Background: an optimization exercise with open tools, aiming at small area and a short achievable clock period. Do not read the settings as production practice. RTL that was checked went through simulation tests only; none was proved equivalent to the original. Some runs may be left out. An edit can pass the tests and still lose a function that they never use. Only the layout flow was run in runs 1, 5 and 6; the RTL was not checked for function there. Power figures rest on the tool's default switching activity, not on a simulated workload.

`design/flow/constraint.sdc`:
```
create_clock -name core_clock -period 13.5 [get_ports {clk}]
set_input_delay 2.7000 -clock core_clock [delete_from_list [all_inputs] [get_ports {clk}]]
set_output_delay 2.7000 -clock core_clock [all_outputs]
set_load 0.01 [all_outputs]
```
`design/flow/design.v`:
```
module wallace_tree_multiplier (
    input  logic        clk,
    input  logic        reset,
    input  logic [31:0] multiplicand,
    input  logic [31:0] multiplier,
    output logic [63:0] product,
    output logic        overflow
);
    logic [15:0] one, two, neg;
    logic [33:0] ae;
    assign ae = {multiplicand[31], multiplicand, 1'b0};
    logic [32:0] pp0;
    logic [32:0] pp1;
    logic [32:0] pp2;
    logic [32:0] pp3;
    logic [32:0] pp4;
    logic [32:0] pp5;
    logic [32:0] pp6;
    logic [32:0] pp7;
    logic [32:0] pp8;
    logic [32:0] pp9;
    logic [32:0] pp10;
    logic [32:0] pp11;
    logic [32:0] pp12;
    logic [32:0] pp13;
    logic [32:0] pp14;
    logic [32:0] pp15;
    logic s1, c2, s3, c4, s5, c6, s7, c8, s9, c10, s11, c12, s13, c14, s15, c16, s17, c18, s19, c20, s21, c22, s23, c24, s25, c26, s27, c28, s29, c30, s31, c32, s33, c34, s35, c36, s37, c38, s39, c40, s41, c42, s43, c44, s45, c46, s47, c48, s49, c50, s51, c52, s53, c54, s55, c56, s57, c58, s59, c60, s61, c62, s63, c64, s65, c66, s67, c68, s69, c70, s71, c72, s73, c74, s75, c76, s77, c78, s79, c80, s81, c82, s83, c84, s85, c86, s87, c88, s89, c90, s91, c92, s93, c94, s95, c96, s97, c98, s99, c100, s101, c102, s103, c104, s105, c106, s107, c108, s109, c110, s111, c112, s113, c114, s115, c116, s117, c118, s119, c120, s121, c122, s123, c124, s125, c126, s127, c128, s129, c130, s131, c132, s133, c134, s135, c136, s137, c138, s139, c140, s141, c142, s143, c144, s145, c146, s147, c148, s149, c150, s151, c152, s153, c154, s155, c156, s157, c158, s159, c160, s161, c162, s163, c164, s165, c166, s167, c168, s169, c170, s171, c172, s173, c174, s175, c176, s177, c178, s179, c180, s181, c182, s183, c184, s185, c186, s187, c188, s189, c190, s191, c192, s193, c194, s195, c196, s197, c198, s199, c200, s201, c202, s203, c204, s205, c206, s207, c208, s209, c210, s211, c212, s213, c214, s215, c216, s217, c218, s219, c220, s221, c222, s223, c224, s225, c226, s227, c228, s229, c230, s231, c232, s233, c234, s235, c236, s237, c238, s239, c240, s241, c242, s243, c244, s245, c246, s247, c248, s249, c250, s251, c252, s253, c254, s255, c256, s257, c258, s259, c260, s261, c262, s263, c264, s265, c266, s267, c268, s269, c270, s271, c272, s273, c274, s275, c276, s277, c278, s279, c280, s281, c282, s283, c284, s285, c286, s287, c288, s289, c290, s291, c292, s293, c294, s295, c296, s297, c298, s299, c300, s301, c302, s303, c304, s305, c306, s307, c308, s309, c310, s311, c312, s313, c314, s315, c316, s317, c318, s319, c320, s321, c322, s323, c324, s325, c326, s327, c328, s329, c330, s331, c332, s333, c334, s335, c336, s337, c338, s339, c340, s341, c342, s343, c344, s345, c346, s347, c348, s349, c350, s351, c352, s353, c354, s355, c356, s357, c358, s359, c360, s361, c362, s363, c364, s365, c366, s367, c368, s369, c370, s371, c372, s373, c374, s375, c376, s377, c378, s379, c380, s381, c382, s383, c384, s385, c386, s387, c388, s389, c390, s391, c392, s393, c394, s395, c396, s397, c398, s399, c400, s401, c402, s403, c404, s405, c406, s407, c408, s409, c410, s411, c412, s413, c414, s415, c416, s417, c418, s419, c420, s421, c422, s423, c424, s425, c426, s427, c428, s429, c430, s431, c432, s433, c434, s435, c436, s437, c438, s439, c440, s441, c442, s443, c444, s445, c446, s447, c448, s449, c450, s451, c452, s453, c454, s455, c456, s457, c458, s459, c460, s461, c462, s463, c464, s465, c466, s467, c468, s469, c470, s471, c472, s473, c474, s475, c476, s477, c478, s479, c480, s481, c482, s483, c484, s485, c486, s487, c488, s489, c490, s491, c492, s493, c494, s495, c496, s497, c498, s499, c500, s501, c502, s503, c504, s505, c506, s507, c508, s509, c510, s511, c512, s513, c514, s515, c516, s517, c518, s519, c520, s521, c522, s523, c524, s525, c526, s527, c528, s529, c530, s531, c532, s533, c534, s535, c536, s537, c538, s539, c540, s541, c542, s543, c544, s545, c546, s547, c548, s549, c550, s551, c552, s553, c554, s555, c556, s557, c558, s559, c560, s561, c562, s563, c564, s565, c566, s567, c568, s569, c570, s571, c572, s573, c574, s575, c576, s577, c578, s579, c580, s581, c582, s583, c584, s585, c586, s587, c588, s589, c590, s591, c592, s593, c594, s595, c596, s597, c598, s599, c600, s601, c602, s603, c604, s605, c606, s607, c608, s609, c610, s611, c612, s613, c614, s615, c616, s617, c618, s619, c620, s621, c622, s623, c624, s625, c626, s627, c628, s629, c630, s631, c632, s633, c634, s635, c636, s637, c638, s639, c640, s641, c642, s643, c644, s645, c646, s647, c648, s649, c650, s651, c652, s653, c654, s655, c656, s657, c658, s659, c660, s661, c662, s663, c664, s665, c666, s667, c668, s669, c670, s671, c672, s673, c674, s675, c676, s677, c678, s679, c680, s681, c682, s683, c684, s685, c686, s687, c688, s689, c690, s691, c692, s693, c694, s695, c696, s697, c698, s699, c700, s701, c702, s703, c704, s705, c706, s707, c708, s709, c710, s711, c712, s713, c714, s715, c716, s717, c718, s719, c720, s721, c722, s723, c724, s725, c726, s727, c728, s729, c730, s731, c732, s733, c734, s735, c736, s737, c738, s739, c740, s741, c742, s743, c744, s745, c746, s747, c748, s749, c750, s751, c752, s753, c754, s755, c756, s757, c758, s759, c760, s761, c762, s763, c764, s765, c766, s767, c768, s769, c770, s771, c772, s773, c774, s775, c776, s777, c778, s779, c780, s781, c782, s783, c784, s785, c786, s787, c788, s789, c790, s791, c792, s793, c794, s795, c796, s797, c798, s799, c800, s801, c802, s803, c804, s805, c806, s807, c808, s809, c810, s811, c812, s813, c814, s815, c816, s817, c818, s819, c820, s821, c822, s823, c824, s825, c826, s827, c828, s829, c830, s831, c832, s833, c834, s835, c836, s837, c838, s839, c840, s841, c842, s843, c844, s845, c846, s847, c848, s849, c850, s851, c852, s853, c854, ls855, lc856, ls857, lc858, ls859, lc860, ls861, lc862, ls863, lc864, ls865, lc866, ls867, lc868, ls869, lc870, s871, c872, s873, c874, s875, c876, s877, c878, s879, c880, s881, c882, s883, c884, s885, c886, s887, c888, s889, c890, s891, c892, s893, c894, s895, c896, s897, c898, s899, c900, s901, c902, s903, c904, s905, c906, s907, c908, s909, c910, s911, c912, s913, c914, s915, c916, s917, c918, s919, c920, s921, c922, s923, c924, s925, c926, s927, c928, s929, c930, s931, c932, s933, c934, s935, c936, s937, c938, s939, c940, s941, c942, s943, c944, s945, c946, s947, c948, s949, c950, s951, c952, s953, c954, s955, c956, s957, c958, s959, c960, s961, c962, s963, c964, s965, c966, s967, c968, s969, c970, s971, c972, s973, c974, s975, c976, s977, c978, g979, p980, g981, p982, g983, p984, g985, p986, g987, p988, g989, p990, g991, p992, g993, p994, g995, p996, g997, p998, g999, p1000, g1001, p1002, g1003, p1004, g1005, p1006, g1007, p1008, g1009, p1010, g1011, p1012, g1013, p1014, g1015, p1016, g1017, p1018, g1019, p1020, g1021, p1022, g1023, p1024, g1025, p1026, g1027, p1028, g1029, p1030, g1031, p1032, g1033, p1034, g1035, p1036, g1037, p1038, g1039, p1040, g1041, p1042, g1043, p1044, g1045, p1046, g1047, p1048, g1049, p1050, g1051, p1052, g1053, p1054, g1055, p1056, g1057, p1058, g1059, p1060, g1061, p1062, g1063, p1064, g1065, p1066, g1067, p1068, g1069, p1070, g1071, p1072, g1073, p1074, g1075, p1076, g1077, p1078, g1079, p1080, g1081, p1082, g1083, p1084, g1085, p1086, g1087, G1088, P1089, G1090, P1091, G1092, P1093, G1094, P1095, G1096, P1097, G1098, P1099, G1100, P1101, G1102, P1103, G1104, P1105, G1106, P1107, G1108, P1109, G1110, P1111, G1112, P1113, G1114, P1115, G1116, P1117, G1118, P1119, G1120, P1121, G1122, P1123, G1124, P1125, G1126, P1127, G1128, P1129, G1130, P1131, G1132, P1133, G1134, P1135, G1136, P1137, G1138, P1139, G1140, P1141, G1142, P1143, G1144, P1145, G1146, P1147, G1148, P1149, G1150, P1151, G1152, P1153, G1154, P1155, G1156, P1157, G1158, P1159, G1160, P1161, G1162, P1163, G1164, P1165, G1166, P1167, G1168, P1169, G1170, P1171, G1172, P1173, G1174, P1175, G1176, P1177, G1178, P1179, G1180, P1181, G1182, P1183, G1184, P1185, G1186, P1187, G1188, P1189, G1190, P1191, G1192, P1193, G1194, P1195, G1196, P1197, G1198, P1199, G1200, P1201, G1202, P1203, G1204, P1205, G1206, P1207, G1208, P1209, G1210, P1211, G1212, P1213, G1214, P1215, G1216, P1217, G1218, P1219, G1220, P1221, G1222, P1223, G1224, P1225, G1226, P1227, G1228, P1229, G1230, P1231, G1232, P1233, G1234, P1235, G1236, P1237, G1238, P1239, G1240, P1241, G1242, P1243, G1244, P1245, G1246, P1247, G1248, P1249, G1250, P1251, G1252, P1253, G1254, P1255, G1256, P1257, G1258, P1259, G1260, P1261, G1262, P1263, G1264, P1265, G1266, P1267, G1268, P1269, G1270, P1271, G1272, P1273, G1274, P1275, G1276, P1277, G1278, P1279, G1280, P1281, G1282, P1283, G1284, P1285, G1286, P1287, G1288, P1289, G1290, P1291, G1292, P1293, G1294, P1295, G1296, P1297, G1298, P1299, G1300, P1301, G1302, P1303, G1304, P1305, G1306, P1307, G1308, P1309, G1310, P1311, G1312, P1313, G1314, P1315, G1316, P1317, G1318, P1319, G1320, P1321, G1322, P1323, G1324, P1325, G1326, P1327, G1328, P1329, G1330, P1331, G1332, P1333, G1334, P1335, G1336, P1337, G1338, P1339, G1340, P1341, G1342, P1343, G1344, P1345, G1346, P1347, G1348, P1349, G1350, P1351, G1352, P1353, G1354, P1355, G1356, P1357, G1358, P1359, G1360, P1361, G1362, P1363, G1364, P1365, G1366, P1367, G1368, P1369, G1370, P1371, G1372, P1373, G1374, P1375, G1376, P1377, G1378, P1379, G1380, P1381, G1382, P1383, G1384, P1385, G1386, P1387, G1388, P1389, G1390, P1391, G1392, P1393, G1394, P1395, G1396, P1397, G1398, P1399;
    logic [63:0] sum;
    logic [63:0] da, qa, db, qb, dc, qc;
    logic dy, qy;
    assign one[0] = multiplier[0] ^ 1'b0;
    assign two[0] = (multiplier[1] & ~multiplier[0] & ~1'b0) | (~multiplier[1] & multiplier[0] & 1'b0);
    assign neg[0] = multiplier[1];
    assign one[1] = multiplier[2] ^ multiplier[1];
    assign two[1] = (multiplier[3] & ~multiplier[2] & ~multiplier[1]) | (~multiplier[3] & multiplier[2] & multiplier[1]);
    assign neg[1] = multiplier[3];
    assign one[2] = multiplier[4] ^ multiplier[3];
    assign two[2] = (multiplier[5] & ~multiplier[4] & ~multiplier[3]) | (~multiplier[5] & multiplier[4] & multiplier[3]);
    assign neg[2] = multiplier[5];
    assign one[3] = multiplier[6] ^ multiplier[5];
    assign two[3] = (multiplier[7] & ~multiplier[6] & ~multiplier[5]) | (~multiplier[7] & multiplier[6] & multiplier[5]);
    assign neg[3] = multiplier[7];
    assign one[4] = multiplier[8] ^ multiplier[7];
    assign two[4] = (multiplier[9] & ~multiplier[8] & ~multiplier[7]) | (~multiplier[9] & multiplier[8] & multiplier[7]);
    assign neg[4] = multiplier[9];
    assign one[5] = multiplier[10] ^ multiplier[9];
    assign two[5] = (multiplier[11] & ~multiplier[10] & ~multiplier[9]) | (~multiplier[11] & multiplier[10] & multiplier[9]);
    assign neg[5] = multiplier[11];
    assign one[6] = multiplier[12] ^ multiplier[11];
    assign two[6] = (multiplier[13] & ~multiplier[12] & ~multiplier[11]) | (~multiplier[13] & multiplier[12] & multiplier[11]);
    assign neg[6] = multiplier[13];
    assign one[7] = multiplier[14] ^ multiplier[13];
    assign two[7] = (multiplier[15] & ~multiplier[14] & ~multiplier[13]) | (~multiplier[15] & multiplier[14] & multiplier[13]);
    assign neg[7] = multiplier[15];
    assign one[8] = multiplier[16] ^ multiplier[15];
    assign two[8] = (multiplier[17] & ~multiplier[16] & ~multiplier[15]) | (~multiplier[17] & multiplier[16] & multiplier[15]);
    assign neg[8] = multiplier[17];
    assign one[9] = multiplier[18] ^ multiplier[17];
    assign two[9] = (multiplier[19] & ~multiplier[18] & ~multiplier[17]) | (~multiplier[19] & multiplier[18] & multiplier[17]);
    assign neg[9] = multiplier[19];
    assign one[10] = multiplier[20] ^ multiplier[19];
    assign two[10] = (multiplier[21] & ~multiplier[20] & ~multiplier[19]) | (~multiplier[21] & multiplier[20] & multiplier[19]);
    assign neg[10] = multiplier[21];
    assign one[11] = multiplier[22] ^ multiplier[21];
    assign two[11] = (multiplier[23] & ~multiplier[22] & ~multiplier[21]) | (~multiplier[23] & multiplier[22] & multiplier[21]);
    assign neg[11] = multiplier[23];
    assign one[12] = multiplier[24] ^ multiplier[23];
    assign two[12] = (multiplier[25] & ~multiplier[24] & ~multiplier[23]) | (~multiplier[25] & multiplier[24] & multiplier[23]);
    assign neg[12] = multiplier[25];
    assign one[13] = multiplier[26] ^ multiplier[25];
    assign two[13] = (multiplier[27] & ~multiplier[26] & ~multiplier[25]) | (~multiplier[27] & multiplier[26] & multiplier[25]);
    assign neg[13] = multiplier[27];
    assign one[14] = multiplier[28] ^ multiplier[27];
    assign two[14] = (multiplier[29] & ~multiplier[28] & ~multiplier[27]) | (~multiplier[29] & multiplier[28] & multiplier[27]);
    assign neg[14] = multiplier[29];
    assign one[15] = multiplier[30] ^ multiplier[29];
    assign two[15] = (multiplier[31] & ~multiplier[30] & ~multiplier[29]) | (~multiplier[31] & multiplier[30] & multiplier[29]);
    assign neg[15] = multiplier[31];
    assign pp0 = {((one[0] & ae[33]) | (two[0] & ae[32])) ^ neg[0], ((one[0] & ae[32]) | (two[0] & ae[31])) ^ neg[0], ((one[0] & ae[31]) | (two[0] & ae[30])) ^ neg[0], ((one[0] & ae[30]) | (two[0] & ae[29])) ^ neg[0], ((one[0] & ae[29]) | (two[0] & ae[28])) ^ neg[0], ((one[0] & ae[28]) | (two[0] & ae[27])) ^ neg[0], ((one[0] & ae[27]) | (two[0] & ae[26])) ^ neg[0], ((one[0] & ae[26]) | (two[0] & ae[25])) ^ neg[0], ((one[0] & ae[25]) | (two[0] & ae[24])) ^ neg[0], ((one[0] & ae[24]) | (two[0] & ae[23])) ^ neg[0], ((one[0] & ae[23]) | (two[0] & ae[22])) ^ neg[0], ((one[0] & ae[22]) | (two[0] & ae[21])) ^ neg[0], ((one[0] & ae[21]) | (two[0] & ae[20])) ^ neg[0], ((one[0] & ae[20]) | (two[0] & ae[19])) ^ neg[0], ((one[0] & ae[19]) | (two[0] & ae[18])) ^ neg[0], ((one[0] & ae[18]) | (two[0] & ae[17])) ^ neg[0], ((one[0] & ae[17]) | (two[0] & ae[16])) ^ neg[0], ((one[0] & ae[16]) | (two[0] & ae[15])) ^ neg[0], ((one[0] & ae[15]) | (two[0] & ae[14])) ^ neg[0], ((one[0] & ae[14]) | (two[0] & ae[13])) ^ neg[0], ((one[0] & ae[13]) | (two[0] & ae[12])) ^ neg[0], ((one[0] & ae[12]) | (two[0] & ae[11])) ^ neg[0], ((one[0] & ae[11]) | (two[0] & ae[10])) ^ neg[0], ((one[0] & ae[10]) | (two[0] & ae[9])) ^ neg[0], ((one[0] & ae[9]) | (two[0] & ae[8])) ^ neg[0], ((one[0] & ae[8]) | (two[0] & ae[7])) ^ neg[0], ((one[0] & ae[7]) | (two[0] & ae[6])) ^ neg[0], ((one[0] & ae[6]) | (two[0] & ae[5])) ^ neg[0], ((one[0] & ae[5]) | (two[0] & ae[4])) ^ neg[0], ((one[0] & ae[4]) | (two[0] & ae[3])) ^ neg[0], ((one[0] & ae[3]) | (two[0] & ae[2])) ^ neg[0], ((one[0] & ae[2]) | (two[0] & ae[1])) ^ neg[0], ((one[0] & ae[1]) | (two[0] & ae[0])) ^ neg[0]};
    assign pp1 = {((one[1] & ae[33]) | (two[1] & ae[32])) ^ neg[1], ((one[1] & ae[32]) | (two[1] & ae[31])) ^ neg[1], ((one[1] & ae[31]) | (two[1] & ae[30])) ^ neg[1], ((one[1] & ae[30]) | (two[1] & ae[29])) ^ neg[1], ((one[1] & ae[29]) | (two[1] & ae[28])) ^ neg[1], ((one[1] & ae[28]) | (two[1] & ae[27])) ^ neg[1], ((one[1] & ae[27]) | (two[1] & ae[26])) ^ neg[1], ((one[1] & ae[26]) | (two[1] & ae[25])) ^ neg[1], ((one[1] & ae[25]) | (two[1] & ae[24])) ^ neg[1], ((one[1] & ae[24]) | (two[1] & ae[23])) ^ neg[1], ((one[1] & ae[23]) | (two[1] & ae[22])) ^ neg[1], ((one[1] & ae[22]) | (two[1] & ae[21])) ^ neg[1], ((one[1] & ae[21]) | (two[1] & ae[20])) ^ neg[1], ((one[1] & ae[20]) | (two[1] & ae[19])) ^ neg[1], ((one[1] & ae[19]) | (two[1] & ae[18])) ^ neg[1], ((one[1] & ae[18]) | (two[1] & ae[17])) ^ neg[1], ((one[1] & ae[17]) | (two[1] & ae[16])) ^ neg[1], ((one[1] & ae[16]) | (two[1] & ae[15])) ^ neg[1], ((one[1] & ae[15]) | (two[1] & ae[14])) ^ neg[1], ((one[1] & ae[14]) | (two[1] & ae[13])) ^ neg[1], ((one[1] & ae[13]) | (two[1] & ae[12])) ^ neg[1], ((one[1] & ae[12]) | (two[1] & ae[11])) ^ neg[1], ((one[1] & ae[11]) | (two[1] & ae[10])) ^ neg[1], ((one[1] & ae[10]) | (two[1] & ae[9])) ^ neg[1], ((one[1] & ae[9]) | (two[1] & ae[8])) ^ neg[1], ((one[1] & ae[8]) | (two[1] & ae[7])) ^ neg[1], ((one[1] & ae[7]) | (two[1] & ae[6])) ^ neg[1], ((one[1] & ae[6]) | (two[1] & ae[5])) ^ neg[1], ((one[1] & ae[5]) | (two[1] & ae[4])) ^ neg[1], ((one[1] & ae[4]) | (two[1] & ae[3])) ^ neg[1], ((one[1] & ae[3]) | (two[1] & ae[2])) ^ neg[1], ((one[1] & ae[2]) | (two[1] & ae[1])) ^ neg[1], ((one[1] & ae[1]) | (two[1] & ae[0])) ^ neg[1]};
    assign pp2 = {((one[2] & ae[33]) | (two[2] & ae[32])) ^ neg[2], ((one[2] & ae[32]) | (two[2] & ae[31])) ^ neg[2], ((one[2] & ae[31]) | (two[2] & ae[30])) ^ neg[2], ((one[2] & ae[30]) | (two[2] & ae[29])) ^ neg[2], ((one[2] & ae[29]) | (two[2] & ae[28])) ^ neg[2], ((one[2] & ae[28]) | (two[2] & ae[27])) ^ neg[2], ((one[2] & ae[27]) | (two[2] & ae[26])) ^ neg[2], ((one[2] & ae[26]) | (two[2] & ae[25])) ^ neg[2], ((one[2] & ae[25]) | (two[2] & ae[24])) ^ neg[2], ((one[2] & ae[24]) | (two[2] & ae[23])) ^ neg[2], ((one[2] & ae[23]) | (two[2] & ae[22])) ^ neg[2], ((one[2] & ae[22]) | (two[2] & ae[21])) ^ neg[2], ((one[2] & ae[21]) | (two[2] & ae[20])) ^ neg[2], ((one[2] & ae[20]) | (two[2] & ae[19])) ^ neg[2], ((one[2] & ae[19]) | (two[2] & ae[18])) ^ neg[2], ((one[2] & ae[18]) | (two[2] & ae[17])) ^ neg[2], ((one[2] & ae[17]) | (two[2] & ae[16])) ^ neg[2], ((one[2] & ae[16]) | (two[2] & ae[15])) ^ neg[2], ((one[2] & ae[15]) | (two[2] & ae[14])) ^ neg[2], ((one[2] & ae[14]) | (two[2] & ae[13])) ^ neg[2], ((one[2] & ae[13]) | (two[2] & ae[12])) ^ neg[2], ((one[2] & ae[12]) | (two[2] & ae[11])) ^ neg[2], ((one[2] & ae[11]) | (two[2] & ae[10])) ^ neg[2], ((one[2] & ae[10]) | (two[2] & ae[9])) ^ neg[2], ((one[2] & ae[9]) | (two[2] & ae[8])) ^ neg[2], ((one[2] & ae[8]) | (two[2] & ae[7])) ^ neg[2], ((one[2] & ae[7]) | (two[2] & ae[6])) ^ neg[2], ((one[2] & ae[6]) | (two[2] & ae[5])) ^ neg[2], ((one[2] & ae[5]) | (two[2] & ae[4])) ^ neg[2], ((one[2] & ae[4]) | (two[2] & ae[3])) ^ neg[2], ((one[2] & ae[3]) | (two[2] & ae[2])) ^ neg[2], ((one[2] & ae[2]) | (two[2] & ae[1])) ^ neg[2], ((one[2] & ae[1]) | (two[2] & ae[0])) ^ neg[2]};
    assign pp3 = {((one[3] & ae[33]) | (two[3] & ae[32])) ^ neg[3], ((one[3] & ae[32]) | (two[3] & ae[31])) ^ neg[3], ((one[3] & ae[31]) | (two[3] & ae[30])) ^ neg[3], ((one[3] & ae[30]) | (two[3] & ae[29])) ^ neg[3], ((one[3] & ae[29]) | (two[3] & ae[28])) ^ neg[3], ((one[3] & ae[28]) | (two[3] & ae[27])) ^ neg[3], ((one[3] & ae[27]) | (two[3] & ae[26])) ^ neg[3], ((one[3] & ae[26]) | (two[3] & ae[25])) ^ neg[3], ((one[3] & ae[25]) | (two[3] & ae[24])) ^ neg[3], ((one[3] & ae[24]) | (two[3] & ae[23])) ^ neg[3], ((one[3] & ae[23]) | (two[3] & ae[22])) ^ neg[3], ((one[3] & ae[22]) | (two[3] & ae[21])) ^ neg[3], ((one[3] & ae[21]) | (two[3] & ae[20])) ^ neg[3], ((one[3] & ae[20]) | (two[3] & ae[19])) ^ neg[3], ((one[3] & ae[19]) | (two[3] & ae[18])) ^ neg[3], ((one[3] & ae[18]) | (two[3] & ae[17])) ^ neg[3], ((one[3] & ae[17]) | (two[3] & ae[16])) ^ neg[3], ((one[3] & ae[16]) | (two[3] & ae[15])) ^ neg[3], ((one[3] & ae[15]) | (two[3] & ae[14])) ^ neg[3], ((one[3] & ae[14]) | (two[3] & ae[13])) ^ neg[3], ((one[3] & ae[13]) | (two[3] & ae[12])) ^ neg[3], ((one[3] & ae[12]) | (two[3] & ae[11])) ^ neg[3], ((one[3] & ae[11]) | (two[3] & ae[10])) ^ neg[3], ((one[3] & ae[10]) | (two[3] & ae[9])) ^ neg[3], ((one[3] & ae[9]) | (two[3] & ae[8])) ^ neg[3], ((one[3] & ae[8]) | (two[3] & ae[7])) ^ neg[3], ((one[3] & ae[7]) | (two[3] & ae[6])) ^ neg[3], ((one[3] & ae[6]) | (two[3] & ae[5])) ^ neg[3], ((one[3] & ae[5]) | (two[3] & ae[4])) ^ neg[3], ((one[3] & ae[4]) | (two[3] & ae[3])) ^ neg[3], ((one[3] & ae[3]) | (two[3] & ae[2])) ^ neg[3], ((one[3] & ae[2]) | (two[3] & ae[1])) ^ neg[3], ((one[3] & ae[1]) | (two[3] & ae[0])) ^ neg[3]};
    assign pp4 = {((one[4] & ae[33]) | (two[4] & ae[32])) ^ neg[4], ((one[4] & ae[32]) | (two[4] & ae[31])) ^ neg[4], ((one[4] & ae[31]) | (two[4] & ae[30])) ^ neg[4], ((one[4] & ae[30]) | (two[4] & ae[29])) ^ neg[4], ((one[4] & ae[29]) | (two[4] & ae[28])) ^ neg[4], ((one[4] & ae[28]) | (two[4] & ae[27])) ^ neg[4], ((one[4] & ae[27]) | (two[4] & ae[26])) ^ neg[4], ((one[4] & ae[26]) | (two[4] & ae[25])) ^ neg[4], ((one[4] & ae[25]) | (two[4] & ae[24])) ^ neg[4], ((one[4] & ae[24]) | (two[4] & ae[23])) ^ neg[4], ((one[4] & ae[23]) | (two[4] & ae[22])) ^ neg[4], ((one[4] & ae[22]) | (two[4] & ae[21])) ^ neg[4], ((one[4] & ae[21]) | (two[4] & ae[20])) ^ neg[4], ((one[4] & ae[20]) | (two[4] & ae[19])) ^ neg[4], ((one[4] & ae[19]) | (two[4] & ae[18])) ^ neg[4], ((one[4] & ae[18]) | (two[4] & ae[17])) ^ neg[4], ((one[4] & ae[17]) | (two[4] & ae[16])) ^ neg[4], ((one[4] & ae[16]) | (two[4] & ae[15])) ^ neg[4], ((one[4] & ae[15]) | (two[4] & ae[14])) ^ neg[4], ((one[4] & ae[14]) | (two[4] & ae[13])) ^ neg[4], ((one[4] & ae[13]) | (two[4] & ae[12])) ^ neg[4], ((one[4] & ae[12]) | (two[4] & ae[11])) ^ neg[4], ((one[4] & ae[11]) | (two[4] & ae[10])) ^ neg[4], ((one[4] & ae[10]) | (two[4] & ae[9])) ^ neg[4], ((one[4] & ae[9]) | (two[4] & ae[8])) ^ neg[4], ((one[4] & ae[8]) | (two[4] & ae[7])) ^ neg[4], ((one[4] & ae[7]) | (two[4] & ae[6])) ^ neg[4], ((one[4] & ae[6]) | (two[4] & ae[5])) ^ neg[4], ((one[4] & ae[5]) | (two[4] & ae[4])) ^ neg[4], ((one[4] & ae[4]) | (two[4] & ae[3])) ^ neg[4], ((one[4] & ae[3]) | (two[4] & ae[2])) ^ neg[4], ((one[4] & ae[2]) | (two[4] & ae[1])) ^ neg[4], ((one[4] & ae[1]) | (two[4] & ae[0])) ^ neg[4]};
    assign pp5 = {((one[5] & ae[33]) | (two[5] & ae[32])) ^ neg[5], ((one[5] & ae[32]) | (two[5] & ae[31])) ^ neg[5], ((one[5] & ae[31]) | (two[5] & ae[30])) ^ neg[5], ((one[5] & ae[30]) | (two[5] & ae[29])) ^ neg[5], ((one[5] & ae[29]) | (two[5] & ae[28])) ^ neg[5], ((one[5] & ae[28]) | (two[5] & ae[27])) ^ neg[5], ((one[5] & ae[27]) | (two[5] & ae[26])) ^ neg[5], ((one[5] & ae[26]) | (two[5] & ae[25])) ^ neg[5], ((one[5] & ae[25]) | (two[5] & ae[24])) ^ neg[5], ((one[5] & ae[24]) | (two[5] & ae[23])) ^ neg[5], ((one[5] & ae[23]) | (two[5] & ae[22])) ^ neg[5], ((one[5] & ae[22]) | (two[5] & ae[21])) ^ neg[5], ((one[5] & ae[21]) | (two[5] & ae[20])) ^ neg[5], ((one[5] & ae[20]) | (two[5] & ae[19])) ^ neg[5], ((one[5] & ae[19]) | (two[5] & ae[18])) ^ neg[5], ((one[5] & ae[18]) | (two[5] & ae[17])) ^ neg[5], ((one[5] & ae[17]) | (two[5] & ae[16])) ^ neg[5], ((one[5] & ae[16]) | (two[5] & ae[15])) ^ neg[5], ((one[5] & ae[15]) | (two[5] & ae[14])) ^ neg[5], ((one[5] & ae[14]) | (two[5] & ae[13])) ^ neg[5], ((one[5] & ae[13]) | (two[5] & ae[12])) ^ neg[5], ((one[5] & ae[12]) | (two[5] & ae[11])) ^ neg[5], ((one[5] & ae[11]) | (two[5] & ae[10])) ^ neg[5], ((one[5] & ae[10]) | (two[5] & ae[9])) ^ neg[5], ((one[5] & ae[9]) | (two[5] & ae[8])) ^ neg[5], ((one[5] & ae[8]) | (two[5] & ae[7])) ^ neg[5], ((one[5] & ae[7]) | (two[5] & ae[6])) ^ neg[5], ((one[5] & ae[6]) | (two[5] & ae[5])) ^ neg[5], ((one[5] & ae[5]) | (two[5] & ae[4])) ^ neg[5], ((one[5] & ae[4]) | (two[5] & ae[3])) ^ neg[5], ((one[5] & ae[3]) | (two[5] & ae[2])) ^ neg[5], ((one[5] & ae[2]) | (two[5] & ae[1])) ^ neg[5], ((one[5] & ae[1]) | (two[5] & ae[0])) ^ neg[5]};
    assign pp6 = {((one[6] & ae[33]) | (two[6] & ae[32])) ^ neg[6], ((one[6] & ae[32]) | (two[6] & ae[31])) ^ neg[6], ((one[6] & ae[31]) | (two[6] & ae[30])) ^ neg[6], ((one[6] & ae[30]) | (two[6] & ae[29])) ^ neg[6], ((one[6] & ae[29]) | (two[6] & ae[28])) ^ neg[6], ((one[6] & ae[28]) | (two[6] & ae[27])) ^ neg[6], ((one[6] & ae[27]) | (two[6] & ae[26])) ^ neg[6], ((one[6] & ae[26]) | (two[6] & ae[25])) ^ neg[6], ((one[6] & ae[25]) | (two[6] & ae[24])) ^ neg[6], ((one[6] & ae[24]) | (two[6] & ae[23])) ^ neg[6], ((one[6] & ae[23]) | (two[6] & ae[22])) ^ neg[6], ((one[6] & ae[22]) | (two[6] & ae[21])) ^ neg[6], ((one[6] & ae[21]) | (two[6] & ae[20])) ^ neg[6], ((one[6] & ae[20]) | (two[6] & ae[19])) ^ neg[6], ((one[6] & ae[19]) | (two[6] & ae[18])) ^ neg[6], ((one[6] & ae[18]) | (two[6] & ae[17])) ^ neg[6], ((one[6] & ae[17]) | (two[6] & ae[16])) ^ neg[6], ((one[6] & ae[16]) | (two[6] & ae[15])) ^ neg[6], ((one[6] & ae[15]) | (two[6] & ae[14])) ^ neg[6], ((one[6] & ae[14]) | (two[6] & ae[13])) ^ neg[6], ((one[6] & ae[13]) | (two[6] & ae[12])) ^ neg[6], ((one[6] & ae[12]) | (two[6] & ae[11])) ^ neg[6], ((one[6] & ae[11]) | (two[6] & ae[10])) ^ neg[6], ((one[6] & ae[10]) | (two[6] & ae[9])) ^ neg[6], ((one[6] & ae[9]) | (two[6] & ae[8])) ^ neg[6], ((one[6] & ae[8]) | (two[6] & ae[7])) ^ neg[6], ((one[6] & ae[7]) | (two[6] & ae[6])) ^ neg[6], ((one[6] & ae[6]) | (two[6] & ae[5])) ^ neg[6], ((one[6] & ae[5]) | (two[6] & ae[4])) ^ neg[6], ((one[6] & ae[4]) | (two[6] & ae[3])) ^ neg[6], ((one[6] & ae[3]) | (two[6] & ae[2])) ^ neg[6], ((one[6] & ae[2]) | (two[6] & ae[1])) ^ neg[6], ((one[6] & ae[1]) | (two[6] & ae[0])) ^ neg[6]};
    assign pp7 = {((one[7] & ae[33]) | (two[7] & ae[32])) ^ neg[7], ((one[7] & ae[32]) | (two[7] & ae[31])) ^ neg[7], ((one[7] & ae[31]) | (two[7] & ae[30])) ^ neg[7], ((one[7] & ae[30]) | (two[7] & ae[29])) ^ neg[7], ((one[7] & ae[29]) | (two[7] & ae[28])) ^ neg[7], ((one[7] & ae[28]) | (two[7] & ae[27])) ^ neg[7], ((one[7] & ae[27]) | (two[7] & ae[26])) ^ neg[7], ((one[7] & ae[26]) | (two[7] & ae[25])) ^ neg[7], ((one[7] & ae[25]) | (two[7] & ae[24])) ^ neg[7], ((one[7] & ae[24]) | (two[7] & ae[23])) ^ neg[7], ((one[7] & ae[23]) | (two[7] & ae[22])) ^ neg[7], ((one[7] & ae[22]) | (two[7] & ae[21])) ^ neg[7], ((one[7] & ae[21]) | (two[7] & ae[20])) ^ neg[7], ((one[7] & ae[20]) | (two[7] & ae[19])) ^ neg[7], ((one[7] & ae[19]) | (two[7] & ae[18])) ^ neg[7], ((one[7] & ae[18]) | (two[7] & ae[17])) ^ neg[7], ((one[7] & ae[17]) | (two[7] & ae[16])) ^ neg[7], ((one[7] & ae[16]) | (two[7] & ae[15])) ^ neg[7], ((one[7] & ae[15]) | (two[7] & ae[14])) ^ neg[7], ((one[7] & ae[14]) | (two[7] & ae[13])) ^ neg[7], ((one[7] & ae[13]) | (two[7] & ae[12])) ^ neg[7], ((one[7] & ae[12]) | (two[7] & ae[11])) ^ neg[7], ((one[7] & ae[11]) | (two[7] & ae[10])) ^ neg[7], ((one[7] & ae[10]) | (two[7] & ae[9])) ^ neg[7], ((one[7] & ae[9]) | (two[7] & ae[8])) ^ neg[7], ((one[7] & ae[8]) | (two[7] & ae[7])) ^ neg[7], ((one[7] & ae[7]) | (two[7] & ae[6])) ^ neg[7], ((one[7] & ae[6]) | (two[7] & ae[5])) ^ neg[7], ((one[7] & ae[5]) | (two[7] & ae[4])) ^ neg[7], ((one[7] & ae[4]) | (two[7] & ae[3])) ^ neg[7], ((one[7] & ae[3]) | (two[7] & ae[2])) ^ neg[7], ((one[7] & ae[2]) | (two[7] & ae[1])) ^ neg[7], ((one[7] & ae[1]) | (two[7] & ae[0])) ^ neg[7]};
    assign pp8 = {((one[8] & ae[33]) | (two[8] & ae[32])) ^ neg[8], ((one[8] & ae[32]) | (two[8] & ae[31])) ^ neg[8], ((one[8] & ae[31]) | (two[8] & ae[30])) ^ neg[8], ((one[8] & ae[30]) | (two[8] & ae[29])) ^ neg[8], ((one[8] & ae[29]) | (two[8] & ae[28])) ^ neg[8], ((one[8] & ae[28]) | (two[8] & ae[27])) ^ neg[8], ((one[8] & ae[27]) | (two[8] & ae[26])) ^ neg[8], ((one[8] & ae[26]) | (two[8] & ae[25])) ^ neg[8], ((one[8] & ae[25]) | (two[8] & ae[24])) ^ neg[8], ((one[8] & ae[24]) | (two[8] & ae[23])) ^ neg[8], ((one[8] & ae[23]) | (two[8] & ae[22])) ^ neg[8], ((one[8] & ae[22]) | (two[8] & ae[21])) ^ neg[8], ((one[8] & ae[21]) | (two[8] & ae[20])) ^ neg[8], ((one[8] & ae[20]) | (two[8] & ae[19])) ^ neg[8], ((one[8] & ae[19]) | (two[8] & ae[18])) ^ neg[8], ((one[8] & ae[18]) | (two[8] & ae[17])) ^ neg[8], ((one[8] & ae[17]) | (two[8] & ae[16])) ^ neg[8], ((one[8] & ae[16]) | (two[8] & ae[15])) ^ neg[8], ((one[8] & ae[15]) | (two[8] & ae[14])) ^ neg[8], ((one[8] & ae[14]) | (two[8] & ae[13])) ^ neg[8], ((one[8] & ae[13]) | (two[8] & ae[12])) ^ neg[8], ((one[8] & ae[12]) | (two[8] & ae[11])) ^ neg[8], ((one[8] & ae[11]) | (two[8] & ae[10])) ^ neg[8], ((one[8] & ae[10]) | (two[8] & ae[9])) ^ neg[8], ((one[8] & ae[9]) | (two[8] & ae[8])) ^ neg[8], ((one[8] & ae[8]) | (two[8] & ae[7])) ^ neg[8], ((one[8] & ae[7]) | (two[8] & ae[6])) ^ neg[8], ((one[8] & ae[6]) | (two[8] & ae[5])) ^ neg[8], ((one[8] & ae[5]) | (two[8] & ae[4])) ^ neg[8], ((one[8] & ae[4]) | (two[8] & ae[3])) ^ neg[8], ((one[8] & ae[3]) | (two[8] & ae[2])) ^ neg[8], ((one[8] & ae[2]) | (two[8] & ae[1])) ^ neg[8], ((one[8] & ae[1]) | (two[8] & ae[0])) ^ neg[8]};
    assign pp9 = {((one[9] & ae[33]) | (two[9] & ae[32])) ^ neg[9], ((one[9] & ae[32]) | (two[9] & ae[31])) ^ neg[9], ((one[9] & ae[31]) | (two[9] & ae[30])) ^ neg[9], ((one[9] & ae[30]) | (two[9] & ae[29])) ^ neg[9], ((one[9] & ae[29]) | (two[9] & ae[28])) ^ neg[9], ((one[9] & ae[28]) | (two[9] & ae[27])) ^ neg[9], ((one[9] & ae[27]) | (two[9] & ae[26])) ^ neg[9], ((one[9] & ae[26]) | (two[9] & ae[25])) ^ neg[9], ((one[9] & ae[25]) | (two[9] & ae[24])) ^ neg[9], ((one[9] & ae[24]) | (two[9] & ae[23])) ^ neg[9], ((one[9] & ae[23]) | (two[9] & ae[22])) ^ neg[9], ((one[9] & ae[22]) | (two[9] & ae[21])) ^ neg[9], ((one[9] & ae[21]) | (two[9] & ae[20])) ^ neg[9], ((one[9] & ae[20]) | (two[9] & ae[19])) ^ neg[9], ((one[9] & ae[19]) | (two[9] & ae[18])) ^ neg[9], ((one[9] & ae[18]) | (two[9] & ae[17])) ^ neg[9], ((one[9] & ae[17]) | (two[9] & ae[16])) ^ neg[9], ((one[9] & ae[16]) | (two[9] & ae[15])) ^ neg[9], ((one[9] & ae[15]) | (two[9] & ae[14])) ^ neg[9], ((one[9] & ae[14]) | (two[9] & ae[13])) ^ neg[9], ((one[9] & ae[13]) | (two[9] & ae[12])) ^ neg[9], ((one[9] & ae[12]) | (two[9] & ae[11])) ^ neg[9], ((one[9] & ae[11]) | (two[9] & ae[10])) ^ neg[9], ((one[9] & ae[10]) | (two[9] & ae[9])) ^ neg[9], ((one[9] & ae[9]) | (two[9] & ae[8])) ^ neg[9], ((one[9] & ae[8]) | (two[9] & ae[7])) ^ neg[9], ((one[9] & ae[7]) | (two[9] & ae[6])) ^ neg[9], ((one[9] & ae[6]) | (two[9] & ae[5])) ^ neg[9], ((one[9] & ae[5]) | (two[9] & ae[4])) ^ neg[9], ((one[9] & ae[4]) | (two[9] & ae[3])) ^ neg[9], ((one[9] & ae[3]) | (two[9] & ae[2])) ^ neg[9], ((one[9] & ae[2]) | (two[9] & ae[1])) ^ neg[9], ((one[9] & ae[1]) | (two[9] & ae[0])) ^ neg[9]};
    assign pp10 = {((one[10] & ae[33]) | (two[10] & ae[32])) ^ neg[10], ((one[10] & ae[32]) | (two[10] & ae[31])) ^ neg[10], ((one[10] & ae[31]) | (two[10] & ae[30])) ^ neg[10], ((one[10] & ae[30]) | (two[10] & ae[29])) ^ neg[10], ((one[10] & ae[29]) | (two[10] & ae[28])) ^ neg[10], ((one[10] & ae[28]) | (two[10] & ae[27])) ^ neg[10], ((one[10] & ae[27]) | (two[10] & ae[26])) ^ neg[10], ((one[10] & ae[26]) | (two[10] & ae[25])) ^ neg[10], ((one[10] & ae[25]) | (two[10] & ae[24])) ^ neg[10], ((one[10] & ae[24]) | (two[10] & ae[23])) ^ neg[10], ((one[10] & ae[23]) | (two[10] & ae[22])) ^ neg[10], ((one[10] & ae[22]) | (two[10] & ae[21])) ^ neg[10], ((one[10] & ae[21]) | (two[10] & ae[20])) ^ neg[10], ((one[10] & ae[20]) | (two[10] & ae[19])) ^ neg[10], ((one[10] & ae[19]) | (two[10] & ae[18])) ^ neg[10], ((one[10] & ae[18]) | (two[10] & ae[17])) ^ neg[10], ((one[10] & ae[17]) | (two[10] & ae[16])) ^ neg[10], ((one[10] & ae[16]) | (two[10] & ae[15])) ^ neg[10], ((one[10] & ae[15]) | (two[10] & ae[14])) ^ neg[10], ((one[10] & ae[14]) | (two[10] & ae[13])) ^ neg[10], ((one[10] & ae[13]) | (two[10] & ae[12])) ^ neg[10], ((one[10] & ae[12]) | (two[10] & ae[11])) ^ neg[10], ((one[10] & ae[11]) | (two[10] & ae[10])) ^ neg[10], ((one[10] & ae[10]) | (two[10] & ae[9])) ^ neg[10], ((one[10] & ae[9]) | (two[10] & ae[8])) ^ neg[10], ((one[10] & ae[8]) | (two[10] & ae[7])) ^ neg[10], ((one[10] & ae[7]) | (two[10] & ae[6])) ^ neg[10], ((one[10] & ae[6]) | (two[10] & ae[5])) ^ neg[10], ((one[10] & ae[5]) | (two[10] & ae[4])) ^ neg[10], ((one[10] & ae[4]) | (two[10] & ae[3])) ^ neg[10], ((one[10] & ae[3]) | (two[10] & ae[2])) ^ neg[10], ((one[10] & ae[2]) | (two[10] & ae[1])) ^ neg[10], ((one[10] & ae[1]) | (two[10] & ae[0])) ^ neg[10]};
    assign pp11 = {((one[11] & ae[33]) | (two[11] & ae[32])) ^ neg[11], ((one[11] & ae[32]) | (two[11] & ae[31])) ^ neg[11], ((one[11] & ae[31]) | (two[11] & ae[30])) ^ neg[11], ((one[11] & ae[30]) | (two[11] & ae[29])) ^ neg[11], ((one[11] & ae[29]) | (two[11] & ae[28])) ^ neg[11], ((one[11] & ae[28]) | (two[11] & ae[27])) ^ neg[11], ((one[11] & ae[27]) | (two[11] & ae[26])) ^ neg[11], ((one[11] & ae[26]) | (two[11] & ae[25])) ^ neg[11], ((one[11] & ae[25]) | (two[11] & ae[24])) ^ neg[11], ((one[11] & ae[24]) | (two[11] & ae[23])) ^ neg[11], ((one[11] & ae[23]) | (two[11] & ae[22])) ^ neg[11], ((one[11] & ae[22]) | (two[11] & ae[21])) ^ neg[11], ((one[11] & ae[21]) | (two[11] & ae[20])) ^ neg[11], ((one[11] & ae[20]) | (two[11] & ae[19])) ^ neg[11], ((one[11] & ae[19]) | (two[11] & ae[18])) ^ neg[11], ((one[11] & ae[18]) | (two[11] & ae[17])) ^ neg[11], ((one[11] & ae[17]) | (two[11] & ae[16])) ^ neg[11], ((one[11] & ae[16]) | (two[11] & ae[15])) ^ neg[11], ((one[11] & ae[15]) | (two[11] & ae[14])) ^ neg[11], ((one[11] & ae[14]) | (two[11] & ae[13])) ^ neg[11], ((one[11] & ae[13]) | (two[11] & ae[12])) ^ neg[11], ((one[11] & ae[12]) | (two[11] & ae[11])) ^ neg[11], ((one[11] & ae[11]) | (two[11] & ae[10])) ^ neg[11], ((one[11] & ae[10]) | (two[11] & ae[9])) ^ neg[11], ((one[11] & ae[9]) | (two[11] & ae[8])) ^ neg[11], ((one[11] & ae[8]) | (two[11] & ae[7])) ^ neg[11], ((one[11] & ae[7]) | (two[11] & ae[6])) ^ neg[11], ((one[11] & ae[6]) | (two[11] & ae[5])) ^ neg[11], ((one[11] & ae[5]) | (two[11] & ae[4])) ^ neg[11], ((one[11] & ae[4]) | (two[11] & ae[3])) ^ neg[11], ((one[11] & ae[3]) | (two[11] & ae[2])) ^ neg[11], ((one[11] & ae[2]) | (two[11] & ae[1])) ^ neg[11], ((one[11] & ae[1]) | (two[11] & ae[0])) ^ neg[11]};
    assign pp12 = {((one[12] & ae[33]) | (two[12] & ae[32])) ^ neg[12], ((one[12] & ae[32]) | (two[12] & ae[31])) ^ neg[12], ((one[12] & ae[31]) | (two[12] & ae[30])) ^ neg[12], ((one[12] & ae[30]) | (two[12] & ae[29])) ^ neg[12], ((one[12] & ae[29]) | (two[12] & ae[28])) ^ neg[12], ((one[12] & ae[28]) | (two[12] & ae[27])) ^ neg[12], ((one[12] & ae[27]) | (two[12] & ae[26])) ^ neg[12], ((one[12] & ae[26]) | (two[12] & ae[25])) ^ neg[12], ((one[12] & ae[25]) | (two[12] & ae[24])) ^ neg[12], ((one[12] & ae[24]) | (two[12] & ae[23])) ^ neg[12], ((one[12] & ae[23]) | (two[12] & ae[22])) ^ neg[12], ((one[12] & ae[22]) | (two[12] & ae[21])) ^ neg[12], ((one[12] & ae[21]) | (two[12] & ae[20])) ^ neg[12], ((one[12] & ae[20]) | (two[12] & ae[19])) ^ neg[12], ((one[12] & ae[19]) | (two[12] & ae[18])) ^ neg[12], ((one[12] & ae[18]) | (two[12] & ae[17])) ^ neg[12], ((one[12] & ae[17]) | (two[12] & ae[16])) ^ neg[12], ((one[12] & ae[16]) | (two[12] & ae[15])) ^ neg[12], ((one[12] & ae[15]) | (two[12] & ae[14])) ^ neg[12], ((one[12] & ae[14]) | (two[12] & ae[13])) ^ neg[12], ((one[12] & ae[13]) | (two[12] & ae[12])) ^ neg[12], ((one[12] & ae[12]) | (two[12] & ae[11])) ^ neg[12], ((one[12] & ae[11]) | (two[12] & ae[10])) ^ neg[12], ((one[12] & ae[10]) | (two[12] & ae[9])) ^ neg[12], ((one[12] & ae[9]) | (two[12] & ae[8])) ^ neg[12], ((one[12] & ae[8]) | (two[12] & ae[7])) ^ neg[12], ((one[12] & ae[7]) | (two[12] & ae[6])) ^ neg[12], ((one[12] & ae[6]) | (two[12] & ae[5])) ^ neg[12], ((one[12] & ae[5]) | (two[12] & ae[4])) ^ neg[12], ((one[12] & ae[4]) | (two[12] & ae[3])) ^ neg[12], ((one[12] & ae[3]) | (two[12] & ae[2])) ^ neg[12], ((one[12] & ae[2]) | (two[12] & ae[1])) ^ neg[12], ((one[12] & ae[1]) | (two[12] & ae[0])) ^ neg[12]};
    assign pp13 = {((one[13] & ae[33]) | (two[13] & ae[32])) ^ neg[13], ((one[13] & ae[32]) | (two[13] & ae[31])) ^ neg[13], ((one[13] & ae[31]) | (two[13] & ae[30])) ^ neg[13], ((one[13] & ae[30]) | (two[13] & ae[29])) ^ neg[13], ((one[13] & ae[29]) | (two[13] & ae[28])) ^ neg[13], ((one[13] & ae[28]) | (two[13] & ae[27])) ^ neg[13], ((one[13] & ae[27]) | (two[13] & ae[26])) ^ neg[13], ((one[13] & ae[26]) | (two[13] & ae[25])) ^ neg[13], ((one[13] & ae[25]) | (two[13] & ae[24])) ^ neg[13], ((one[13] & ae[24]) | (two[13] & ae[23])) ^ neg[13], ((one[13] & ae[23]) | (two[13] & ae[22])) ^ neg[13], ((one[13] & ae[22]) | (two[13] & ae[21])) ^ neg[13], ((one[13] & ae[21]) | (two[13] & ae[20])) ^ neg[13], ((one[13] & ae[20]) | (two[13] & ae[19])) ^ neg[13], ((one[13] & ae[19]) | (two[13] & ae[18])) ^ neg[13], ((one[13] & ae[18]) | (two[13] & ae[17])) ^ neg[13], ((one[13] & ae[17]) | (two[13] & ae[16])) ^ neg[13], ((one[13] & ae[16]) | (two[13] & ae[15])) ^ neg[13], ((one[13] & ae[15]) | (two[13] & ae[14])) ^ neg[13], ((one[13] & ae[14]) | (two[13] & ae[13])) ^ neg[13], ((one[13] & ae[13]) | (two[13] & ae[12])) ^ neg[13], ((one[13] & ae[12]) | (two[13] & ae[11])) ^ neg[13], ((one[13] & ae[11]) | (two[13] & ae[10])) ^ neg[13], ((one[13] & ae[10]) | (two[13] & ae[9])) ^ neg[13], ((one[13] & ae[9]) | (two[13] & ae[8])) ^ neg[13], ((one[13] & ae[8]) | (two[13] & ae[7])) ^ neg[13], ((one[13] & ae[7]) | (two[13] & ae[6])) ^ neg[13], ((one[13] & ae[6]) | (two[13] & ae[5])) ^ neg[13], ((one[13] & ae[5]) | (two[13] & ae[4])) ^ neg[13], ((one[13] & ae[4]) | (two[13] & ae[3])) ^ neg[13], ((one[13] & ae[3]) | (two[13] & ae[2])) ^ neg[13], ((one[13] & ae[2]) | (two[13] & ae[1])) ^ neg[13], ((one[13] & ae[1]) | (two[13] & ae[0])) ^ neg[13]};
    assign pp14 = {((one[14] & ae[33]) | (two[14] & ae[32])) ^ neg[14], ((one[14] & ae[32]) | (two[14] & ae[31])) ^ neg[14], ((one[14] & ae[31]) | (two[14] & ae[30])) ^ neg[14], ((one[14] & ae[30]) | (two[14] & ae[29])) ^ neg[14], ((one[14] & ae[29]) | (two[14] & ae[28])) ^ neg[14], ((one[14] & ae[28]) | (two[14] & ae[27])) ^ neg[14], ((one[14] & ae[27]) | (two[14] & ae[26])) ^ neg[14], ((one[14] & ae[26]) | (two[14] & ae[25])) ^ neg[14], ((one[14] & ae[25]) | (two[14] & ae[24])) ^ neg[14], ((one[14] & ae[24]) | (two[14] & ae[23])) ^ neg[14], ((one[14] & ae[23]) | (two[14] & ae[22])) ^ neg[14], ((one[14] & ae[22]) | (two[14] & ae[21])) ^ neg[14], ((one[14] & ae[21]) | (two[14] & ae[20])) ^ neg[14], ((one[14] & ae[20]) | (two[14] & ae[19])) ^ neg[14], ((one[14] & ae[19]) | (two[14] & ae[18])) ^ neg[14], ((one[14] & ae[18]) | (two[14] & ae[17])) ^ neg[14], ((one[14] & ae[17]) | (two[14] & ae[16])) ^ neg[14], ((one[14] & ae[16]) | (two[14] & ae[15])) ^ neg[14], ((one[14] & ae[15]) | (two[14] & ae[14])) ^ neg[14], ((one[14] & ae[14]) | (two[14] & ae[13])) ^ neg[14], ((one[14] & ae[13]) | (two[14] & ae[12])) ^ neg[14], ((one[14] & ae[12]) | (two[14] & ae[11])) ^ neg[14], ((one[14] & ae[11]) | (two[14] & ae[10])) ^ neg[14], ((one[14] & ae[10]) | (two[14] & ae[9])) ^ neg[14], ((one[14] & ae[9]) | (two[14] & ae[8])) ^ neg[14], ((one[14] & ae[8]) | (two[14] & ae[7])) ^ neg[14], ((one[14] & ae[7]) | (two[14] & ae[6])) ^ neg[14], ((one[14] & ae[6]) | (two[14] & ae[5])) ^ neg[14], ((one[14] & ae[5]) | (two[14] & ae[4])) ^ neg[14], ((one[14] & ae[4]) | (two[14] & ae[3])) ^ neg[14], ((one[14] & ae[3]) | (two[14] & ae[2])) ^ neg[14], ((one[14] & ae[2]) | (two[14] & ae[1])) ^ neg[14], ((one[14] & ae[1]) | (two[14] & ae[0])) ^ neg[14]};
    assign pp15 = {((one[15] & ae[33]) | (two[15] & ae[32])) ^ neg[15], ((one[15] & ae[32]) | (two[15] & ae[31])) ^ neg[15], ((one[15] & ae[31]) | (two[15] & ae[30])) ^ neg[15], ((one[15] & ae[30]) | (two[15] & ae[29])) ^ neg[15], ((one[15] & ae[29]) | (two[15] & ae[28])) ^ neg[15], ((one[15] & ae[28]) | (two[15] & ae[27])) ^ neg[15], ((one[15] & ae[27]) | (two[15] & ae[26])) ^ neg[15], ((one[15] & ae[26]) | (two[15] & ae[25])) ^ neg[15], ((one[15] & ae[25]) | (two[15] & ae[24])) ^ neg[15], ((one[15] & ae[24]) | (two[15] & ae[23])) ^ neg[15], ((one[15] & ae[23]) | (two[15] & ae[22])) ^ neg[15], ((one[15] & ae[22]) | (two[15] & ae[21])) ^ neg[15], ((one[15] & ae[21]) | (two[15] & ae[20])) ^ neg[15], ((one[15] & ae[20]) | (two[15] & ae[19])) ^ neg[15], ((one[15] & ae[19]) | (two[15] & ae[18])) ^ neg[15], ((one[15] & ae[18]) | (two[15] & ae[17])) ^ neg[15], ((one[15] & ae[17]) | (two[15] & ae[16])) ^ neg[15], ((one[15] & ae[16]) | (two[15] & ae[15])) ^ neg[15], ((one[15] & ae[15]) | (two[15] & ae[14])) ^ neg[15], ((one[15] & ae[14]) | (two[15] & ae[13])) ^ neg[15], ((one[15] & ae[13]) | (two[15] & ae[12])) ^ neg[15], ((one[15] & ae[12]) | (two[15] & ae[11])) ^ neg[15], ((one[15] & ae[11]) | (two[15] & ae[10])) ^ neg[15], ((one[15] & ae[10]) | (two[15] & ae[9])) ^ neg[15], ((one[15] & ae[9]) | (two[15] & ae[8])) ^ neg[15], ((one[15] & ae[8]) | (two[15] & ae[7])) ^ neg[15], ((one[15] & ae[7]) | (two[15] & ae[6])) ^ neg[15], ((one[15] & ae[6]) | (two[15] & ae[5])) ^ neg[15], ((one[15] & ae[5]) | (two[15] & ae[4])) ^ neg[15], ((one[15] & ae[4]) | (two[15] & ae[3])) ^ neg[15], ((one[15] & ae[3]) | (two[15] & ae[2])) ^ neg[15], ((one[15] & ae[2]) | (two[15] & ae[1])) ^ neg[15], ((one[15] & ae[1]) | (two[15] & ae[0])) ^ neg[15]};
    mul_fa us1 (.a(neg[1]), .b(pp0[2]), .c(pp1[0]), .s(s1), .co(c2));
    mul_fa us3 (.a(pp0[3]), .b(pp1[1]), .c(c2), .s(s3), .co(c4));
    mul_fa us5 (.a(neg[2]), .b(pp0[4]), .c(pp1[2]), .s(s5), .co(c6));
    mul_fa us7 (.a(pp2[0]), .b(s5), .c(c4), .s(s7), .co(c8));
    mul_fa us9 (.a(pp0[5]), .b(pp1[3]), .c(pp2[1]), .s(s9), .co(c10));
    mul_fa us11 (.a(c6), .b(s9), .c(c8), .s(s11), .co(c12));
    mul_fa us13 (.a(neg[3]), .b(pp0[6]), .c(pp1[4]), .s(s13), .co(c14));
    mul_fa us15 (.a(pp2[2]), .b(pp3[0]), .c(c10), .s(s15), .co(c16));
    mul_fa us17 (.a(s13), .b(s15), .c(c12), .s(s17), .co(c18));
    mul_fa us19 (.a(pp0[7]), .b(pp1[5]), .c(pp2[3]), .s(s19), .co(c20));
    mul_fa us21 (.a(pp3[1]), .b(c14), .c(s19), .s(s21), .co(c22));
    mul_fa us23 (.a(c16), .b(s21), .c(c18), .s(s23), .co(c24));
    mul_fa us25 (.a(neg[4]), .b(pp0[8]), .c(pp1[6]), .s(s25), .co(c26));
    mul_fa us27 (.a(pp2[4]), .b(pp3[2]), .c(pp4[0]), .s(s27), .co(c28));
    mul_fa us29 (.a(c20), .b(s25), .c(s27), .s(s29), .co(c30));
    mul_fa us31 (.a(pp0[9]), .b(pp1[7]), .c(pp2[5]), .s(s31), .co(c32));
    mul_fa us33 (.a(pp3[3]), .b(pp4[1]), .c(c26), .s(s33), .co(c34));
    mul_fa us35 (.a(c28), .b(s31), .c(c30), .s(s35), .co(c36));
    mul_fa us37 (.a(neg[5]), .b(pp0[10]), .c(pp1[8]), .s(s37), .co(c38));
    mul_fa us39 (.a(pp2[6]), .b(pp3[4]), .c(pp4[2]), .s(s39), .co(c40));
    mul_fa us41 (.a(pp5[0]), .b(c32), .c(s37), .s(s41), .co(c42));
    mul_fa us43 (.a(s39), .b(c34), .c(s41), .s(s43), .co(c44));
    mul_fa us45 (.a(pp0[11]), .b(pp1[9]), .c(pp2[7]), .s(s45), .co(c46));
    mul_fa us47 (.a(pp3[5]), .b(pp4[3]), .c(pp5[1]), .s(s47), .co(c48));
    mul_fa us49 (.a(c38), .b(c40), .c(s45), .s(s49), .co(c50));
    mul_fa us51 (.a(s47), .b(c42), .c(s49), .s(s51), .co(c52));
    mul_fa us53 (.a(neg[6]), .b(pp0[12]), .c(pp1[10]), .s(s53), .co(c54));
    mul_fa us55 (.a(pp2[8]), .b(pp3[6]), .c(pp4[4]), .s(s55), .co(c56));
    mul_fa us57 (.a(pp5[2]), .b(pp6[0]), .c(c46), .s(s57), .co(c58));
    mul_fa us59 (.a(c48), .b(s53), .c(s55), .s(s59), .co(c60));
    mul_fa us61 (.a(c50), .b(s57), .c(s59), .s(s61), .co(c62));
    mul_fa us63 (.a(pp0[13]), .b(pp1[11]), .c(pp2[9]), .s(s63), .co(c64));
    mul_fa us65 (.a(pp3[7]), .b(pp4[5]), .c(pp5[3]), .s(s65), .co(c66));
    mul_fa us67 (.a(pp6[1]), .b(c54), .c(c56), .s(s67), .co(c68));
    mul_fa us69 (.a(s63), .b(s65), .c(c58), .s(s69), .co(c70));
    mul_fa us71 (.a(c60), .b(s67), .c(s69), .s(s71), .co(c72));
    mul_fa us73 (.a(neg[7]), .b(pp0[14]), .c(pp1[12]), .s(s73), .co(c74));
    mul_fa us75 (.a(pp2[10]), .b(pp3[8]), .c(pp4[6]), .s(s75), .co(c76));
    mul_fa us77 (.a(pp5[4]), .b(pp6[2]), .c(pp7[0]), .s(s77), .co(c78));
    mul_fa us79 (.a(c64), .b(c66), .c(s73), .s(s79), .co(c80));
    mul_fa us81 (.a(s75), .b(s77), .c(c68), .s(s81), .co(c82));
    mul_fa us83 (.a(s79), .b(c70), .c(s81), .s(s83), .co(c84));
    mul_fa us85 (.a(pp0[15]), .b(pp1[13]), .c(pp2[11]), .s(s85), .co(c86));
    mul_fa us87 (.a(pp3[9]), .b(pp4[7]), .c(pp5[5]), .s(s87), .co(c88));
    mul_fa us89 (.a(pp6[3]), .b(pp7[1]), .c(c74), .s(s89), .co(c90));
    mul_fa us91 (.a(c76), .b(c78), .c(s85), .s(s91), .co(c92));
    mul_fa us93 (.a(s87), .b(c80), .c(s89), .s(s93), .co(c94));
    mul_fa us95 (.a(s91), .b(c82), .c(s93), .s(s95), .co(c96));
    mul_fa us97 (.a(neg[8]), .b(pp0[16]), .c(pp1[14]), .s(s97), .co(c98));
    mul_fa us99 (.a(pp2[12]), .b(pp3[10]), .c(pp4[8]), .s(s99), .co(c100));
    mul_fa us101 (.a(pp5[6]), .b(pp6[4]), .c(pp7[2]), .s(s101), .co(c102));
    mul_fa us103 (.a(pp8[0]), .b(c86), .c(c88), .s(s103), .co(c104));
    mul_fa us105 (.a(s97), .b(s99), .c(s101), .s(s105), .co(c106));
    mul_fa us107 (.a(c90), .b(c92), .c(s103), .s(s107), .co(c108));
    mul_fa us109 (.a(s105), .b(c94), .c(s107), .s(s109), .co(c110));
    mul_fa us111 (.a(pp0[17]), .b(pp1[15]), .c(pp2[13]), .s(s111), .co(c112));
    mul_fa us113 (.a(pp3[11]), .b(pp4[9]), .c(pp5[7]), .s(s113), .co(c114));
    mul_fa us115 (.a(pp6[5]), .b(pp7[3]), .c(pp8[1]), .s(s115), .co(c116));
    mul_fa us117 (.a(c98), .b(c100), .c(c102), .s(s117), .co(c118));
    mul_fa us119 (.a(s111), .b(s113), .c(s115), .s(s119), .co(c120));
    mul_fa us121 (.a(c104), .b(c106), .c(s117), .s(s121), .co(c122));
    mul_fa us123 (.a(s119), .b(c108), .c(s121), .s(s123), .co(c124));
    mul_fa us125 (.a(neg[9]), .b(pp0[18]), .c(pp1[16]), .s(s125), .co(c126));
    mul_fa us127 (.a(pp2[14]), .b(pp3[12]), .c(pp4[10]), .s(s127), .co(c128));
    mul_fa us129 (.a(pp5[8]), .b(pp6[6]), .c(pp7[4]), .s(s129), .co(c130));
    mul_fa us131 (.a(pp8[2]), .b(pp9[0]), .c(c112), .s(s131), .co(c132));
    mul_fa us133 (.a(c114), .b(c116), .c(s125), .s(s133), .co(c134));
    mul_fa us135 (.a(s127), .b(s129), .c(c118), .s(s135), .co(c136));
    mul_fa us137 (.a(c120), .b(s131), .c(s133), .s(s137), .co(c138));
    mul_fa us139 (.a(c122), .b(s135), .c(s137), .s(s139), .co(c140));
    mul_fa us141 (.a(pp0[19]), .b(pp1[17]), .c(pp2[15]), .s(s141), .co(c142));
    mul_fa us143 (.a(pp3[13]), .b(pp4[11]), .c(pp5[9]), .s(s143), .co(c144));
    mul_fa us145 (.a(pp6[7]), .b(pp7[5]), .c(pp8[3]), .s(s145), .co(c146));
    mul_fa us147 (.a(pp9[1]), .b(c126), .c(c128), .s(s147), .co(c148));
    mul_fa us149 (.a(c130), .b(s141), .c(s143), .s(s149), .co(c150));
    mul_fa us151 (.a(s145), .b(c132), .c(c134), .s(s151), .co(c152));
    mul_fa us153 (.a(s147), .b(s149), .c(c136), .s(s153), .co(c154));
    mul_fa us155 (.a(c138), .b(s151), .c(s153), .s(s155), .co(c156));
    mul_fa us157 (.a(neg[10]), .b(pp0[20]), .c(pp1[18]), .s(s157), .co(c158));
    mul_fa us159 (.a(pp2[16]), .b(pp3[14]), .c(pp4[12]), .s(s159), .co(c160));
    mul_fa us161 (.a(pp5[10]), .b(pp6[8]), .c(pp7[6]), .s(s161), .co(c162));
    mul_fa us163 (.a(pp8[4]), .b(pp9[2]), .c(pp10[0]), .s(s163), .co(c164));
    mul_fa us165 (.a(c142), .b(c144), .c(c146), .s(s165), .co(c166));
    mul_fa us167 (.a(s157), .b(s159), .c(s161), .s(s167), .co(c168));
    mul_fa us169 (.a(s163), .b(c148), .c(c150), .s(s169), .co(c170));
    mul_fa us171 (.a(s165), .b(s167), .c(c152), .s(s171), .co(c172));
    mul_fa us173 (.a(s169), .b(c154), .c(s171), .s(s173), .co(c174));
    mul_fa us175 (.a(pp0[21]), .b(pp1[19]), .c(pp2[17]), .s(s175), .co(c176));
    mul_fa us177 (.a(pp3[15]), .b(pp4[13]), .c(pp5[11]), .s(s177), .co(c178));
    mul_fa us179 (.a(pp6[9]), .b(pp7[7]), .c(pp8[5]), .s(s179), .co(c180));
    mul_fa us181 (.a(pp9[3]), .b(pp10[1]), .c(c158), .s(s181), .co(c182));
    mul_fa us183 (.a(c160), .b(c162), .c(c164), .s(s183), .co(c184));
    mul_fa us185 (.a(s175), .b(s177), .c(s179), .s(s185), .co(c186));
    mul_fa us187 (.a(c166), .b(c168), .c(s181), .s(s187), .co(c188));
    mul_fa us189 (.a(s183), .b(s185), .c(c170), .s(s189), .co(c190));
    mul_fa us191 (.a(s187), .b(c172), .c(s189), .s(s191), .co(c192));
    mul_fa us193 (.a(neg[11]), .b(pp0[22]), .c(pp1[20]), .s(s193), .co(c194));
    mul_fa us195 (.a(pp2[18]), .b(pp3[16]), .c(pp4[14]), .s(s195), .co(c196));
    mul_fa us197 (.a(pp5[12]), .b(pp6[10]), .c(pp7[8]), .s(s197), .co(c198));
    mul_fa us199 (.a(pp8[6]), .b(pp9[4]), .c(pp10[2]), .s(s199), .co(c200));
    mul_fa us201 (.a(pp11[0]), .b(c176), .c(c178), .s(s201), .co(c202));
    mul_fa us203 (.a(c180), .b(s193), .c(s195), .s(s203), .co(c204));
    mul_fa us205 (.a(s197), .b(s199), .c(c182), .s(s205), .co(c206));
    mul_fa us207 (.a(c184), .b(c186), .c(s201), .s(s207), .co(c208));
    mul_fa us209 (.a(s203), .b(c188), .c(s205), .s(s209), .co(c210));
    mul_fa us211 (.a(s207), .b(c190), .c(s209), .s(s211), .co(c212));
    mul_fa us213 (.a(pp0[23]), .b(pp1[21]), .c(pp2[19]), .s(s213), .co(c214));
    mul_fa us215 (.a(pp3[17]), .b(pp4[15]), .c(pp5[13]), .s(s215), .co(c216));
    mul_fa us217 (.a(pp6[11]), .b(pp7[9]), .c(pp8[7]), .s(s217), .co(c218));
    mul_fa us219 (.a(pp9[5]), .b(pp10[3]), .c(pp11[1]), .s(s219), .co(c220));
    mul_fa us221 (.a(c194), .b(c196), .c(c198), .s(s221), .co(c222));
    mul_fa us223 (.a(c200), .b(s213), .c(s215), .s(s223), .co(c224));
    mul_fa us225 (.a(s217), .b(s219), .c(c202), .s(s225), .co(c226));
    mul_fa us227 (.a(c204), .b(s221), .c(s223), .s(s227), .co(c228));
    mul_fa us229 (.a(c206), .b(c208), .c(s225), .s(s229), .co(c230));
    mul_fa us231 (.a(s227), .b(c210), .c(s229), .s(s231), .co(c232));
    mul_fa us233 (.a(neg[12]), .b(pp0[24]), .c(pp1[22]), .s(s233), .co(c234));
    mul_fa us235 (.a(pp2[20]), .b(pp3[18]), .c(pp4[16]), .s(s235), .co(c236));
    mul_fa us237 (.a(pp5[14]), .b(pp6[12]), .c(pp7[10]), .s(s237), .co(c238));
    mul_fa us239 (.a(pp8[8]), .b(pp9[6]), .c(pp10[4]), .s(s239), .co(c240));
    mul_fa us241 (.a(pp11[2]), .b(pp12[0]), .c(c214), .s(s241), .co(c242));
    mul_fa us243 (.a(c216), .b(c218), .c(c220), .s(s243), .co(c244));
    mul_fa us245 (.a(s233), .b(s235), .c(s237), .s(s245), .co(c246));
    mul_fa us247 (.a(s239), .b(c222), .c(c224), .s(s247), .co(c248));
    mul_fa us249 (.a(s241), .b(s243), .c(s245), .s(s249), .co(c250));
    mul_fa us251 (.a(c226), .b(c228), .c(s247), .s(s251), .co(c252));
    mul_fa us253 (.a(s249), .b(c230), .c(s251), .s(s253), .co(c254));
    mul_fa us255 (.a(pp0[25]), .b(pp1[23]), .c(pp2[21]), .s(s255), .co(c256));
    mul_fa us257 (.a(pp3[19]), .b(pp4[17]), .c(pp5[15]), .s(s257), .co(c258));
    mul_fa us259 (.a(pp6[13]), .b(pp7[11]), .c(pp8[9]), .s(s259), .co(c260));
    mul_fa us261 (.a(pp9[7]), .b(pp10[5]), .c(pp11[3]), .s(s261), .co(c262));
    mul_fa us263 (.a(pp12[1]), .b(c234), .c(c236), .s(s263), .co(c264));
    mul_fa us265 (.a(c238), .b(c240), .c(s255), .s(s265), .co(c266));
    mul_fa us267 (.a(s257), .b(s259), .c(s261), .s(s267), .co(c268));
    mul_fa us269 (.a(c242), .b(c244), .c(c246), .s(s269), .co(c270));
    mul_fa us271 (.a(s263), .b(s265), .c(s267), .s(s271), .co(c272));
    mul_fa us273 (.a(c248), .b(c250), .c(s269), .s(s273), .co(c274));
    mul_fa us275 (.a(s271), .b(c252), .c(s273), .s(s275), .co(c276));
    mul_fa us277 (.a(neg[13]), .b(pp0[26]), .c(pp1[24]), .s(s277), .co(c278));
    mul_fa us279 (.a(pp2[22]), .b(pp3[20]), .c(pp4[18]), .s(s279), .co(c280));
    mul_fa us281 (.a(pp5[16]), .b(pp6[14]), .c(pp7[12]), .s(s281), .co(c282));
    mul_fa us283 (.a(pp8[10]), .b(pp9[8]), .c(pp10[6]), .s(s283), .co(c284));
    mul_fa us285 (.a(pp11[4]), .b(pp12[2]), .c(pp13[0]), .s(s285), .co(c286));
    mul_fa us287 (.a(c256), .b(c258), .c(c260), .s(s287), .co(c288));
    mul_fa us289 (.a(c262), .b(s277), .c(s279), .s(s289), .co(c290));
    mul_fa us291 (.a(s281), .b(s283), .c(s285), .s(s291), .co(c292));
    mul_fa us293 (.a(c264), .b(c266), .c(c268), .s(s293), .co(c294));
    mul_fa us295 (.a(s287), .b(s289), .c(s291), .s(s295), .co(c296));
    mul_fa us297 (.a(c270), .b(c272), .c(s293), .s(s297), .co(c298));
    mul_fa us299 (.a(s295), .b(c274), .c(s297), .s(s299), .co(c300));
    mul_fa us301 (.a(pp0[27]), .b(pp1[25]), .c(pp2[23]), .s(s301), .co(c302));
    mul_fa us303 (.a(pp3[21]), .b(pp4[19]), .c(pp5[17]), .s(s303), .co(c304));
    mul_fa us305 (.a(pp6[15]), .b(pp7[13]), .c(pp8[11]), .s(s305), .co(c306));
    mul_fa us307 (.a(pp9[9]), .b(pp10[7]), .c(pp11[5]), .s(s307), .co(c308));
    mul_fa us309 (.a(pp12[3]), .b(pp13[1]), .c(c278), .s(s309), .co(c310));
    mul_fa us311 (.a(c280), .b(c282), .c(c284), .s(s311), .co(c312));
    mul_fa us313 (.a(c286), .b(s301), .c(s303), .s(s313), .co(c314));
    mul_fa us315 (.a(s305), .b(s307), .c(c288), .s(s315), .co(c316));
    mul_fa us317 (.a(c290), .b(c292), .c(s309), .s(s317), .co(c318));
    mul_fa us319 (.a(s311), .b(s313), .c(c294), .s(s319), .co(c320));
    mul_fa us321 (.a(s315), .b(c296), .c(s317), .s(s321), .co(c322));
    mul_fa us323 (.a(c298), .b(s319), .c(s321), .s(s323), .co(c324));
    mul_fa us325 (.a(neg[14]), .b(pp0[28]), .c(pp1[26]), .s(s325), .co(c326));
    mul_fa us327 (.a(pp2[24]), .b(pp3[22]), .c(pp4[20]), .s(s327), .co(c328));
    mul_fa us329 (.a(pp5[18]), .b(pp6[16]), .c(pp7[14]), .s(s329), .co(c330));
    mul_fa us331 (.a(pp8[12]), .b(pp9[10]), .c(pp10[8]), .s(s331), .co(c332));
    mul_fa us333 (.a(pp11[6]), .b(pp12[4]), .c(pp13[2]), .s(s333), .co(c334));
    mul_fa us335 (.a(pp14[0]), .b(c302), .c(c304), .s(s335), .co(c336));
    mul_fa us337 (.a(c306), .b(c308), .c(s325), .s(s337), .co(c338));
    mul_fa us339 (.a(s327), .b(s329), .c(s331), .s(s339), .co(c340));
    mul_fa us341 (.a(s333), .b(c310), .c(c312), .s(s341), .co(c342));
    mul_fa us343 (.a(c314), .b(s335), .c(s337), .s(s343), .co(c344));
    mul_fa us345 (.a(s339), .b(c316), .c(c318), .s(s345), .co(c346));
    mul_fa us347 (.a(s341), .b(s343), .c(c320), .s(s347), .co(c348));
    mul_fa us349 (.a(c322), .b(s345), .c(s347), .s(s349), .co(c350));
    mul_fa us351 (.a(pp0[29]), .b(pp1[27]), .c(pp2[25]), .s(s351), .co(c352));
    mul_fa us353 (.a(pp3[23]), .b(pp4[21]), .c(pp5[19]), .s(s353), .co(c354));
    mul_fa us355 (.a(pp6[17]), .b(pp7[15]), .c(pp8[13]), .s(s355), .co(c356));
    mul_fa us357 (.a(pp9[11]), .b(pp10[9]), .c(pp11[7]), .s(s357), .co(c358));
    mul_fa us359 (.a(pp12[5]), .b(pp13[3]), .c(pp14[1]), .s(s359), .co(c360));
    mul_fa us361 (.a(c326), .b(c328), .c(c330), .s(s361), .co(c362));
    mul_fa us363 (.a(c332), .b(c334), .c(s351), .s(s363), .co(c364));
    mul_fa us365 (.a(s353), .b(s355), .c(s357), .s(s365), .co(c366));
    mul_fa us367 (.a(s359), .b(c336), .c(c338), .s(s367), .co(c368));
    mul_fa us369 (.a(c340), .b(s361), .c(s363), .s(s369), .co(c370));
    mul_fa us371 (.a(s365), .b(c342), .c(c344), .s(s371), .co(c372));
    mul_fa us373 (.a(s367), .b(s369), .c(c346), .s(s373), .co(c374));
    mul_ha us375 (.a(s371), .b(c348), .s(s375), .co(c376));
    mul_fa us377 (.a(neg[15]), .b(pp0[30]), .c(pp1[28]), .s(s377), .co(c378));
    mul_fa us379 (.a(pp2[26]), .b(pp3[24]), .c(pp4[22]), .s(s379), .co(c380));
    mul_fa us381 (.a(pp5[20]), .b(pp6[18]), .c(pp7[16]), .s(s381), .co(c382));
    mul_fa us383 (.a(pp8[14]), .b(pp9[12]), .c(pp10[10]), .s(s383), .co(c384));
    mul_fa us385 (.a(pp11[8]), .b(pp12[6]), .c(pp13[4]), .s(s385), .co(c386));
    mul_fa us387 (.a(pp14[2]), .b(pp15[0]), .c(c352), .s(s387), .co(c388));
    mul_fa us389 (.a(c354), .b(c356), .c(c358), .s(s389), .co(c390));
    mul_fa us391 (.a(c360), .b(s377), .c(s379), .s(s391), .co(c392));
    mul_fa us393 (.a(s381), .b(s383), .c(s385), .s(s393), .co(c394));
    mul_fa us395 (.a(c362), .b(c364), .c(c366), .s(s395), .co(c396));
    mul_fa us397 (.a(s387), .b(s389), .c(s391), .s(s397), .co(c398));
    mul_fa us399 (.a(s393), .b(c368), .c(c370), .s(s399), .co(c400));
    mul_fa us401 (.a(s395), .b(s397), .c(c372), .s(s401), .co(c402));
    mul_fa us403 (.a(s399), .b(c374), .c(s401), .s(s403), .co(c404));
    mul_fa us405 (.a(pp0[31]), .b(pp1[29]), .c(pp2[27]), .s(s405), .co(c406));
    mul_fa us407 (.a(pp3[25]), .b(pp4[23]), .c(pp5[21]), .s(s407), .co(c408));
    mul_fa us409 (.a(pp6[19]), .b(pp7[17]), .c(pp8[15]), .s(s409), .co(c410));
    mul_fa us411 (.a(pp9[13]), .b(pp10[11]), .c(pp11[9]), .s(s411), .co(c412));
    mul_fa us413 (.a(pp12[7]), .b(pp13[5]), .c(pp14[3]), .s(s413), .co(c414));
    mul_fa us415 (.a(pp15[1]), .b(c378), .c(c380), .s(s415), .co(c416));
    mul_fa us417 (.a(c382), .b(c384), .c(c386), .s(s417), .co(c418));
    mul_fa us419 (.a(s405), .b(s407), .c(s409), .s(s419), .co(c420));
    mul_fa us421 (.a(s411), .b(s413), .c(c388), .s(s421), .co(c422));
    mul_fa us423 (.a(c390), .b(c392), .c(c394), .s(s423), .co(c424));
    mul_fa us425 (.a(s415), .b(s417), .c(s419), .s(s425), .co(c426));
    mul_fa us427 (.a(c396), .b(s421), .c(c398), .s(s427), .co(c428));
    mul_fa us429 (.a(s423), .b(s425), .c(c400), .s(s429), .co(c430));
    mul_ha us431 (.a(s427), .b(c402), .s(s431), .co(c432));
    mul_fa us433 (.a(pp0[32]), .b(pp1[30]), .c(pp2[28]), .s(s433), .co(c434));
    mul_fa us435 (.a(pp3[26]), .b(pp4[24]), .c(pp5[22]), .s(s435), .co(c436));
    mul_fa us437 (.a(pp6[20]), .b(pp7[18]), .c(pp8[16]), .s(s437), .co(c438));
    mul_fa us439 (.a(pp9[14]), .b(pp10[12]), .c(pp11[10]), .s(s439), .co(c440));
    mul_fa us441 (.a(pp12[8]), .b(pp13[6]), .c(pp14[4]), .s(s441), .co(c442));
    mul_fa us443 (.a(pp15[2]), .b(c406), .c(c408), .s(s443), .co(c444));
    mul_fa us445 (.a(c410), .b(c412), .c(c414), .s(s445), .co(c446));
    mul_fa us447 (.a(s433), .b(s435), .c(s437), .s(s447), .co(c448));
    mul_fa us449 (.a(s439), .b(s441), .c(c416), .s(s449), .co(c450));
    mul_fa us451 (.a(c418), .b(c420), .c(s443), .s(s451), .co(c452));
    mul_fa us453 (.a(s445), .b(s447), .c(c422), .s(s453), .co(c454));
    mul_fa us455 (.a(c424), .b(s449), .c(c426), .s(s455), .co(c456));
    mul_fa us457 (.a(s451), .b(s453), .c(c428), .s(s457), .co(c458));
    mul_fa us459 (.a(s455), .b(c430), .c(s457), .s(s459), .co(c460));
    mul_fa us461 (.a(pp0[32]), .b(pp1[31]), .c(pp2[29]), .s(s461), .co(c462));
    mul_fa us463 (.a(pp3[27]), .b(pp4[25]), .c(pp5[23]), .s(s463), .co(c464));
    mul_fa us465 (.a(pp6[21]), .b(pp7[19]), .c(pp8[17]), .s(s465), .co(c466));
    mul_fa us467 (.a(pp9[15]), .b(pp10[13]), .c(pp11[11]), .s(s467), .co(c468));
    mul_fa us469 (.a(pp12[9]), .b(pp13[7]), .c(pp14[5]), .s(s469), .co(c470));
    mul_fa us471 (.a(pp15[3]), .b(c434), .c(c436), .s(s471), .co(c472));
    mul_fa us473 (.a(c438), .b(c440), .c(c442), .s(s473), .co(c474));
    mul_fa us475 (.a(s461), .b(s463), .c(s465), .s(s475), .co(c476));
    mul_fa us477 (.a(s467), .b(s469), .c(c444), .s(s477), .co(c478));
    mul_fa us479 (.a(c446), .b(c448), .c(s471), .s(s479), .co(c480));
    mul_fa us481 (.a(s473), .b(s475), .c(c450), .s(s481), .co(c482));
    mul_fa us483 (.a(c452), .b(s477), .c(s479), .s(s483), .co(c484));
    mul_fa us485 (.a(c454), .b(s481), .c(c456), .s(s485), .co(c486));
    mul_ha us487 (.a(s483), .b(c458), .s(s487), .co(c488));
    mul_fa us489 (.a(pp2[30]), .b(pp3[28]), .c(pp4[26]), .s(s489), .co(c490));
    mul_fa us491 (.a(pp5[24]), .b(pp6[22]), .c(pp7[20]), .s(s491), .co(c492));
    mul_fa us493 (.a(pp8[18]), .b(pp9[16]), .c(pp10[14]), .s(s493), .co(c494));
    mul_fa us495 (.a(pp11[12]), .b(pp12[10]), .c(pp13[8]), .s(s495), .co(c496));
    mul_fa us497 (.a(pp14[6]), .b(pp15[4]), .c(~pp0[32]), .s(s497), .co(c498));
    mul_fa us499 (.a(~pp1[32]), .b(c462), .c(c464), .s(s499), .co(c500));
    mul_fa us501 (.a(c466), .b(c468), .c(c470), .s(s501), .co(c502));
    mul_fa us503 (.a(s489), .b(s491), .c(s493), .s(s503), .co(c504));
    mul_fa us505 (.a(s495), .b(s497), .c(c472), .s(s505), .co(c506));
    mul_fa us507 (.a(c474), .b(c476), .c(s499), .s(s507), .co(c508));
    mul_fa us509 (.a(s501), .b(s503), .c(c478), .s(s509), .co(c510));
    mul_fa us511 (.a(c480), .b(s505), .c(s507), .s(s511), .co(c512));
    mul_fa us513 (.a(c482), .b(s509), .c(c484), .s(s513), .co(c514));
    mul_fa us515 (.a(s511), .b(c486), .c(s513), .s(s515), .co(c516));
    assign s517 = ~(pp2[31] ^ pp3[29]);
    assign c518 = pp2[31] | pp3[29];
    mul_fa us519 (.a(pp4[27]), .b(pp5[25]), .c(pp6[23]), .s(s519), .co(c520));
    mul_fa us521 (.a(pp7[21]), .b(pp8[19]), .c(pp9[17]), .s(s521), .co(c522));
    mul_fa us523 (.a(pp10[15]), .b(pp11[13]), .c(pp12[11]), .s(s523), .co(c524));
    mul_fa us525 (.a(pp13[9]), .b(pp14[7]), .c(pp15[5]), .s(s525), .co(c526));
    mul_fa us527 (.a(s517), .b(c490), .c(c492), .s(s527), .co(c528));
    mul_fa us529 (.a(c494), .b(c496), .c(c498), .s(s529), .co(c530));
    mul_fa us531 (.a(s519), .b(s521), .c(s523), .s(s531), .co(c532));
    mul_fa us533 (.a(s525), .b(c500), .c(c502), .s(s533), .co(c534));
    mul_fa us535 (.a(c504), .b(s527), .c(s529), .s(s535), .co(c536));
    mul_fa us537 (.a(s531), .b(c506), .c(c508), .s(s537), .co(c538));
    mul_fa us539 (.a(s533), .b(s535), .c(c510), .s(s539), .co(c540));
    mul_fa us541 (.a(c512), .b(s537), .c(s539), .s(s541), .co(c542));
    mul_fa us543 (.a(pp3[30]), .b(pp4[28]), .c(pp5[26]), .s(s543), .co(c544));
    mul_fa us545 (.a(pp6[24]), .b(pp7[22]), .c(pp8[20]), .s(s545), .co(c546));
    mul_fa us547 (.a(pp9[18]), .b(pp10[16]), .c(pp11[14]), .s(s547), .co(c548));
    mul_fa us549 (.a(pp12[12]), .b(pp13[10]), .c(pp14[8]), .s(s549), .co(c550));
    mul_fa us551 (.a(pp15[6]), .b(~pp2[32]), .c(c518), .s(s551), .co(c552));
    mul_fa us553 (.a(c520), .b(c522), .c(c524), .s(s553), .co(c554));
    mul_fa us555 (.a(c526), .b(s543), .c(s545), .s(s555), .co(c556));
    mul_fa us557 (.a(s547), .b(s549), .c(s551), .s(s557), .co(c558));
    mul_fa us559 (.a(c528), .b(c530), .c(c532), .s(s559), .co(c560));
    mul_fa us561 (.a(s553), .b(s555), .c(s557), .s(s561), .co(c562));
    mul_fa us563 (.a(c534), .b(c536), .c(s559), .s(s563), .co(c564));
    mul_fa us565 (.a(s561), .b(c538), .c(s563), .s(s565), .co(c566));
    assign s567 = ~(pp3[31] ^ pp4[29]);
    assign c568 = pp3[31] | pp4[29];
    mul_fa us569 (.a(pp5[27]), .b(pp6[25]), .c(pp7[23]), .s(s569), .co(c570));
    mul_fa us571 (.a(pp8[21]), .b(pp9[19]), .c(pp10[17]), .s(s571), .co(c572));
    mul_fa us573 (.a(pp11[15]), .b(pp12[13]), .c(pp13[11]), .s(s573), .co(c574));
    mul_fa us575 (.a(pp14[9]), .b(pp15[7]), .c(s567), .s(s575), .co(c576));
    mul_fa us577 (.a(c544), .b(c546), .c(c548), .s(s577), .co(c578));
    mul_fa us579 (.a(c550), .b(s569), .c(s571), .s(s579), .co(c580));
    mul_fa us581 (.a(s573), .b(c552), .c(s575), .s(s581), .co(c582));
    mul_fa us583 (.a(c554), .b(c556), .c(s577), .s(s583), .co(c584));
    mul_fa us585 (.a(s579), .b(c558), .c(s581), .s(s585), .co(c586));
    mul_fa us587 (.a(c560), .b(s583), .c(c562), .s(s587), .co(c588));
    mul_fa us589 (.a(s585), .b(c564), .c(s587), .s(s589), .co(c590));
    mul_fa us591 (.a(pp4[30]), .b(pp5[28]), .c(pp6[26]), .s(s591), .co(c592));
    mul_fa us593 (.a(pp7[24]), .b(pp8[22]), .c(pp9[20]), .s(s593), .co(c594));
    mul_fa us595 (.a(pp10[18]), .b(pp11[16]), .c(pp12[14]), .s(s595), .co(c596));
    mul_fa us597 (.a(pp13[12]), .b(pp14[10]), .c(pp15[8]), .s(s597), .co(c598));
    mul_fa us599 (.a(~pp3[32]), .b(c568), .c(c570), .s(s599), .co(c600));
    mul_fa us601 (.a(c572), .b(c574), .c(s591), .s(s601), .co(c602));
    mul_fa us603 (.a(s593), .b(s595), .c(s597), .s(s603), .co(c604));
    mul_fa us605 (.a(c576), .b(c578), .c(c580), .s(s605), .co(c606));
    mul_fa us607 (.a(s599), .b(s601), .c(s603), .s(s607), .co(c608));
    mul_fa us609 (.a(c582), .b(c584), .c(s605), .s(s609), .co(c610));
    mul_fa us611 (.a(s607), .b(c586), .c(s609), .s(s611), .co(c612));
    assign s613 = ~(pp4[31] ^ pp5[29]);
    assign c614 = pp4[31] | pp5[29];
    mul_fa us615 (.a(pp6[27]), .b(pp7[25]), .c(pp8[23]), .s(s615), .co(c616));
    mul_fa us617 (.a(pp9[21]), .b(pp10[19]), .c(pp11[17]), .s(s617), .co(c618));
    mul_fa us619 (.a(pp12[15]), .b(pp13[13]), .c(pp14[11]), .s(s619), .co(c620));
    mul_fa us621 (.a(pp15[9]), .b(s613), .c(c592), .s(s621), .co(c622));
    mul_fa us623 (.a(c594), .b(c596), .c(c598), .s(s623), .co(c624));
    mul_fa us625 (.a(s615), .b(s617), .c(s619), .s(s625), .co(c626));
    mul_fa us627 (.a(c600), .b(c602), .c(c604), .s(s627), .co(c628));
    mul_fa us629 (.a(s621), .b(s623), .c(s625), .s(s629), .co(c630));
    mul_fa us631 (.a(c606), .b(c608), .c(s627), .s(s631), .co(c632));
    mul_fa us633 (.a(s629), .b(c610), .c(s631), .s(s633), .co(c634));
    mul_fa us635 (.a(pp5[30]), .b(pp6[28]), .c(pp7[26]), .s(s635), .co(c636));
    mul_fa us637 (.a(pp8[24]), .b(pp9[22]), .c(pp10[20]), .s(s637), .co(c638));
    mul_fa us639 (.a(pp11[18]), .b(pp12[16]), .c(pp13[14]), .s(s639), .co(c640));
    mul_fa us641 (.a(pp14[12]), .b(pp15[10]), .c(~pp4[32]), .s(s641), .co(c642));
    mul_fa us643 (.a(c614), .b(c616), .c(c618), .s(s643), .co(c644));
    mul_fa us645 (.a(c620), .b(s635), .c(s637), .s(s645), .co(c646));
    mul_fa us647 (.a(s639), .b(s641), .c(c622), .s(s647), .co(c648));
    mul_fa us649 (.a(c624), .b(c626), .c(s643), .s(s649), .co(c650));
    mul_fa us651 (.a(s645), .b(c628), .c(s647), .s(s651), .co(c652));
    mul_fa us653 (.a(c630), .b(s649), .c(c632), .s(s653), .co(c654));
    assign s655 = ~(pp5[31] ^ pp6[29]);
    assign c656 = pp5[31] | pp6[29];
    mul_fa us657 (.a(pp7[27]), .b(pp8[25]), .c(pp9[23]), .s(s657), .co(c658));
    mul_fa us659 (.a(pp10[21]), .b(pp11[19]), .c(pp12[17]), .s(s659), .co(c660));
    mul_fa us661 (.a(pp13[15]), .b(pp14[13]), .c(pp15[11]), .s(s661), .co(c662));
    mul_fa us663 (.a(s655), .b(c636), .c(c638), .s(s663), .co(c664));
    mul_fa us665 (.a(c640), .b(c642), .c(s657), .s(s665), .co(c666));
    mul_fa us667 (.a(s659), .b(s661), .c(c644), .s(s667), .co(c668));
    mul_fa us669 (.a(c646), .b(s663), .c(s665), .s(s669), .co(c670));
    mul_fa us671 (.a(c648), .b(c650), .c(s667), .s(s671), .co(c672));
    mul_fa us673 (.a(s669), .b(c652), .c(s671), .s(s673), .co(c674));
    mul_fa us675 (.a(pp6[30]), .b(pp7[28]), .c(pp8[26]), .s(s675), .co(c676));
    mul_fa us677 (.a(pp9[24]), .b(pp10[22]), .c(pp11[20]), .s(s677), .co(c678));
    mul_fa us679 (.a(pp12[18]), .b(pp13[16]), .c(pp14[14]), .s(s679), .co(c680));
    mul_fa us681 (.a(pp15[12]), .b(~pp5[32]), .c(c656), .s(s681), .co(c682));
    mul_fa us683 (.a(c658), .b(c660), .c(c662), .s(s683), .co(c684));
    mul_fa us685 (.a(s675), .b(s677), .c(s679), .s(s685), .co(c686));
    mul_fa us687 (.a(s681), .b(c664), .c(c666), .s(s687), .co(c688));
    mul_fa us689 (.a(s683), .b(s685), .c(c668), .s(s689), .co(c690));
    mul_fa us691 (.a(c670), .b(s687), .c(c672), .s(s691), .co(c692));
    assign s693 = ~(pp6[31] ^ pp7[29]);
    assign c694 = pp6[31] | pp7[29];
    mul_fa us695 (.a(pp8[27]), .b(pp9[25]), .c(pp10[23]), .s(s695), .co(c696));
    mul_fa us697 (.a(pp11[21]), .b(pp12[19]), .c(pp13[17]), .s(s697), .co(c698));
    mul_fa us699 (.a(pp14[15]), .b(pp15[13]), .c(s693), .s(s699), .co(c700));
    mul_fa us701 (.a(c676), .b(c678), .c(c680), .s(s701), .co(c702));
    mul_fa us703 (.a(s695), .b(s697), .c(c682), .s(s703), .co(c704));
    mul_fa us705 (.a(s699), .b(c684), .c(c686), .s(s705), .co(c706));
    mul_fa us707 (.a(s701), .b(s703), .c(c688), .s(s707), .co(c708));
    mul_fa us709 (.a(s705), .b(c690), .c(s707), .s(s709), .co(c710));
    mul_fa us711 (.a(pp7[30]), .b(pp8[28]), .c(pp9[26]), .s(s711), .co(c712));
    mul_fa us713 (.a(pp10[24]), .b(pp11[22]), .c(pp12[20]), .s(s713), .co(c714));
    mul_fa us715 (.a(pp13[18]), .b(pp14[16]), .c(pp15[14]), .s(s715), .co(c716));
    mul_fa us717 (.a(~pp6[32]), .b(c694), .c(c696), .s(s717), .co(c718));
    mul_fa us719 (.a(c698), .b(s711), .c(s713), .s(s719), .co(c720));
    mul_fa us721 (.a(s715), .b(c700), .c(c702), .s(s721), .co(c722));
    mul_fa us723 (.a(s717), .b(c704), .c(s719), .s(s723), .co(c724));
    mul_fa us725 (.a(c706), .b(s721), .c(s723), .s(s725), .co(c726));
    assign s727 = ~(pp7[31] ^ pp8[29]);
    assign c728 = pp7[31] | pp8[29];
    mul_fa us729 (.a(pp9[27]), .b(pp10[25]), .c(pp11[23]), .s(s729), .co(c730));
    mul_fa us731 (.a(pp12[21]), .b(pp13[19]), .c(pp14[17]), .s(s731), .co(c732));
    mul_fa us733 (.a(pp15[15]), .b(s727), .c(c712), .s(s733), .co(c734));
    mul_fa us735 (.a(c714), .b(c716), .c(s729), .s(s735), .co(c736));
    mul_fa us737 (.a(s731), .b(c718), .c(c720), .s(s737), .co(c738));
    mul_fa us739 (.a(s733), .b(s735), .c(c722), .s(s739), .co(c740));
    mul_fa us741 (.a(c724), .b(s737), .c(s739), .s(s741), .co(c742));
    mul_fa us743 (.a(pp8[30]), .b(pp9[28]), .c(pp10[26]), .s(s743), .co(c744));
    mul_fa us745 (.a(pp11[24]), .b(pp12[22]), .c(pp13[20]), .s(s745), .co(c746));
    mul_fa us747 (.a(pp14[18]), .b(pp15[16]), .c(~pp7[32]), .s(s747), .co(c748));
    mul_fa us749 (.a(c728), .b(c730), .c(c732), .s(s749), .co(c750));
    mul_fa us751 (.a(s743), .b(s745), .c(s747), .s(s751), .co(c752));
    mul_fa us753 (.a(c734), .b(c736), .c(s749), .s(s753), .co(c754));
    mul_fa us755 (.a(s751), .b(c738), .c(s753), .s(s755), .co(c756));
    assign s757 = ~(pp8[31] ^ pp9[29]);
    assign c758 = pp8[31] | pp9[29];
    mul_fa us759 (.a(pp10[27]), .b(pp11[25]), .c(pp12[23]), .s(s759), .co(c760));
    mul_fa us761 (.a(pp13[21]), .b(pp14[19]), .c(pp15[17]), .s(s761), .co(c762));
    mul_fa us763 (.a(s757), .b(c744), .c(c746), .s(s763), .co(c764));
    mul_fa us765 (.a(c748), .b(s759), .c(s761), .s(s765), .co(c766));
    mul_fa us767 (.a(c750), .b(s763), .c(c752), .s(s767), .co(c768));
    mul_fa us769 (.a(s765), .b(c754), .c(s767), .s(s769), .co(c770));
    mul_fa us771 (.a(pp9[30]), .b(pp10[28]), .c(pp11[26]), .s(s771), .co(c772));
    mul_fa us773 (.a(pp12[24]), .b(pp13[22]), .c(pp14[20]), .s(s773), .co(c774));
    mul_fa us775 (.a(pp15[18]), .b(~pp8[32]), .c(c758), .s(s775), .co(c776));
    mul_fa us777 (.a(c760), .b(c762), .c(s771), .s(s777), .co(c778));
    mul_fa us779 (.a(s773), .b(s775), .c(c764), .s(s779), .co(c780));
    mul_fa us781 (.a(c766), .b(s777), .c(s779), .s(s781), .co(c782));
    assign s783 = ~(pp9[31] ^ pp10[29]);
    assign c784 = pp9[31] | pp10[29];
    mul_fa us785 (.a(pp11[27]), .b(pp12[25]), .c(pp13[23]), .s(s785), .co(c786));
    mul_fa us787 (.a(pp14[21]), .b(pp15[19]), .c(s783), .s(s787), .co(c788));
    mul_fa us789 (.a(c772), .b(c774), .c(s785), .s(s789), .co(c790));
    mul_fa us791 (.a(c776), .b(s787), .c(c778), .s(s791), .co(c792));
    mul_fa us793 (.a(s789), .b(c780), .c(s791), .s(s793), .co(c794));
    mul_fa us795 (.a(pp10[30]), .b(pp11[28]), .c(pp12[26]), .s(s795), .co(c796));
    mul_fa us797 (.a(pp13[24]), .b(pp14[22]), .c(pp15[20]), .s(s797), .co(c798));
    mul_fa us799 (.a(~pp9[32]), .b(c784), .c(c786), .s(s799), .co(c800));
    mul_fa us801 (.a(s795), .b(s797), .c(c788), .s(s801), .co(c802));
    mul_fa us803 (.a(c790), .b(s799), .c(s801), .s(s803), .co(c804));
    assign s805 = ~(pp10[31] ^ pp11[29]);
    assign c806 = pp10[31] | pp11[29];
    mul_fa us807 (.a(pp12[27]), .b(pp13[25]), .c(pp14[23]), .s(s807), .co(c808));
    mul_fa us809 (.a(pp15[21]), .b(s805), .c(c796), .s(s809), .co(c810));
    mul_fa us811 (.a(c798), .b(s807), .c(c800), .s(s811), .co(c812));
    mul_fa us813 (.a(s809), .b(c802), .c(s811), .s(s813), .co(c814));
    mul_fa us815 (.a(pp11[30]), .b(pp12[28]), .c(pp13[26]), .s(s815), .co(c816));
    mul_fa us817 (.a(pp14[24]), .b(pp15[22]), .c(~pp10[32]), .s(s817), .co(c818));
    mul_fa us819 (.a(c806), .b(c808), .c(s815), .s(s819), .co(c820));
    mul_fa us821 (.a(s817), .b(c810), .c(s819), .s(s821), .co(c822));
    assign s823 = ~(pp11[31] ^ pp12[29]);
    assign c824 = pp11[31] | pp12[29];
    mul_fa us825 (.a(pp13[27]), .b(pp14[25]), .c(pp15[23]), .s(s825), .co(c826));
    mul_fa us827 (.a(s823), .b(c816), .c(c818), .s(s827), .co(c828));
    mul_fa us829 (.a(s825), .b(c820), .c(s827), .s(s829), .co(c830));
    mul_fa us831 (.a(pp12[30]), .b(pp13[28]), .c(pp14[26]), .s(s831), .co(c832));
    mul_fa us833 (.a(pp15[24]), .b(~pp11[32]), .c(c824), .s(s833), .co(c834));
    mul_fa us835 (.a(c826), .b(s831), .c(s833), .s(s835), .co(c836));
    assign s837 = ~(pp12[31] ^ pp13[29]);
    assign c838 = pp12[31] | pp13[29];
    mul_fa us839 (.a(pp14[27]), .b(pp15[25]), .c(s837), .s(s839), .co(c840));
    mul_fa us841 (.a(c832), .b(c834), .c(s839), .s(s841), .co(c842));
    mul_fa us843 (.a(pp13[30]), .b(pp14[28]), .c(pp15[26]), .s(s843), .co(c844));
    mul_fa us845 (.a(~pp12[32]), .b(c838), .c(s843), .s(s845), .co(c846));
    assign s847 = ~(pp13[31] ^ pp14[29]);
    assign c848 = pp13[31] | pp14[29];
    mul_fa us849 (.a(pp15[27]), .b(s847), .c(c844), .s(s849), .co(c850));
    mul_fa us851 (.a(pp14[30]), .b(pp15[28]), .c(~pp13[32]), .s(s851), .co(c852));
    assign s853 = ~(pp14[31] ^ pp15[29]);
    assign c854 = pp14[31] | pp15[29];
    assign ls855 = neg[0] ^ pp0[0] ^ 1'b0;
    assign lc856 = (neg[0] & pp0[0]) | (1'b0 & (neg[0] ^ pp0[0]));
    assign ls857 = pp0[1] ^ 1'b0 ^ lc856;
    assign lc858 = (pp0[1] & 1'b0) | (lc856 & (pp0[1] ^ 1'b0));
    assign ls859 = s1 ^ 1'b0 ^ lc858;
    assign lc860 = (s1 & 1'b0) | (lc858 & (s1 ^ 1'b0));
    assign ls861 = s3 ^ 1'b0 ^ lc860;
    assign lc862 = (s3 & 1'b0) | (lc860 & (s3 ^ 1'b0));
    assign ls863 = s7 ^ 1'b0 ^ lc862;
    assign lc864 = (s7 & 1'b0) | (lc862 & (s7 ^ 1'b0));
    assign ls865 = s11 ^ 1'b0 ^ lc864;
    assign lc866 = (s11 & 1'b0) | (lc864 & (s11 ^ 1'b0));
    assign ls867 = s17 ^ 1'b0 ^ lc866;
    assign lc868 = (s17 & 1'b0) | (lc866 & (s17 ^ 1'b0));
    assign ls869 = s23 ^ 1'b0 ^ lc868;
    assign lc870 = (s23 & 1'b0) | (lc868 & (s23 ^ 1'b0));
    assign dy = lc870;
    assign da[0] = ls855;
    assign db[0] = 1'b0;
    assign dc[0] = 1'b0;
    assign da[1] = ls857;
    assign db[1] = 1'b0;
    assign dc[1] = 1'b0;
    assign da[2] = ls859;
    assign db[2] = 1'b0;
    assign dc[2] = 1'b0;
    assign da[3] = ls861;
    assign db[3] = 1'b0;
    assign dc[3] = 1'b0;
    assign da[4] = ls863;
    assign db[4] = 1'b0;
    assign dc[4] = 1'b0;
    assign da[5] = ls865;
    assign db[5] = 1'b0;
    assign dc[5] = 1'b0;
    assign da[6] = ls867;
    assign db[6] = 1'b0;
    assign dc[6] = 1'b0;
    assign da[7] = ls869;
    assign db[7] = 1'b0;
    assign dc[7] = 1'b0;
    assign da[8] = c22;
    assign db[8] = s29;
    assign dc[8] = c24;
    assign da[9] = s33;
    assign db[9] = s35;
    assign dc[9] = 1'b0;
    assign da[10] = c36;
    assign db[10] = s43;
    assign dc[10] = 1'b0;
    assign da[11] = c44;
    assign db[11] = s51;
    assign dc[11] = 1'b0;
    assign da[12] = c52;
    assign db[12] = s61;
    assign dc[12] = 1'b0;
    assign da[13] = c62;
    assign db[13] = s71;
    assign dc[13] = 1'b0;
    assign da[14] = c72;
    assign db[14] = s83;
    assign dc[14] = 1'b0;
    assign da[15] = c84;
    assign db[15] = s95;
    assign dc[15] = 1'b0;
    assign da[16] = c96;
    assign db[16] = s109;
    assign dc[16] = 1'b0;
    assign da[17] = c110;
    assign db[17] = s123;
    assign dc[17] = 1'b0;
    assign da[18] = c124;
    assign db[18] = s139;
    assign dc[18] = 1'b0;
    assign da[19] = c140;
    assign db[19] = s155;
    assign dc[19] = 1'b0;
    assign da[20] = c156;
    assign db[20] = s173;
    assign dc[20] = 1'b0;
    assign da[21] = c174;
    assign db[21] = s191;
    assign dc[21] = 1'b0;
    assign da[22] = c192;
    assign db[22] = s211;
    assign dc[22] = 1'b0;
    assign da[23] = c212;
    assign db[23] = s231;
    assign dc[23] = 1'b0;
    assign da[24] = c232;
    assign db[24] = s253;
    assign dc[24] = 1'b0;
    assign da[25] = c254;
    assign db[25] = s275;
    assign dc[25] = 1'b0;
    assign da[26] = c276;
    assign db[26] = s299;
    assign dc[26] = 1'b0;
    assign da[27] = c300;
    assign db[27] = s323;
    assign dc[27] = 1'b0;
    assign da[28] = c324;
    assign db[28] = s349;
    assign dc[28] = 1'b0;
    assign da[29] = s373;
    assign db[29] = s375;
    assign dc[29] = c350;
    assign da[30] = c376;
    assign db[30] = s403;
    assign dc[30] = 1'b0;
    assign da[31] = s429;
    assign db[31] = s431;
    assign dc[31] = c404;
    assign da[32] = c432;
    assign db[32] = s459;
    assign dc[32] = 1'b0;
    assign da[33] = s485;
    assign db[33] = s487;
    assign dc[33] = c460;
    assign da[34] = c488;
    assign db[34] = s515;
    assign dc[34] = 1'b0;
    assign da[35] = c514;
    assign db[35] = s541;
    assign dc[35] = c516;
    assign da[36] = c540;
    assign db[36] = s565;
    assign dc[36] = c542;
    assign da[37] = c566;
    assign db[37] = s589;
    assign dc[37] = 1'b0;
    assign da[38] = c588;
    assign db[38] = s611;
    assign dc[38] = c590;
    assign da[39] = c612;
    assign db[39] = s633;
    assign dc[39] = 1'b0;
    assign da[40] = s651;
    assign db[40] = c634;
    assign dc[40] = s653;
    assign da[41] = c654;
    assign db[41] = s673;
    assign dc[41] = 1'b0;
    assign da[42] = s689;
    assign db[42] = c674;
    assign dc[42] = s691;
    assign da[43] = c692;
    assign db[43] = s709;
    assign dc[43] = 1'b0;
    assign da[44] = c708;
    assign db[44] = s725;
    assign dc[44] = c710;
    assign da[45] = c726;
    assign db[45] = s741;
    assign dc[45] = 1'b0;
    assign da[46] = c740;
    assign db[46] = s755;
    assign dc[46] = c742;
    assign da[47] = c756;
    assign db[47] = s769;
    assign dc[47] = 1'b0;
    assign da[48] = c768;
    assign db[48] = s781;
    assign dc[48] = c770;
    assign da[49] = c782;
    assign db[49] = s793;
    assign dc[49] = 1'b0;
    assign da[50] = c792;
    assign db[50] = s803;
    assign dc[50] = c794;
    assign da[51] = c804;
    assign db[51] = s813;
    assign dc[51] = 1'b0;
    assign da[52] = c812;
    assign db[52] = s821;
    assign dc[52] = c814;
    assign da[53] = c822;
    assign db[53] = s829;
    assign dc[53] = 1'b0;
    assign da[54] = c828;
    assign db[54] = s835;
    assign dc[54] = c830;
    assign da[55] = c836;
    assign db[55] = s841;
    assign dc[55] = 1'b0;
    assign da[56] = c840;
    assign db[56] = s845;
    assign dc[56] = c842;
    assign da[57] = c846;
    assign db[57] = s849;
    assign dc[57] = 1'b0;
    assign da[58] = c848;
    assign db[58] = s851;
    assign dc[58] = c850;
    assign da[59] = s853;
    assign db[59] = c852;
    assign dc[59] = 1'b0;
    assign da[60] = pp15[30];
    assign db[60] = ~pp14[32];
    assign dc[60] = c854;
    assign da[61] = ~pp15[31];
    assign db[61] = 1'b0;
    assign dc[61] = 1'b0;
    assign da[62] = pp15[31];
    assign db[62] = ~pp15[32];
    assign dc[62] = 1'b0;
    assign da[63] = 1'b1;
    assign db[63] = 1'b0;
    assign dc[63] = 1'b0;
    mul_fa us871 (.a(qa[8]), .b(qb[8]), .c(qc[8]), .s(s871), .co(c872));
    mul_ha us873 (.a(qa[9]), .b(qb[9]), .s(s873), .co(c874));
    mul_ha us875 (.a(qa[10]), .b(qb[10]), .s(s875), .co(c876));
    mul_ha us877 (.a(qa[11]), .b(qb[11]), .s(s877), .co(c878));
    mul_ha us879 (.a(qa[12]), .b(qb[12]), .s(s879), .co(c880));
    mul_ha us881 (.a(qa[13]), .b(qb[13]), .s(s881), .co(c882));
    mul_ha us883 (.a(qa[14]), .b(qb[14]), .s(s883), .co(c884));
    mul_ha us885 (.a(qa[15]), .b(qb[15]), .s(s885), .co(c886));
    mul_ha us887 (.a(qa[16]), .b(qb[16]), .s(s887), .co(c888));
    mul_ha us889 (.a(qa[17]), .b(qb[17]), .s(s889), .co(c890));
    mul_ha us891 (.a(qa[18]), .b(qb[18]), .s(s891), .co(c892));
    mul_ha us893 (.a(qa[19]), .b(qb[19]), .s(s893), .co(c894));
    mul_ha us895 (.a(qa[20]), .b(qb[20]), .s(s895), .co(c896));
    mul_ha us897 (.a(qa[21]), .b(qb[21]), .s(s897), .co(c898));
    mul_ha us899 (.a(qa[22]), .b(qb[22]), .s(s899), .co(c900));
    mul_ha us901 (.a(qa[23]), .b(qb[23]), .s(s901), .co(c902));
    mul_ha us903 (.a(qa[24]), .b(qb[24]), .s(s903), .co(c904));
    mul_ha us905 (.a(qa[25]), .b(qb[25]), .s(s905), .co(c906));
    mul_ha us907 (.a(qa[26]), .b(qb[26]), .s(s907), .co(c908));
    mul_ha us909 (.a(qa[27]), .b(qb[27]), .s(s909), .co(c910));
    mul_ha us911 (.a(qa[28]), .b(qb[28]), .s(s911), .co(c912));
    mul_fa us913 (.a(qa[29]), .b(qb[29]), .c(qc[29]), .s(s913), .co(c914));
    mul_ha us915 (.a(qa[30]), .b(qb[30]), .s(s915), .co(c916));
    mul_fa us917 (.a(qa[31]), .b(qb[31]), .c(qc[31]), .s(s917), .co(c918));
    mul_ha us919 (.a(qa[32]), .b(qb[32]), .s(s919), .co(c920));
    mul_fa us921 (.a(qa[33]), .b(qb[33]), .c(qc[33]), .s(s921), .co(c922));
    mul_ha us923 (.a(qa[34]), .b(qb[34]), .s(s923), .co(c924));
    mul_fa us925 (.a(qa[35]), .b(qb[35]), .c(qc[35]), .s(s925), .co(c926));
    mul_fa us927 (.a(qa[36]), .b(qb[36]), .c(qc[36]), .s(s927), .co(c928));
    mul_ha us929 (.a(qa[37]), .b(qb[37]), .s(s929), .co(c930));
    mul_fa us931 (.a(qa[38]), .b(qb[38]), .c(qc[38]), .s(s931), .co(c932));
    mul_ha us933 (.a(qa[39]), .b(qb[39]), .s(s933), .co(c934));
    mul_fa us935 (.a(qa[40]), .b(qb[40]), .c(qc[40]), .s(s935), .co(c936));
    mul_ha us937 (.a(qa[41]), .b(qb[41]), .s(s937), .co(c938));
    mul_fa us939 (.a(qa[42]), .b(qb[42]), .c(qc[42]), .s(s939), .co(c940));
    mul_ha us941 (.a(qa[43]), .b(qb[43]), .s(s941), .co(c942));
    mul_fa us943 (.a(qa[44]), .b(qb[44]), .c(qc[44]), .s(s943), .co(c944));
    mul_ha us945 (.a(qa[45]), .b(qb[45]), .s(s945), .co(c946));
    mul_fa us947 (.a(qa[46]), .b(qb[46]), .c(qc[46]), .s(s947), .co(c948));
    mul_ha us949 (.a(qa[47]), .b(qb[47]), .s(s949), .co(c950));
    mul_fa us951 (.a(qa[48]), .b(qb[48]), .c(qc[48]), .s(s951), .co(c952));
    mul_ha us953 (.a(qa[49]), .b(qb[49]), .s(s953), .co(c954));
    mul_fa us955 (.a(qa[50]), .b(qb[50]), .c(qc[50]), .s(s955), .co(c956));
    mul_ha us957 (.a(qa[51]), .b(qb[51]), .s(s957), .co(c958));
    mul_fa us959 (.a(qa[52]), .b(qb[52]), .c(qc[52]), .s(s959), .co(c960));
    mul_ha us961 (.a(qa[53]), .b(qb[53]), .s(s961), .co(c962));
    mul_fa us963 (.a(qa[54]), .b(qb[54]), .c(qc[54]), .s(s963), .co(c964));
    mul_ha us965 (.a(qa[55]), .b(qb[55]), .s(s965), .co(c966));
    mul_fa us967 (.a(qa[56]), .b(qb[56]), .c(qc[56]), .s(s967), .co(c968));
    mul_ha us969 (.a(qa[57]), .b(qb[57]), .s(s969), .co(c970));
    mul_fa us971 (.a(qa[58]), .b(qb[58]), .c(qc[58]), .s(s971), .co(c972));
    mul_ha us973 (.a(qa[59]), .b(qb[59]), .s(s973), .co(c974));
    mul_fa us975 (.a(qa[60]), .b(qb[60]), .c(qc[60]), .s(s975), .co(c976));
    mul_ha us977 (.a(qa[62]), .b(qb[62]), .s(s977), .co(c978));
    assign g979 = s873 & c872;
    assign p980 = s873 ^ c872;
    assign g981 = s875 & c874;
    assign p982 = s875 ^ c874;
    assign g983 = s877 & c876;
    assign p984 = s877 ^ c876;
    assign g985 = s879 & c878;
    assign p986 = s879 ^ c878;
    assign g987 = s881 & c880;
    assign p988 = s881 ^ c880;
    assign g989 = s883 & c882;
    assign p990 = s883 ^ c882;
    assign g991 = s885 & c884;
    assign p992 = s885 ^ c884;
    assign g993 = s887 & c886;
    assign p994 = s887 ^ c886;
    assign g995 = s889 & c888;
    assign p996 = s889 ^ c888;
    assign g997 = s891 & c890;
    assign p998 = s891 ^ c890;
    assign g999 = s893 & c892;
    assign p1000 = s893 ^ c892;
    assign g1001 = s895 & c894;
    assign p1002 = s895 ^ c894;
    assign g1003 = s897 & c896;
    assign p1004 = s897 ^ c896;
    assign g1005 = s899 & c898;
    assign p1006 = s899 ^ c898;
    assign g1007 = s901 & c900;
    assign p1008 = s901 ^ c900;
    assign g1009 = s903 & c902;
    assign p1010 = s903 ^ c902;
    assign g1011 = s905 & c904;
    assign p1012 = s905 ^ c904;
    assign g1013 = s907 & c906;
    assign p1014 = s907 ^ c906;
    assign g1015 = s909 & c908;
    assign p1016 = s909 ^ c908;
    assign g1017 = s911 & c910;
    assign p1018 = s911 ^ c910;
    assign g1019 = s913 & c912;
    assign p1020 = s913 ^ c912;
    assign g1021 = s915 & c914;
    assign p1022 = s915 ^ c914;
    assign g1023 = s917 & c916;
    assign p1024 = s917 ^ c916;
    assign g1025 = s919 & c918;
    assign p1026 = s919 ^ c918;
    assign g1027 = s921 & c920;
    assign p1028 = s921 ^ c920;
    assign g1029 = s923 & c922;
    assign p1030 = s923 ^ c922;
    assign g1031 = s925 & c924;
    assign p1032 = s925 ^ c924;
    assign g1033 = s927 & c926;
    assign p1034 = s927 ^ c926;
    assign g1035 = s929 & c928;
    assign p1036 = s929 ^ c928;
    assign g1037 = s931 & c930;
    assign p1038 = s931 ^ c930;
    assign g1039 = s933 & c932;
    assign p1040 = s933 ^ c932;
    assign g1041 = s935 & c934;
    assign p1042 = s935 ^ c934;
    assign g1043 = s937 & c936;
    assign p1044 = s937 ^ c936;
    assign g1045 = s939 & c938;
    assign p1046 = s939 ^ c938;
    assign g1047 = s941 & c940;
    assign p1048 = s941 ^ c940;
    assign g1049 = s943 & c942;
    assign p1050 = s943 ^ c942;
    assign g1051 = s945 & c944;
    assign p1052 = s945 ^ c944;
    assign g1053 = s947 & c946;
    assign p1054 = s947 ^ c946;
    assign g1055 = s949 & c948;
    assign p1056 = s949 ^ c948;
    assign g1057 = s951 & c950;
    assign p1058 = s951 ^ c950;
    assign g1059 = s953 & c952;
    assign p1060 = s953 ^ c952;
    assign g1061 = s955 & c954;
    assign p1062 = s955 ^ c954;
    assign g1063 = s957 & c956;
    assign p1064 = s957 ^ c956;
    assign g1065 = s959 & c958;
    assign p1066 = s959 ^ c958;
    assign g1067 = s961 & c960;
    assign p1068 = s961 ^ c960;
    assign g1069 = s963 & c962;
    assign p1070 = s963 ^ c962;
    assign g1071 = s965 & c964;
    assign p1072 = s965 ^ c964;
    assign g1073 = s967 & c966;
    assign p1074 = s967 ^ c966;
    assign g1075 = s969 & c968;
    assign p1076 = s969 ^ c968;
    assign g1077 = s971 & c970;
    assign p1078 = s971 ^ c970;
    assign g1079 = s973 & c972;
    assign p1080 = s973 ^ c972;
    assign g1081 = s975 & c974;
    assign p1082 = s975 ^ c974;
    assign g1083 = qa[61] & c976;
    assign p1084 = qa[61] ^ c976;
    assign g1085 = qa[63] & c978;
    assign p1086 = qa[63] ^ c978;
    assign g1087 = 1'b0 | (s871 & qy);
    assign G1088 = g979 | (p980 & g1087);
    assign P1089 = p980 & s871;
    assign G1090 = g983 | (p984 & g981);
    assign P1091 = p984 & p982;
    assign G1092 = g987 | (p988 & g985);
    assign P1093 = p988 & p986;
    assign G1094 = g991 | (p992 & g989);
    assign P1095 = p992 & p990;
    assign G1096 = g995 | (p996 & g993);
    assign P1097 = p996 & p994;
    assign G1098 = g999 | (p1000 & g997);
    assign P1099 = p1000 & p998;
    assign G1100 = g1003 | (p1004 & g1001);
    assign P1101 = p1004 & p1002;
    assign G1102 = g1007 | (p1008 & g1005);
    assign P1103 = p1008 & p1006;
    assign G1104 = g1011 | (p1012 & g1009);
    assign P1105 = p1012 & p1010;
    assign G1106 = g1015 | (p1016 & g1013);
    assign P1107 = p1016 & p1014;
    assign G1108 = g1019 | (p1020 & g1017);
    assign P1109 = p1020 & p1018;
    assign G1110 = g1023 | (p1024 & g1021);
    assign P1111 = p1024 & p1022;
    assign G1112 = g1027 | (p1028 & g1025);
    assign P1113 = p1028 & p1026;
    assign G1114 = g1031 | (p1032 & g1029);
    assign P1115 = p1032 & p1030;
    assign G1116 = g1035 | (p1036 & g1033);
    assign P1117 = p1036 & p1034;
    assign G1118 = g1039 | (p1040 & g1037);
    assign P1119 = p1040 & p1038;
    assign G1120 = g1043 | (p1044 & g1041);
    assign P1121 = p1044 & p1042;
    assign G1122 = g1047 | (p1048 & g1045);
    assign P1123 = p1048 & p1046;
    assign G1124 = g1051 | (p1052 & g1049);
    assign P1125 = p1052 & p1050;
    assign G1126 = g1055 | (p1056 & g1053);
    assign P1127 = p1056 & p1054;
    assign G1128 = g1059 | (p1060 & g1057);
    assign P1129 = p1060 & p1058;
    assign G1130 = g1063 | (p1064 & g1061);
    assign P1131 = p1064 & p1062;
    assign G1132 = g1067 | (p1068 & g1065);
    assign P1133 = p1068 & p1066;
    assign G1134 = g1071 | (p1072 & g1069);
    assign P1135 = p1072 & p1070;
    assign G1136 = g1075 | (p1076 & g1073);
    assign P1137 = p1076 & p1074;
    assign G1138 = g1079 | (p1080 & g1077);
    assign P1139 = p1080 & p1078;
    assign G1140 = g1083 | (p1084 & g1081);
    assign P1141 = p1084 & p1082;
    assign G1142 = g1085 | (p1086 & 1'b0);
    assign P1143 = p1086 & s977;
    assign G1144 = g981 | (p982 & G1088);
    assign P1145 = p982 & P1089;
    assign G1146 = G1090 | (P1091 & G1088);
    assign P1147 = P1091 & P1089;
    assign G1148 = g989 | (p990 & G1092);
    assign P1149 = p990 & P1093;
    assign G1150 = G1094 | (P1095 & G1092);
    assign P1151 = P1095 & P1093;
    assign G1152 = g997 | (p998 & G1096);
    assign P1153 = p998 & P1097;
    assign G1154 = G1098 | (P1099 & G1096);
    assign P1155 = P1099 & P1097;
    assign G1156 = g1005 | (p1006 & G1100);
    assign P1157 = p1006 & P1101;
    assign G1158 = G1102 | (P1103 & G1100);
    assign P1159 = P1103 & P1101;
    assign G1160 = g1013 | (p1014 & G1104);
    assign P1161 = p1014 & P1105;
    assign G1162 = G1106 | (P1107 & G1104);
    assign P1163 = P1107 & P1105;
    assign G1164 = g1021 | (p1022 & G1108);
    assign P1165 = p1022 & P1109;
    assign G1166 = G1110 | (P1111 & G1108);
    assign P1167 = P1111 & P1109;
    assign G1168 = g1029 | (p1030 & G1112);
    assign P1169 = p1030 & P1113;
    assign G1170 = G1114 | (P1115 & G1112);
    assign P1171 = P1115 & P1113;
    assign G1172 = g1037 | (p1038 & G1116);
    assign P1173 = p1038 & P1117;
    assign G1174 = G1118 | (P1119 & G1116);
    assign P1175 = P1119 & P1117;
    assign G1176 = g1045 | (p1046 & G1120);
    assign P1177 = p1046 & P1121;
    assign G1178 = G1122 | (P1123 & G1120);
    assign P1179 = P1123 & P1121;
    assign G1180 = g1053 | (p1054 & G1124);
    assign P1181 = p1054 & P1125;
    assign G1182 = G1126 | (P1127 & G1124);
    assign P1183 = P1127 & P1125;
    assign G1184 = g1061 | (p1062 & G1128);
    assign P1185 = p1062 & P1129;
    assign G1186 = G1130 | (P1131 & G1128);
    assign P1187 = P1131 & P1129;
    assign G1188 = g1069 | (p1070 & G1132);
    assign P1189 = p1070 & P1133;
    assign G1190 = G1134 | (P1135 & G1132);
    assign P1191 = P1135 & P1133;
    assign G1192 = g1077 | (p1078 & G1136);
    assign P1193 = p1078 & P1137;
    assign G1194 = G1138 | (P1139 & G1136);
    assign P1195 = P1139 & P1137;
    assign G1196 = 1'b0 | (s977 & G1140);
    assign P1197 = s977 & P1141;
    assign G1198 = G1142 | (P1143 & G1140);
    assign P1199 = P1143 & P1141;
    assign G1200 = g985 | (p986 & G1146);
    assign P1201 = p986 & P1147;
    assign G1202 = G1092 | (P1093 & G1146);
    assign P1203 = P1093 & P1147;
    assign G1204 = G1148 | (P1149 & G1146);
    assign P1205 = P1149 & P1147;
    assign G1206 = G1150 | (P1151 & G1146);
    assign P1207 = P1151 & P1147;
    assign G1208 = g1001 | (p1002 & G1154);
    assign P1209 = p1002 & P1155;
    assign G1210 = G1100 | (P1101 & G1154);
    assign P1211 = P1101 & P1155;
    assign G1212 = G1156 | (P1157 & G1154);
    assign P1213 = P1157 & P1155;
    assign G1214 = G1158 | (P1159 & G1154);
    assign P1215 = P1159 & P1155;
    assign G1216 = g1017 | (p1018 & G1162);
    assign P1217 = p1018 & P1163;
    assign G1218 = G1108 | (P1109 & G1162);
    assign P1219 = P1109 & P1163;
    assign G1220 = G1164 | (P1165 & G1162);
    assign P1221 = P1165 & P1163;
    assign G1222 = G1166 | (P1167 & G1162);
    assign P1223 = P1167 & P1163;
    assign G1224 = g1033 | (p1034 & G1170);
    assign P1225 = p1034 & P1171;
    assign G1226 = G1116 | (P1117 & G1170);
    assign P1227 = P1117 & P1171;
    assign G1228 = G1172 | (P1173 & G1170);
    assign P1229 = P1173 & P1171;
    assign G1230 = G1174 | (P1175 & G1170);
    assign P1231 = P1175 & P1171;
    assign G1232 = g1049 | (p1050 & G1178);
    assign P1233 = p1050 & P1179;
    assign G1234 = G1124 | (P1125 & G1178);
    assign P1235 = P1125 & P1179;
    assign G1236 = G1180 | (P1181 & G1178);
    assign P1237 = P1181 & P1179;
    assign G1238 = G1182 | (P1183 & G1178);
    assign P1239 = P1183 & P1179;
    assign G1240 = g1065 | (p1066 & G1186);
    assign P1241 = p1066 & P1187;
    assign G1242 = G1132 | (P1133 & G1186);
    assign P1243 = P1133 & P1187;
    assign G1244 = G1188 | (P1189 & G1186);
    assign P1245 = P1189 & P1187;
    assign G1246 = G1190 | (P1191 & G1186);
    assign P1247 = P1191 & P1187;
    assign G1248 = g1081 | (p1082 & G1194);
    assign P1249 = p1082 & P1195;
    assign G1250 = G1140 | (P1141 & G1194);
    assign P1251 = P1141 & P1195;
    assign G1252 = G1196 | (P1197 & G1194);
    assign P1253 = P1197 & P1195;
    assign G1254 = G1198 | (P1199 & G1194);
    assign P1255 = P1199 & P1195;
    assign G1256 = g993 | (p994 & G1206);
    assign P1257 = p994 & P1207;
    assign G1258 = G1096 | (P1097 & G1206);
    assign P1259 = P1097 & P1207;
    assign G1260 = G1152 | (P1153 & G1206);
    assign P1261 = P1153 & P1207;
    assign G1262 = G1154 | (P1155 & G1206);
    assign P1263 = P1155 & P1207;
    assign G1264 = G1208 | (P1209 & G1206);
    assign P1265 = P1209 & P1207;
    assign G1266 = G1210 | (P1211 & G1206);
    assign P1267 = P1211 & P1207;
    assign G1268 = G1212 | (P1213 & G1206);
    assign P1269 = P1213 & P1207;
    assign G1270 = G1214 | (P1215 & G1206);
    assign P1271 = P1215 & P1207;
    assign G1272 = g1025 | (p1026 & G1222);
    assign P1273 = p1026 & P1223;
    assign G1274 = G1112 | (P1113 & G1222);
    assign P1275 = P1113 & P1223;
    assign G1276 = G1168 | (P1169 & G1222);
    assign P1277 = P1169 & P1223;
    assign G1278 = G1170 | (P1171 & G1222);
    assign P1279 = P1171 & P1223;
    assign G1280 = G1224 | (P1225 & G1222);
    assign P1281 = P1225 & P1223;
    assign G1282 = G1226 | (P1227 & G1222);
    assign P1283 = P1227 & P1223;
    assign G1284 = G1228 | (P1229 & G1222);
    assign P1285 = P1229 & P1223;
    assign G1286 = G1230 | (P1231 & G1222);
    assign P1287 = P1231 & P1223;
    assign G1288 = g1057 | (p1058 & G1238);
    assign P1289 = p1058 & P1239;
    assign G1290 = G1128 | (P1129 & G1238);
    assign P1291 = P1129 & P1239;
    assign G1292 = G1184 | (P1185 & G1238);
    assign P1293 = P1185 & P1239;
    assign G1294 = G1186 | (P1187 & G1238);
    assign P1295 = P1187 & P1239;
    assign G1296 = G1240 | (P1241 & G1238);
    assign P1297 = P1241 & P1239;
    assign G1298 = G1242 | (P1243 & G1238);
    assign P1299 = P1243 & P1239;
    assign G1300 = G1244 | (P1245 & G1238);
    assign P1301 = P1245 & P1239;
    assign G1302 = G1246 | (P1247 & G1238);
    assign P1303 = P1247 & P1239;
    assign G1304 = g1009 | (p1010 & G1270);
    assign P1305 = p1010 & P1271;
    assign G1306 = G1104 | (P1105 & G1270);
    assign P1307 = P1105 & P1271;
    assign G1308 = G1160 | (P1161 & G1270);
    assign P1309 = P1161 & P1271;
    assign G1310 = G1162 | (P1163 & G1270);
    assign P1311 = P1163 & P1271;
    assign G1312 = G1216 | (P1217 & G1270);
    assign P1313 = P1217 & P1271;
    assign G1314 = G1218 | (P1219 & G1270);
    assign P1315 = P1219 & P1271;
    assign G1316 = G1220 | (P1221 & G1270);
    assign P1317 = P1221 & P1271;
    assign G1318 = G1222 | (P1223 & G1270);
    assign P1319 = P1223 & P1271;
    assign G1320 = G1272 | (P1273 & G1270);
    assign P1321 = P1273 & P1271;
    assign G1322 = G1274 | (P1275 & G1270);
    assign P1323 = P1275 & P1271;
    assign G1324 = G1276 | (P1277 & G1270);
    assign P1325 = P1277 & P1271;
    assign G1326 = G1278 | (P1279 & G1270);
    assign P1327 = P1279 & P1271;
    assign G1328 = G1280 | (P1281 & G1270);
    assign P1329 = P1281 & P1271;
    assign G1330 = G1282 | (P1283 & G1270);
    assign P1331 = P1283 & P1271;
    assign G1332 = G1284 | (P1285 & G1270);
    assign P1333 = P1285 & P1271;
    assign G1334 = G1286 | (P1287 & G1270);
    assign P1335 = P1287 & P1271;
    assign G1336 = g1073 | (p1074 & G1302);
    assign P1337 = p1074 & P1303;
    assign G1338 = G1136 | (P1137 & G1302);
    assign P1339 = P1137 & P1303;
    assign G1340 = G1192 | (P1193 & G1302);
    assign P1341 = P1193 & P1303;
    assign G1342 = G1194 | (P1195 & G1302);
    assign P1343 = P1195 & P1303;
    assign G1344 = G1248 | (P1249 & G1302);
    assign P1345 = P1249 & P1303;
    assign G1346 = G1250 | (P1251 & G1302);
    assign P1347 = P1251 & P1303;
    assign G1348 = G1252 | (P1253 & G1302);
    assign P1349 = P1253 & P1303;
    assign G1350 = G1254 | (P1255 & G1302);
    assign P1351 = P1255 & P1303;
    assign G1352 = g1041 | (p1042 & G1334);
    assign P1353 = p1042 & P1335;
    assign G1354 = G1120 | (P1121 & G1334);
    assign P1355 = P1121 & P1335;
    assign G1356 = G1176 | (P1177 & G1334);
    assign P1357 = P1177 & P1335;
    assign G1358 = G1178 | (P1179 & G1334);
    assign P1359 = P1179 & P1335;
    assign G1360 = G1232 | (P1233 & G1334);
    assign P1361 = P1233 & P1335;
    assign G1362 = G1234 | (P1235 & G1334);
    assign P1363 = P1235 & P1335;
    assign G1364 = G1236 | (P1237 & G1334);
    assign P1365 = P1237 & P1335;
    assign G1366 = G1238 | (P1239 & G1334);
    assign P1367 = P1239 & P1335;
    assign G1368 = G1288 | (P1289 & G1334);
    assign P1369 = P1289 & P1335;
    assign G1370 = G1290 | (P1291 & G1334);
    assign P1371 = P1291 & P1335;
    assign G1372 = G1292 | (P1293 & G1334);
    assign P1373 = P1293 & P1335;
    assign G1374 = G1294 | (P1295 & G1334);
    assign P1375 = P1295 & P1335;
    assign G1376 = G1296 | (P1297 & G1334);
    assign P1377 = P1297 & P1335;
    assign G1378 = G1298 | (P1299 & G1334);
    assign P1379 = P1299 & P1335;
    assign G1380 = G1300 | (P1301 & G1334);
    assign P1381 = P1301 & P1335;
    assign G1382 = G1302 | (P1303 & G1334);
    assign P1383 = P1303 & P1335;
    assign G1384 = G1336 | (P1337 & G1334);
    assign P1385 = P1337 & P1335;
    assign G1386 = G1338 | (P1339 & G1334);
    assign P1387 = P1339 & P1335;
    assign G1388 = G1340 | (P1341 & G1334);
    assign P1389 = P1341 & P1335;
    assign G1390 = G1342 | (P1343 & G1334);
    assign P1391 = P1343 & P1335;
    assign G1392 = G1344 | (P1345 & G1334);
    assign P1393 = P1345 & P1335;
    assign G1394 = G1346 | (P1347 & G1334);
    assign P1395 = P1347 & P1335;
    assign G1396 = G1348 | (P1349 & G1334);
    assign P1397 = P1349 & P1335;
    assign G1398 = G1350 | (P1351 & G1334);
    assign P1399 = P1351 & P1335;
    assign sum[0] = qa[0];
    assign sum[1] = qa[1];
    assign sum[2] = qa[2];
    assign sum[3] = qa[3];
    assign sum[4] = qa[4];
    assign sum[5] = qa[5];
    assign sum[6] = qa[6];
    assign sum[7] = qa[7];
    assign sum[8] = s871 ^ qy;
    assign sum[9] = p980 ^ g1087;
    assign sum[10] = p982 ^ G1088;
    assign sum[11] = p984 ^ G1144;
    assign sum[12] = p986 ^ G1146;
    assign sum[13] = p988 ^ G1200;
    assign sum[14] = p990 ^ G1202;
    assign sum[15] = p992 ^ G1204;
    assign sum[16] = p994 ^ G1206;
    assign sum[17] = p996 ^ G1256;
    assign sum[18] = p998 ^ G1258;
    assign sum[19] = p1000 ^ G1260;
    assign sum[20] = p1002 ^ G1262;
    assign sum[21] = p1004 ^ G1264;
    assign sum[22] = p1006 ^ G1266;
    assign sum[23] = p1008 ^ G1268;
    assign sum[24] = p1010 ^ G1270;
    assign sum[25] = p1012 ^ G1304;
    assign sum[26] = p1014 ^ G1306;
    assign sum[27] = p1016 ^ G1308;
    assign sum[28] = p1018 ^ G1310;
    assign sum[29] = p1020 ^ G1312;
    assign sum[30] = p1022 ^ G1314;
    assign sum[31] = p1024 ^ G1316;
    assign sum[32] = p1026 ^ G1318;
    assign sum[33] = p1028 ^ G1320;
    assign sum[34] = p1030 ^ G1322;
    assign sum[35] = p1032 ^ G1324;
    assign sum[36] = p1034 ^ G1326;
    assign sum[37] = p1036 ^ G1328;
    assign sum[38] = p1038 ^ G1330;
    assign sum[39] = p1040 ^ G1332;
    assign sum[40] = p1042 ^ G1334;
    assign sum[41] = p1044 ^ G1352;
    assign sum[42] = p1046 ^ G1354;
    assign sum[43] = p1048 ^ G1356;
    assign sum[44] = p1050 ^ G1358;
    assign sum[45] = p1052 ^ G1360;
    assign sum[46] = p1054 ^ G1362;
    assign sum[47] = p1056 ^ G1364;
    assign sum[48] = p1058 ^ G1366;
    assign sum[49] = p1060 ^ G1368;
    assign sum[50] = p1062 ^ G1370;
    assign sum[51] = p1064 ^ G1372;
    assign sum[52] = p1066 ^ G1374;
    assign sum[53] = p1068 ^ G1376;
    assign sum[54] = p1070 ^ G1378;
    assign sum[55] = p1072 ^ G1380;
    assign sum[56] = p1074 ^ G1382;
    assign sum[57] = p1076 ^ G1384;
    assign sum[58] = p1078 ^ G1386;
    assign sum[59] = p1080 ^ G1388;
    assign sum[60] = p1082 ^ G1390;
    assign sum[61] = p1084 ^ G1392;
    assign sum[62] = s977 ^ G1394;
    assign sum[63] = p1086 ^ G1396;
    assign product = sum;
    always_ff @(posedge clk or posedge reset) begin
        if (reset) begin
            qa <= '0;
            qb <= '0;
            qc <= '0;
            qy <= 1'b0;
            overflow <= 1'b0;
        end else begin
            qa <= da;
            qb <= db;
            qc <= dc;
            qy <= dy;
            overflow <= (product[63] != product[62]) && (|product[61:0]);
        end
    end
endmodule
module mul_fa (input logic a, b, c, output logic s, co);
    assign s = ~(~a ^ b ^ c);
    assign co = ~((~a & ~b) | (~a & ~c) | (~b & ~c));
endmodule
module mul_ha (input logic a, b, output logic s, co);
    assign s = a ^ b;
    assign co = a & b;
endmodule
```
`design/flow/config.mk`:
```
export PLATFORM = sky130hd
export DESIGN_NAME = wallace_tree_multiplier
export DESIGN_NICKNAME = wallace_tree_multiplier
export VERILOG_FILES = /design/flow/design.v
export SDC_FILE = /design/flow/constraint.sdc
export NUM_CORES = 4
export LEC_CHECK = 0
export ABC_AREA = 1
export CAP_MARGIN = 20
export CORE_MARGIN = 2
export CORE_UTILIZATION = 70
export SLEW_MARGIN = 20
export SYNTH_HIERARCHICAL = 1
```
`design/flow/flow/run.sh`:
```
#!/bin/bash
# Standard ORFS layout, with plain buf_1 cells as the port buffers (buffer_ports
# otherwise picks a delay-cell buffer for every port), and timing repair aimed
# at a 6.7 ns setup margin.
set -euo pipefail
export BUFFER_PORTS_ARGS="-buffer_cell sky130_fd_sc_hd__buf_1"
bash standard.sh SETUP_SLACK_MARGIN=6.7 finish > standard_flow.log 2>&1
```
`design/flow/standard.sh`:
```
#!/bin/bash
# synth_recipe.tcl (not shown) runs the flow's synth.tcl, then flattens the netlist and writes it again
# the make line also repeats each setting of config.mk as NAME=value (left out here)
make -C /OpenROAD-flow-scripts/flow DESIGN_CONFIG=/design/flow/config.mk WORK_HOME=/design/flow/orfs CLKGATE_MAP_FILE= SYNTH_SCRIPT=/design/flow/synth_recipe.tcl "${@:-finish}"
```
==> flow_summary_export.csv, run 1 <==
group,metric,value,unit
cells_and_area,layout_commonest_cell,"xor2_1",
yosys,ys.warnings.count,7,
cells_and_area,fin_cells,3189,
yosys,synthCells,2739,
global_route,use_met1,0.609,
clock_tree,insertion_delay,460,ps
power,max-vdd-ir-drop,0.352,mV
setup_path,rrSetupSlack,8560,ps
clock_tree,ctsLongestPathBuffers,2,
cells_and_area,clkbuf_count,17,
die,core,0.0363,sq mm
yosys,ys_ff_latch,138,
routing,firstDrtPassIters,8,
clock_tree,cts_resized,32,
cells_and_area,nNonClkBuffers,216,
global_route,use_met2,0.690,
clock_tree,cts-root-buf,"clkbuf_16",
cells_and_area,nNetsFinal,3323,
routing,routed-wl-met2,37.1,mm
routing,wl,87.1,mm
cells_and_area,layout_common_cells,"xor2_1 (518), o22ai_1 (495), fa_1 (434)",
timing,finalSetupViolCount,0,
flow_run,cap_violations,0,
timing,worstMarginPinSlew,924,ps
cells_and_area,multi_input_area_share,0.749,
power,swShare,0.548,
setup_path,cp_data_required_time,13830,ps
yosys,syn_nets,3353,
timing,finalHoldViolCount,0,
yosys,async_flop_share,1.00,
cells_and_area,multi_input_gates,2119,
global_route,grt_max_degree,82,
power,p_sw,0.00451,W
placement,pre_cts_slack,5800,ps
status,outcome,"finished clean",
cells_and_area,multi_input_area,0.0205,sq mm
power,power_density,300,mW/mm^2
[run 1: power groups by stage]
stage / Sequential [W] / Combinational [W] / Clock (W)
after floorplan: 0.000791 / 0.00460 / 0
after global placement: 0.000810 / 0.00641 / 0
after detailed placement: 0.000821 / 0.00663 / 0
after CTS: 0.000813 / 0.00673 / 0.000499
after global routing: 0.000834 / 0.00766 / 0.000517
final: 0.000814 / 0.00691 / 0.000498
[run 1: worst min-delay path by stage]
stage | to
after global placement | overflow
final | overflow
after floorplan | overflow
after global routing | overflow
after CTS | overflow
after detailed placement | overflow
[run 1: through the flow]
| step | hold WS (ps) | cell area, sq um | total power [W] |
|---|---|---|---|
| final | 717 | 27400 | 0.00822 |
| after global routing | 778 | 27400 | 0.00901 |
| after CTS | 731 | 27100 | 0.00805 |
| after detailed placement | 717 | 26400 | 0.00745 |
| after global placement | 691 | 26400 | 0.00722 |
| after floorplan | 648 | 25600 | 0.00539 |
[run 1: worst max-delay path, cell delays in order]
cell,delay (ps)
clkbuf_2,90
buf_8,340
inv_1,230
o21ai_4,230
buf_6,330
o22ai_1,130
xor2_1,260
fa_1,500
fa_1,450
fa_1,480
fa_1,430
fa_1,420
fa_1,480
Figure 1. Clock nets (run 1).
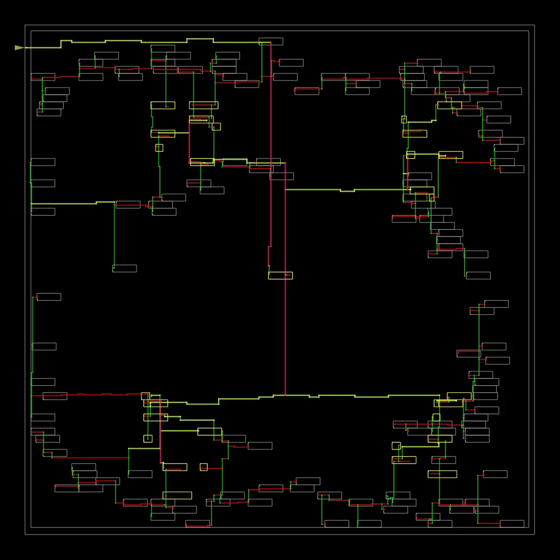
count of flip-flops and latches: 138
clock sink count: 138

Figure 2. Met4 routing (run 1).
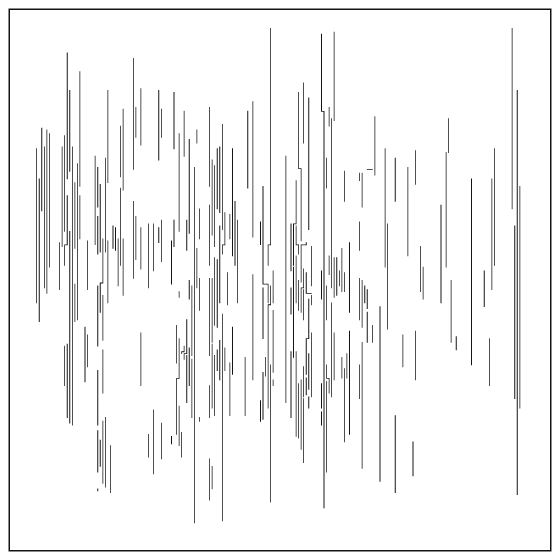
153 nets have wire on it. The layer holds 6.5% of the routed length.

Figure 3. Clock wires, drivers and flops (run 1).
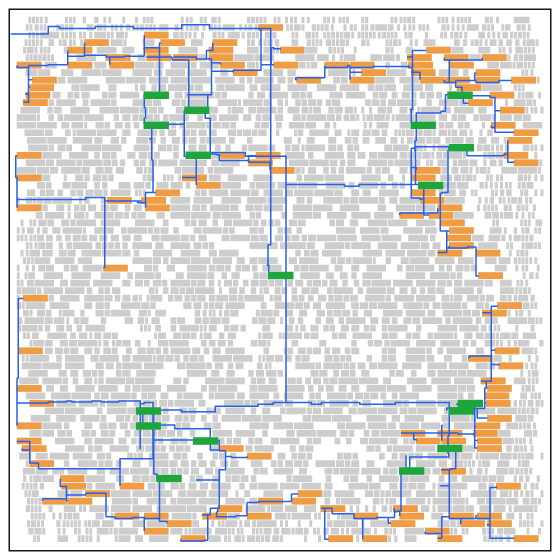
Blue shows clock wires, length 2330 um. Orange shows flip-flops, count 138. Green shows cells driving clock nets, count 17.
Position of the flops: widely spread. There are 18 routed clock nets.

Figure 4. Logic cells by family (run 1).
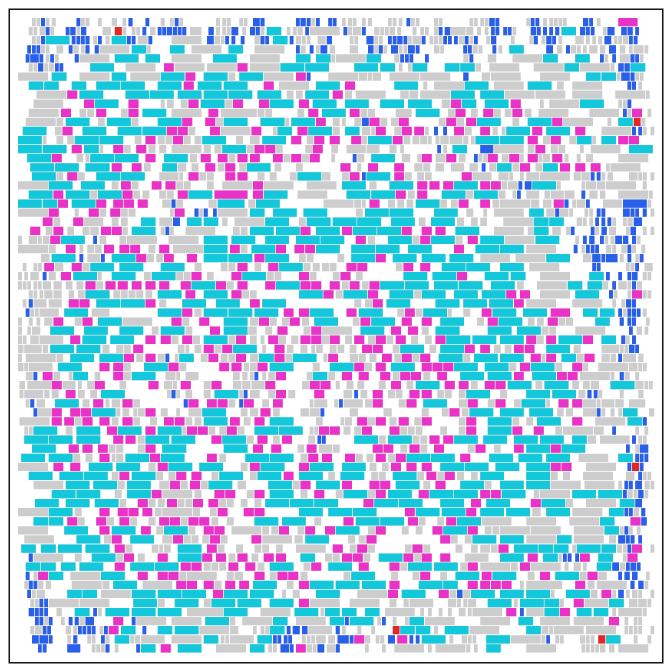

## Run 2: what changed since run 1
--- a/design/flow/design.v
+++ b/design/flow/design.v
@@ -27,3 +27,3 @@
     logic [32:0] pp15;
-    logic s1, c2, s3, c4, s5, c6, s7, c8, s9, c10, s11, c12, s13, c14, s15, c16, s17, c18, s19, c20, s21, c22, s23, c24, s25, c26, s27, c28, s29, c30, s31, c32, s33, c34, s35, c36, s37, c38, s39, c40, s41, c42, s43, c44, s45, c46, s47, c48, s49, c50, s51, c52, s53, c54, s55, c56, s57, c58, s59, c60, s61, c62, s63, c64, s65, c66, s67, c68, s69, c70, s71, c72, s73, c74, s75, c76, s77, c78, s79, c80, s81, c82, s83, c84, s85, c86, s87, c88, s89, c90, s91, c92, s93, c94, s95, c96, s97, c98, s99, c100, s101, c102, s103, c104, s105, c106, s107, c108, s109, c110, s111, c112, s113, c114, s115, c116, s117, c118, s119, c120, s121, c122, s123, c124, s125, c126, s127, c128, s129, c130, s131, c132, s133, c134, s135, c136, s137, c138, s139, c140, s141, c142, s143, c144, s145, c146, s147, c148, s149, c150, s151, c152, s153, c154, s155, c156, s157, c158, s159, c160, s161, c162, s163, c164, s165, c166, s167, c168, s169, c170, s171, c172, s173, c174, s175, c176, s177, c178, s179, c180, s181, c182, s183, c184, s185, c186, s187, c188, s189, c190, s191, c192, s193, c194, s195, c196, s197, c198, s199, c200, s201, c202, s203, c204, s205, c206, s207, c208, s209, c210, s211, c212, s213, c214, s215, c216, s217, c218, s219, c220, s221, c222, s223, c224, s225, c226, s227, c228, s229, c230, s231, c232, s233, c234, s235, c236, s237, c238, s239, c240, s241, c242, s243, c244, s245, c246, s247, c248, s249, c250, s251, c252, s253, c254, s255, c256, s257, c258, s259, c260, s261, c262, s263, c264, s265, c266, s267, c268, s269, c270, s271, c272, s273, c274, s275, c276, s277, c278, s279, c280, s281, c282, s283, c284, s285, c286, s287, c288, s289, c290, s291, c292, s293, c294, s295, c296, s297, c298, s299, c300, s301, c302, s303, c304, s305, c306, s307, c308, s309, c310, s311, c312, s313, c314, s315, c316, s317, c318, s319, c320, s321, c322, s323, c324, s325, c326, s327, c328, s329, c330, s331, c332, s333, c334, s335, c336, s337, c338, s339, c340, s341, c342, s343, c344, s345, c346, s347, c348, s349, c350, s351, c352, s353, c354, s355, c356, s357, c358, s359, c360, s361, c362, s363, c364, s365, c366, s367, c368, s369, c370, s371, c372, s373, c374, s375, c376, s377, c378, s379, c380, s381, c382, s383, c384, s385, c386, s387, c388, s389, c390, s391, c392, s393, c394, s395, c396, s397, c398, s399, c400, s401, c402, s403, c404, s405, c406, s407, c408, s409, c410, s411, c412, s413, c414, s415, c416, s417, c418, s419, c420, s421, c422, s423, c424, s425, c426, s427, c428, s429, c430, s431, c432, s433, c434, s435, c436, s437, c438, s439, c440, s441, c442, s443, c444, s445, c446, s447, c448, s449, c450, s451, c452, s453, c454, s455, c456, s457, c458, s459, c460, s461, c462, s463, c464, s465, c466, s467, c468, s469, c470, s471, c472, s473, c474, s475, c476, s477, c478, s479, c480, s481, c482, s483, c484, s485, c486, s487, c488, s489, c490, s491, c492, s493, c494, s495, c496, s497, c498, s499, c500, s501, c502, s503, c504, s505, c506, s507, c508, s509, c510, s511, c512, s513, c514, s515, c516, s517, c518, s519, c520, s521, c522, s523, c524, s525, c526, s527, c528, s529, c530, s531, c532, s533, c534, s535, c536, s537, c538, s539, c540, s541, c542, s543, c544, s545, c546, s547, c548, s549, c550, s551, c552, s553, c554, s555, c556, s557, c558, s559, c560, s561, c562, s563, c564, s565, c566, s567, c568, s569, c570, s571, c572, s573, c574, s575, c576, s577, c578, s579, c580, s581, c582, s583, c584, s585, c586, s587, c588, s589, c590, s591, c592, s593, c594, s595, c596, s597, c598, s599, c600, s601, c602, s603, c604, s605, c606, s607, c608, s609, c610, s611, c612, s613, c614, s615, c616, s617, c618, s619, c620, s621, c622, s623, c624, s625, c626, s627, c628, s629, c630, s631, c632, s633, c634, s635, c636, s637, c638, s639, c640, s641, c642, s643, c644, s645, c646, s647, c648, s649, c650, s651, c652, s653, c654, s655, c656, s657, c658, s659, c660, s661, c662, s663, c664, s665, c666, s667, c668, s669, c670, s671, c672, s673, c674, s675, c676, s677, c678, s679, c680, s681, c682, s683, c684, s685, c686, s687, c688, s689, c690, s691, c692, s693, c694, s695, c696, s697, c698, s699, c700, s701, c702, s703, c704, s705, c706, s707, c708, s709, c710, s711, c712, s713, c714, s715, c716, s717, c718, s719, c720, s721, c722, s723, c724, s725, c726, s727, c728, s729, c730, s731, c732, s733, c734, s735, c736, s737, c738, s739, c740, s741, c742, s743, c744, s745, c746, s747, c748, s749, c750, s751, c752, s753, c754, s755, c756, s757, c758, s759, c760, s761, c762, s763, c764, s765, c766, s767, c768, s769, c770, s771, c772, s773, c774, s775, c776, s777, c778, s779, c780, s781, c782, s783, c784, s785, c786, s787, c788, s789, c790, s791, c792, s793, c794, s795, c796, s797, c798, s799, c800, s801, c802, s803, c804, s805, c806, s807, c808, s809, c810, s811, c812, s813, c814, s815, c816, s817, c818, s819, c820, s821, c822, s823, c824, s825, c826, s827, c828, s829, c830, s831, c832, s833, c834, s835, c836, s837, c838, s839, c840, s841, c842, s843, c844, s845, c846, s847, c848, s849, c850, s851, c852, s853, c854, ls855, lc856, ls857, lc858, ls859, lc860, ls861, lc862, ls863, lc864, ls865, lc866, ls867, lc868, ls869, lc870, s871, c872, s873, c874, s875, c876, s877, c878, s879, c880, s881, c882, s883, c884, s885, c886, s887, c888, s889, c890, s891, c892, s893, c894, s895, c896, s897, c898, s899, c900, s901, c902, s903, c904, s905, c906, s907, c908, s909, c910, s911, c912, s913, c914, s915, c916, s917, c918, s919, c920, s921, c922, s923, c924, s925, c926, s927, c928, s929, c930, s931, c932, s933, c934, s935, c936, s937, c938, s939, c940, s941, c942, s943, c944, s945, c946, s947, c948, s949, c950, s951, c952, s953, c954, s955, c956, s957, c958, s959, c960, s961, c962, s963, c964, s965, c966, s967, c968, s969, c970, s971, c972, s973, c974, s975, c976, s977, c978, g979, p980, g981, p982, g983, p984, g985, p986, g987, p988, g989, p990, g991, p992, g993, p994, g995, p996, g997, p998, g999, p1000, g1001, p1002, g1003, p1004, g1005, p1006, g1007, p1008, g1009, p1010, g1011, p1012, g1013, p1014, g1015, p1016, g1017, p1018, g1019, p1020, g1021, p1022, g1023, p1024, g1025, p1026, g1027, p1028, g1029, p1030, g1031, p1032, g1033, p1034, g1035, p1036, g1037, p1038, g1039, p1040, g1041, p1042, g1043, p1044, g1045, p1046, g1047, p1048, g1049, p1050, g1051, p1052, g1053, p1054, g1055, p1056, g1057, p1058, g1059, p1060, g1061, p1062, g1063, p1064, g1065, p1066, g1067, p1068, g1069, p1070, g1071, p1072, g1073, p1074, g1075, p1076, g1077, p1078, g1079, p1080, g1081, p1082, g1083, p1084, g1085, p1086, g1087, G1088, P1089, G1090, P1091, G1092, P1093, G1094, P1095, G1096, P1097, G1098, P1099, G1100, P1101, G1102, P1103, G1104, P1105, G1106, P1107, G1108, P1109, G1110, P1111, G1112, P1113, G1114, P1115, G1116, P1117, G1118, P1119, G1120, P1121, G1122, P1123, G1124, P1125, G1126, P1127, G1128, P1129, G1130, P1131, G1132, P1133, G1134, P1135, G1136, P1137, G1138, P1139, G1140, P1141, G1142, P1143, G1144, P1145, G1146, P1147, G1148, P1149, G1150, P1151, G1152, P1153, G1154, P1155, G1156, P1157, G1158, P1159, G1160, P1161, G1162, P1163, G1164, P1165, G1166, P1167, G1168, P1169, G1170, P1171, G1172, P1173, G1174, P1175, G1176, P1177, G1178, P1179, G1180, P1181, G1182, P1183, G1184, P1185, G1186, P1187, G1188, P1189, G1190, P1191, G1192, P1193, G1194, P1195, G1196, P1197, G1198, P1199, G1200, P1201, G1202, P1203, G1204, P1205, G1206, P1207, G1208, P1209, G1210, P1211, G1212, P1213, G1214, P1215, G1216, P1217, G1218, P1219, G1220, P1221, G1222, P1223, G1224, P1225, G1226, P1227, G1228, P1229, G1230, P1231, G1232, P1233, G1234, P1235, G1236, P1237, G1238, P1239, G1240, P1241, G1242, P1243, G1244, P1245, G1246, P1247, G1248, P1249, G1250, P1251, G1252, P1253, G1254, P1255, G1256, P1257, G1258, P1259, G1260, P1261, G1262, P1263, G1264, P1265, G1266, P1267, G1268, P1269, G1270, P1271, G1272, P1273, G1274, P1275, G1276, P1277, G1278, P1279, G1280, P1281, G1282, P1283, G1284, P1285, G1286, P1287, G1288, P1289, G1290, P1291, G1292, P1293, G1294, P1295, G1296, P1297, G1298, P1299, G1300, P1301, G1302, P1303, G1304, P1305, G1306, P1307, G1308, P1309, G1310, P1311, G1312, P1313, G1314, P1315, G1316, P1317, G1318, P1319, G1320, P1321, G1322, P1323, G1324, P1325, G1326, P1327, G1328, P1329, G1330, P1331, G1332, P1333, G1334, P1335, G1336, P1337, G1338, P1339, G1340, P1341, G1342, P1343, G1344, P1345, G1346, P1347, G1348, P1349, G1350, P1351, G1352, P1353, G1354, P1355, G1356, P1357, G1358, P1359, G1360, P1361, G1362, P1363, G1364, P1365, G1366, P1367, G1368, P1369, G1370, P1371, G1372, P1373, G1374, P1375, G1376, P1377, G1378, P1379, G1380, P1381, G1382, P1383, G1384, P1385, G1386, P1387, G1388, P1389, G1390, P1391, G1392, P1393, G1394, P1395, G1396, P1397, G1398, P1399;
+    logic s1, c2, s3, c4, s5, c6, s7, c8, s9, c10, s11, c12, s13, c14, s15, c16, s17, c18, s19, c20, s21, c22, s23, c24, s25, c26, s27, c28, s29, c30, s31, c32, s33, c34, s35, c36, s37, c38, s39, c40, s41, c42, s43, c44, s45, c46, s47, c48, s49, c50, s51, c52, s53, c54, s55, c56, s57, c58, s59, c60, s61, c62, s63, c64, s65, c66, s67, c68, s69, c70, s71, c72, s73, c74, s75, c76, s77, c78, s79, c80, s81, c82, s83, c84, s85, c86, s87, c88, s89, c90, s91, c92, s93, c94, s95, c96, s97, c98, s99, c100, s101, c102, s103, c104, s105, c106, s107, c108, s109, c110, s111, c112, s113, c114, s115, c116, s117, c118, s119, c120, s121, c122, s123, c124, s125, c126, s127, c128, s129, c130, s131, c132, s133, c134, s135, c136, s137, c138, s139, c140, s141, c142, s143, c144, s145, c146, s147, c148, s149, c150, s151, c152, s153, c154, s155, c156, s157, c158, s159, c160, s161, c162, s163, c164, s165, c166, s167, c168, s169, c170, s171, c172, s173, c174, s175, c176, s177, c178, s179, c180, s181, c182, s183, c184, s185, c186, s187, c188, s189, c190, s191, c192, s193, c194, s195, c196, s197, c198, s199, c200, s201, c202, s203, c204, s205, c206, s207, c208, s209, c210, s211, c212, s213, c214, s215, c216, s217, c218, s219, c220, s221, c222, s223, c224, s225, c226, s227, c228, s229, c230, s231, c232, s233, c234, s235, c236, s237, c238, s239, c240, s241, c242, s243, c244, s245, c246, s247, c248, s249, c250, s251, c252, s253, c254, s255, c256, s257, c258, s259, c260, s261, c262, s263, c264, s265, c266, s267, c268, s269, c270, s271, c272, s273, c274, s275, c276, s277, c278, s279, c280, s281, c282, s283, c284, s285, c286, s287, c288, s289, c290, s291, c292, s293, c294, s295, c296, s297, c298, s299, c300, s301, c302, s303, c304, s305, c306, s307, c308, s309, c310, s311, c312, s313, c314, s315, c316, s317, c318, s319, c320, s321, c322, s323, c324, s325, c326, s327, c328, s329, c330, s331, c332, s333, c334, s335, c336, s337, c338, s339, c340, s341, c342, s343, c344, s345, c346, s347, c348, s349, c350, s351, c352, s353, c354, s355, c356, s357, c358, s359, c360, s361, c362, s363, c364, s365, c366, s367, c368, s369, c370, s371, c372, s373, c374, s375, c376, s377, c378, s379, c380, s381, c382, s383, c384, s385, c386, s387, c388, s389, c390, s391, c392, s393, c394, s395, c396, s397, c398, s399, c400, s401, c402, s403, c404, s405, c406, s407, c408, s409, c410, s411, c412, s413, c414, s415, c416, s417, c418, s419, c420, s421, c422, s423, c424, s425, c426, s427, c428, s429, c430, s431, c432, s433, c434, s435, c436, s437, c438, s439, c440, s441, c442, s443, c444, s445, c446, s447, c448, s449, c450, s451, c452, s453, c454, s455, c456, s457, c458, s459, c460, s461, c462, s463, c464, s465, c466, s467, c468, s469, c470, s471, c472, s473, c474, s475, c476, s477, c478, s479, c480, s481, c482, s483, c484, s485, c486, s487, c488, s489, c490, s491, c492, s493, c494, s495, c496, s497, c498, s499, c500, s501, c502, s503, c504, s505, c506, s507, c508, s509, c510, s511, c512, s513, c514, s515, c516, s517, c518, s519, c520, s521, c522, s523, c524, s525, c526, s527, c528, s529, c530, s531, c532, s533, c534, s535, c536, s537, c538, s539, c540, s541, c542, s543, c544, s545, c546, s547, c548, s549, c550, s551, c552, s553, c554, s555, c556, s557, c558, s559, c560, s561, c562, s563, c564, s565, c566, s567, c568, s569, c570, s571, c572, s573, c574, s575, c576, s577, c578, s579, c580, s581, c582, s583, c584, s585, c586, s587, c588, s589, c590, s591, c592, s593, c594, s595, c596, s597, c598, s599, c600, s601, c602, s603, c604, s605, c606, s607, c608, s609, c610, s611, c612, s613, c614, s615, c616, s617, c618, s619, c620, s621, c622, s623, c624, s625, c626, s627, c628, s629, c630, s631, c632, s633, c634, s635, c636, s637, c638, s639, c640, s641, c642, s643, c644, s645, c646, s647, c648, s649, c650, s651, c652, s653, c654, s655, c656, s657, c658, s659, c660, s661, c662, s663, c664, s665, c666, s667, c668, s669, c670, s671, c672, s673, c674, s675, c676, s677, c678, s679, c680, s681, c682, s683, c684, s685, c686, s687, c688, s689, c690, s691, c692, s693, c694, s695, c696, s697, c698, s699, c700, s701, c702, s703, c704, s705, c706, s707, c708, s709, c710, s711, c712, s713, c714, s715, c716, s717, c718, s719, c720, s721, c722, s723, c724, s725, c726, s727, c728, s729, c730, s731, c732, s733, c734, s735, c736, s737, c738, s739, c740, s741, c742, s743, c744, s745, c746, s747, c748, s749, c750, s751, c752, s753, c754, s755, c756, s757, c758, s759, c760, s761, c762, s763, c764, s765, c766, s767, c768, s769, c770, s771, c772, s773, c774, s775, c776, s777, c778, s779, c780, s781, c782, s783, c784, s785, c786, s787, c788, s789, c790, s791, c792, s793, c794, s795, c796, s797, c798, s799, c800, s801, c802, s803, c804, s805, c806, s807, c808, s809, c810, s811, c812, s813, c814, s815, c816, s817, c818, s819, c820, s821, c822, s823, c824, s825, c826, s827, c828, s829, c830, s831, c832, s833, c834, s835, c836, s837, c838, s839, c840, s841, c842, s843, c844, s845, c846, s847, c848, s849, c850, s851, c852, s853, c854, ls855, lc856, ls857, lc858, ls859, lc860, ls861, lc862, ls863, lc864, ls865, lc866, ls867, lc868, ls869, lc870, s871, c872, s873, c874, s875, c876, s877, c878, s879, c880, s881, c882, s883, c884, s885, c886, s887, c888, s889, c890, s891, c892, s893, c894, s895, c896, s897, c898, s899, c900, s901, c902, s903, c904, s905, c906, s907, c908, s909, c910, s911, c912, s913, c914, s915, c916, s917, c918, s919, c920, s921, c922, s923, c924, s925, c926, s927, c928, s929, c930, s931, c932, s933, c934, s935, c936, s937, c938, s939, c940, s941, c942, s943, c944, s945, c946, s947, c948, s949, c950, s951, c952, s953, c954, s955, c956, s957, c958, s959, c960, s961, c962, s963, c964, s965, c966, s967, c968, s969, c970, s971, c972, s973, c974, s975, c976, g977, p978, g979, p980, g981, p982, g983, p984, g985, p986, g987, p988, g989, p990, g991, p992, g993, p994, g995, p996, g997, p998, g999, p1000, g1001, p1002, g1003, p1004, g1005, p1006, g1007, p1008, g1009, p1010, g1011, p1012, g1013, p1014, g1015, p1016, g1017, p1018, g1019, p1020, g1021, p1022, g1023, p1024, g1025, p1026, g1027, p1028, g1029, p1030, g1031, p1032, g1033, p1034, g1035, p1036, g1037, p1038, g1039, p1040, g1041, p1042, g1043, p1044, g1045, p1046, g1047, p1048, g1049, p1050, g1051, p1052, g1053, p1054, g1055, p1056, g1057, p1058, g1059, p1060, g1061, p1062, g1063, p1064, g1065, p1066, g1067, p1068, g1069, p1070, g1071, p1072, g1073, p1074, g1075, p1076, g1077, p1078, g1079, p1080, g1081, p1082, g1083, p1084, g1085, p1086, g1087, G1088, P1089, G1090, P1091, G1092, P1093, G1094, P1095, G1096, P1097, G1098, P1099, G1100, P1101, G1102, P1103, G1104, P1105, G1106, P1107, G1108, P1109, G1110, P1111, G1112, P1113, G1114, P1115, G1116, P1117, G1118, P1119, G1120, P1121, G1122, P1123, G1124, P1125, G1126, P1127, G1128, P1129, G1130, P1131, G1132, P1133, G1134, P1135, G1136, P1137, G1138, P1139, G1140, P1141, G1142, P1143, G1144, P1145, G1146, P1147, G1148, P1149, G1150, P1151, G1152, P1153, G1154, P1155, G1156, P1157, G1158, P1159, G1160, P1161, G1162, P1163, G1164, P1165, G1166, P1167, G1168, P1169, G1170, P1171, G1172, P1173, G1174, P1175, G1176, P1177, G1178, P1179, G1180, P1181, G1182, P1183, G1184, P1185, G1186, P1187, G1188, P1189, G1190, P1191, G1192, P1193, G1194, P1195, G1196, P1197, G1198, P1199, G1200, P1201, G1202, P1203, G1204, P1205, G1206, P1207, G1208, P1209, G1210, P1211, G1212, P1213, G1214, P1215, G1216, P1217, G1218, P1219, G1220, P1221, G1222, P1223, G1224, P1225, G1226, P1227, G1228, P1229, G1230, P1231, G1232, P1233, G1234, P1235, G1236, P1237, G1238, P1239, G1240, P1241, G1242, P1243, G1244, P1245, G1246, P1247, G1248, P1249, G1250, P1251, G1252, P1253, G1254, P1255, G1256, P1257, G1258, P1259, G1260, P1261, G1262, P1263, G1264, P1265, G1266, P1267, G1268, P1269, G1270, P1271, G1272, P1273, G1274, P1275, G1276, P1277, G1278, P1279, G1280, P1281, G1282, P1283, G1284, P1285, G1286, P1287, G1288, P1289, G1290, P1291, G1292, P1293, G1294, P1295, G1296, P1297, G1298, P1299, G1300, P1301, G1302, P1303, G1304, P1305, G1306, P1307, G1308, P1309, G1310, P1311, G1312, P1313, G1314, P1315, G1316, P1317, G1318, P1319, G1320, P1321, G1322, P1323, G1324, P1325, G1326, P1327, G1328, P1329, G1330, P1331, G1332, P1333, G1334, P1335, G1336, P1337, G1338, P1339, G1340, P1341, G1342, P1343, G1344, P1345, G1346, P1347, G1348, P1349, G1350, P1351, G1352, P1353, G1354, P1355, G1356, P1357, G1358, P1359, G1360, P1361, G1362, P1363, G1364, P1365, G1366, P1367, G1368, P1369, G1370, P1371, G1372, P1373, G1374, P1375, G1376, P1377, G1378, P1379, G1380, P1381, G1382, P1383, G1384, P1385, G1386, P1387, G1388, P1389, G1390, P1391, G1392, P1393, G1394, P1395, G1396, P1397, G1398, P1399;
     logic [63:0] sum;
@@ -744,3 +744,3 @@
     assign dc[63] = 1'b0;
-    mul_fa us871 (.a(qa[8]), .b(qb[8]), .c(qc[8]), .s(s871), .co(c872));
+    mul_ha us871 (.a(qa[8]), .b(qb[8]), .s(s871), .co(c872));
     mul_ha us873 (.a(qa[9]), .b(qb[9]), .s(s873), .co(c874));
@@ -797,114 +797,115 @@
     mul_fa us975 (.a(qa[60]), .b(qb[60]), .c(qc[60]), .s(s975), .co(c976));
-    mul_ha us977 (.a(qa[62]), .b(qb[62]), .s(s977), .co(c978));
-    assign g979 = s873 & c872;
-    assign p980 = s873 ^ c872;
-    assign g981 = s875 & c874;
-    assign p982 = s875 ^ c874;
-    assign g983 = s877 & c876;
-    assign p984 = s877 ^ c876;
-    assign g985 = s879 & c878;
-    assign p986 = s879 ^ c878;
-    assign g987 = s881 & c880;
-    assign p988 = s881 ^ c880;
-    assign g989 = s883 & c882;
-    assign p990 = s883 ^ c882;
-    assign g991 = s885 & c884;
-    assign p992 = s885 ^ c884;
-    assign g993 = s887 & c886;
-    assign p994 = s887 ^ c886;
-    assign g995 = s889 & c888;
-    assign p996 = s889 ^ c888;
-    assign g997 = s891 & c890;
-    assign p998 = s891 ^ c890;
-    assign g999 = s893 & c892;
-    assign p1000 = s893 ^ c892;
-    assign g1001 = s895 & c894;
-    assign p1002 = s895 ^ c894;
-    assign g1003 = s897 & c896;
-    assign p1004 = s897 ^ c896;
-    assign g1005 = s899 & c898;
-    assign p1006 = s899 ^ c898;
-    assign g1007 = s901 & c900;
-    assign p1008 = s901 ^ c900;
-    assign g1009 = s903 & c902;
-    assign p1010 = s903 ^ c902;
-    assign g1011 = s905 & c904;
-    assign p1012 = s905 ^ c904;
-    assign g1013 = s907 & c906;
-    assign p1014 = s907 ^ c906;
-    assign g1015 = s909 & c908;
-    assign p1016 = s909 ^ c908;
-    assign g1017 = s911 & c910;
-    assign p1018 = s911 ^ c910;
-    assign g1019 = s913 & c912;
-    assign p1020 = s913 ^ c912;
-    assign g1021 = s915 & c914;
-    assign p1022 = s915 ^ c914;
-    assign g1023 = s917 & c916;
-    assign p1024 = s917 ^ c916;
-    assign g1025 = s919 & c918;
-    assign p1026 = s919 ^ c918;
-    assign g1027 = s921 & c920;
-    assign p1028 = s921 ^ c920;
-    assign g1029 = s923 & c922;
-    assign p1030 = s923 ^ c922;
-    assign g1031 = s925 & c924;
-    assign p1032 = s925 ^ c924;
-    assign g1033 = s927 & c926;
-    assign p1034 = s927 ^ c926;
-    assign g1035 = s929 & c928;
-    assign p1036 = s929 ^ c928;
-    assign g1037 = s931 & c930;
-    assign p1038 = s931 ^ c930;
-    assign g1039 = s933 & c932;
-    assign p1040 = s933 ^ c932;
-    assign g1041 = s935 & c934;
-    assign p1042 = s935 ^ c934;
-    assign g1043 = s937 & c936;
-    assign p1044 = s937 ^ c936;
-    assign g1045 = s939 & c938;
-    assign p1046 = s939 ^ c938;
-    assign g1047 = s941 & c940;
-    assign p1048 = s941 ^ c940;
-    assign g1049 = s943 & c942;
-    assign p1050 = s943 ^ c942;
-    assign g1051 = s945 & c944;
-    assign p1052 = s945 ^ c944;
-    assign g1053 = s947 & c946;
-    assign p1054 = s947 ^ c946;
-    assign g1055 = s949 & c948;
-    assign p1056 = s949 ^ c948;
-    assign g1057 = s951 & c950;
-    assign p1058 = s951 ^ c950;
-    assign g1059 = s953 & c952;
-    assign p1060 = s953 ^ c952;
-    assign g1061 = s955 & c954;
-    assign p1062 = s955 ^ c954;
-    assign g1063 = s957 & c956;
-    assign p1064 = s957 ^ c956;
-    assign g1065 = s959 & c958;
-    assign p1066 = s959 ^ c958;
-    assign g1067 = s961 & c960;
-    assign p1068 = s961 ^ c960;
-    assign g1069 = s963 & c962;
-    assign p1070 = s963 ^ c962;
-    assign g1071 = s965 & c964;
-    assign p1072 = s965 ^ c964;
-    assign g1073 = s967 & c966;
-    assign p1074 = s967 ^ c966;
-    assign g1075 = s969 & c968;
-    assign p1076 = s969 ^ c968;
-    assign g1077 = s971 & c970;
-    assign p1078 = s971 ^ c970;
-    assign g1079 = s973 & c972;
-    assign p1080 = s973 ^ c972;
-    assign g1081 = s975 & c974;
-    assign p1082 = s975 ^ c974;
-    assign g1083 = qa[61] & c976;
-    assign p1084 = qa[61] ^ c976;
-    assign g1085 = qa[63] & c978;
-    assign p1086 = qa[63] ^ c978;
-    assign g1087 = 1'b0 | (s871 & qy);
+    assign g977 = s871 & qc[8];
+    assign p978 = s871 ^ qc[8];
+    assign g979 = c872 & s873;
+    assign p980 = c872 ^ s873;
+    assign g981 = c874 & s875;
+    assign p982 = c874 ^ s875;
+    assign g983 = c876 & s877;
+    assign p984 = c876 ^ s877;
+    assign g985 = c878 & s879;
+    assign p986 = c878 ^ s879;
+    assign g987 = c880 & s881;
+    assign p988 = c880 ^ s881;
+    assign g989 = c882 & s883;
+    assign p990 = c882 ^ s883;
+    assign g991 = c884 & s885;
+    assign p992 = c884 ^ s885;
+    assign g993 = c886 & s887;
+    assign p994 = c886 ^ s887;
+    assign g995 = c888 & s889;
+    assign p996 = c888 ^ s889;
+    assign g997 = c890 & s891;
+    assign p998 = c890 ^ s891;
+    assign g999 = c892 & s893;
+    assign p1000 = c892 ^ s893;
+    assign g1001 = c894 & s895;
+    assign p1002 = c894 ^ s895;
+    assign g1003 = c896 & s897;
+    assign p1004 = c896 ^ s897;
+    assign g1005 = c898 & s899;
+    assign p1006 = c898 ^ s899;
+    assign g1007 = c900 & s901;
+    assign p1008 = c900 ^ s901;
+    assign g1009 = c902 & s903;
+    assign p1010 = c902 ^ s903;
+    assign g1011 = c904 & s905;
+    assign p1012 = c904 ^ s905;
+    assign g1013 = c906 & s907;
+    assign p1014 = c906 ^ s907;
+    assign g1015 = c908 & s909;
+    assign p1016 = c908 ^ s909;
+    assign g1017 = c910 & s911;
+    assign p1018 = c910 ^ s911;
+    assign g1019 = c912 & s913;
+    assign p1020 = c912 ^ s913;
+    assign g1021 = c914 & s915;
+    assign p1022 = c914 ^ s915;
+    assign g1023 = c916 & s917;
+    assign p1024 = c916 ^ s917;
+    assign g1025 = c918 & s919;
+    assign p1026 = c918 ^ s919;
+    assign g1027 = c920 & s921;
+    assign p1028 = c920 ^ s921;
+    assign g1029 = c922 & s923;
+    assign p1030 = c922 ^ s923;
+    assign g1031 = c924 & s925;
+    assign p1032 = c924 ^ s925;
+    assign g1033 = c926 & s927;
+    assign p1034 = c926 ^ s927;
+    assign g1035 = c928 & s929;
+    assign p1036 = c928 ^ s929;
+    assign g1037 = c930 & s931;
+    assign p1038 = c930 ^ s931;
+    assign g1039 = c932 & s933;
+    assign p1040 = c932 ^ s933;
+    assign g1041 = c934 & s935;
+    assign p1042 = c934 ^ s935;
+    assign g1043 = c936 & s937;
+    assign p1044 = c936 ^ s937;
+    assign g1045 = c938 & s939;
+    assign p1046 = c938 ^ s939;
+    assign g1047 = c940 & s941;
+    assign p1048 = c940 ^ s941;
+    assign g1049 = c942 & s943;
+    assign p1050 = c942 ^ s943;
+    assign g1051 = c944 & s945;
+    assign p1052 = c944 ^ s945;
+    assign g1053 = c946 & s947;
+    assign p1054 = c946 ^ s947;
+    assign g1055 = c948 & s949;
+    assign p1056 = c948 ^ s949;
+    assign g1057 = c950 & s951;
+    assign p1058 = c950 ^ s951;
+    assign g1059 = c952 & s953;
+    assign p1060 = c952 ^ s953;
+    assign g1061 = c954 & s955;
+    assign p1062 = c954 ^ s955;
+    assign g1063 = c956 & s957;
+    assign p1064 = c956 ^ s957;
+    assign g1065 = c958 & s959;
+    assign p1066 = c958 ^ s959;
+    assign g1067 = c960 & s961;
+    assign p1068 = c960 ^ s961;
+    assign g1069 = c962 & s963;
+    assign p1070 = c962 ^ s963;
+    assign g1071 = c964 & s965;
+    assign p1072 = c964 ^ s965;
+    assign g1073 = c966 & s967;
+    assign p1074 = c966 ^ s967;
+    assign g1075 = c968 & s969;
+    assign p1076 = c968 ^ s969;
+    assign g1077 = c970 & s971;
+    assign p1078 = c970 ^ s971;
+    assign g1079 = c972 & s973;
+    assign p1080 = c972 ^ s973;
+    assign g1081 = c974 & s975;
+    assign p1082 = c974 ^ s975;
+    assign g1083 = c976 & qa[61];
+    assign p1084 = c976 ^ qa[61];
+    assign g1085 = qa[62] & qb[62];
+    assign p1086 = qa[62] ^ qb[62];
+    assign g1087 = g977 | (p978 & qy);
     assign G1088 = g979 | (p980 & g1087);
-    assign P1089 = p980 & s871;
+    assign P1089 = p980 & p978;
     assign G1090 = g983 | (p984 & g981);
@@ -961,4 +962,4 @@
     assign P1141 = p1084 & p1082;
-    assign G1142 = g1085 | (p1086 & 1'b0);
-    assign P1143 = p1086 & s977;
+    assign G1142 = 1'b0 | (qa[63] & g1085);
+    assign P1143 = qa[63] & p1086;
     assign G1144 = g981 | (p982 & G1088);
@@ -1015,4 +1016,4 @@
     assign P1195 = P1139 & P1137;
-    assign G1196 = 1'b0 | (s977 & G1140);
-    assign P1197 = s977 & P1141;
+    assign G1196 = g1085 | (p1086 & G1140);
+    assign P1197 = p1086 & P1141;
     assign G1198 = G1142 | (P1143 & G1140);
@@ -1227,3 +1228,3 @@
     assign sum[7] = qa[7];
-    assign sum[8] = s871 ^ qy;
+    assign sum[8] = p978 ^ qy;
     assign sum[9] = p980 ^ g1087;
@@ -1281,4 +1282,4 @@
     assign sum[61] = p1084 ^ G1392;
-    assign sum[62] = s977 ^ G1394;
-    assign sum[63] = p1086 ^ G1396;
+    assign sum[62] = p1086 ^ G1394;
+    assign sum[63] = qa[63] ^ G1396;
     assign product = sum;
==> design/flow/flow/run.sh (replaced) <==
#!/bin/bash
# Standard ORFS layout, with plain buf_1 cells as the port buffers (buffer_ports
# otherwise picks a delay-cell buffer for every port), and timing repair aimed
# at a 6.5 ns setup margin.
set -euo pipefail
export BUFFER_PORTS_ARGS="-buffer_cell sky130_fd_sc_hd__buf_1"
bash standard.sh SETUP_SLACK_MARGIN=6.5 finish > standard_flow.log 2>&1
Figure 5. Logic cells by family (run 2).
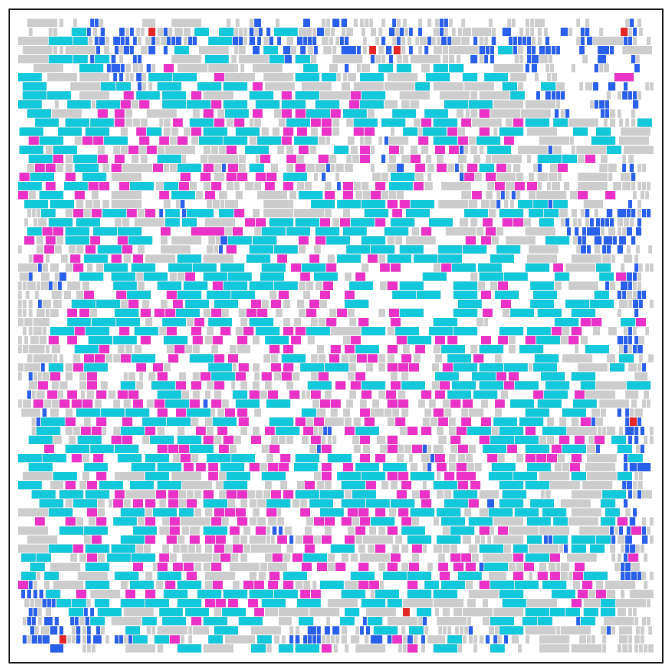
Blue shows NAND gates, cells 348, where widely spread. Red shows AND and OR gates, cells 7, where widely spread. Cyan shows adder and majority cells, cells 548, where widely spread. Magenta shows XOR/XNOR gates, cells 525, where widely spread.

Figure 6. Clock nets (run 2).
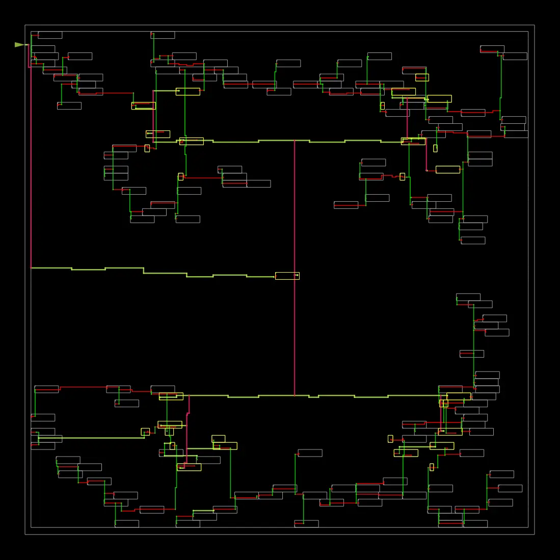
Final Skew: 8.34 ps
Clock Power: 0.000436 W
clock latency (worst-skew pair): 460 ps
clkbuf count: 23
CTS Buf Count: 17

Figure 7. Met4 routing (run 2).
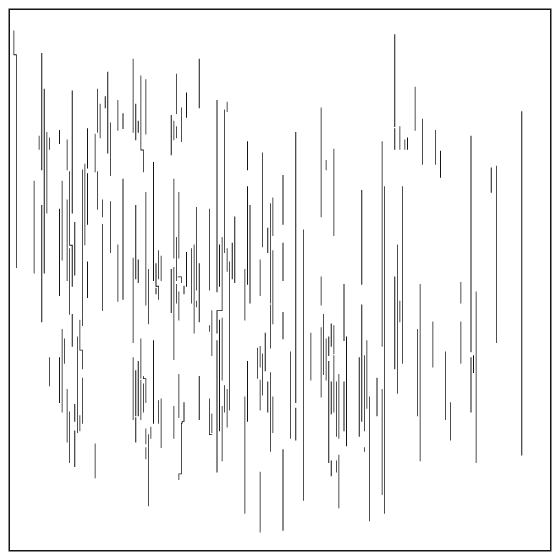
The longest straight run is 124 um. The layer carries 4960 um of wire. The wires run mostly vertical. 141 nets have wire on it. The layer holds 5.8% of the routed length.

==> flow_summary_export.csv, run 2 <==
group,metric,value,unit
yosys,synthAdderAreaFrac,0.394,
yosys,async_flop_share,1.00,
power,power_density,300,mW/mm^2
global_route,use_met2,0.669,
cells_and_area,nFlopsAndLatches,138,
timing,relSlewSlack,0.385,
placement,place_area,0.0264,sq mm
yosys,ys.warnings.count,7,
min_path,whs_endpoint,"overflow",
routing,dr.max_layer_used,"met5",
clock_tree,cts-root-buf,"clkbuf_16",
status,outcome,"finished clean",
die,core,0.0363,sq mm
power,p_sw,0.00451,W
cells_and_area,nNonClkBuffers,213,
cells_and_area,final_area,0.0272,sq mm
routing,detail-route-antenna-nets,0,
yosys,syn_nets,3361,
power,swShare,0.552,
placement,pre_cts_slack,5880,ps
cells_and_area,layout_commonest_cell,"xor2_1",
timing,worstMarginPinSlew,922,ps
power,power.total,0.00817,W
cells_and_area,fin_cells,3192,
setup_path,cp_data_required_time,13830,ps
yosys,ys_ff_latch,138,
yosys,ys_types,41,
timing,min_period,6910,ps
global_route,grt_max_degree,73,
setup_path,cp.arrival,7240,ps
cells_and_area,drive_gt1_frac,0.0734,
routing,routed-wl-met2,36.6,mm
timing,worst_hold_slack,656,ps
cells_and_area,layout_common_cells,"xor2_1 (517), o22ai_1 (494), fa_1 (434)",
routing,wl_met1,31.3,mm
setup_path,rrSetupSlack,8330,ps
clock_tree,clock-sinks,138,
yosys,synth_top_family_by_area,"adder cells",
routing,wl,85.3,mm
routing,firstDrtPassIters,6,
global_route,use_met1,0.607,
cells_and_area,multi_input_area_share,0.757,
global_route,grt-ovfl-total,0,
yosys,synthCells,2747,
flow_run,cap_violations,0,
clock_tree,ctsLongestPathBuffers,2,
power,max-vdd-ir-drop,0.334,mV
routing,num_vias,22500,
timing,finalSetupViolCount,0,
-- run 2: cell types whose count changed in the layout (fill, tap and decap cells not counted), sizes merged, moves of 4 or more --
cell / previous run / this run
buf: 198 / 191
clkinvlp: 8 / 0
clkbuf: 35 / 45
nand3: 41 / 46
clkinv: 7 / 11
inv: 213 / 208
-- run 2: critical path: stages --
cell and delay, ps:
clkbuf_2 110, buf_8 300, inv_1 240, o21ai_4 320, buf_4 340, o22ai_1 130
xor2_1 270, fa_1 490, fa_1 430, fa_1 500, fa_1 410, fa_1 510
fa_1 410
-- run 2: timing repair --
item / 4_1_cts / 5_1_grt
endpoints found under the setup margin: 9 / 21
gates cloned: 0 / 1
hold endpoints to repair: 0 / 0
buffers inserted: 0 / 1
pin swaps: 0 / 1
gates resized for setup: 14 / 36
-- run 2: power by group through the flow --
stage	Clock, W	Combinational [W]	Sequential [W]
3_5_place_dp	0	0.00671	0.000819
5_1_grt	0.000454	0.00771	0.000832
2_1_floorplan	0	0.00465	0.000790
3_3_place_gp	0	0.00646	0.000809
6_report	0.000436	0.00692	0.000812
4_1_cts	0.000437	0.00679	0.000811
Figure 8. Clock wires, drivers and flops (run 2).
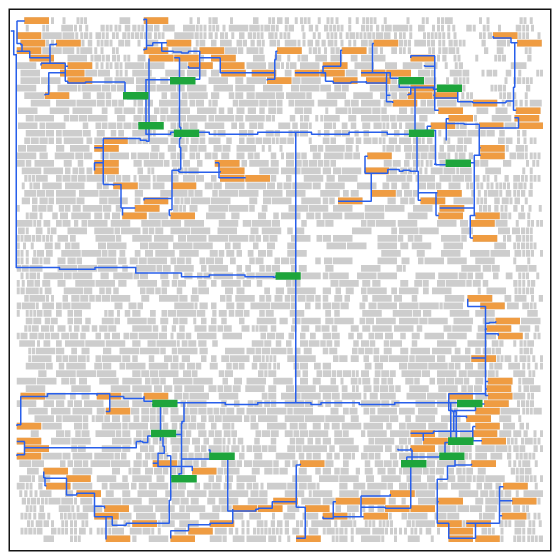

## Run 3: what changed since run 2
==> design/flow/flow/run.sh (replaced) <==
#!/bin/bash
# Standard ORFS layout, with plain buf_1 cells as the port buffers (buffer_ports
# otherwise picks a delay-cell buffer for every port), and timing repair aimed
# at a 6.7 ns setup margin.
set -euo pipefail
export BUFFER_PORTS_ARGS="-buffer_cell sky130_fd_sc_hd__buf_1"
bash standard.sh SETUP_SLACK_MARGIN=6.7 finish > standard_flow.log 2>&1
Figure 9. Clock wires, drivers and flops (run 3).
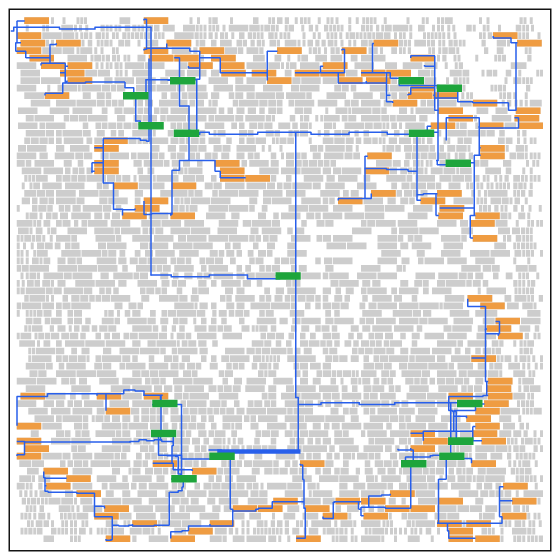
Orange shows flip-flops, count 138. Green shows cells driving clock nets, count 17. Blue shows clock wires, length 2370 um.
Position of the flops: widely spread.

Figure 10. Met1 routing (run 3).
Scale bar: 50 um.
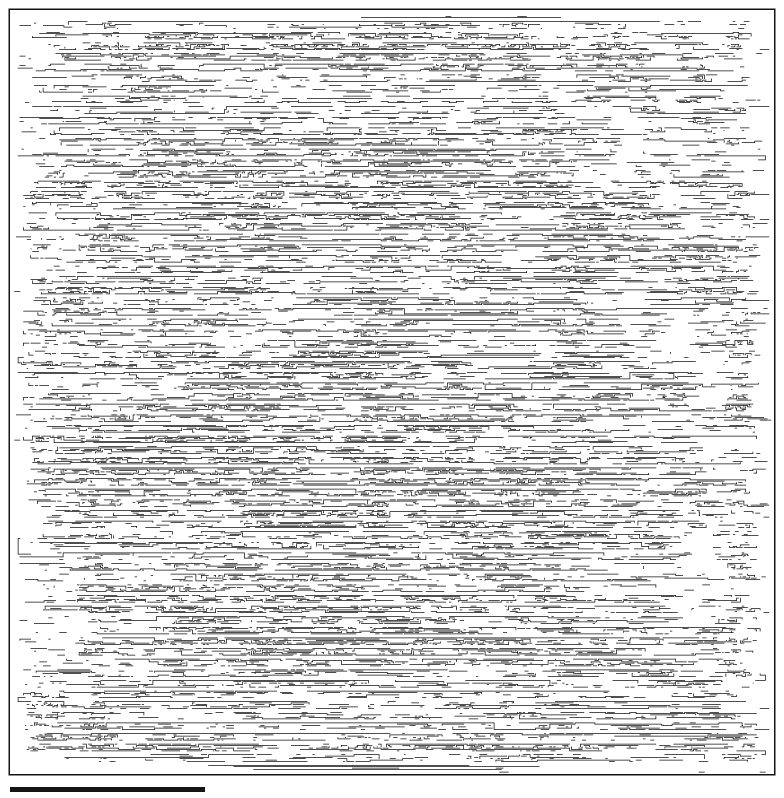
3038 nets have wire on it. The layer carries 31.1 mm of wire. The wires run mostly horizontal.

==> flow_summary_export.csv, run 3 <==
group,metric,value,unit
status,outcome,"finished clean",
power,power_density,300,mW/mm^2
routing,detail-route-antenna-nets,0,
setup_path,cp.arrival,7080,ps
power,pg_clk,0.000438,W
routing,routed-wl-met2,36.9,mm
routing,wl_met1,31.1,mm
power,swShare,0.551,
power,power.total,0.00823,W
setup_path,rrSetupSlack,8330,ps
routing,firstDrtPassIters,7,
cells_and_area,layout_common_cells,"xor2_1 (516), o22ai_1 (492), fa_1 (433)",
cells_and_area,drive_gt1_frac,0.0805,
timing,worstMarginPinSlew,993,ps
routing,dr.max_layer_used,"met5",
setup_path,cp_data_required_time,13840,ps
yosys,ys.warnings.count,7,
clock_tree,ctsLongestPathBuffers,2,
flow_run,cap_violations,0,
cells_and_area,multi_input_area,0.0206,sq mm
cells_and_area,layout_commonest_cell,"xor2_1",
yosys,async_flop_share,1.00,
timing,finalHoldViolCount,0,
power,p_comb,0.00698,W
yosys,synthCells,2747,
global_route,grt_max_degree,73,
clock_tree,insertion_delay,460,ps
cells_and_area,nNetsFinal,3334,
global_route,use_met2,0.671,
routing,wl,86.2,mm
clock_tree,clock-sinks,138,
die,core,0.0363,sq mm
cells_and_area,fin_cells,3200,
min_path,whs_endpoint,"overflow",
routing,num_vias,22500,
timing,relSlewSlack,0.333,
timing,skew,8.51,ps
placement,pre_cts_slack,5880,ps
Figure 11. Logic cells by family (run 3).
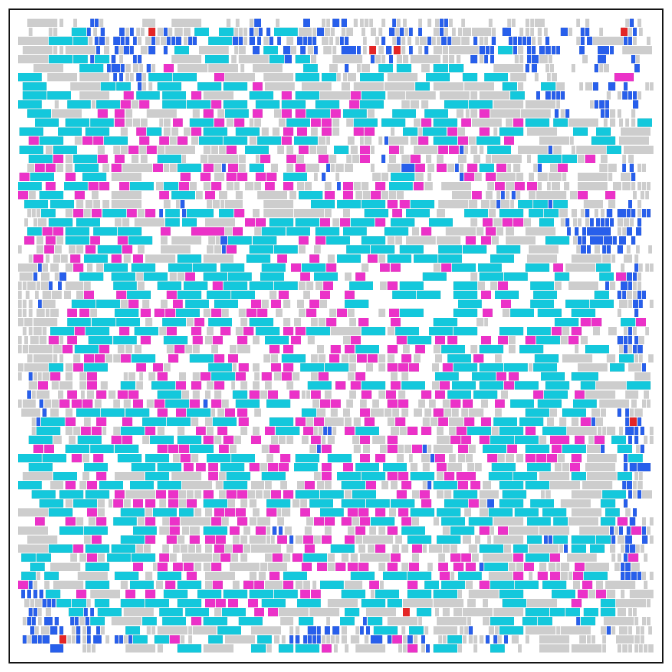
Cyan shows adder and majority cells, cells 548, where widely spread. Blue shows NAND gates, cells 348, where widely spread. Red shows AND and OR gates, cells 7, where widely spread. Magenta shows XOR/XNOR gates, cells 525, where widely spread.

-- run 3: worst max-delay path, cell delays in order --
cell and delay [ps]:
clkbuf_2 110, buf_12 180, nor2_2 300, inv_1 70
nand2_1 70, buf_4 410, o22ai_1 150, xor2_1 200
fa_1 500, fa_1 460, fa_1 470, fa_1 460
fa_1 510, fa_1 410
-- run 3: logic make-up after synthesis --
family | Yosys count | synth area share
XOR/XNOR | 525 | 0.179
AO/OA/AOI/OAI | 598 | 0.144
AND/OR/NAND/NOR | 459 | 0.0769
adder cells (fa/ha/maj) | 548 | 0.394
other | 1 | 0.000146
buffers and inverters | 478 | 0.0717
flip-flops | 138 | 0.134
-- run 3: layout make-up --
class                      count  area share
timing repair buffer         221      0.0532
inverter                     211      0.0292
clock buffer                  23      0.0170
clock inverter                 8     0.00173
multi-input combinational   2131       0.752
tap                          468      0.0213
sequential                   138       0.126
-- run 3: worst max path at each step --
stage	cells after the start	to	start	slack, ps
finish	14	qb[34]	multiplier[9]	6760
global route	13	qb[34]	multiplier[11]	6670
CTS	14	qb[34]	multiplier[3]	6720
detailed placement	13	qb[34]	multiplier[17]	5880
global placement	13	qb[34]	multiplier[15]	6000
floorplan	12	qb[34]	multiplier[11]	6720
Figure 12. Clock nets (run 3).
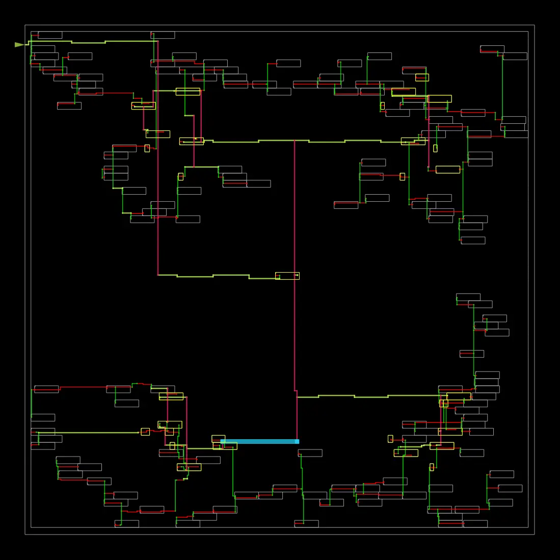

## Run 4: what changed since run 3
--- a/design/flow/config.mk
+++ b/design/flow/config.mk
@@ -10,3 +10,3 @@
 export CORE_MARGIN = 2
-export CORE_UTILIZATION = 70
+export CORE_UTILIZATION = 80
 export SLEW_MARGIN = 20
Figure 13. Clock nets (run 4).
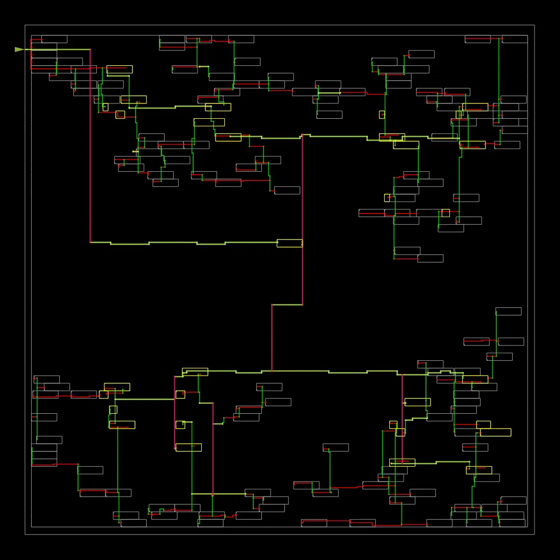
clock latency (worst-skew pair): 470 ps
clkbuf count: 18
Clock Power: 0.000487 W

Figure 14. Met4 routing (run 4).
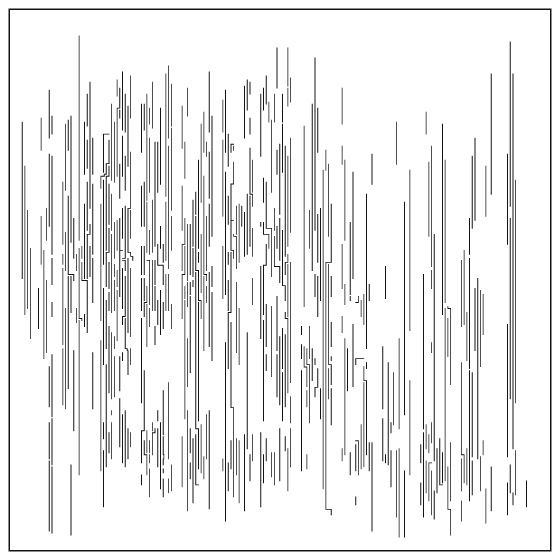
The wires run mostly vertical. 281 nets have wire on it. The layer holds 9.5% of the routed length.

Figure 15. Clock wires, drivers and flops (run 4).
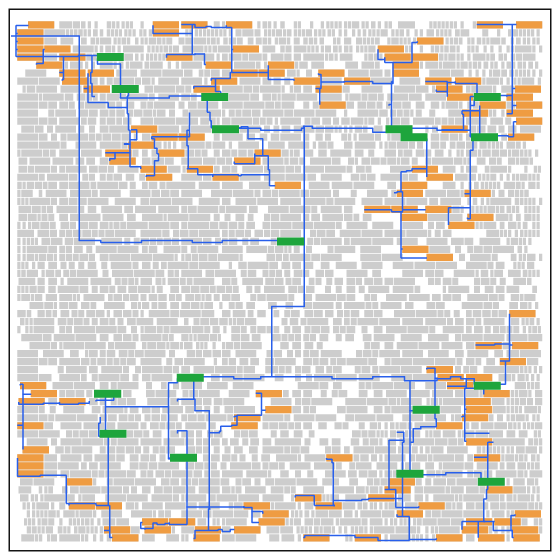
Green shows cells driving clock nets, count 17. Blue shows clock wires, length 2270 um. Orange shows flip-flops, count 138.
There are 18 routed clock nets. Position of the flops: widely spread.

==> flow_summary_export.csv, run 4 <==
group,metric,value,unit
status,outcome,"finished clean",
power,p_seq,0.000826,W
cells_and_area,nNonClkBuffers,220,
die,taps,402,
clock_tree,post_cts_buffers,3,
routing,detail-route-antenna-nets,0,
cells_and_area,drive_gt1_frac,0.0790,
yosys,synth_simple_gate_area_frac,0.0769,
yosys,synthCells,2747,
setup_path,startpoint,"multiplier[3]",
routing,num_vias,24200,
cells_and_area,nNetsFinal,3335,
setup_path,cp.arrival,7190,ps
setup_path,cp_data_required_time,13830,ps
yosys,synth_compound_area_frac,0.144,
flow_run,cap_violations,0,
placement,pre_cts_slack,5690,ps
cells_and_area,seq_share,0.126,
setup_path,crit_family,"adder cells",
timing,skew,10.7,ps
yosys,ys.warnings.count,7,
cells_and_area,layout_common_cells,"xor2_1 (518), o22ai_1 (495), fa_1 (434)",
setup_path,slowest_delay,520,ps
power,power-top-group,"combinational cells",
placement,place_area,0.0263,sq mm
cells_and_area,multi_input_area,0.0206,sq mm
cells_and_area,layout_commonest_cell,"xor2_1",
global_route,grt-ovfl-total,0,
yosys,syn_nets,3361,
cells_and_area,final_area,0.0274,sq mm
routing,firstDrtPassIters,15,
yosys,muxShareOfSynthArea,0,
## run 4: final timing paths
| path | endpoint | slack [ps] |
|---|---|---|
| setup / recovery | qb[34] | 6650 |
| hold / removal | overflow | 660 |
| setup reg to reg | overflow | 8440 |
| hold reg to reg | overflow | 660 |
| max in group asynchronous | qb[18] | 9750 |
| min in group asynchronous | qa[63] | 2390 |
## run 4: worst register-to-register path, cell delays in order (launching register included)
cell and delay [ps]:
dfrtp_1 370, ha_1 310, fa_1 450, fa_1 420
nand2_1 90, nand2_1 100, nand3_2 100, nand2_2 140
nand2_4 130, nand2_8 120, nand2_4 140, nand2_8 140
fa_2 450, xnor2_4 300, buf_4 220, nand2_1 60
nor2_1 120, nand2_1 110, nor2_1 100, nand3_1 190
nor2_1 190, nand3_1 280, nor2_1 200, nand3_1 90
nor2_1 100, nor2_1 40
## run 4: modules after synthesis, one instance, submodules excluded
module / flops+latches / area, sq um
mul_fa: 0 / 20.0
mul_ha: 0 / 12.5
wallace_tree_multiplier: 138 / 16600
## run 4: per-layer routing
layer	routed length [um]	share of wire	GRT usage
met5	0	0	0.0133
met4	8780	0.095	0.359
met3	17100	0.18	0.312
met2	38000	0.41	0.797
met1	28600	0.31	0.659
Figure 16. Met1 routing (run 4).
Scale bar: 50 um.
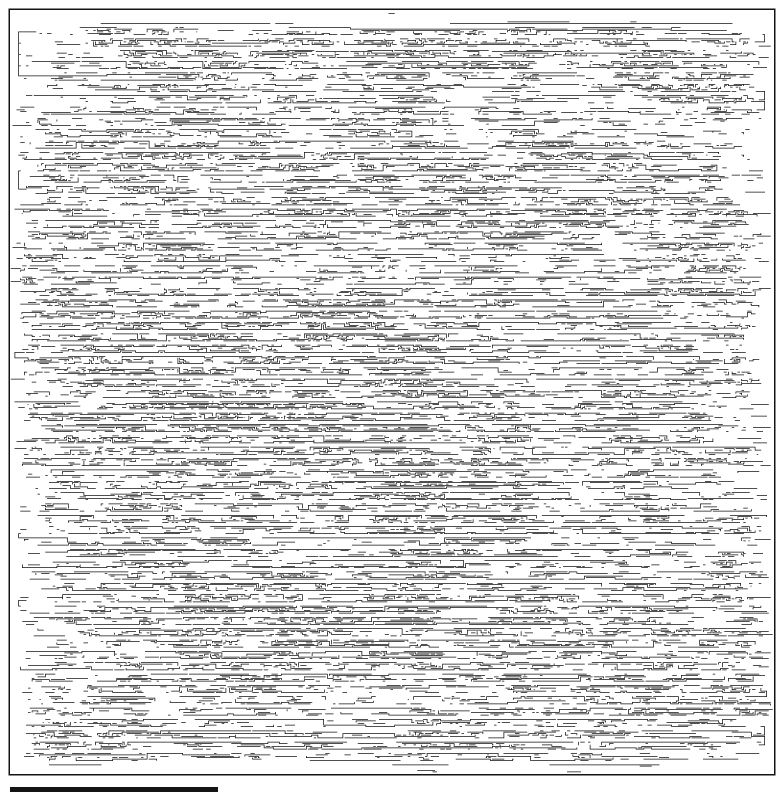

## Run 5: what changed since run 4
--- a/design/flow/design.v
+++ b/design/flow/design.v
@@ -181,3 +181,3 @@
     mul_fa us171 (.a(s165), .b(s167), .c(c152), .s(s171), .co(c172));
-    mul_fa us173 (.a(s169), .b(c154), .c(s171), .s(s173), .co(c174));
+    mul_ha us173 (.a(s169), .b(c154), .s(s173), .co(c174));
     mul_fa us175 (.a(pp0[21]), .b(pp1[19]), .c(pp2[17]), .s(s175), .co(c176));
@@ -200,3 +200,3 @@
     mul_fa us209 (.a(s203), .b(c188), .c(s205), .s(s209), .co(c210));
-    mul_fa us211 (.a(s207), .b(c190), .c(s209), .s(s211), .co(c212));
+    mul_ha us211 (.a(s207), .b(c190), .s(s211), .co(c212));
     mul_fa us213 (.a(pp0[23]), .b(pp1[21]), .c(pp2[19]), .s(s213), .co(c214));
@@ -221,3 +221,3 @@
     mul_fa us251 (.a(c226), .b(c228), .c(s247), .s(s251), .co(c252));
-    mul_fa us253 (.a(s249), .b(c230), .c(s251), .s(s253), .co(c254));
+    mul_ha us253 (.a(s249), .b(c230), .s(s253), .co(c254));
     mul_fa us255 (.a(pp0[25]), .b(pp1[23]), .c(pp2[21]), .s(s255), .co(c256));
@@ -244,3 +244,3 @@
     mul_fa us297 (.a(c270), .b(c272), .c(s293), .s(s297), .co(c298));
-    mul_fa us299 (.a(s295), .b(c274), .c(s297), .s(s299), .co(c300));
+    mul_ha us299 (.a(s295), .b(c274), .s(s299), .co(c300));
     mul_fa us301 (.a(pp0[27]), .b(pp1[25]), .c(pp2[23]), .s(s301), .co(c302));
@@ -269,3 +269,3 @@
     mul_fa us347 (.a(s341), .b(s343), .c(c320), .s(s347), .co(c348));
-    mul_fa us349 (.a(c322), .b(s345), .c(s347), .s(s349), .co(c350));
+    mul_ha us349 (.a(c322), .b(s345), .s(s349), .co(c350));
     mul_fa us351 (.a(pp0[29]), .b(pp1[27]), .c(pp2[25]), .s(s351), .co(c352));
@@ -282,3 +282,3 @@
     mul_fa us373 (.a(s367), .b(s369), .c(c346), .s(s373), .co(c374));
-    mul_ha us375 (.a(s371), .b(c348), .s(s375), .co(c376));
+    mul_ha us375 (.a(s371), .b(c350), .s(s375), .co(c376));
     mul_fa us377 (.a(neg[15]), .b(pp0[30]), .c(pp1[28]), .s(s377), .co(c378));
@@ -296,3 +296,3 @@
     mul_fa us401 (.a(s395), .b(s397), .c(c372), .s(s401), .co(c402));
-    mul_fa us403 (.a(s399), .b(c374), .c(s401), .s(s403), .co(c404));
+    mul_ha us403 (.a(s399), .b(c374), .s(s403), .co(c404));
     mul_fa us405 (.a(pp0[31]), .b(pp1[29]), .c(pp2[27]), .s(s405), .co(c406));
@@ -324,3 +324,3 @@
     mul_fa us457 (.a(s451), .b(s453), .c(c428), .s(s457), .co(c458));
-    mul_fa us459 (.a(s455), .b(c430), .c(s457), .s(s459), .co(c460));
+    mul_ha us459 (.a(s455), .b(c430), .s(s459), .co(c460));
     mul_fa us461 (.a(pp0[32]), .b(pp1[31]), .c(pp2[29]), .s(s461), .co(c462));
@@ -352,3 +352,3 @@
     mul_fa us513 (.a(c482), .b(s509), .c(c484), .s(s513), .co(c514));
-    mul_fa us515 (.a(s511), .b(c486), .c(s513), .s(s515), .co(c516));
+    mul_ha us515 (.a(s511), .b(c486), .s(s515), .co(c516));
     assign s517 = ~(pp2[31] ^ pp3[29]);
@@ -391,3 +391,3 @@
     mul_fa us587 (.a(c560), .b(s583), .c(c562), .s(s587), .co(c588));
-    mul_fa us589 (.a(s585), .b(c564), .c(s587), .s(s589), .co(c590));
+    mul_ha us589 (.a(s585), .b(c564), .s(s589), .co(c590));
     mul_fa us591 (.a(pp4[30]), .b(pp5[28]), .c(pp6[26]), .s(s591), .co(c592));
@@ -414,3 +414,3 @@
     mul_fa us631 (.a(c606), .b(c608), .c(s627), .s(s631), .co(c632));
-    mul_fa us633 (.a(s629), .b(c610), .c(s631), .s(s633), .co(c634));
+    mul_ha us633 (.a(s629), .b(c610), .s(s633), .co(c634));
     mul_fa us635 (.a(pp5[30]), .b(pp6[28]), .c(pp7[26]), .s(s635), .co(c636));
@@ -435,3 +435,3 @@
     mul_fa us671 (.a(c648), .b(c650), .c(s667), .s(s671), .co(c672));
-    mul_fa us673 (.a(s669), .b(c652), .c(s671), .s(s673), .co(c674));
+    mul_ha us673 (.a(s669), .b(c652), .s(s673), .co(c674));
     mul_fa us675 (.a(pp6[30]), .b(pp7[28]), .c(pp8[26]), .s(s675), .co(c676));
@@ -454,3 +454,3 @@
     mul_fa us707 (.a(s701), .b(s703), .c(c688), .s(s707), .co(c708));
-    mul_fa us709 (.a(s705), .b(c690), .c(s707), .s(s709), .co(c710));
+    mul_ha us709 (.a(s705), .b(c690), .s(s709), .co(c710));
     mul_fa us711 (.a(pp7[30]), .b(pp8[28]), .c(pp9[26]), .s(s711), .co(c712));
@@ -612,5 +612,5 @@
     assign dc[19] = 1'b0;
-    assign da[20] = c156;
+    assign da[20] = s171;
     assign db[20] = s173;
-    assign dc[20] = 1'b0;
+    assign dc[20] = c156;
     assign da[21] = c174;
@@ -618,5 +618,5 @@
     assign dc[21] = 1'b0;
-    assign da[22] = c192;
+    assign da[22] = s209;
     assign db[22] = s211;
-    assign dc[22] = 1'b0;
+    assign dc[22] = c192;
     assign da[23] = c212;
@@ -624,5 +624,5 @@
     assign dc[23] = 1'b0;
-    assign da[24] = c232;
+    assign da[24] = s251;
     assign db[24] = s253;
-    assign dc[24] = 1'b0;
+    assign dc[24] = c232;
     assign da[25] = c254;
@@ -630,5 +630,5 @@
     assign dc[25] = 1'b0;
-    assign da[26] = c276;
+    assign da[26] = s297;
     assign db[26] = s299;
-    assign dc[26] = 1'b0;
+    assign dc[26] = c276;
     assign da[27] = c300;
@@ -636,26 +636,26 @@
     assign dc[27] = 1'b0;
-    assign da[28] = c324;
-    assign db[28] = s349;
-    assign dc[28] = 1'b0;
-    assign da[29] = s373;
-    assign db[29] = s375;
-    assign dc[29] = c350;
+    assign da[28] = s349;
+    assign db[28] = s347;
+    assign dc[28] = c324;
+    assign da[29] = c348;
+    assign db[29] = s373;
+    assign dc[29] = s375;
     assign da[30] = c376;
-    assign db[30] = s403;
-    assign dc[30] = 1'b0;
+    assign db[30] = s401;
+    assign dc[30] = s403;
     assign da[31] = s429;
-    assign db[31] = s431;
-    assign dc[31] = c404;
-    assign da[32] = c432;
-    assign db[32] = s459;
-    assign dc[32] = 1'b0;
+    assign db[31] = c404;
+    assign dc[31] = s431;
+    assign da[32] = s457;
+    assign db[32] = c432;
+    assign dc[32] = s459;
     assign da[33] = s485;
-    assign db[33] = s487;
-    assign dc[33] = c460;
-    assign da[34] = c488;
-    assign db[34] = s515;
-    assign dc[34] = 1'b0;
+    assign db[33] = c460;
+    assign dc[33] = s487;
+    assign da[34] = s513;
+    assign db[34] = c488;
+    assign dc[34] = s515;
     assign da[35] = c514;
-    assign db[35] = s541;
-    assign dc[35] = c516;
+    assign db[35] = c516;
+    assign dc[35] = s541;
     assign da[36] = c540;
@@ -663,11 +663,11 @@
     assign dc[36] = c542;
-    assign da[37] = c566;
+    assign da[37] = s587;
     assign db[37] = s589;
-    assign dc[37] = 1'b0;
+    assign dc[37] = c566;
     assign da[38] = c588;
-    assign db[38] = s611;
-    assign dc[38] = c590;
-    assign da[39] = c612;
+    assign db[38] = c590;
+    assign dc[38] = s611;
+    assign da[39] = s631;
     assign db[39] = s633;
-    assign dc[39] = 1'b0;
+    assign dc[39] = c612;
     assign da[40] = s651;
@@ -675,5 +675,5 @@
     assign dc[40] = s653;
-    assign da[41] = c654;
+    assign da[41] = s671;
     assign db[41] = s673;
-    assign dc[41] = 1'b0;
+    assign dc[41] = c654;
     assign da[42] = s689;
@@ -681,8 +681,8 @@
     assign dc[42] = s691;
-    assign da[43] = c692;
+    assign da[43] = s707;
     assign db[43] = s709;
-    assign dc[43] = 1'b0;
+    assign dc[43] = c692;
     assign da[44] = c708;
-    assign db[44] = s725;
-    assign dc[44] = c710;
+    assign db[44] = c710;
+    assign dc[44] = s725;
     assign da[45] = c726;
@@ -756,26 +756,26 @@
     mul_ha us893 (.a(qa[19]), .b(qb[19]), .s(s893), .co(c894));
-    mul_ha us895 (.a(qa[20]), .b(qb[20]), .s(s895), .co(c896));
+    mul_fa us895 (.a(qa[20]), .b(qb[20]), .c(qc[20]), .s(s895), .co(c896));
     mul_ha us897 (.a(qa[21]), .b(qb[21]), .s(s897), .co(c898));
-    mul_ha us899 (.a(qa[22]), .b(qb[22]), .s(s899), .co(c900));
+    mul_fa us899 (.a(qa[22]), .b(qb[22]), .c(qc[22]), .s(s899), .co(c900));
     mul_ha us901 (.a(qa[23]), .b(qb[23]), .s(s901), .co(c902));
-    mul_ha us903 (.a(qa[24]), .b(qb[24]), .s(s903), .co(c904));
+    mul_fa us903 (.a(qa[24]), .b(qb[24]), .c(qc[24]), .s(s903), .co(c904));
     mul_ha us905 (.a(qa[25]), .b(qb[25]), .s(s905), .co(c906));
-    mul_ha us907 (.a(qa[26]), .b(qb[26]), .s(s907), .co(c908));
+    mul_fa us907 (.a(qa[26]), .b(qb[26]), .c(qc[26]), .s(s907), .co(c908));
     mul_ha us909 (.a(qa[27]), .b(qb[27]), .s(s909), .co(c910));
-    mul_ha us911 (.a(qa[28]), .b(qb[28]), .s(s911), .co(c912));
+    mul_fa us911 (.a(qa[28]), .b(qb[28]), .c(qc[28]), .s(s911), .co(c912));
     mul_fa us913 (.a(qa[29]), .b(qb[29]), .c(qc[29]), .s(s913), .co(c914));
-    mul_ha us915 (.a(qa[30]), .b(qb[30]), .s(s915), .co(c916));
+    mul_fa us915 (.a(qa[30]), .b(qb[30]), .c(qc[30]), .s(s915), .co(c916));
     mul_fa us917 (.a(qa[31]), .b(qb[31]), .c(qc[31]), .s(s917), .co(c918));
-    mul_ha us919 (.a(qa[32]), .b(qb[32]), .s(s919), .co(c920));
+    mul_fa us919 (.a(qa[32]), .b(qb[32]), .c(qc[32]), .s(s919), .co(c920));
     mul_fa us921 (.a(qa[33]), .b(qb[33]), .c(qc[33]), .s(s921), .co(c922));
-    mul_ha us923 (.a(qa[34]), .b(qb[34]), .s(s923), .co(c924));
+    mul_fa us923 (.a(qa[34]), .b(qb[34]), .c(qc[34]), .s(s923), .co(c924));
     mul_fa us925 (.a(qa[35]), .b(qb[35]), .c(qc[35]), .s(s925), .co(c926));
     mul_fa us927 (.a(qa[36]), .b(qb[36]), .c(qc[36]), .s(s927), .co(c928));
-    mul_ha us929 (.a(qa[37]), .b(qb[37]), .s(s929), .co(c930));
+    mul_fa us929 (.a(qa[37]), .b(qb[37]), .c(qc[37]), .s(s929), .co(c930));
     mul_fa us931 (.a(qa[38]), .b(qb[38]), .c(qc[38]), .s(s931), .co(c932));
-    mul_ha us933 (.a(qa[39]), .b(qb[39]), .s(s933), .co(c934));
+    mul_fa us933 (.a(qa[39]), .b(qb[39]), .c(qc[39]), .s(s933), .co(c934));
     mul_fa us935 (.a(qa[40]), .b(qb[40]), .c(qc[40]), .s(s935), .co(c936));
-    mul_ha us937 (.a(qa[41]), .b(qb[41]), .s(s937), .co(c938));
+    mul_fa us937 (.a(qa[41]), .b(qb[41]), .c(qc[41]), .s(s937), .co(c938));
     mul_fa us939 (.a(qa[42]), .b(qb[42]), .c(qc[42]), .s(s939), .co(c940));
-    mul_ha us941 (.a(qa[43]), .b(qb[43]), .s(s941), .co(c942));
+    mul_fa us941 (.a(qa[43]), .b(qb[43]), .c(qc[43]), .s(s941), .co(c942));
     mul_fa us943 (.a(qa[44]), .b(qb[44]), .c(qc[44]), .s(s943), .co(c944));
==> design/flow/flow/run.sh (replaced) <==
#!/bin/bash
# Standard ORFS layout, with plain buf_1 cells as the port buffers (buffer_ports
# otherwise picks a delay-cell buffer for every port), and timing repair aimed
# at a 6.9 ns setup margin.
set -euo pipefail
export BUFFER_PORTS_ARGS="-buffer_cell sky130_fd_sc_hd__buf_1"
bash standard.sh SETUP_SLACK_MARGIN=6.9 finish > standard_flow.log 2>&1
--- a/design/flow/config.mk
+++ b/design/flow/config.mk
@@ -10,3 +10,3 @@
 export CORE_MARGIN = 2
-export CORE_UTILIZATION = 80
+export CORE_UTILIZATION = 70
 export SLEW_MARGIN = 20
Figure 17. Met1 routing (run 5).
Scale bar: 50 um.
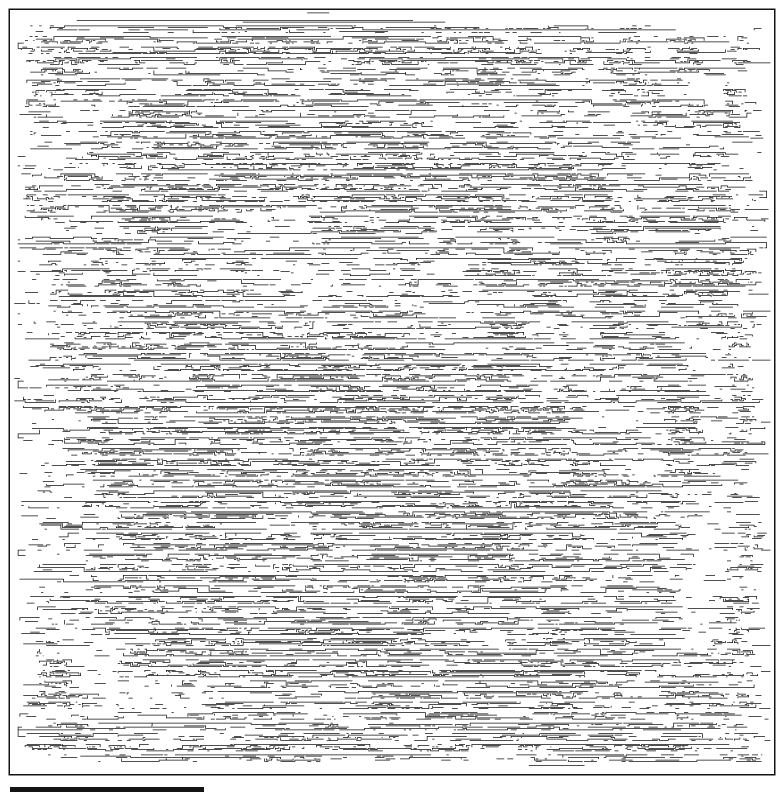
The layer carries 31.5 mm of wire. The wires run mostly horizontal.

Figure 18. Met4 routing (run 5).
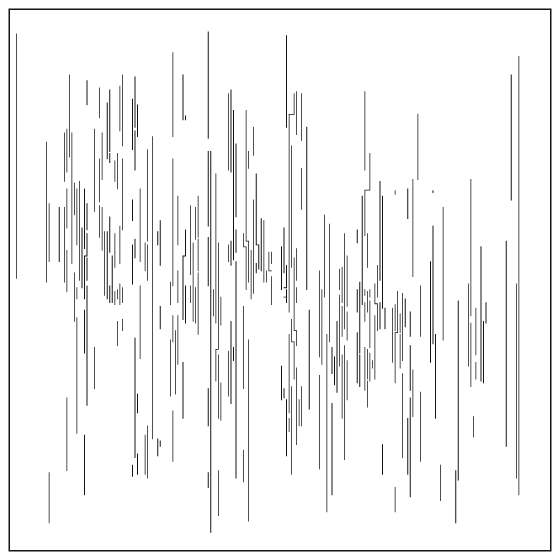
The longest straight run is 160 um. 170 nets have wire on it. The wires run mostly vertical. The layer holds 6.4% of the routed length.

Figure 19. Logic cells by family (run 5).
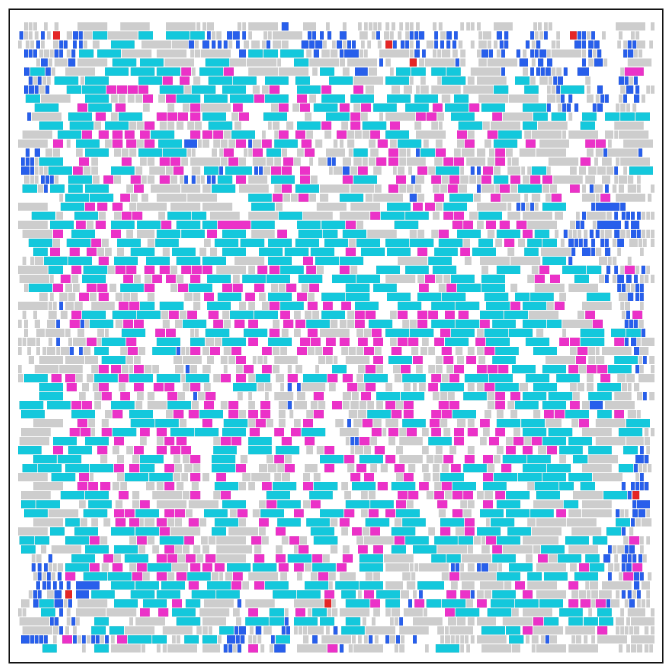
Blue shows NAND gates, cells 349, where widely spread. Cyan shows adder and majority cells, cells 548, where widely spread. Magenta shows XOR/XNOR gates, cells 525, where widely spread. Red shows AND and OR gates, cells 7, where widely spread.

==> flow_summary_export.csv, run 5 <==
group,metric,value,unit
routing,wl_met3,14.2,mm
timing,relSlewSlack,0.366,
global_route,grt_util_met3,0.197,
routing,firstDrtPassIters,9,
timing,finalSetupViolCount,0,
yosys,syn_nets,3373,
routing,dr.max_layer_used,"met5",
cells_and_area,largest_cell_class,"multi-input combinational cells",
power,power-top-group,"combinational cells",
global_route,use_met2,0.708,
power,max-vdd-ir-drop,0.539,mV
yosys,muxShareOfSynthArea,0,
power,p_comb,0.00725,W
clock_tree,cts-root-buf,"clkbuf_16",
yosys,async_flop_share,1.00,
clock_tree,ctsLongestPathBuffers,2,
power,power_density,307,mW/mm^2
yosys,ys.warnings.count,7,
timing,worstMarginPinSlew,945,ps
yosys,ys_ff_latch,150,
yosys,synth_xor_area_frac,0.177,
cells_and_area,buf_share,0.0610,
cells_and_area,drive_gt1_frac,0.0890,
global_route,use_met1,0.614,
cells_and_area,multi_input_area,0.0207,sq mm
setup_path,slowest_delay,560,ps
cells_and_area,layout_commonest_cell,"xor2_1",
setup_path,cp_cell_sequence,"clkbuf_2 -> buf_12 -> nor2_1 -> nor2_1 -> inv_2 -> buf_4 -> o22ai_1 -> xor2_1 -> fa_1 -> fa_1 -> fa_1 -> fa_1 -> fa_1",
routing,wl,90.2,mm
cells_and_area,seq_share,0.133,
timing,min_period,6570,ps
cells_and_area,clock_area_frac,0.0223,
setup_path,cp.arrival,6910,ps
status,outcome,"finished clean",
routing,wl_met1,31.5,mm
setup_path,rrSetupSlack,8670,ps
yosys,synth_simple_gate_area_frac,0.0760,
cells_and_area,multi_input_area_share,0.734,
routing,routed-wl-met2,38.7,mm
yosys,synth_top_family_by_area,"adder cells",
global_route,grt-ovfl-total,0,
timing,finalHoldViolCount,0,
yosys,ys_types,41,
cells_and_area,nNonClkBuffers,247,
cells_and_area,nNetsFinal,3376,
setup_path,cp_data_required_time,13840,ps
cells_and_area,fin_cells,3242,
timing,skew,9.08,ps
die,taps,468,
timing,worst_hold_slack,676,ps
setup_path,critPathMostFrequentCell,"fa_1",
flow_run,cap_violations,0,
yosys,synth_compound_area_frac,0.142,
global_route,grt_max_degree,151,
power,power.total,0.00865,W
## run 5: cell types whose count changed after synthesis
cell,previous run,this run
dfrtp_1,138,150
## run 5: repair_timing
action	CTS	global route
buffers inserted	23	17
pin swaps	12	7
setup endpoints to repair	64	35
cloned	4	0
hold buffers	0	0
gates resized for setup	48	48
## run 5: path summary, 6_finish.rpt
kind | start | end | depth (start not counted)
max | multiplier[3] | qc[35] | 13
min | qa[63] | overflow | 5
max reg2reg | qa[8] | overflow | 26
min reg2reg | qa[63] | overflow | 5
max in group asynchronous | reset | qa[23] | 3
min in group asynchronous | reset | overflow | 3
## run 5: critical path: cells and delay by family
family | cells | cell delay, ps
buffers and inverters | 4 | 890
XOR/XNOR | 1 | 200
AO/OA/AOI/OAI | 1 | 140
adder cells (fa/ha/maj) | 5 | 2500
AND/OR/NAND/NOR | 2 | 440
## run 5: per-stage QoR
| step | instance area [sq um] | setup WS [ps] |
|---|---|---|
| after floorplan | 26000 | 6970 |
| final | 28200 | 6930 |
| after CTS | 27900 | 6880 |
| after global routing | 28200 | 6860 |
| after detailed placement | 26700 | 5890 |
| after global placement | 26700 | 5940 |
Figure 20. Clock nets (run 5).
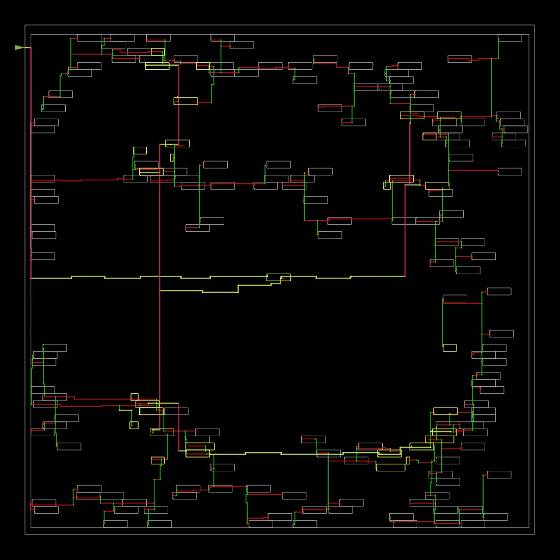

## Run 6: what changed since run 5
==> design/flow/flow/run.sh (replaced) <==
#!/bin/bash
# Standard ORFS layout, with plain buf_1 cells as the port buffers (buffer_ports
# otherwise picks a delay-cell buffer for every port), and timing repair aimed
# at a 6.7 ns setup margin.
set -euo pipefail
export BUFFER_PORTS_ARGS="-buffer_cell sky130_fd_sc_hd__buf_1"
bash standard.sh SETUP_SLACK_MARGIN=6.7 finish > standard_flow.log 2>&1
Figure 21. Clock nets (run 6).
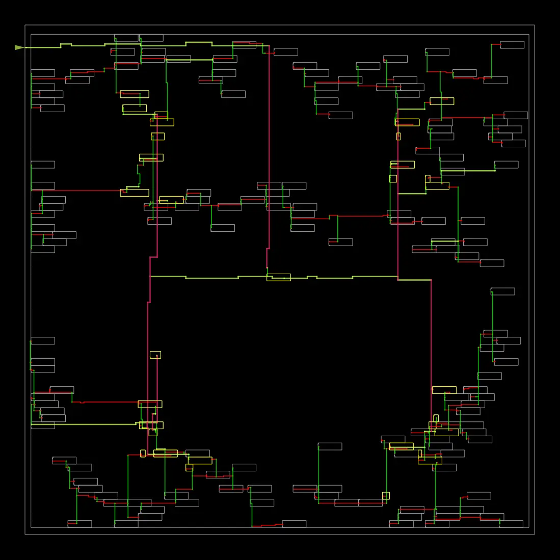
clkbuf count: 21
Clock Power: 0.000497 W

Figure 22. Met1 routing (run 6).
Scale bar: 50 um.
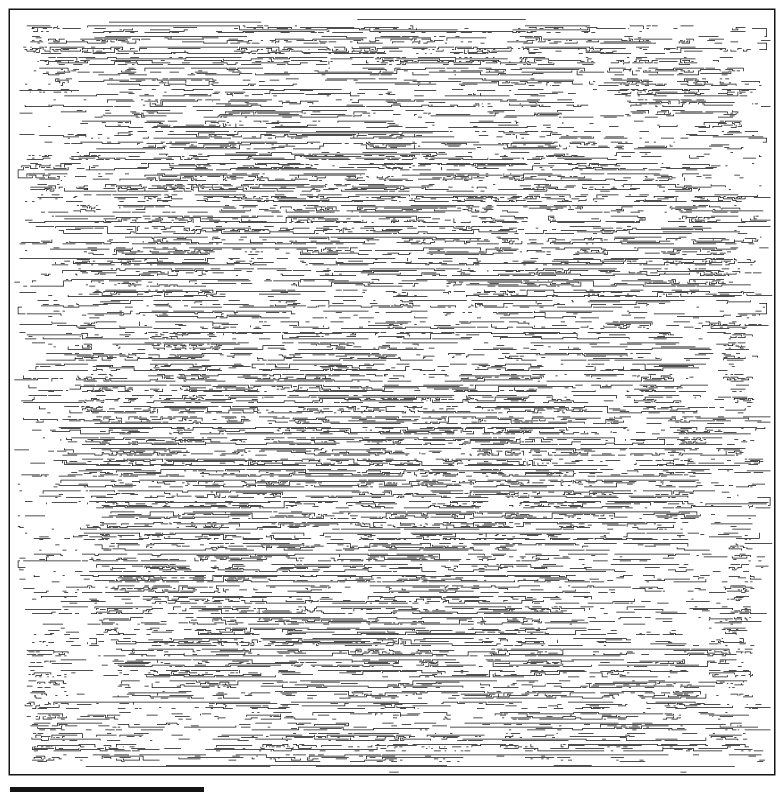
The longest straight run is 108 um. The wires run mostly horizontal.

==> flow_summary_export.csv, run 6 <==
group,metric,value,unit
die,core,0.0366,sq mm
cells_and_area,final_area,0.0278,sq mm
global_route,grt_util_met3,0.184,
yosys,syn_nets,3373,
setup_path,crit_path_end,"qc[34]",
timing,relSlewSlack,0.367,
yosys,synth_compound_area_frac,0.142,
min_path,hold_depth,5,
placement,place_area,0.0267,sq mm
timing,min_period,6790,ps
flow_run,cap_violations,0,
power,power_density,303,mW/mm^2
cells_and_area,nNetsFinal,3358,
timing,skew,13.2,ps
setup_path,worstReg2RegEnd,"overflow",
setup_path,worstRegToRegCells,24,
clock_tree,cts-root-buf,"clkbuf_16",
cells_and_area,layout_commonest_cell,"xor2_1",
global_route,use_met1,0.609,
setup_path,worstReg2RegStart,"qa[8]",
routing,num_vias,23000,
yosys,async_flop_share,1.00,
setup_path,cp_cell_sequence,"clkbuf_2 -> buf_4 -> inv_1 -> nand2_1 -> o21ai_4 -> buf_4 -> o22ai_1 -> xor2_1 -> fa_1 -> fa_1 -> fa_1 -> fa_1 -> fa_1 -> ha_1",
yosys,synth_xor_area_frac,0.177,
routing,wl_met1,31.0,mm
clock_tree,cts_made_buffers,17,
clock_tree,ctsLongestPathBuffers,2,
routing,detail-route-antenna-nets,0,
cells_and_area,drive_gt1_frac,0.0820,
cells_and_area,fin_cells,3225,
global_route,grt_max_degree,88,
setup_path,slowest_delay,560,ps
cells_and_area,multi_input_area,0.0206,sq mm
yosys,synthCells,2759,
routing,wl_met3,14.3,mm
yosys,ys_ff_latch,150,
yosys,yosysTopAreaCellShare,0.335,
setup_path,startpoint,"multiplier[17]",
global_route,use_met2,0.696,
placement,pre_cts_slack,5920,ps
power,max-vdd-ir-drop,0.457,mV
clock_tree,clock-sinks,150,
routing,dr.max_layer_used,"met4",
routing,wl,88.8,mm
timing,fin_ws,6710,ps
yosys,ys_types,41,
timing,worstMarginPinSlew,939,ps
yosys,synth_simple_gate_area_frac,0.0760,
timing,worst_hold_slack,686,ps
global_route,busiest_layer,"met2",
setup_path,cp_data_required_time,13850,ps
power,power.total,0.00841,W
timing,finalHoldViolCount,0,
setup_path,cp.arrival,7130,ps
routing,firstDrtPassIters,9,
yosys,ys.warnings.count,7,
status,outcome,"finished clean",
timing,finalSetupViolCount,0,
yosys,synthAdderAreaFrac,0.389,
Figure 23. Logic cells by family (run 6).
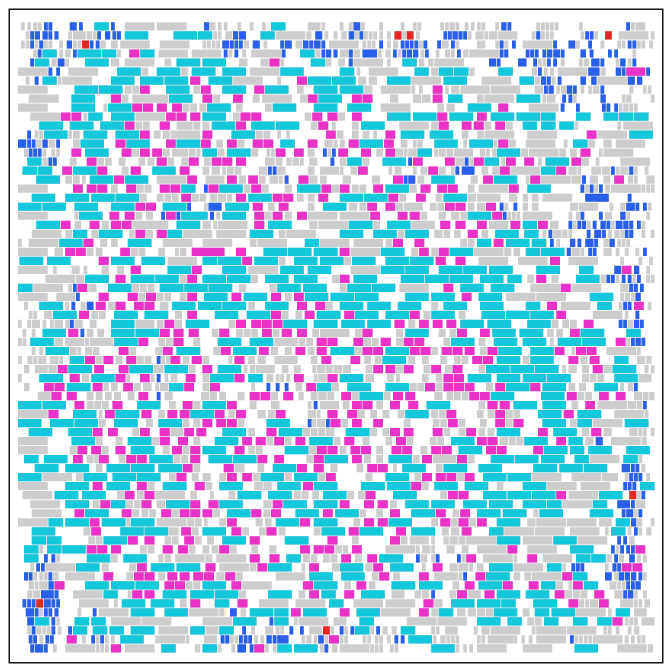
Red shows AND and OR gates, cells 7, where widely spread. Magenta shows XOR/XNOR gates, cells 525, where widely spread. Cyan shows adder and majority cells, cells 548, where widely spread. Blue shows NAND gates, cells 348, where widely spread.

[run 6: repair_timing]
action | in CTS | in global routing
pin swaps | 3 | 6
setup buffers | 9 | 15
endpoints found under the setup margin | 41 | 43
resized for setup | 17 | 21
hold buffers | 0 | 0
gates cloned | 3 | 0
[run 6: critical path: cells and delay by family]
family / cells / cell delay (ps)
adders and majority gates: 6 / 2410
AOI/OAI and AO/OA: 2 / 390
buffers and inverters: 4 / 1130
xor gates and xnor gates: 1 / 240
and+or+nand+nor: 1 / 200
[run 6: cell type report]
cell class | instances | share of cell area
multi-input combinational | 2133 | 0.743
sequential | 150 | 0.135
timing repair buffer | 230 | 0.0507
inverter | 211 | 0.0288
tap | 468 | 0.0211
clock buffer | 21 | 0.0166
clock inverter | 11 | 0.00451
timing repair inverter | 1 | 0.000270
[run 6: per-module statistics from Yosys (local to each module, per instance)]
module / cells / flip-flops and latches
mul_ha: 1 / 0
wallace_tree_multiplier: 2292 / 150
mul_fa: 1 / 0
[run 6: power by group]
group / switching, W / internal (W) / total, W
sequential: 0.000107 / 0.000760 / 0.000867
clock: 0.000215 / 0.000282 / 0.000497
combinational: 0.00434 / 0.00271 / 0.00705

-- static timing again, ports no longer ideal --
The results above use ideal ports. As a check the final layouts listed here were re-extracted and re-timed, cells and wires unchanged. Step 1: set_driving_cell puts a clkbuf_16 on clk and a buf_2 on each other input, an assumption about the parent block. Step 2 adds t to the input delays and takes it off the output delays; t is the mean of the earliest and latest rising clock arrival at the registers after step 1. Input paths then give back, and output paths get back, about the clock's delay inside the block. Slacks: no drivers / after step 1 / after step 2; pairs: no drivers / after step 1.
run | shift t [ns] | setup slack, ns | hold WS [ns] | worst setup path after step 2
run 1 | 0.514 | 6.733 / 6.765 / 6.253 | 0.717 / 0.717 / 0.717 | input to register
run 2 | 0.518 | 6.593 / 6.606 / 6.089 | 0.656 / 0.656 / 0.656 | input to register
run 3 | 0.522 | 6.756 / 6.778 / 6.256 | 0.656 / 0.656 / 0.656 | input to register
run 4 | 0.519 | 6.646 / 6.668 / 6.149 | 0.656 / 0.656 / 0.656 | input to register
run 5 | 0.523 | 6.927 / 6.933 / 6.438 | 0.676 / 0.676 / 0.676 | input to register
run 6 | 0.514 | 6.715 / 6.747 / 6.234 | 0.686 / 0.686 / 0.686 | input to register
After both steps setup and hold are still met in every run listed. The setup slack of run 2, which loses most, moves by +0.013 ns with the drivers and by -0.504 ns with both steps.
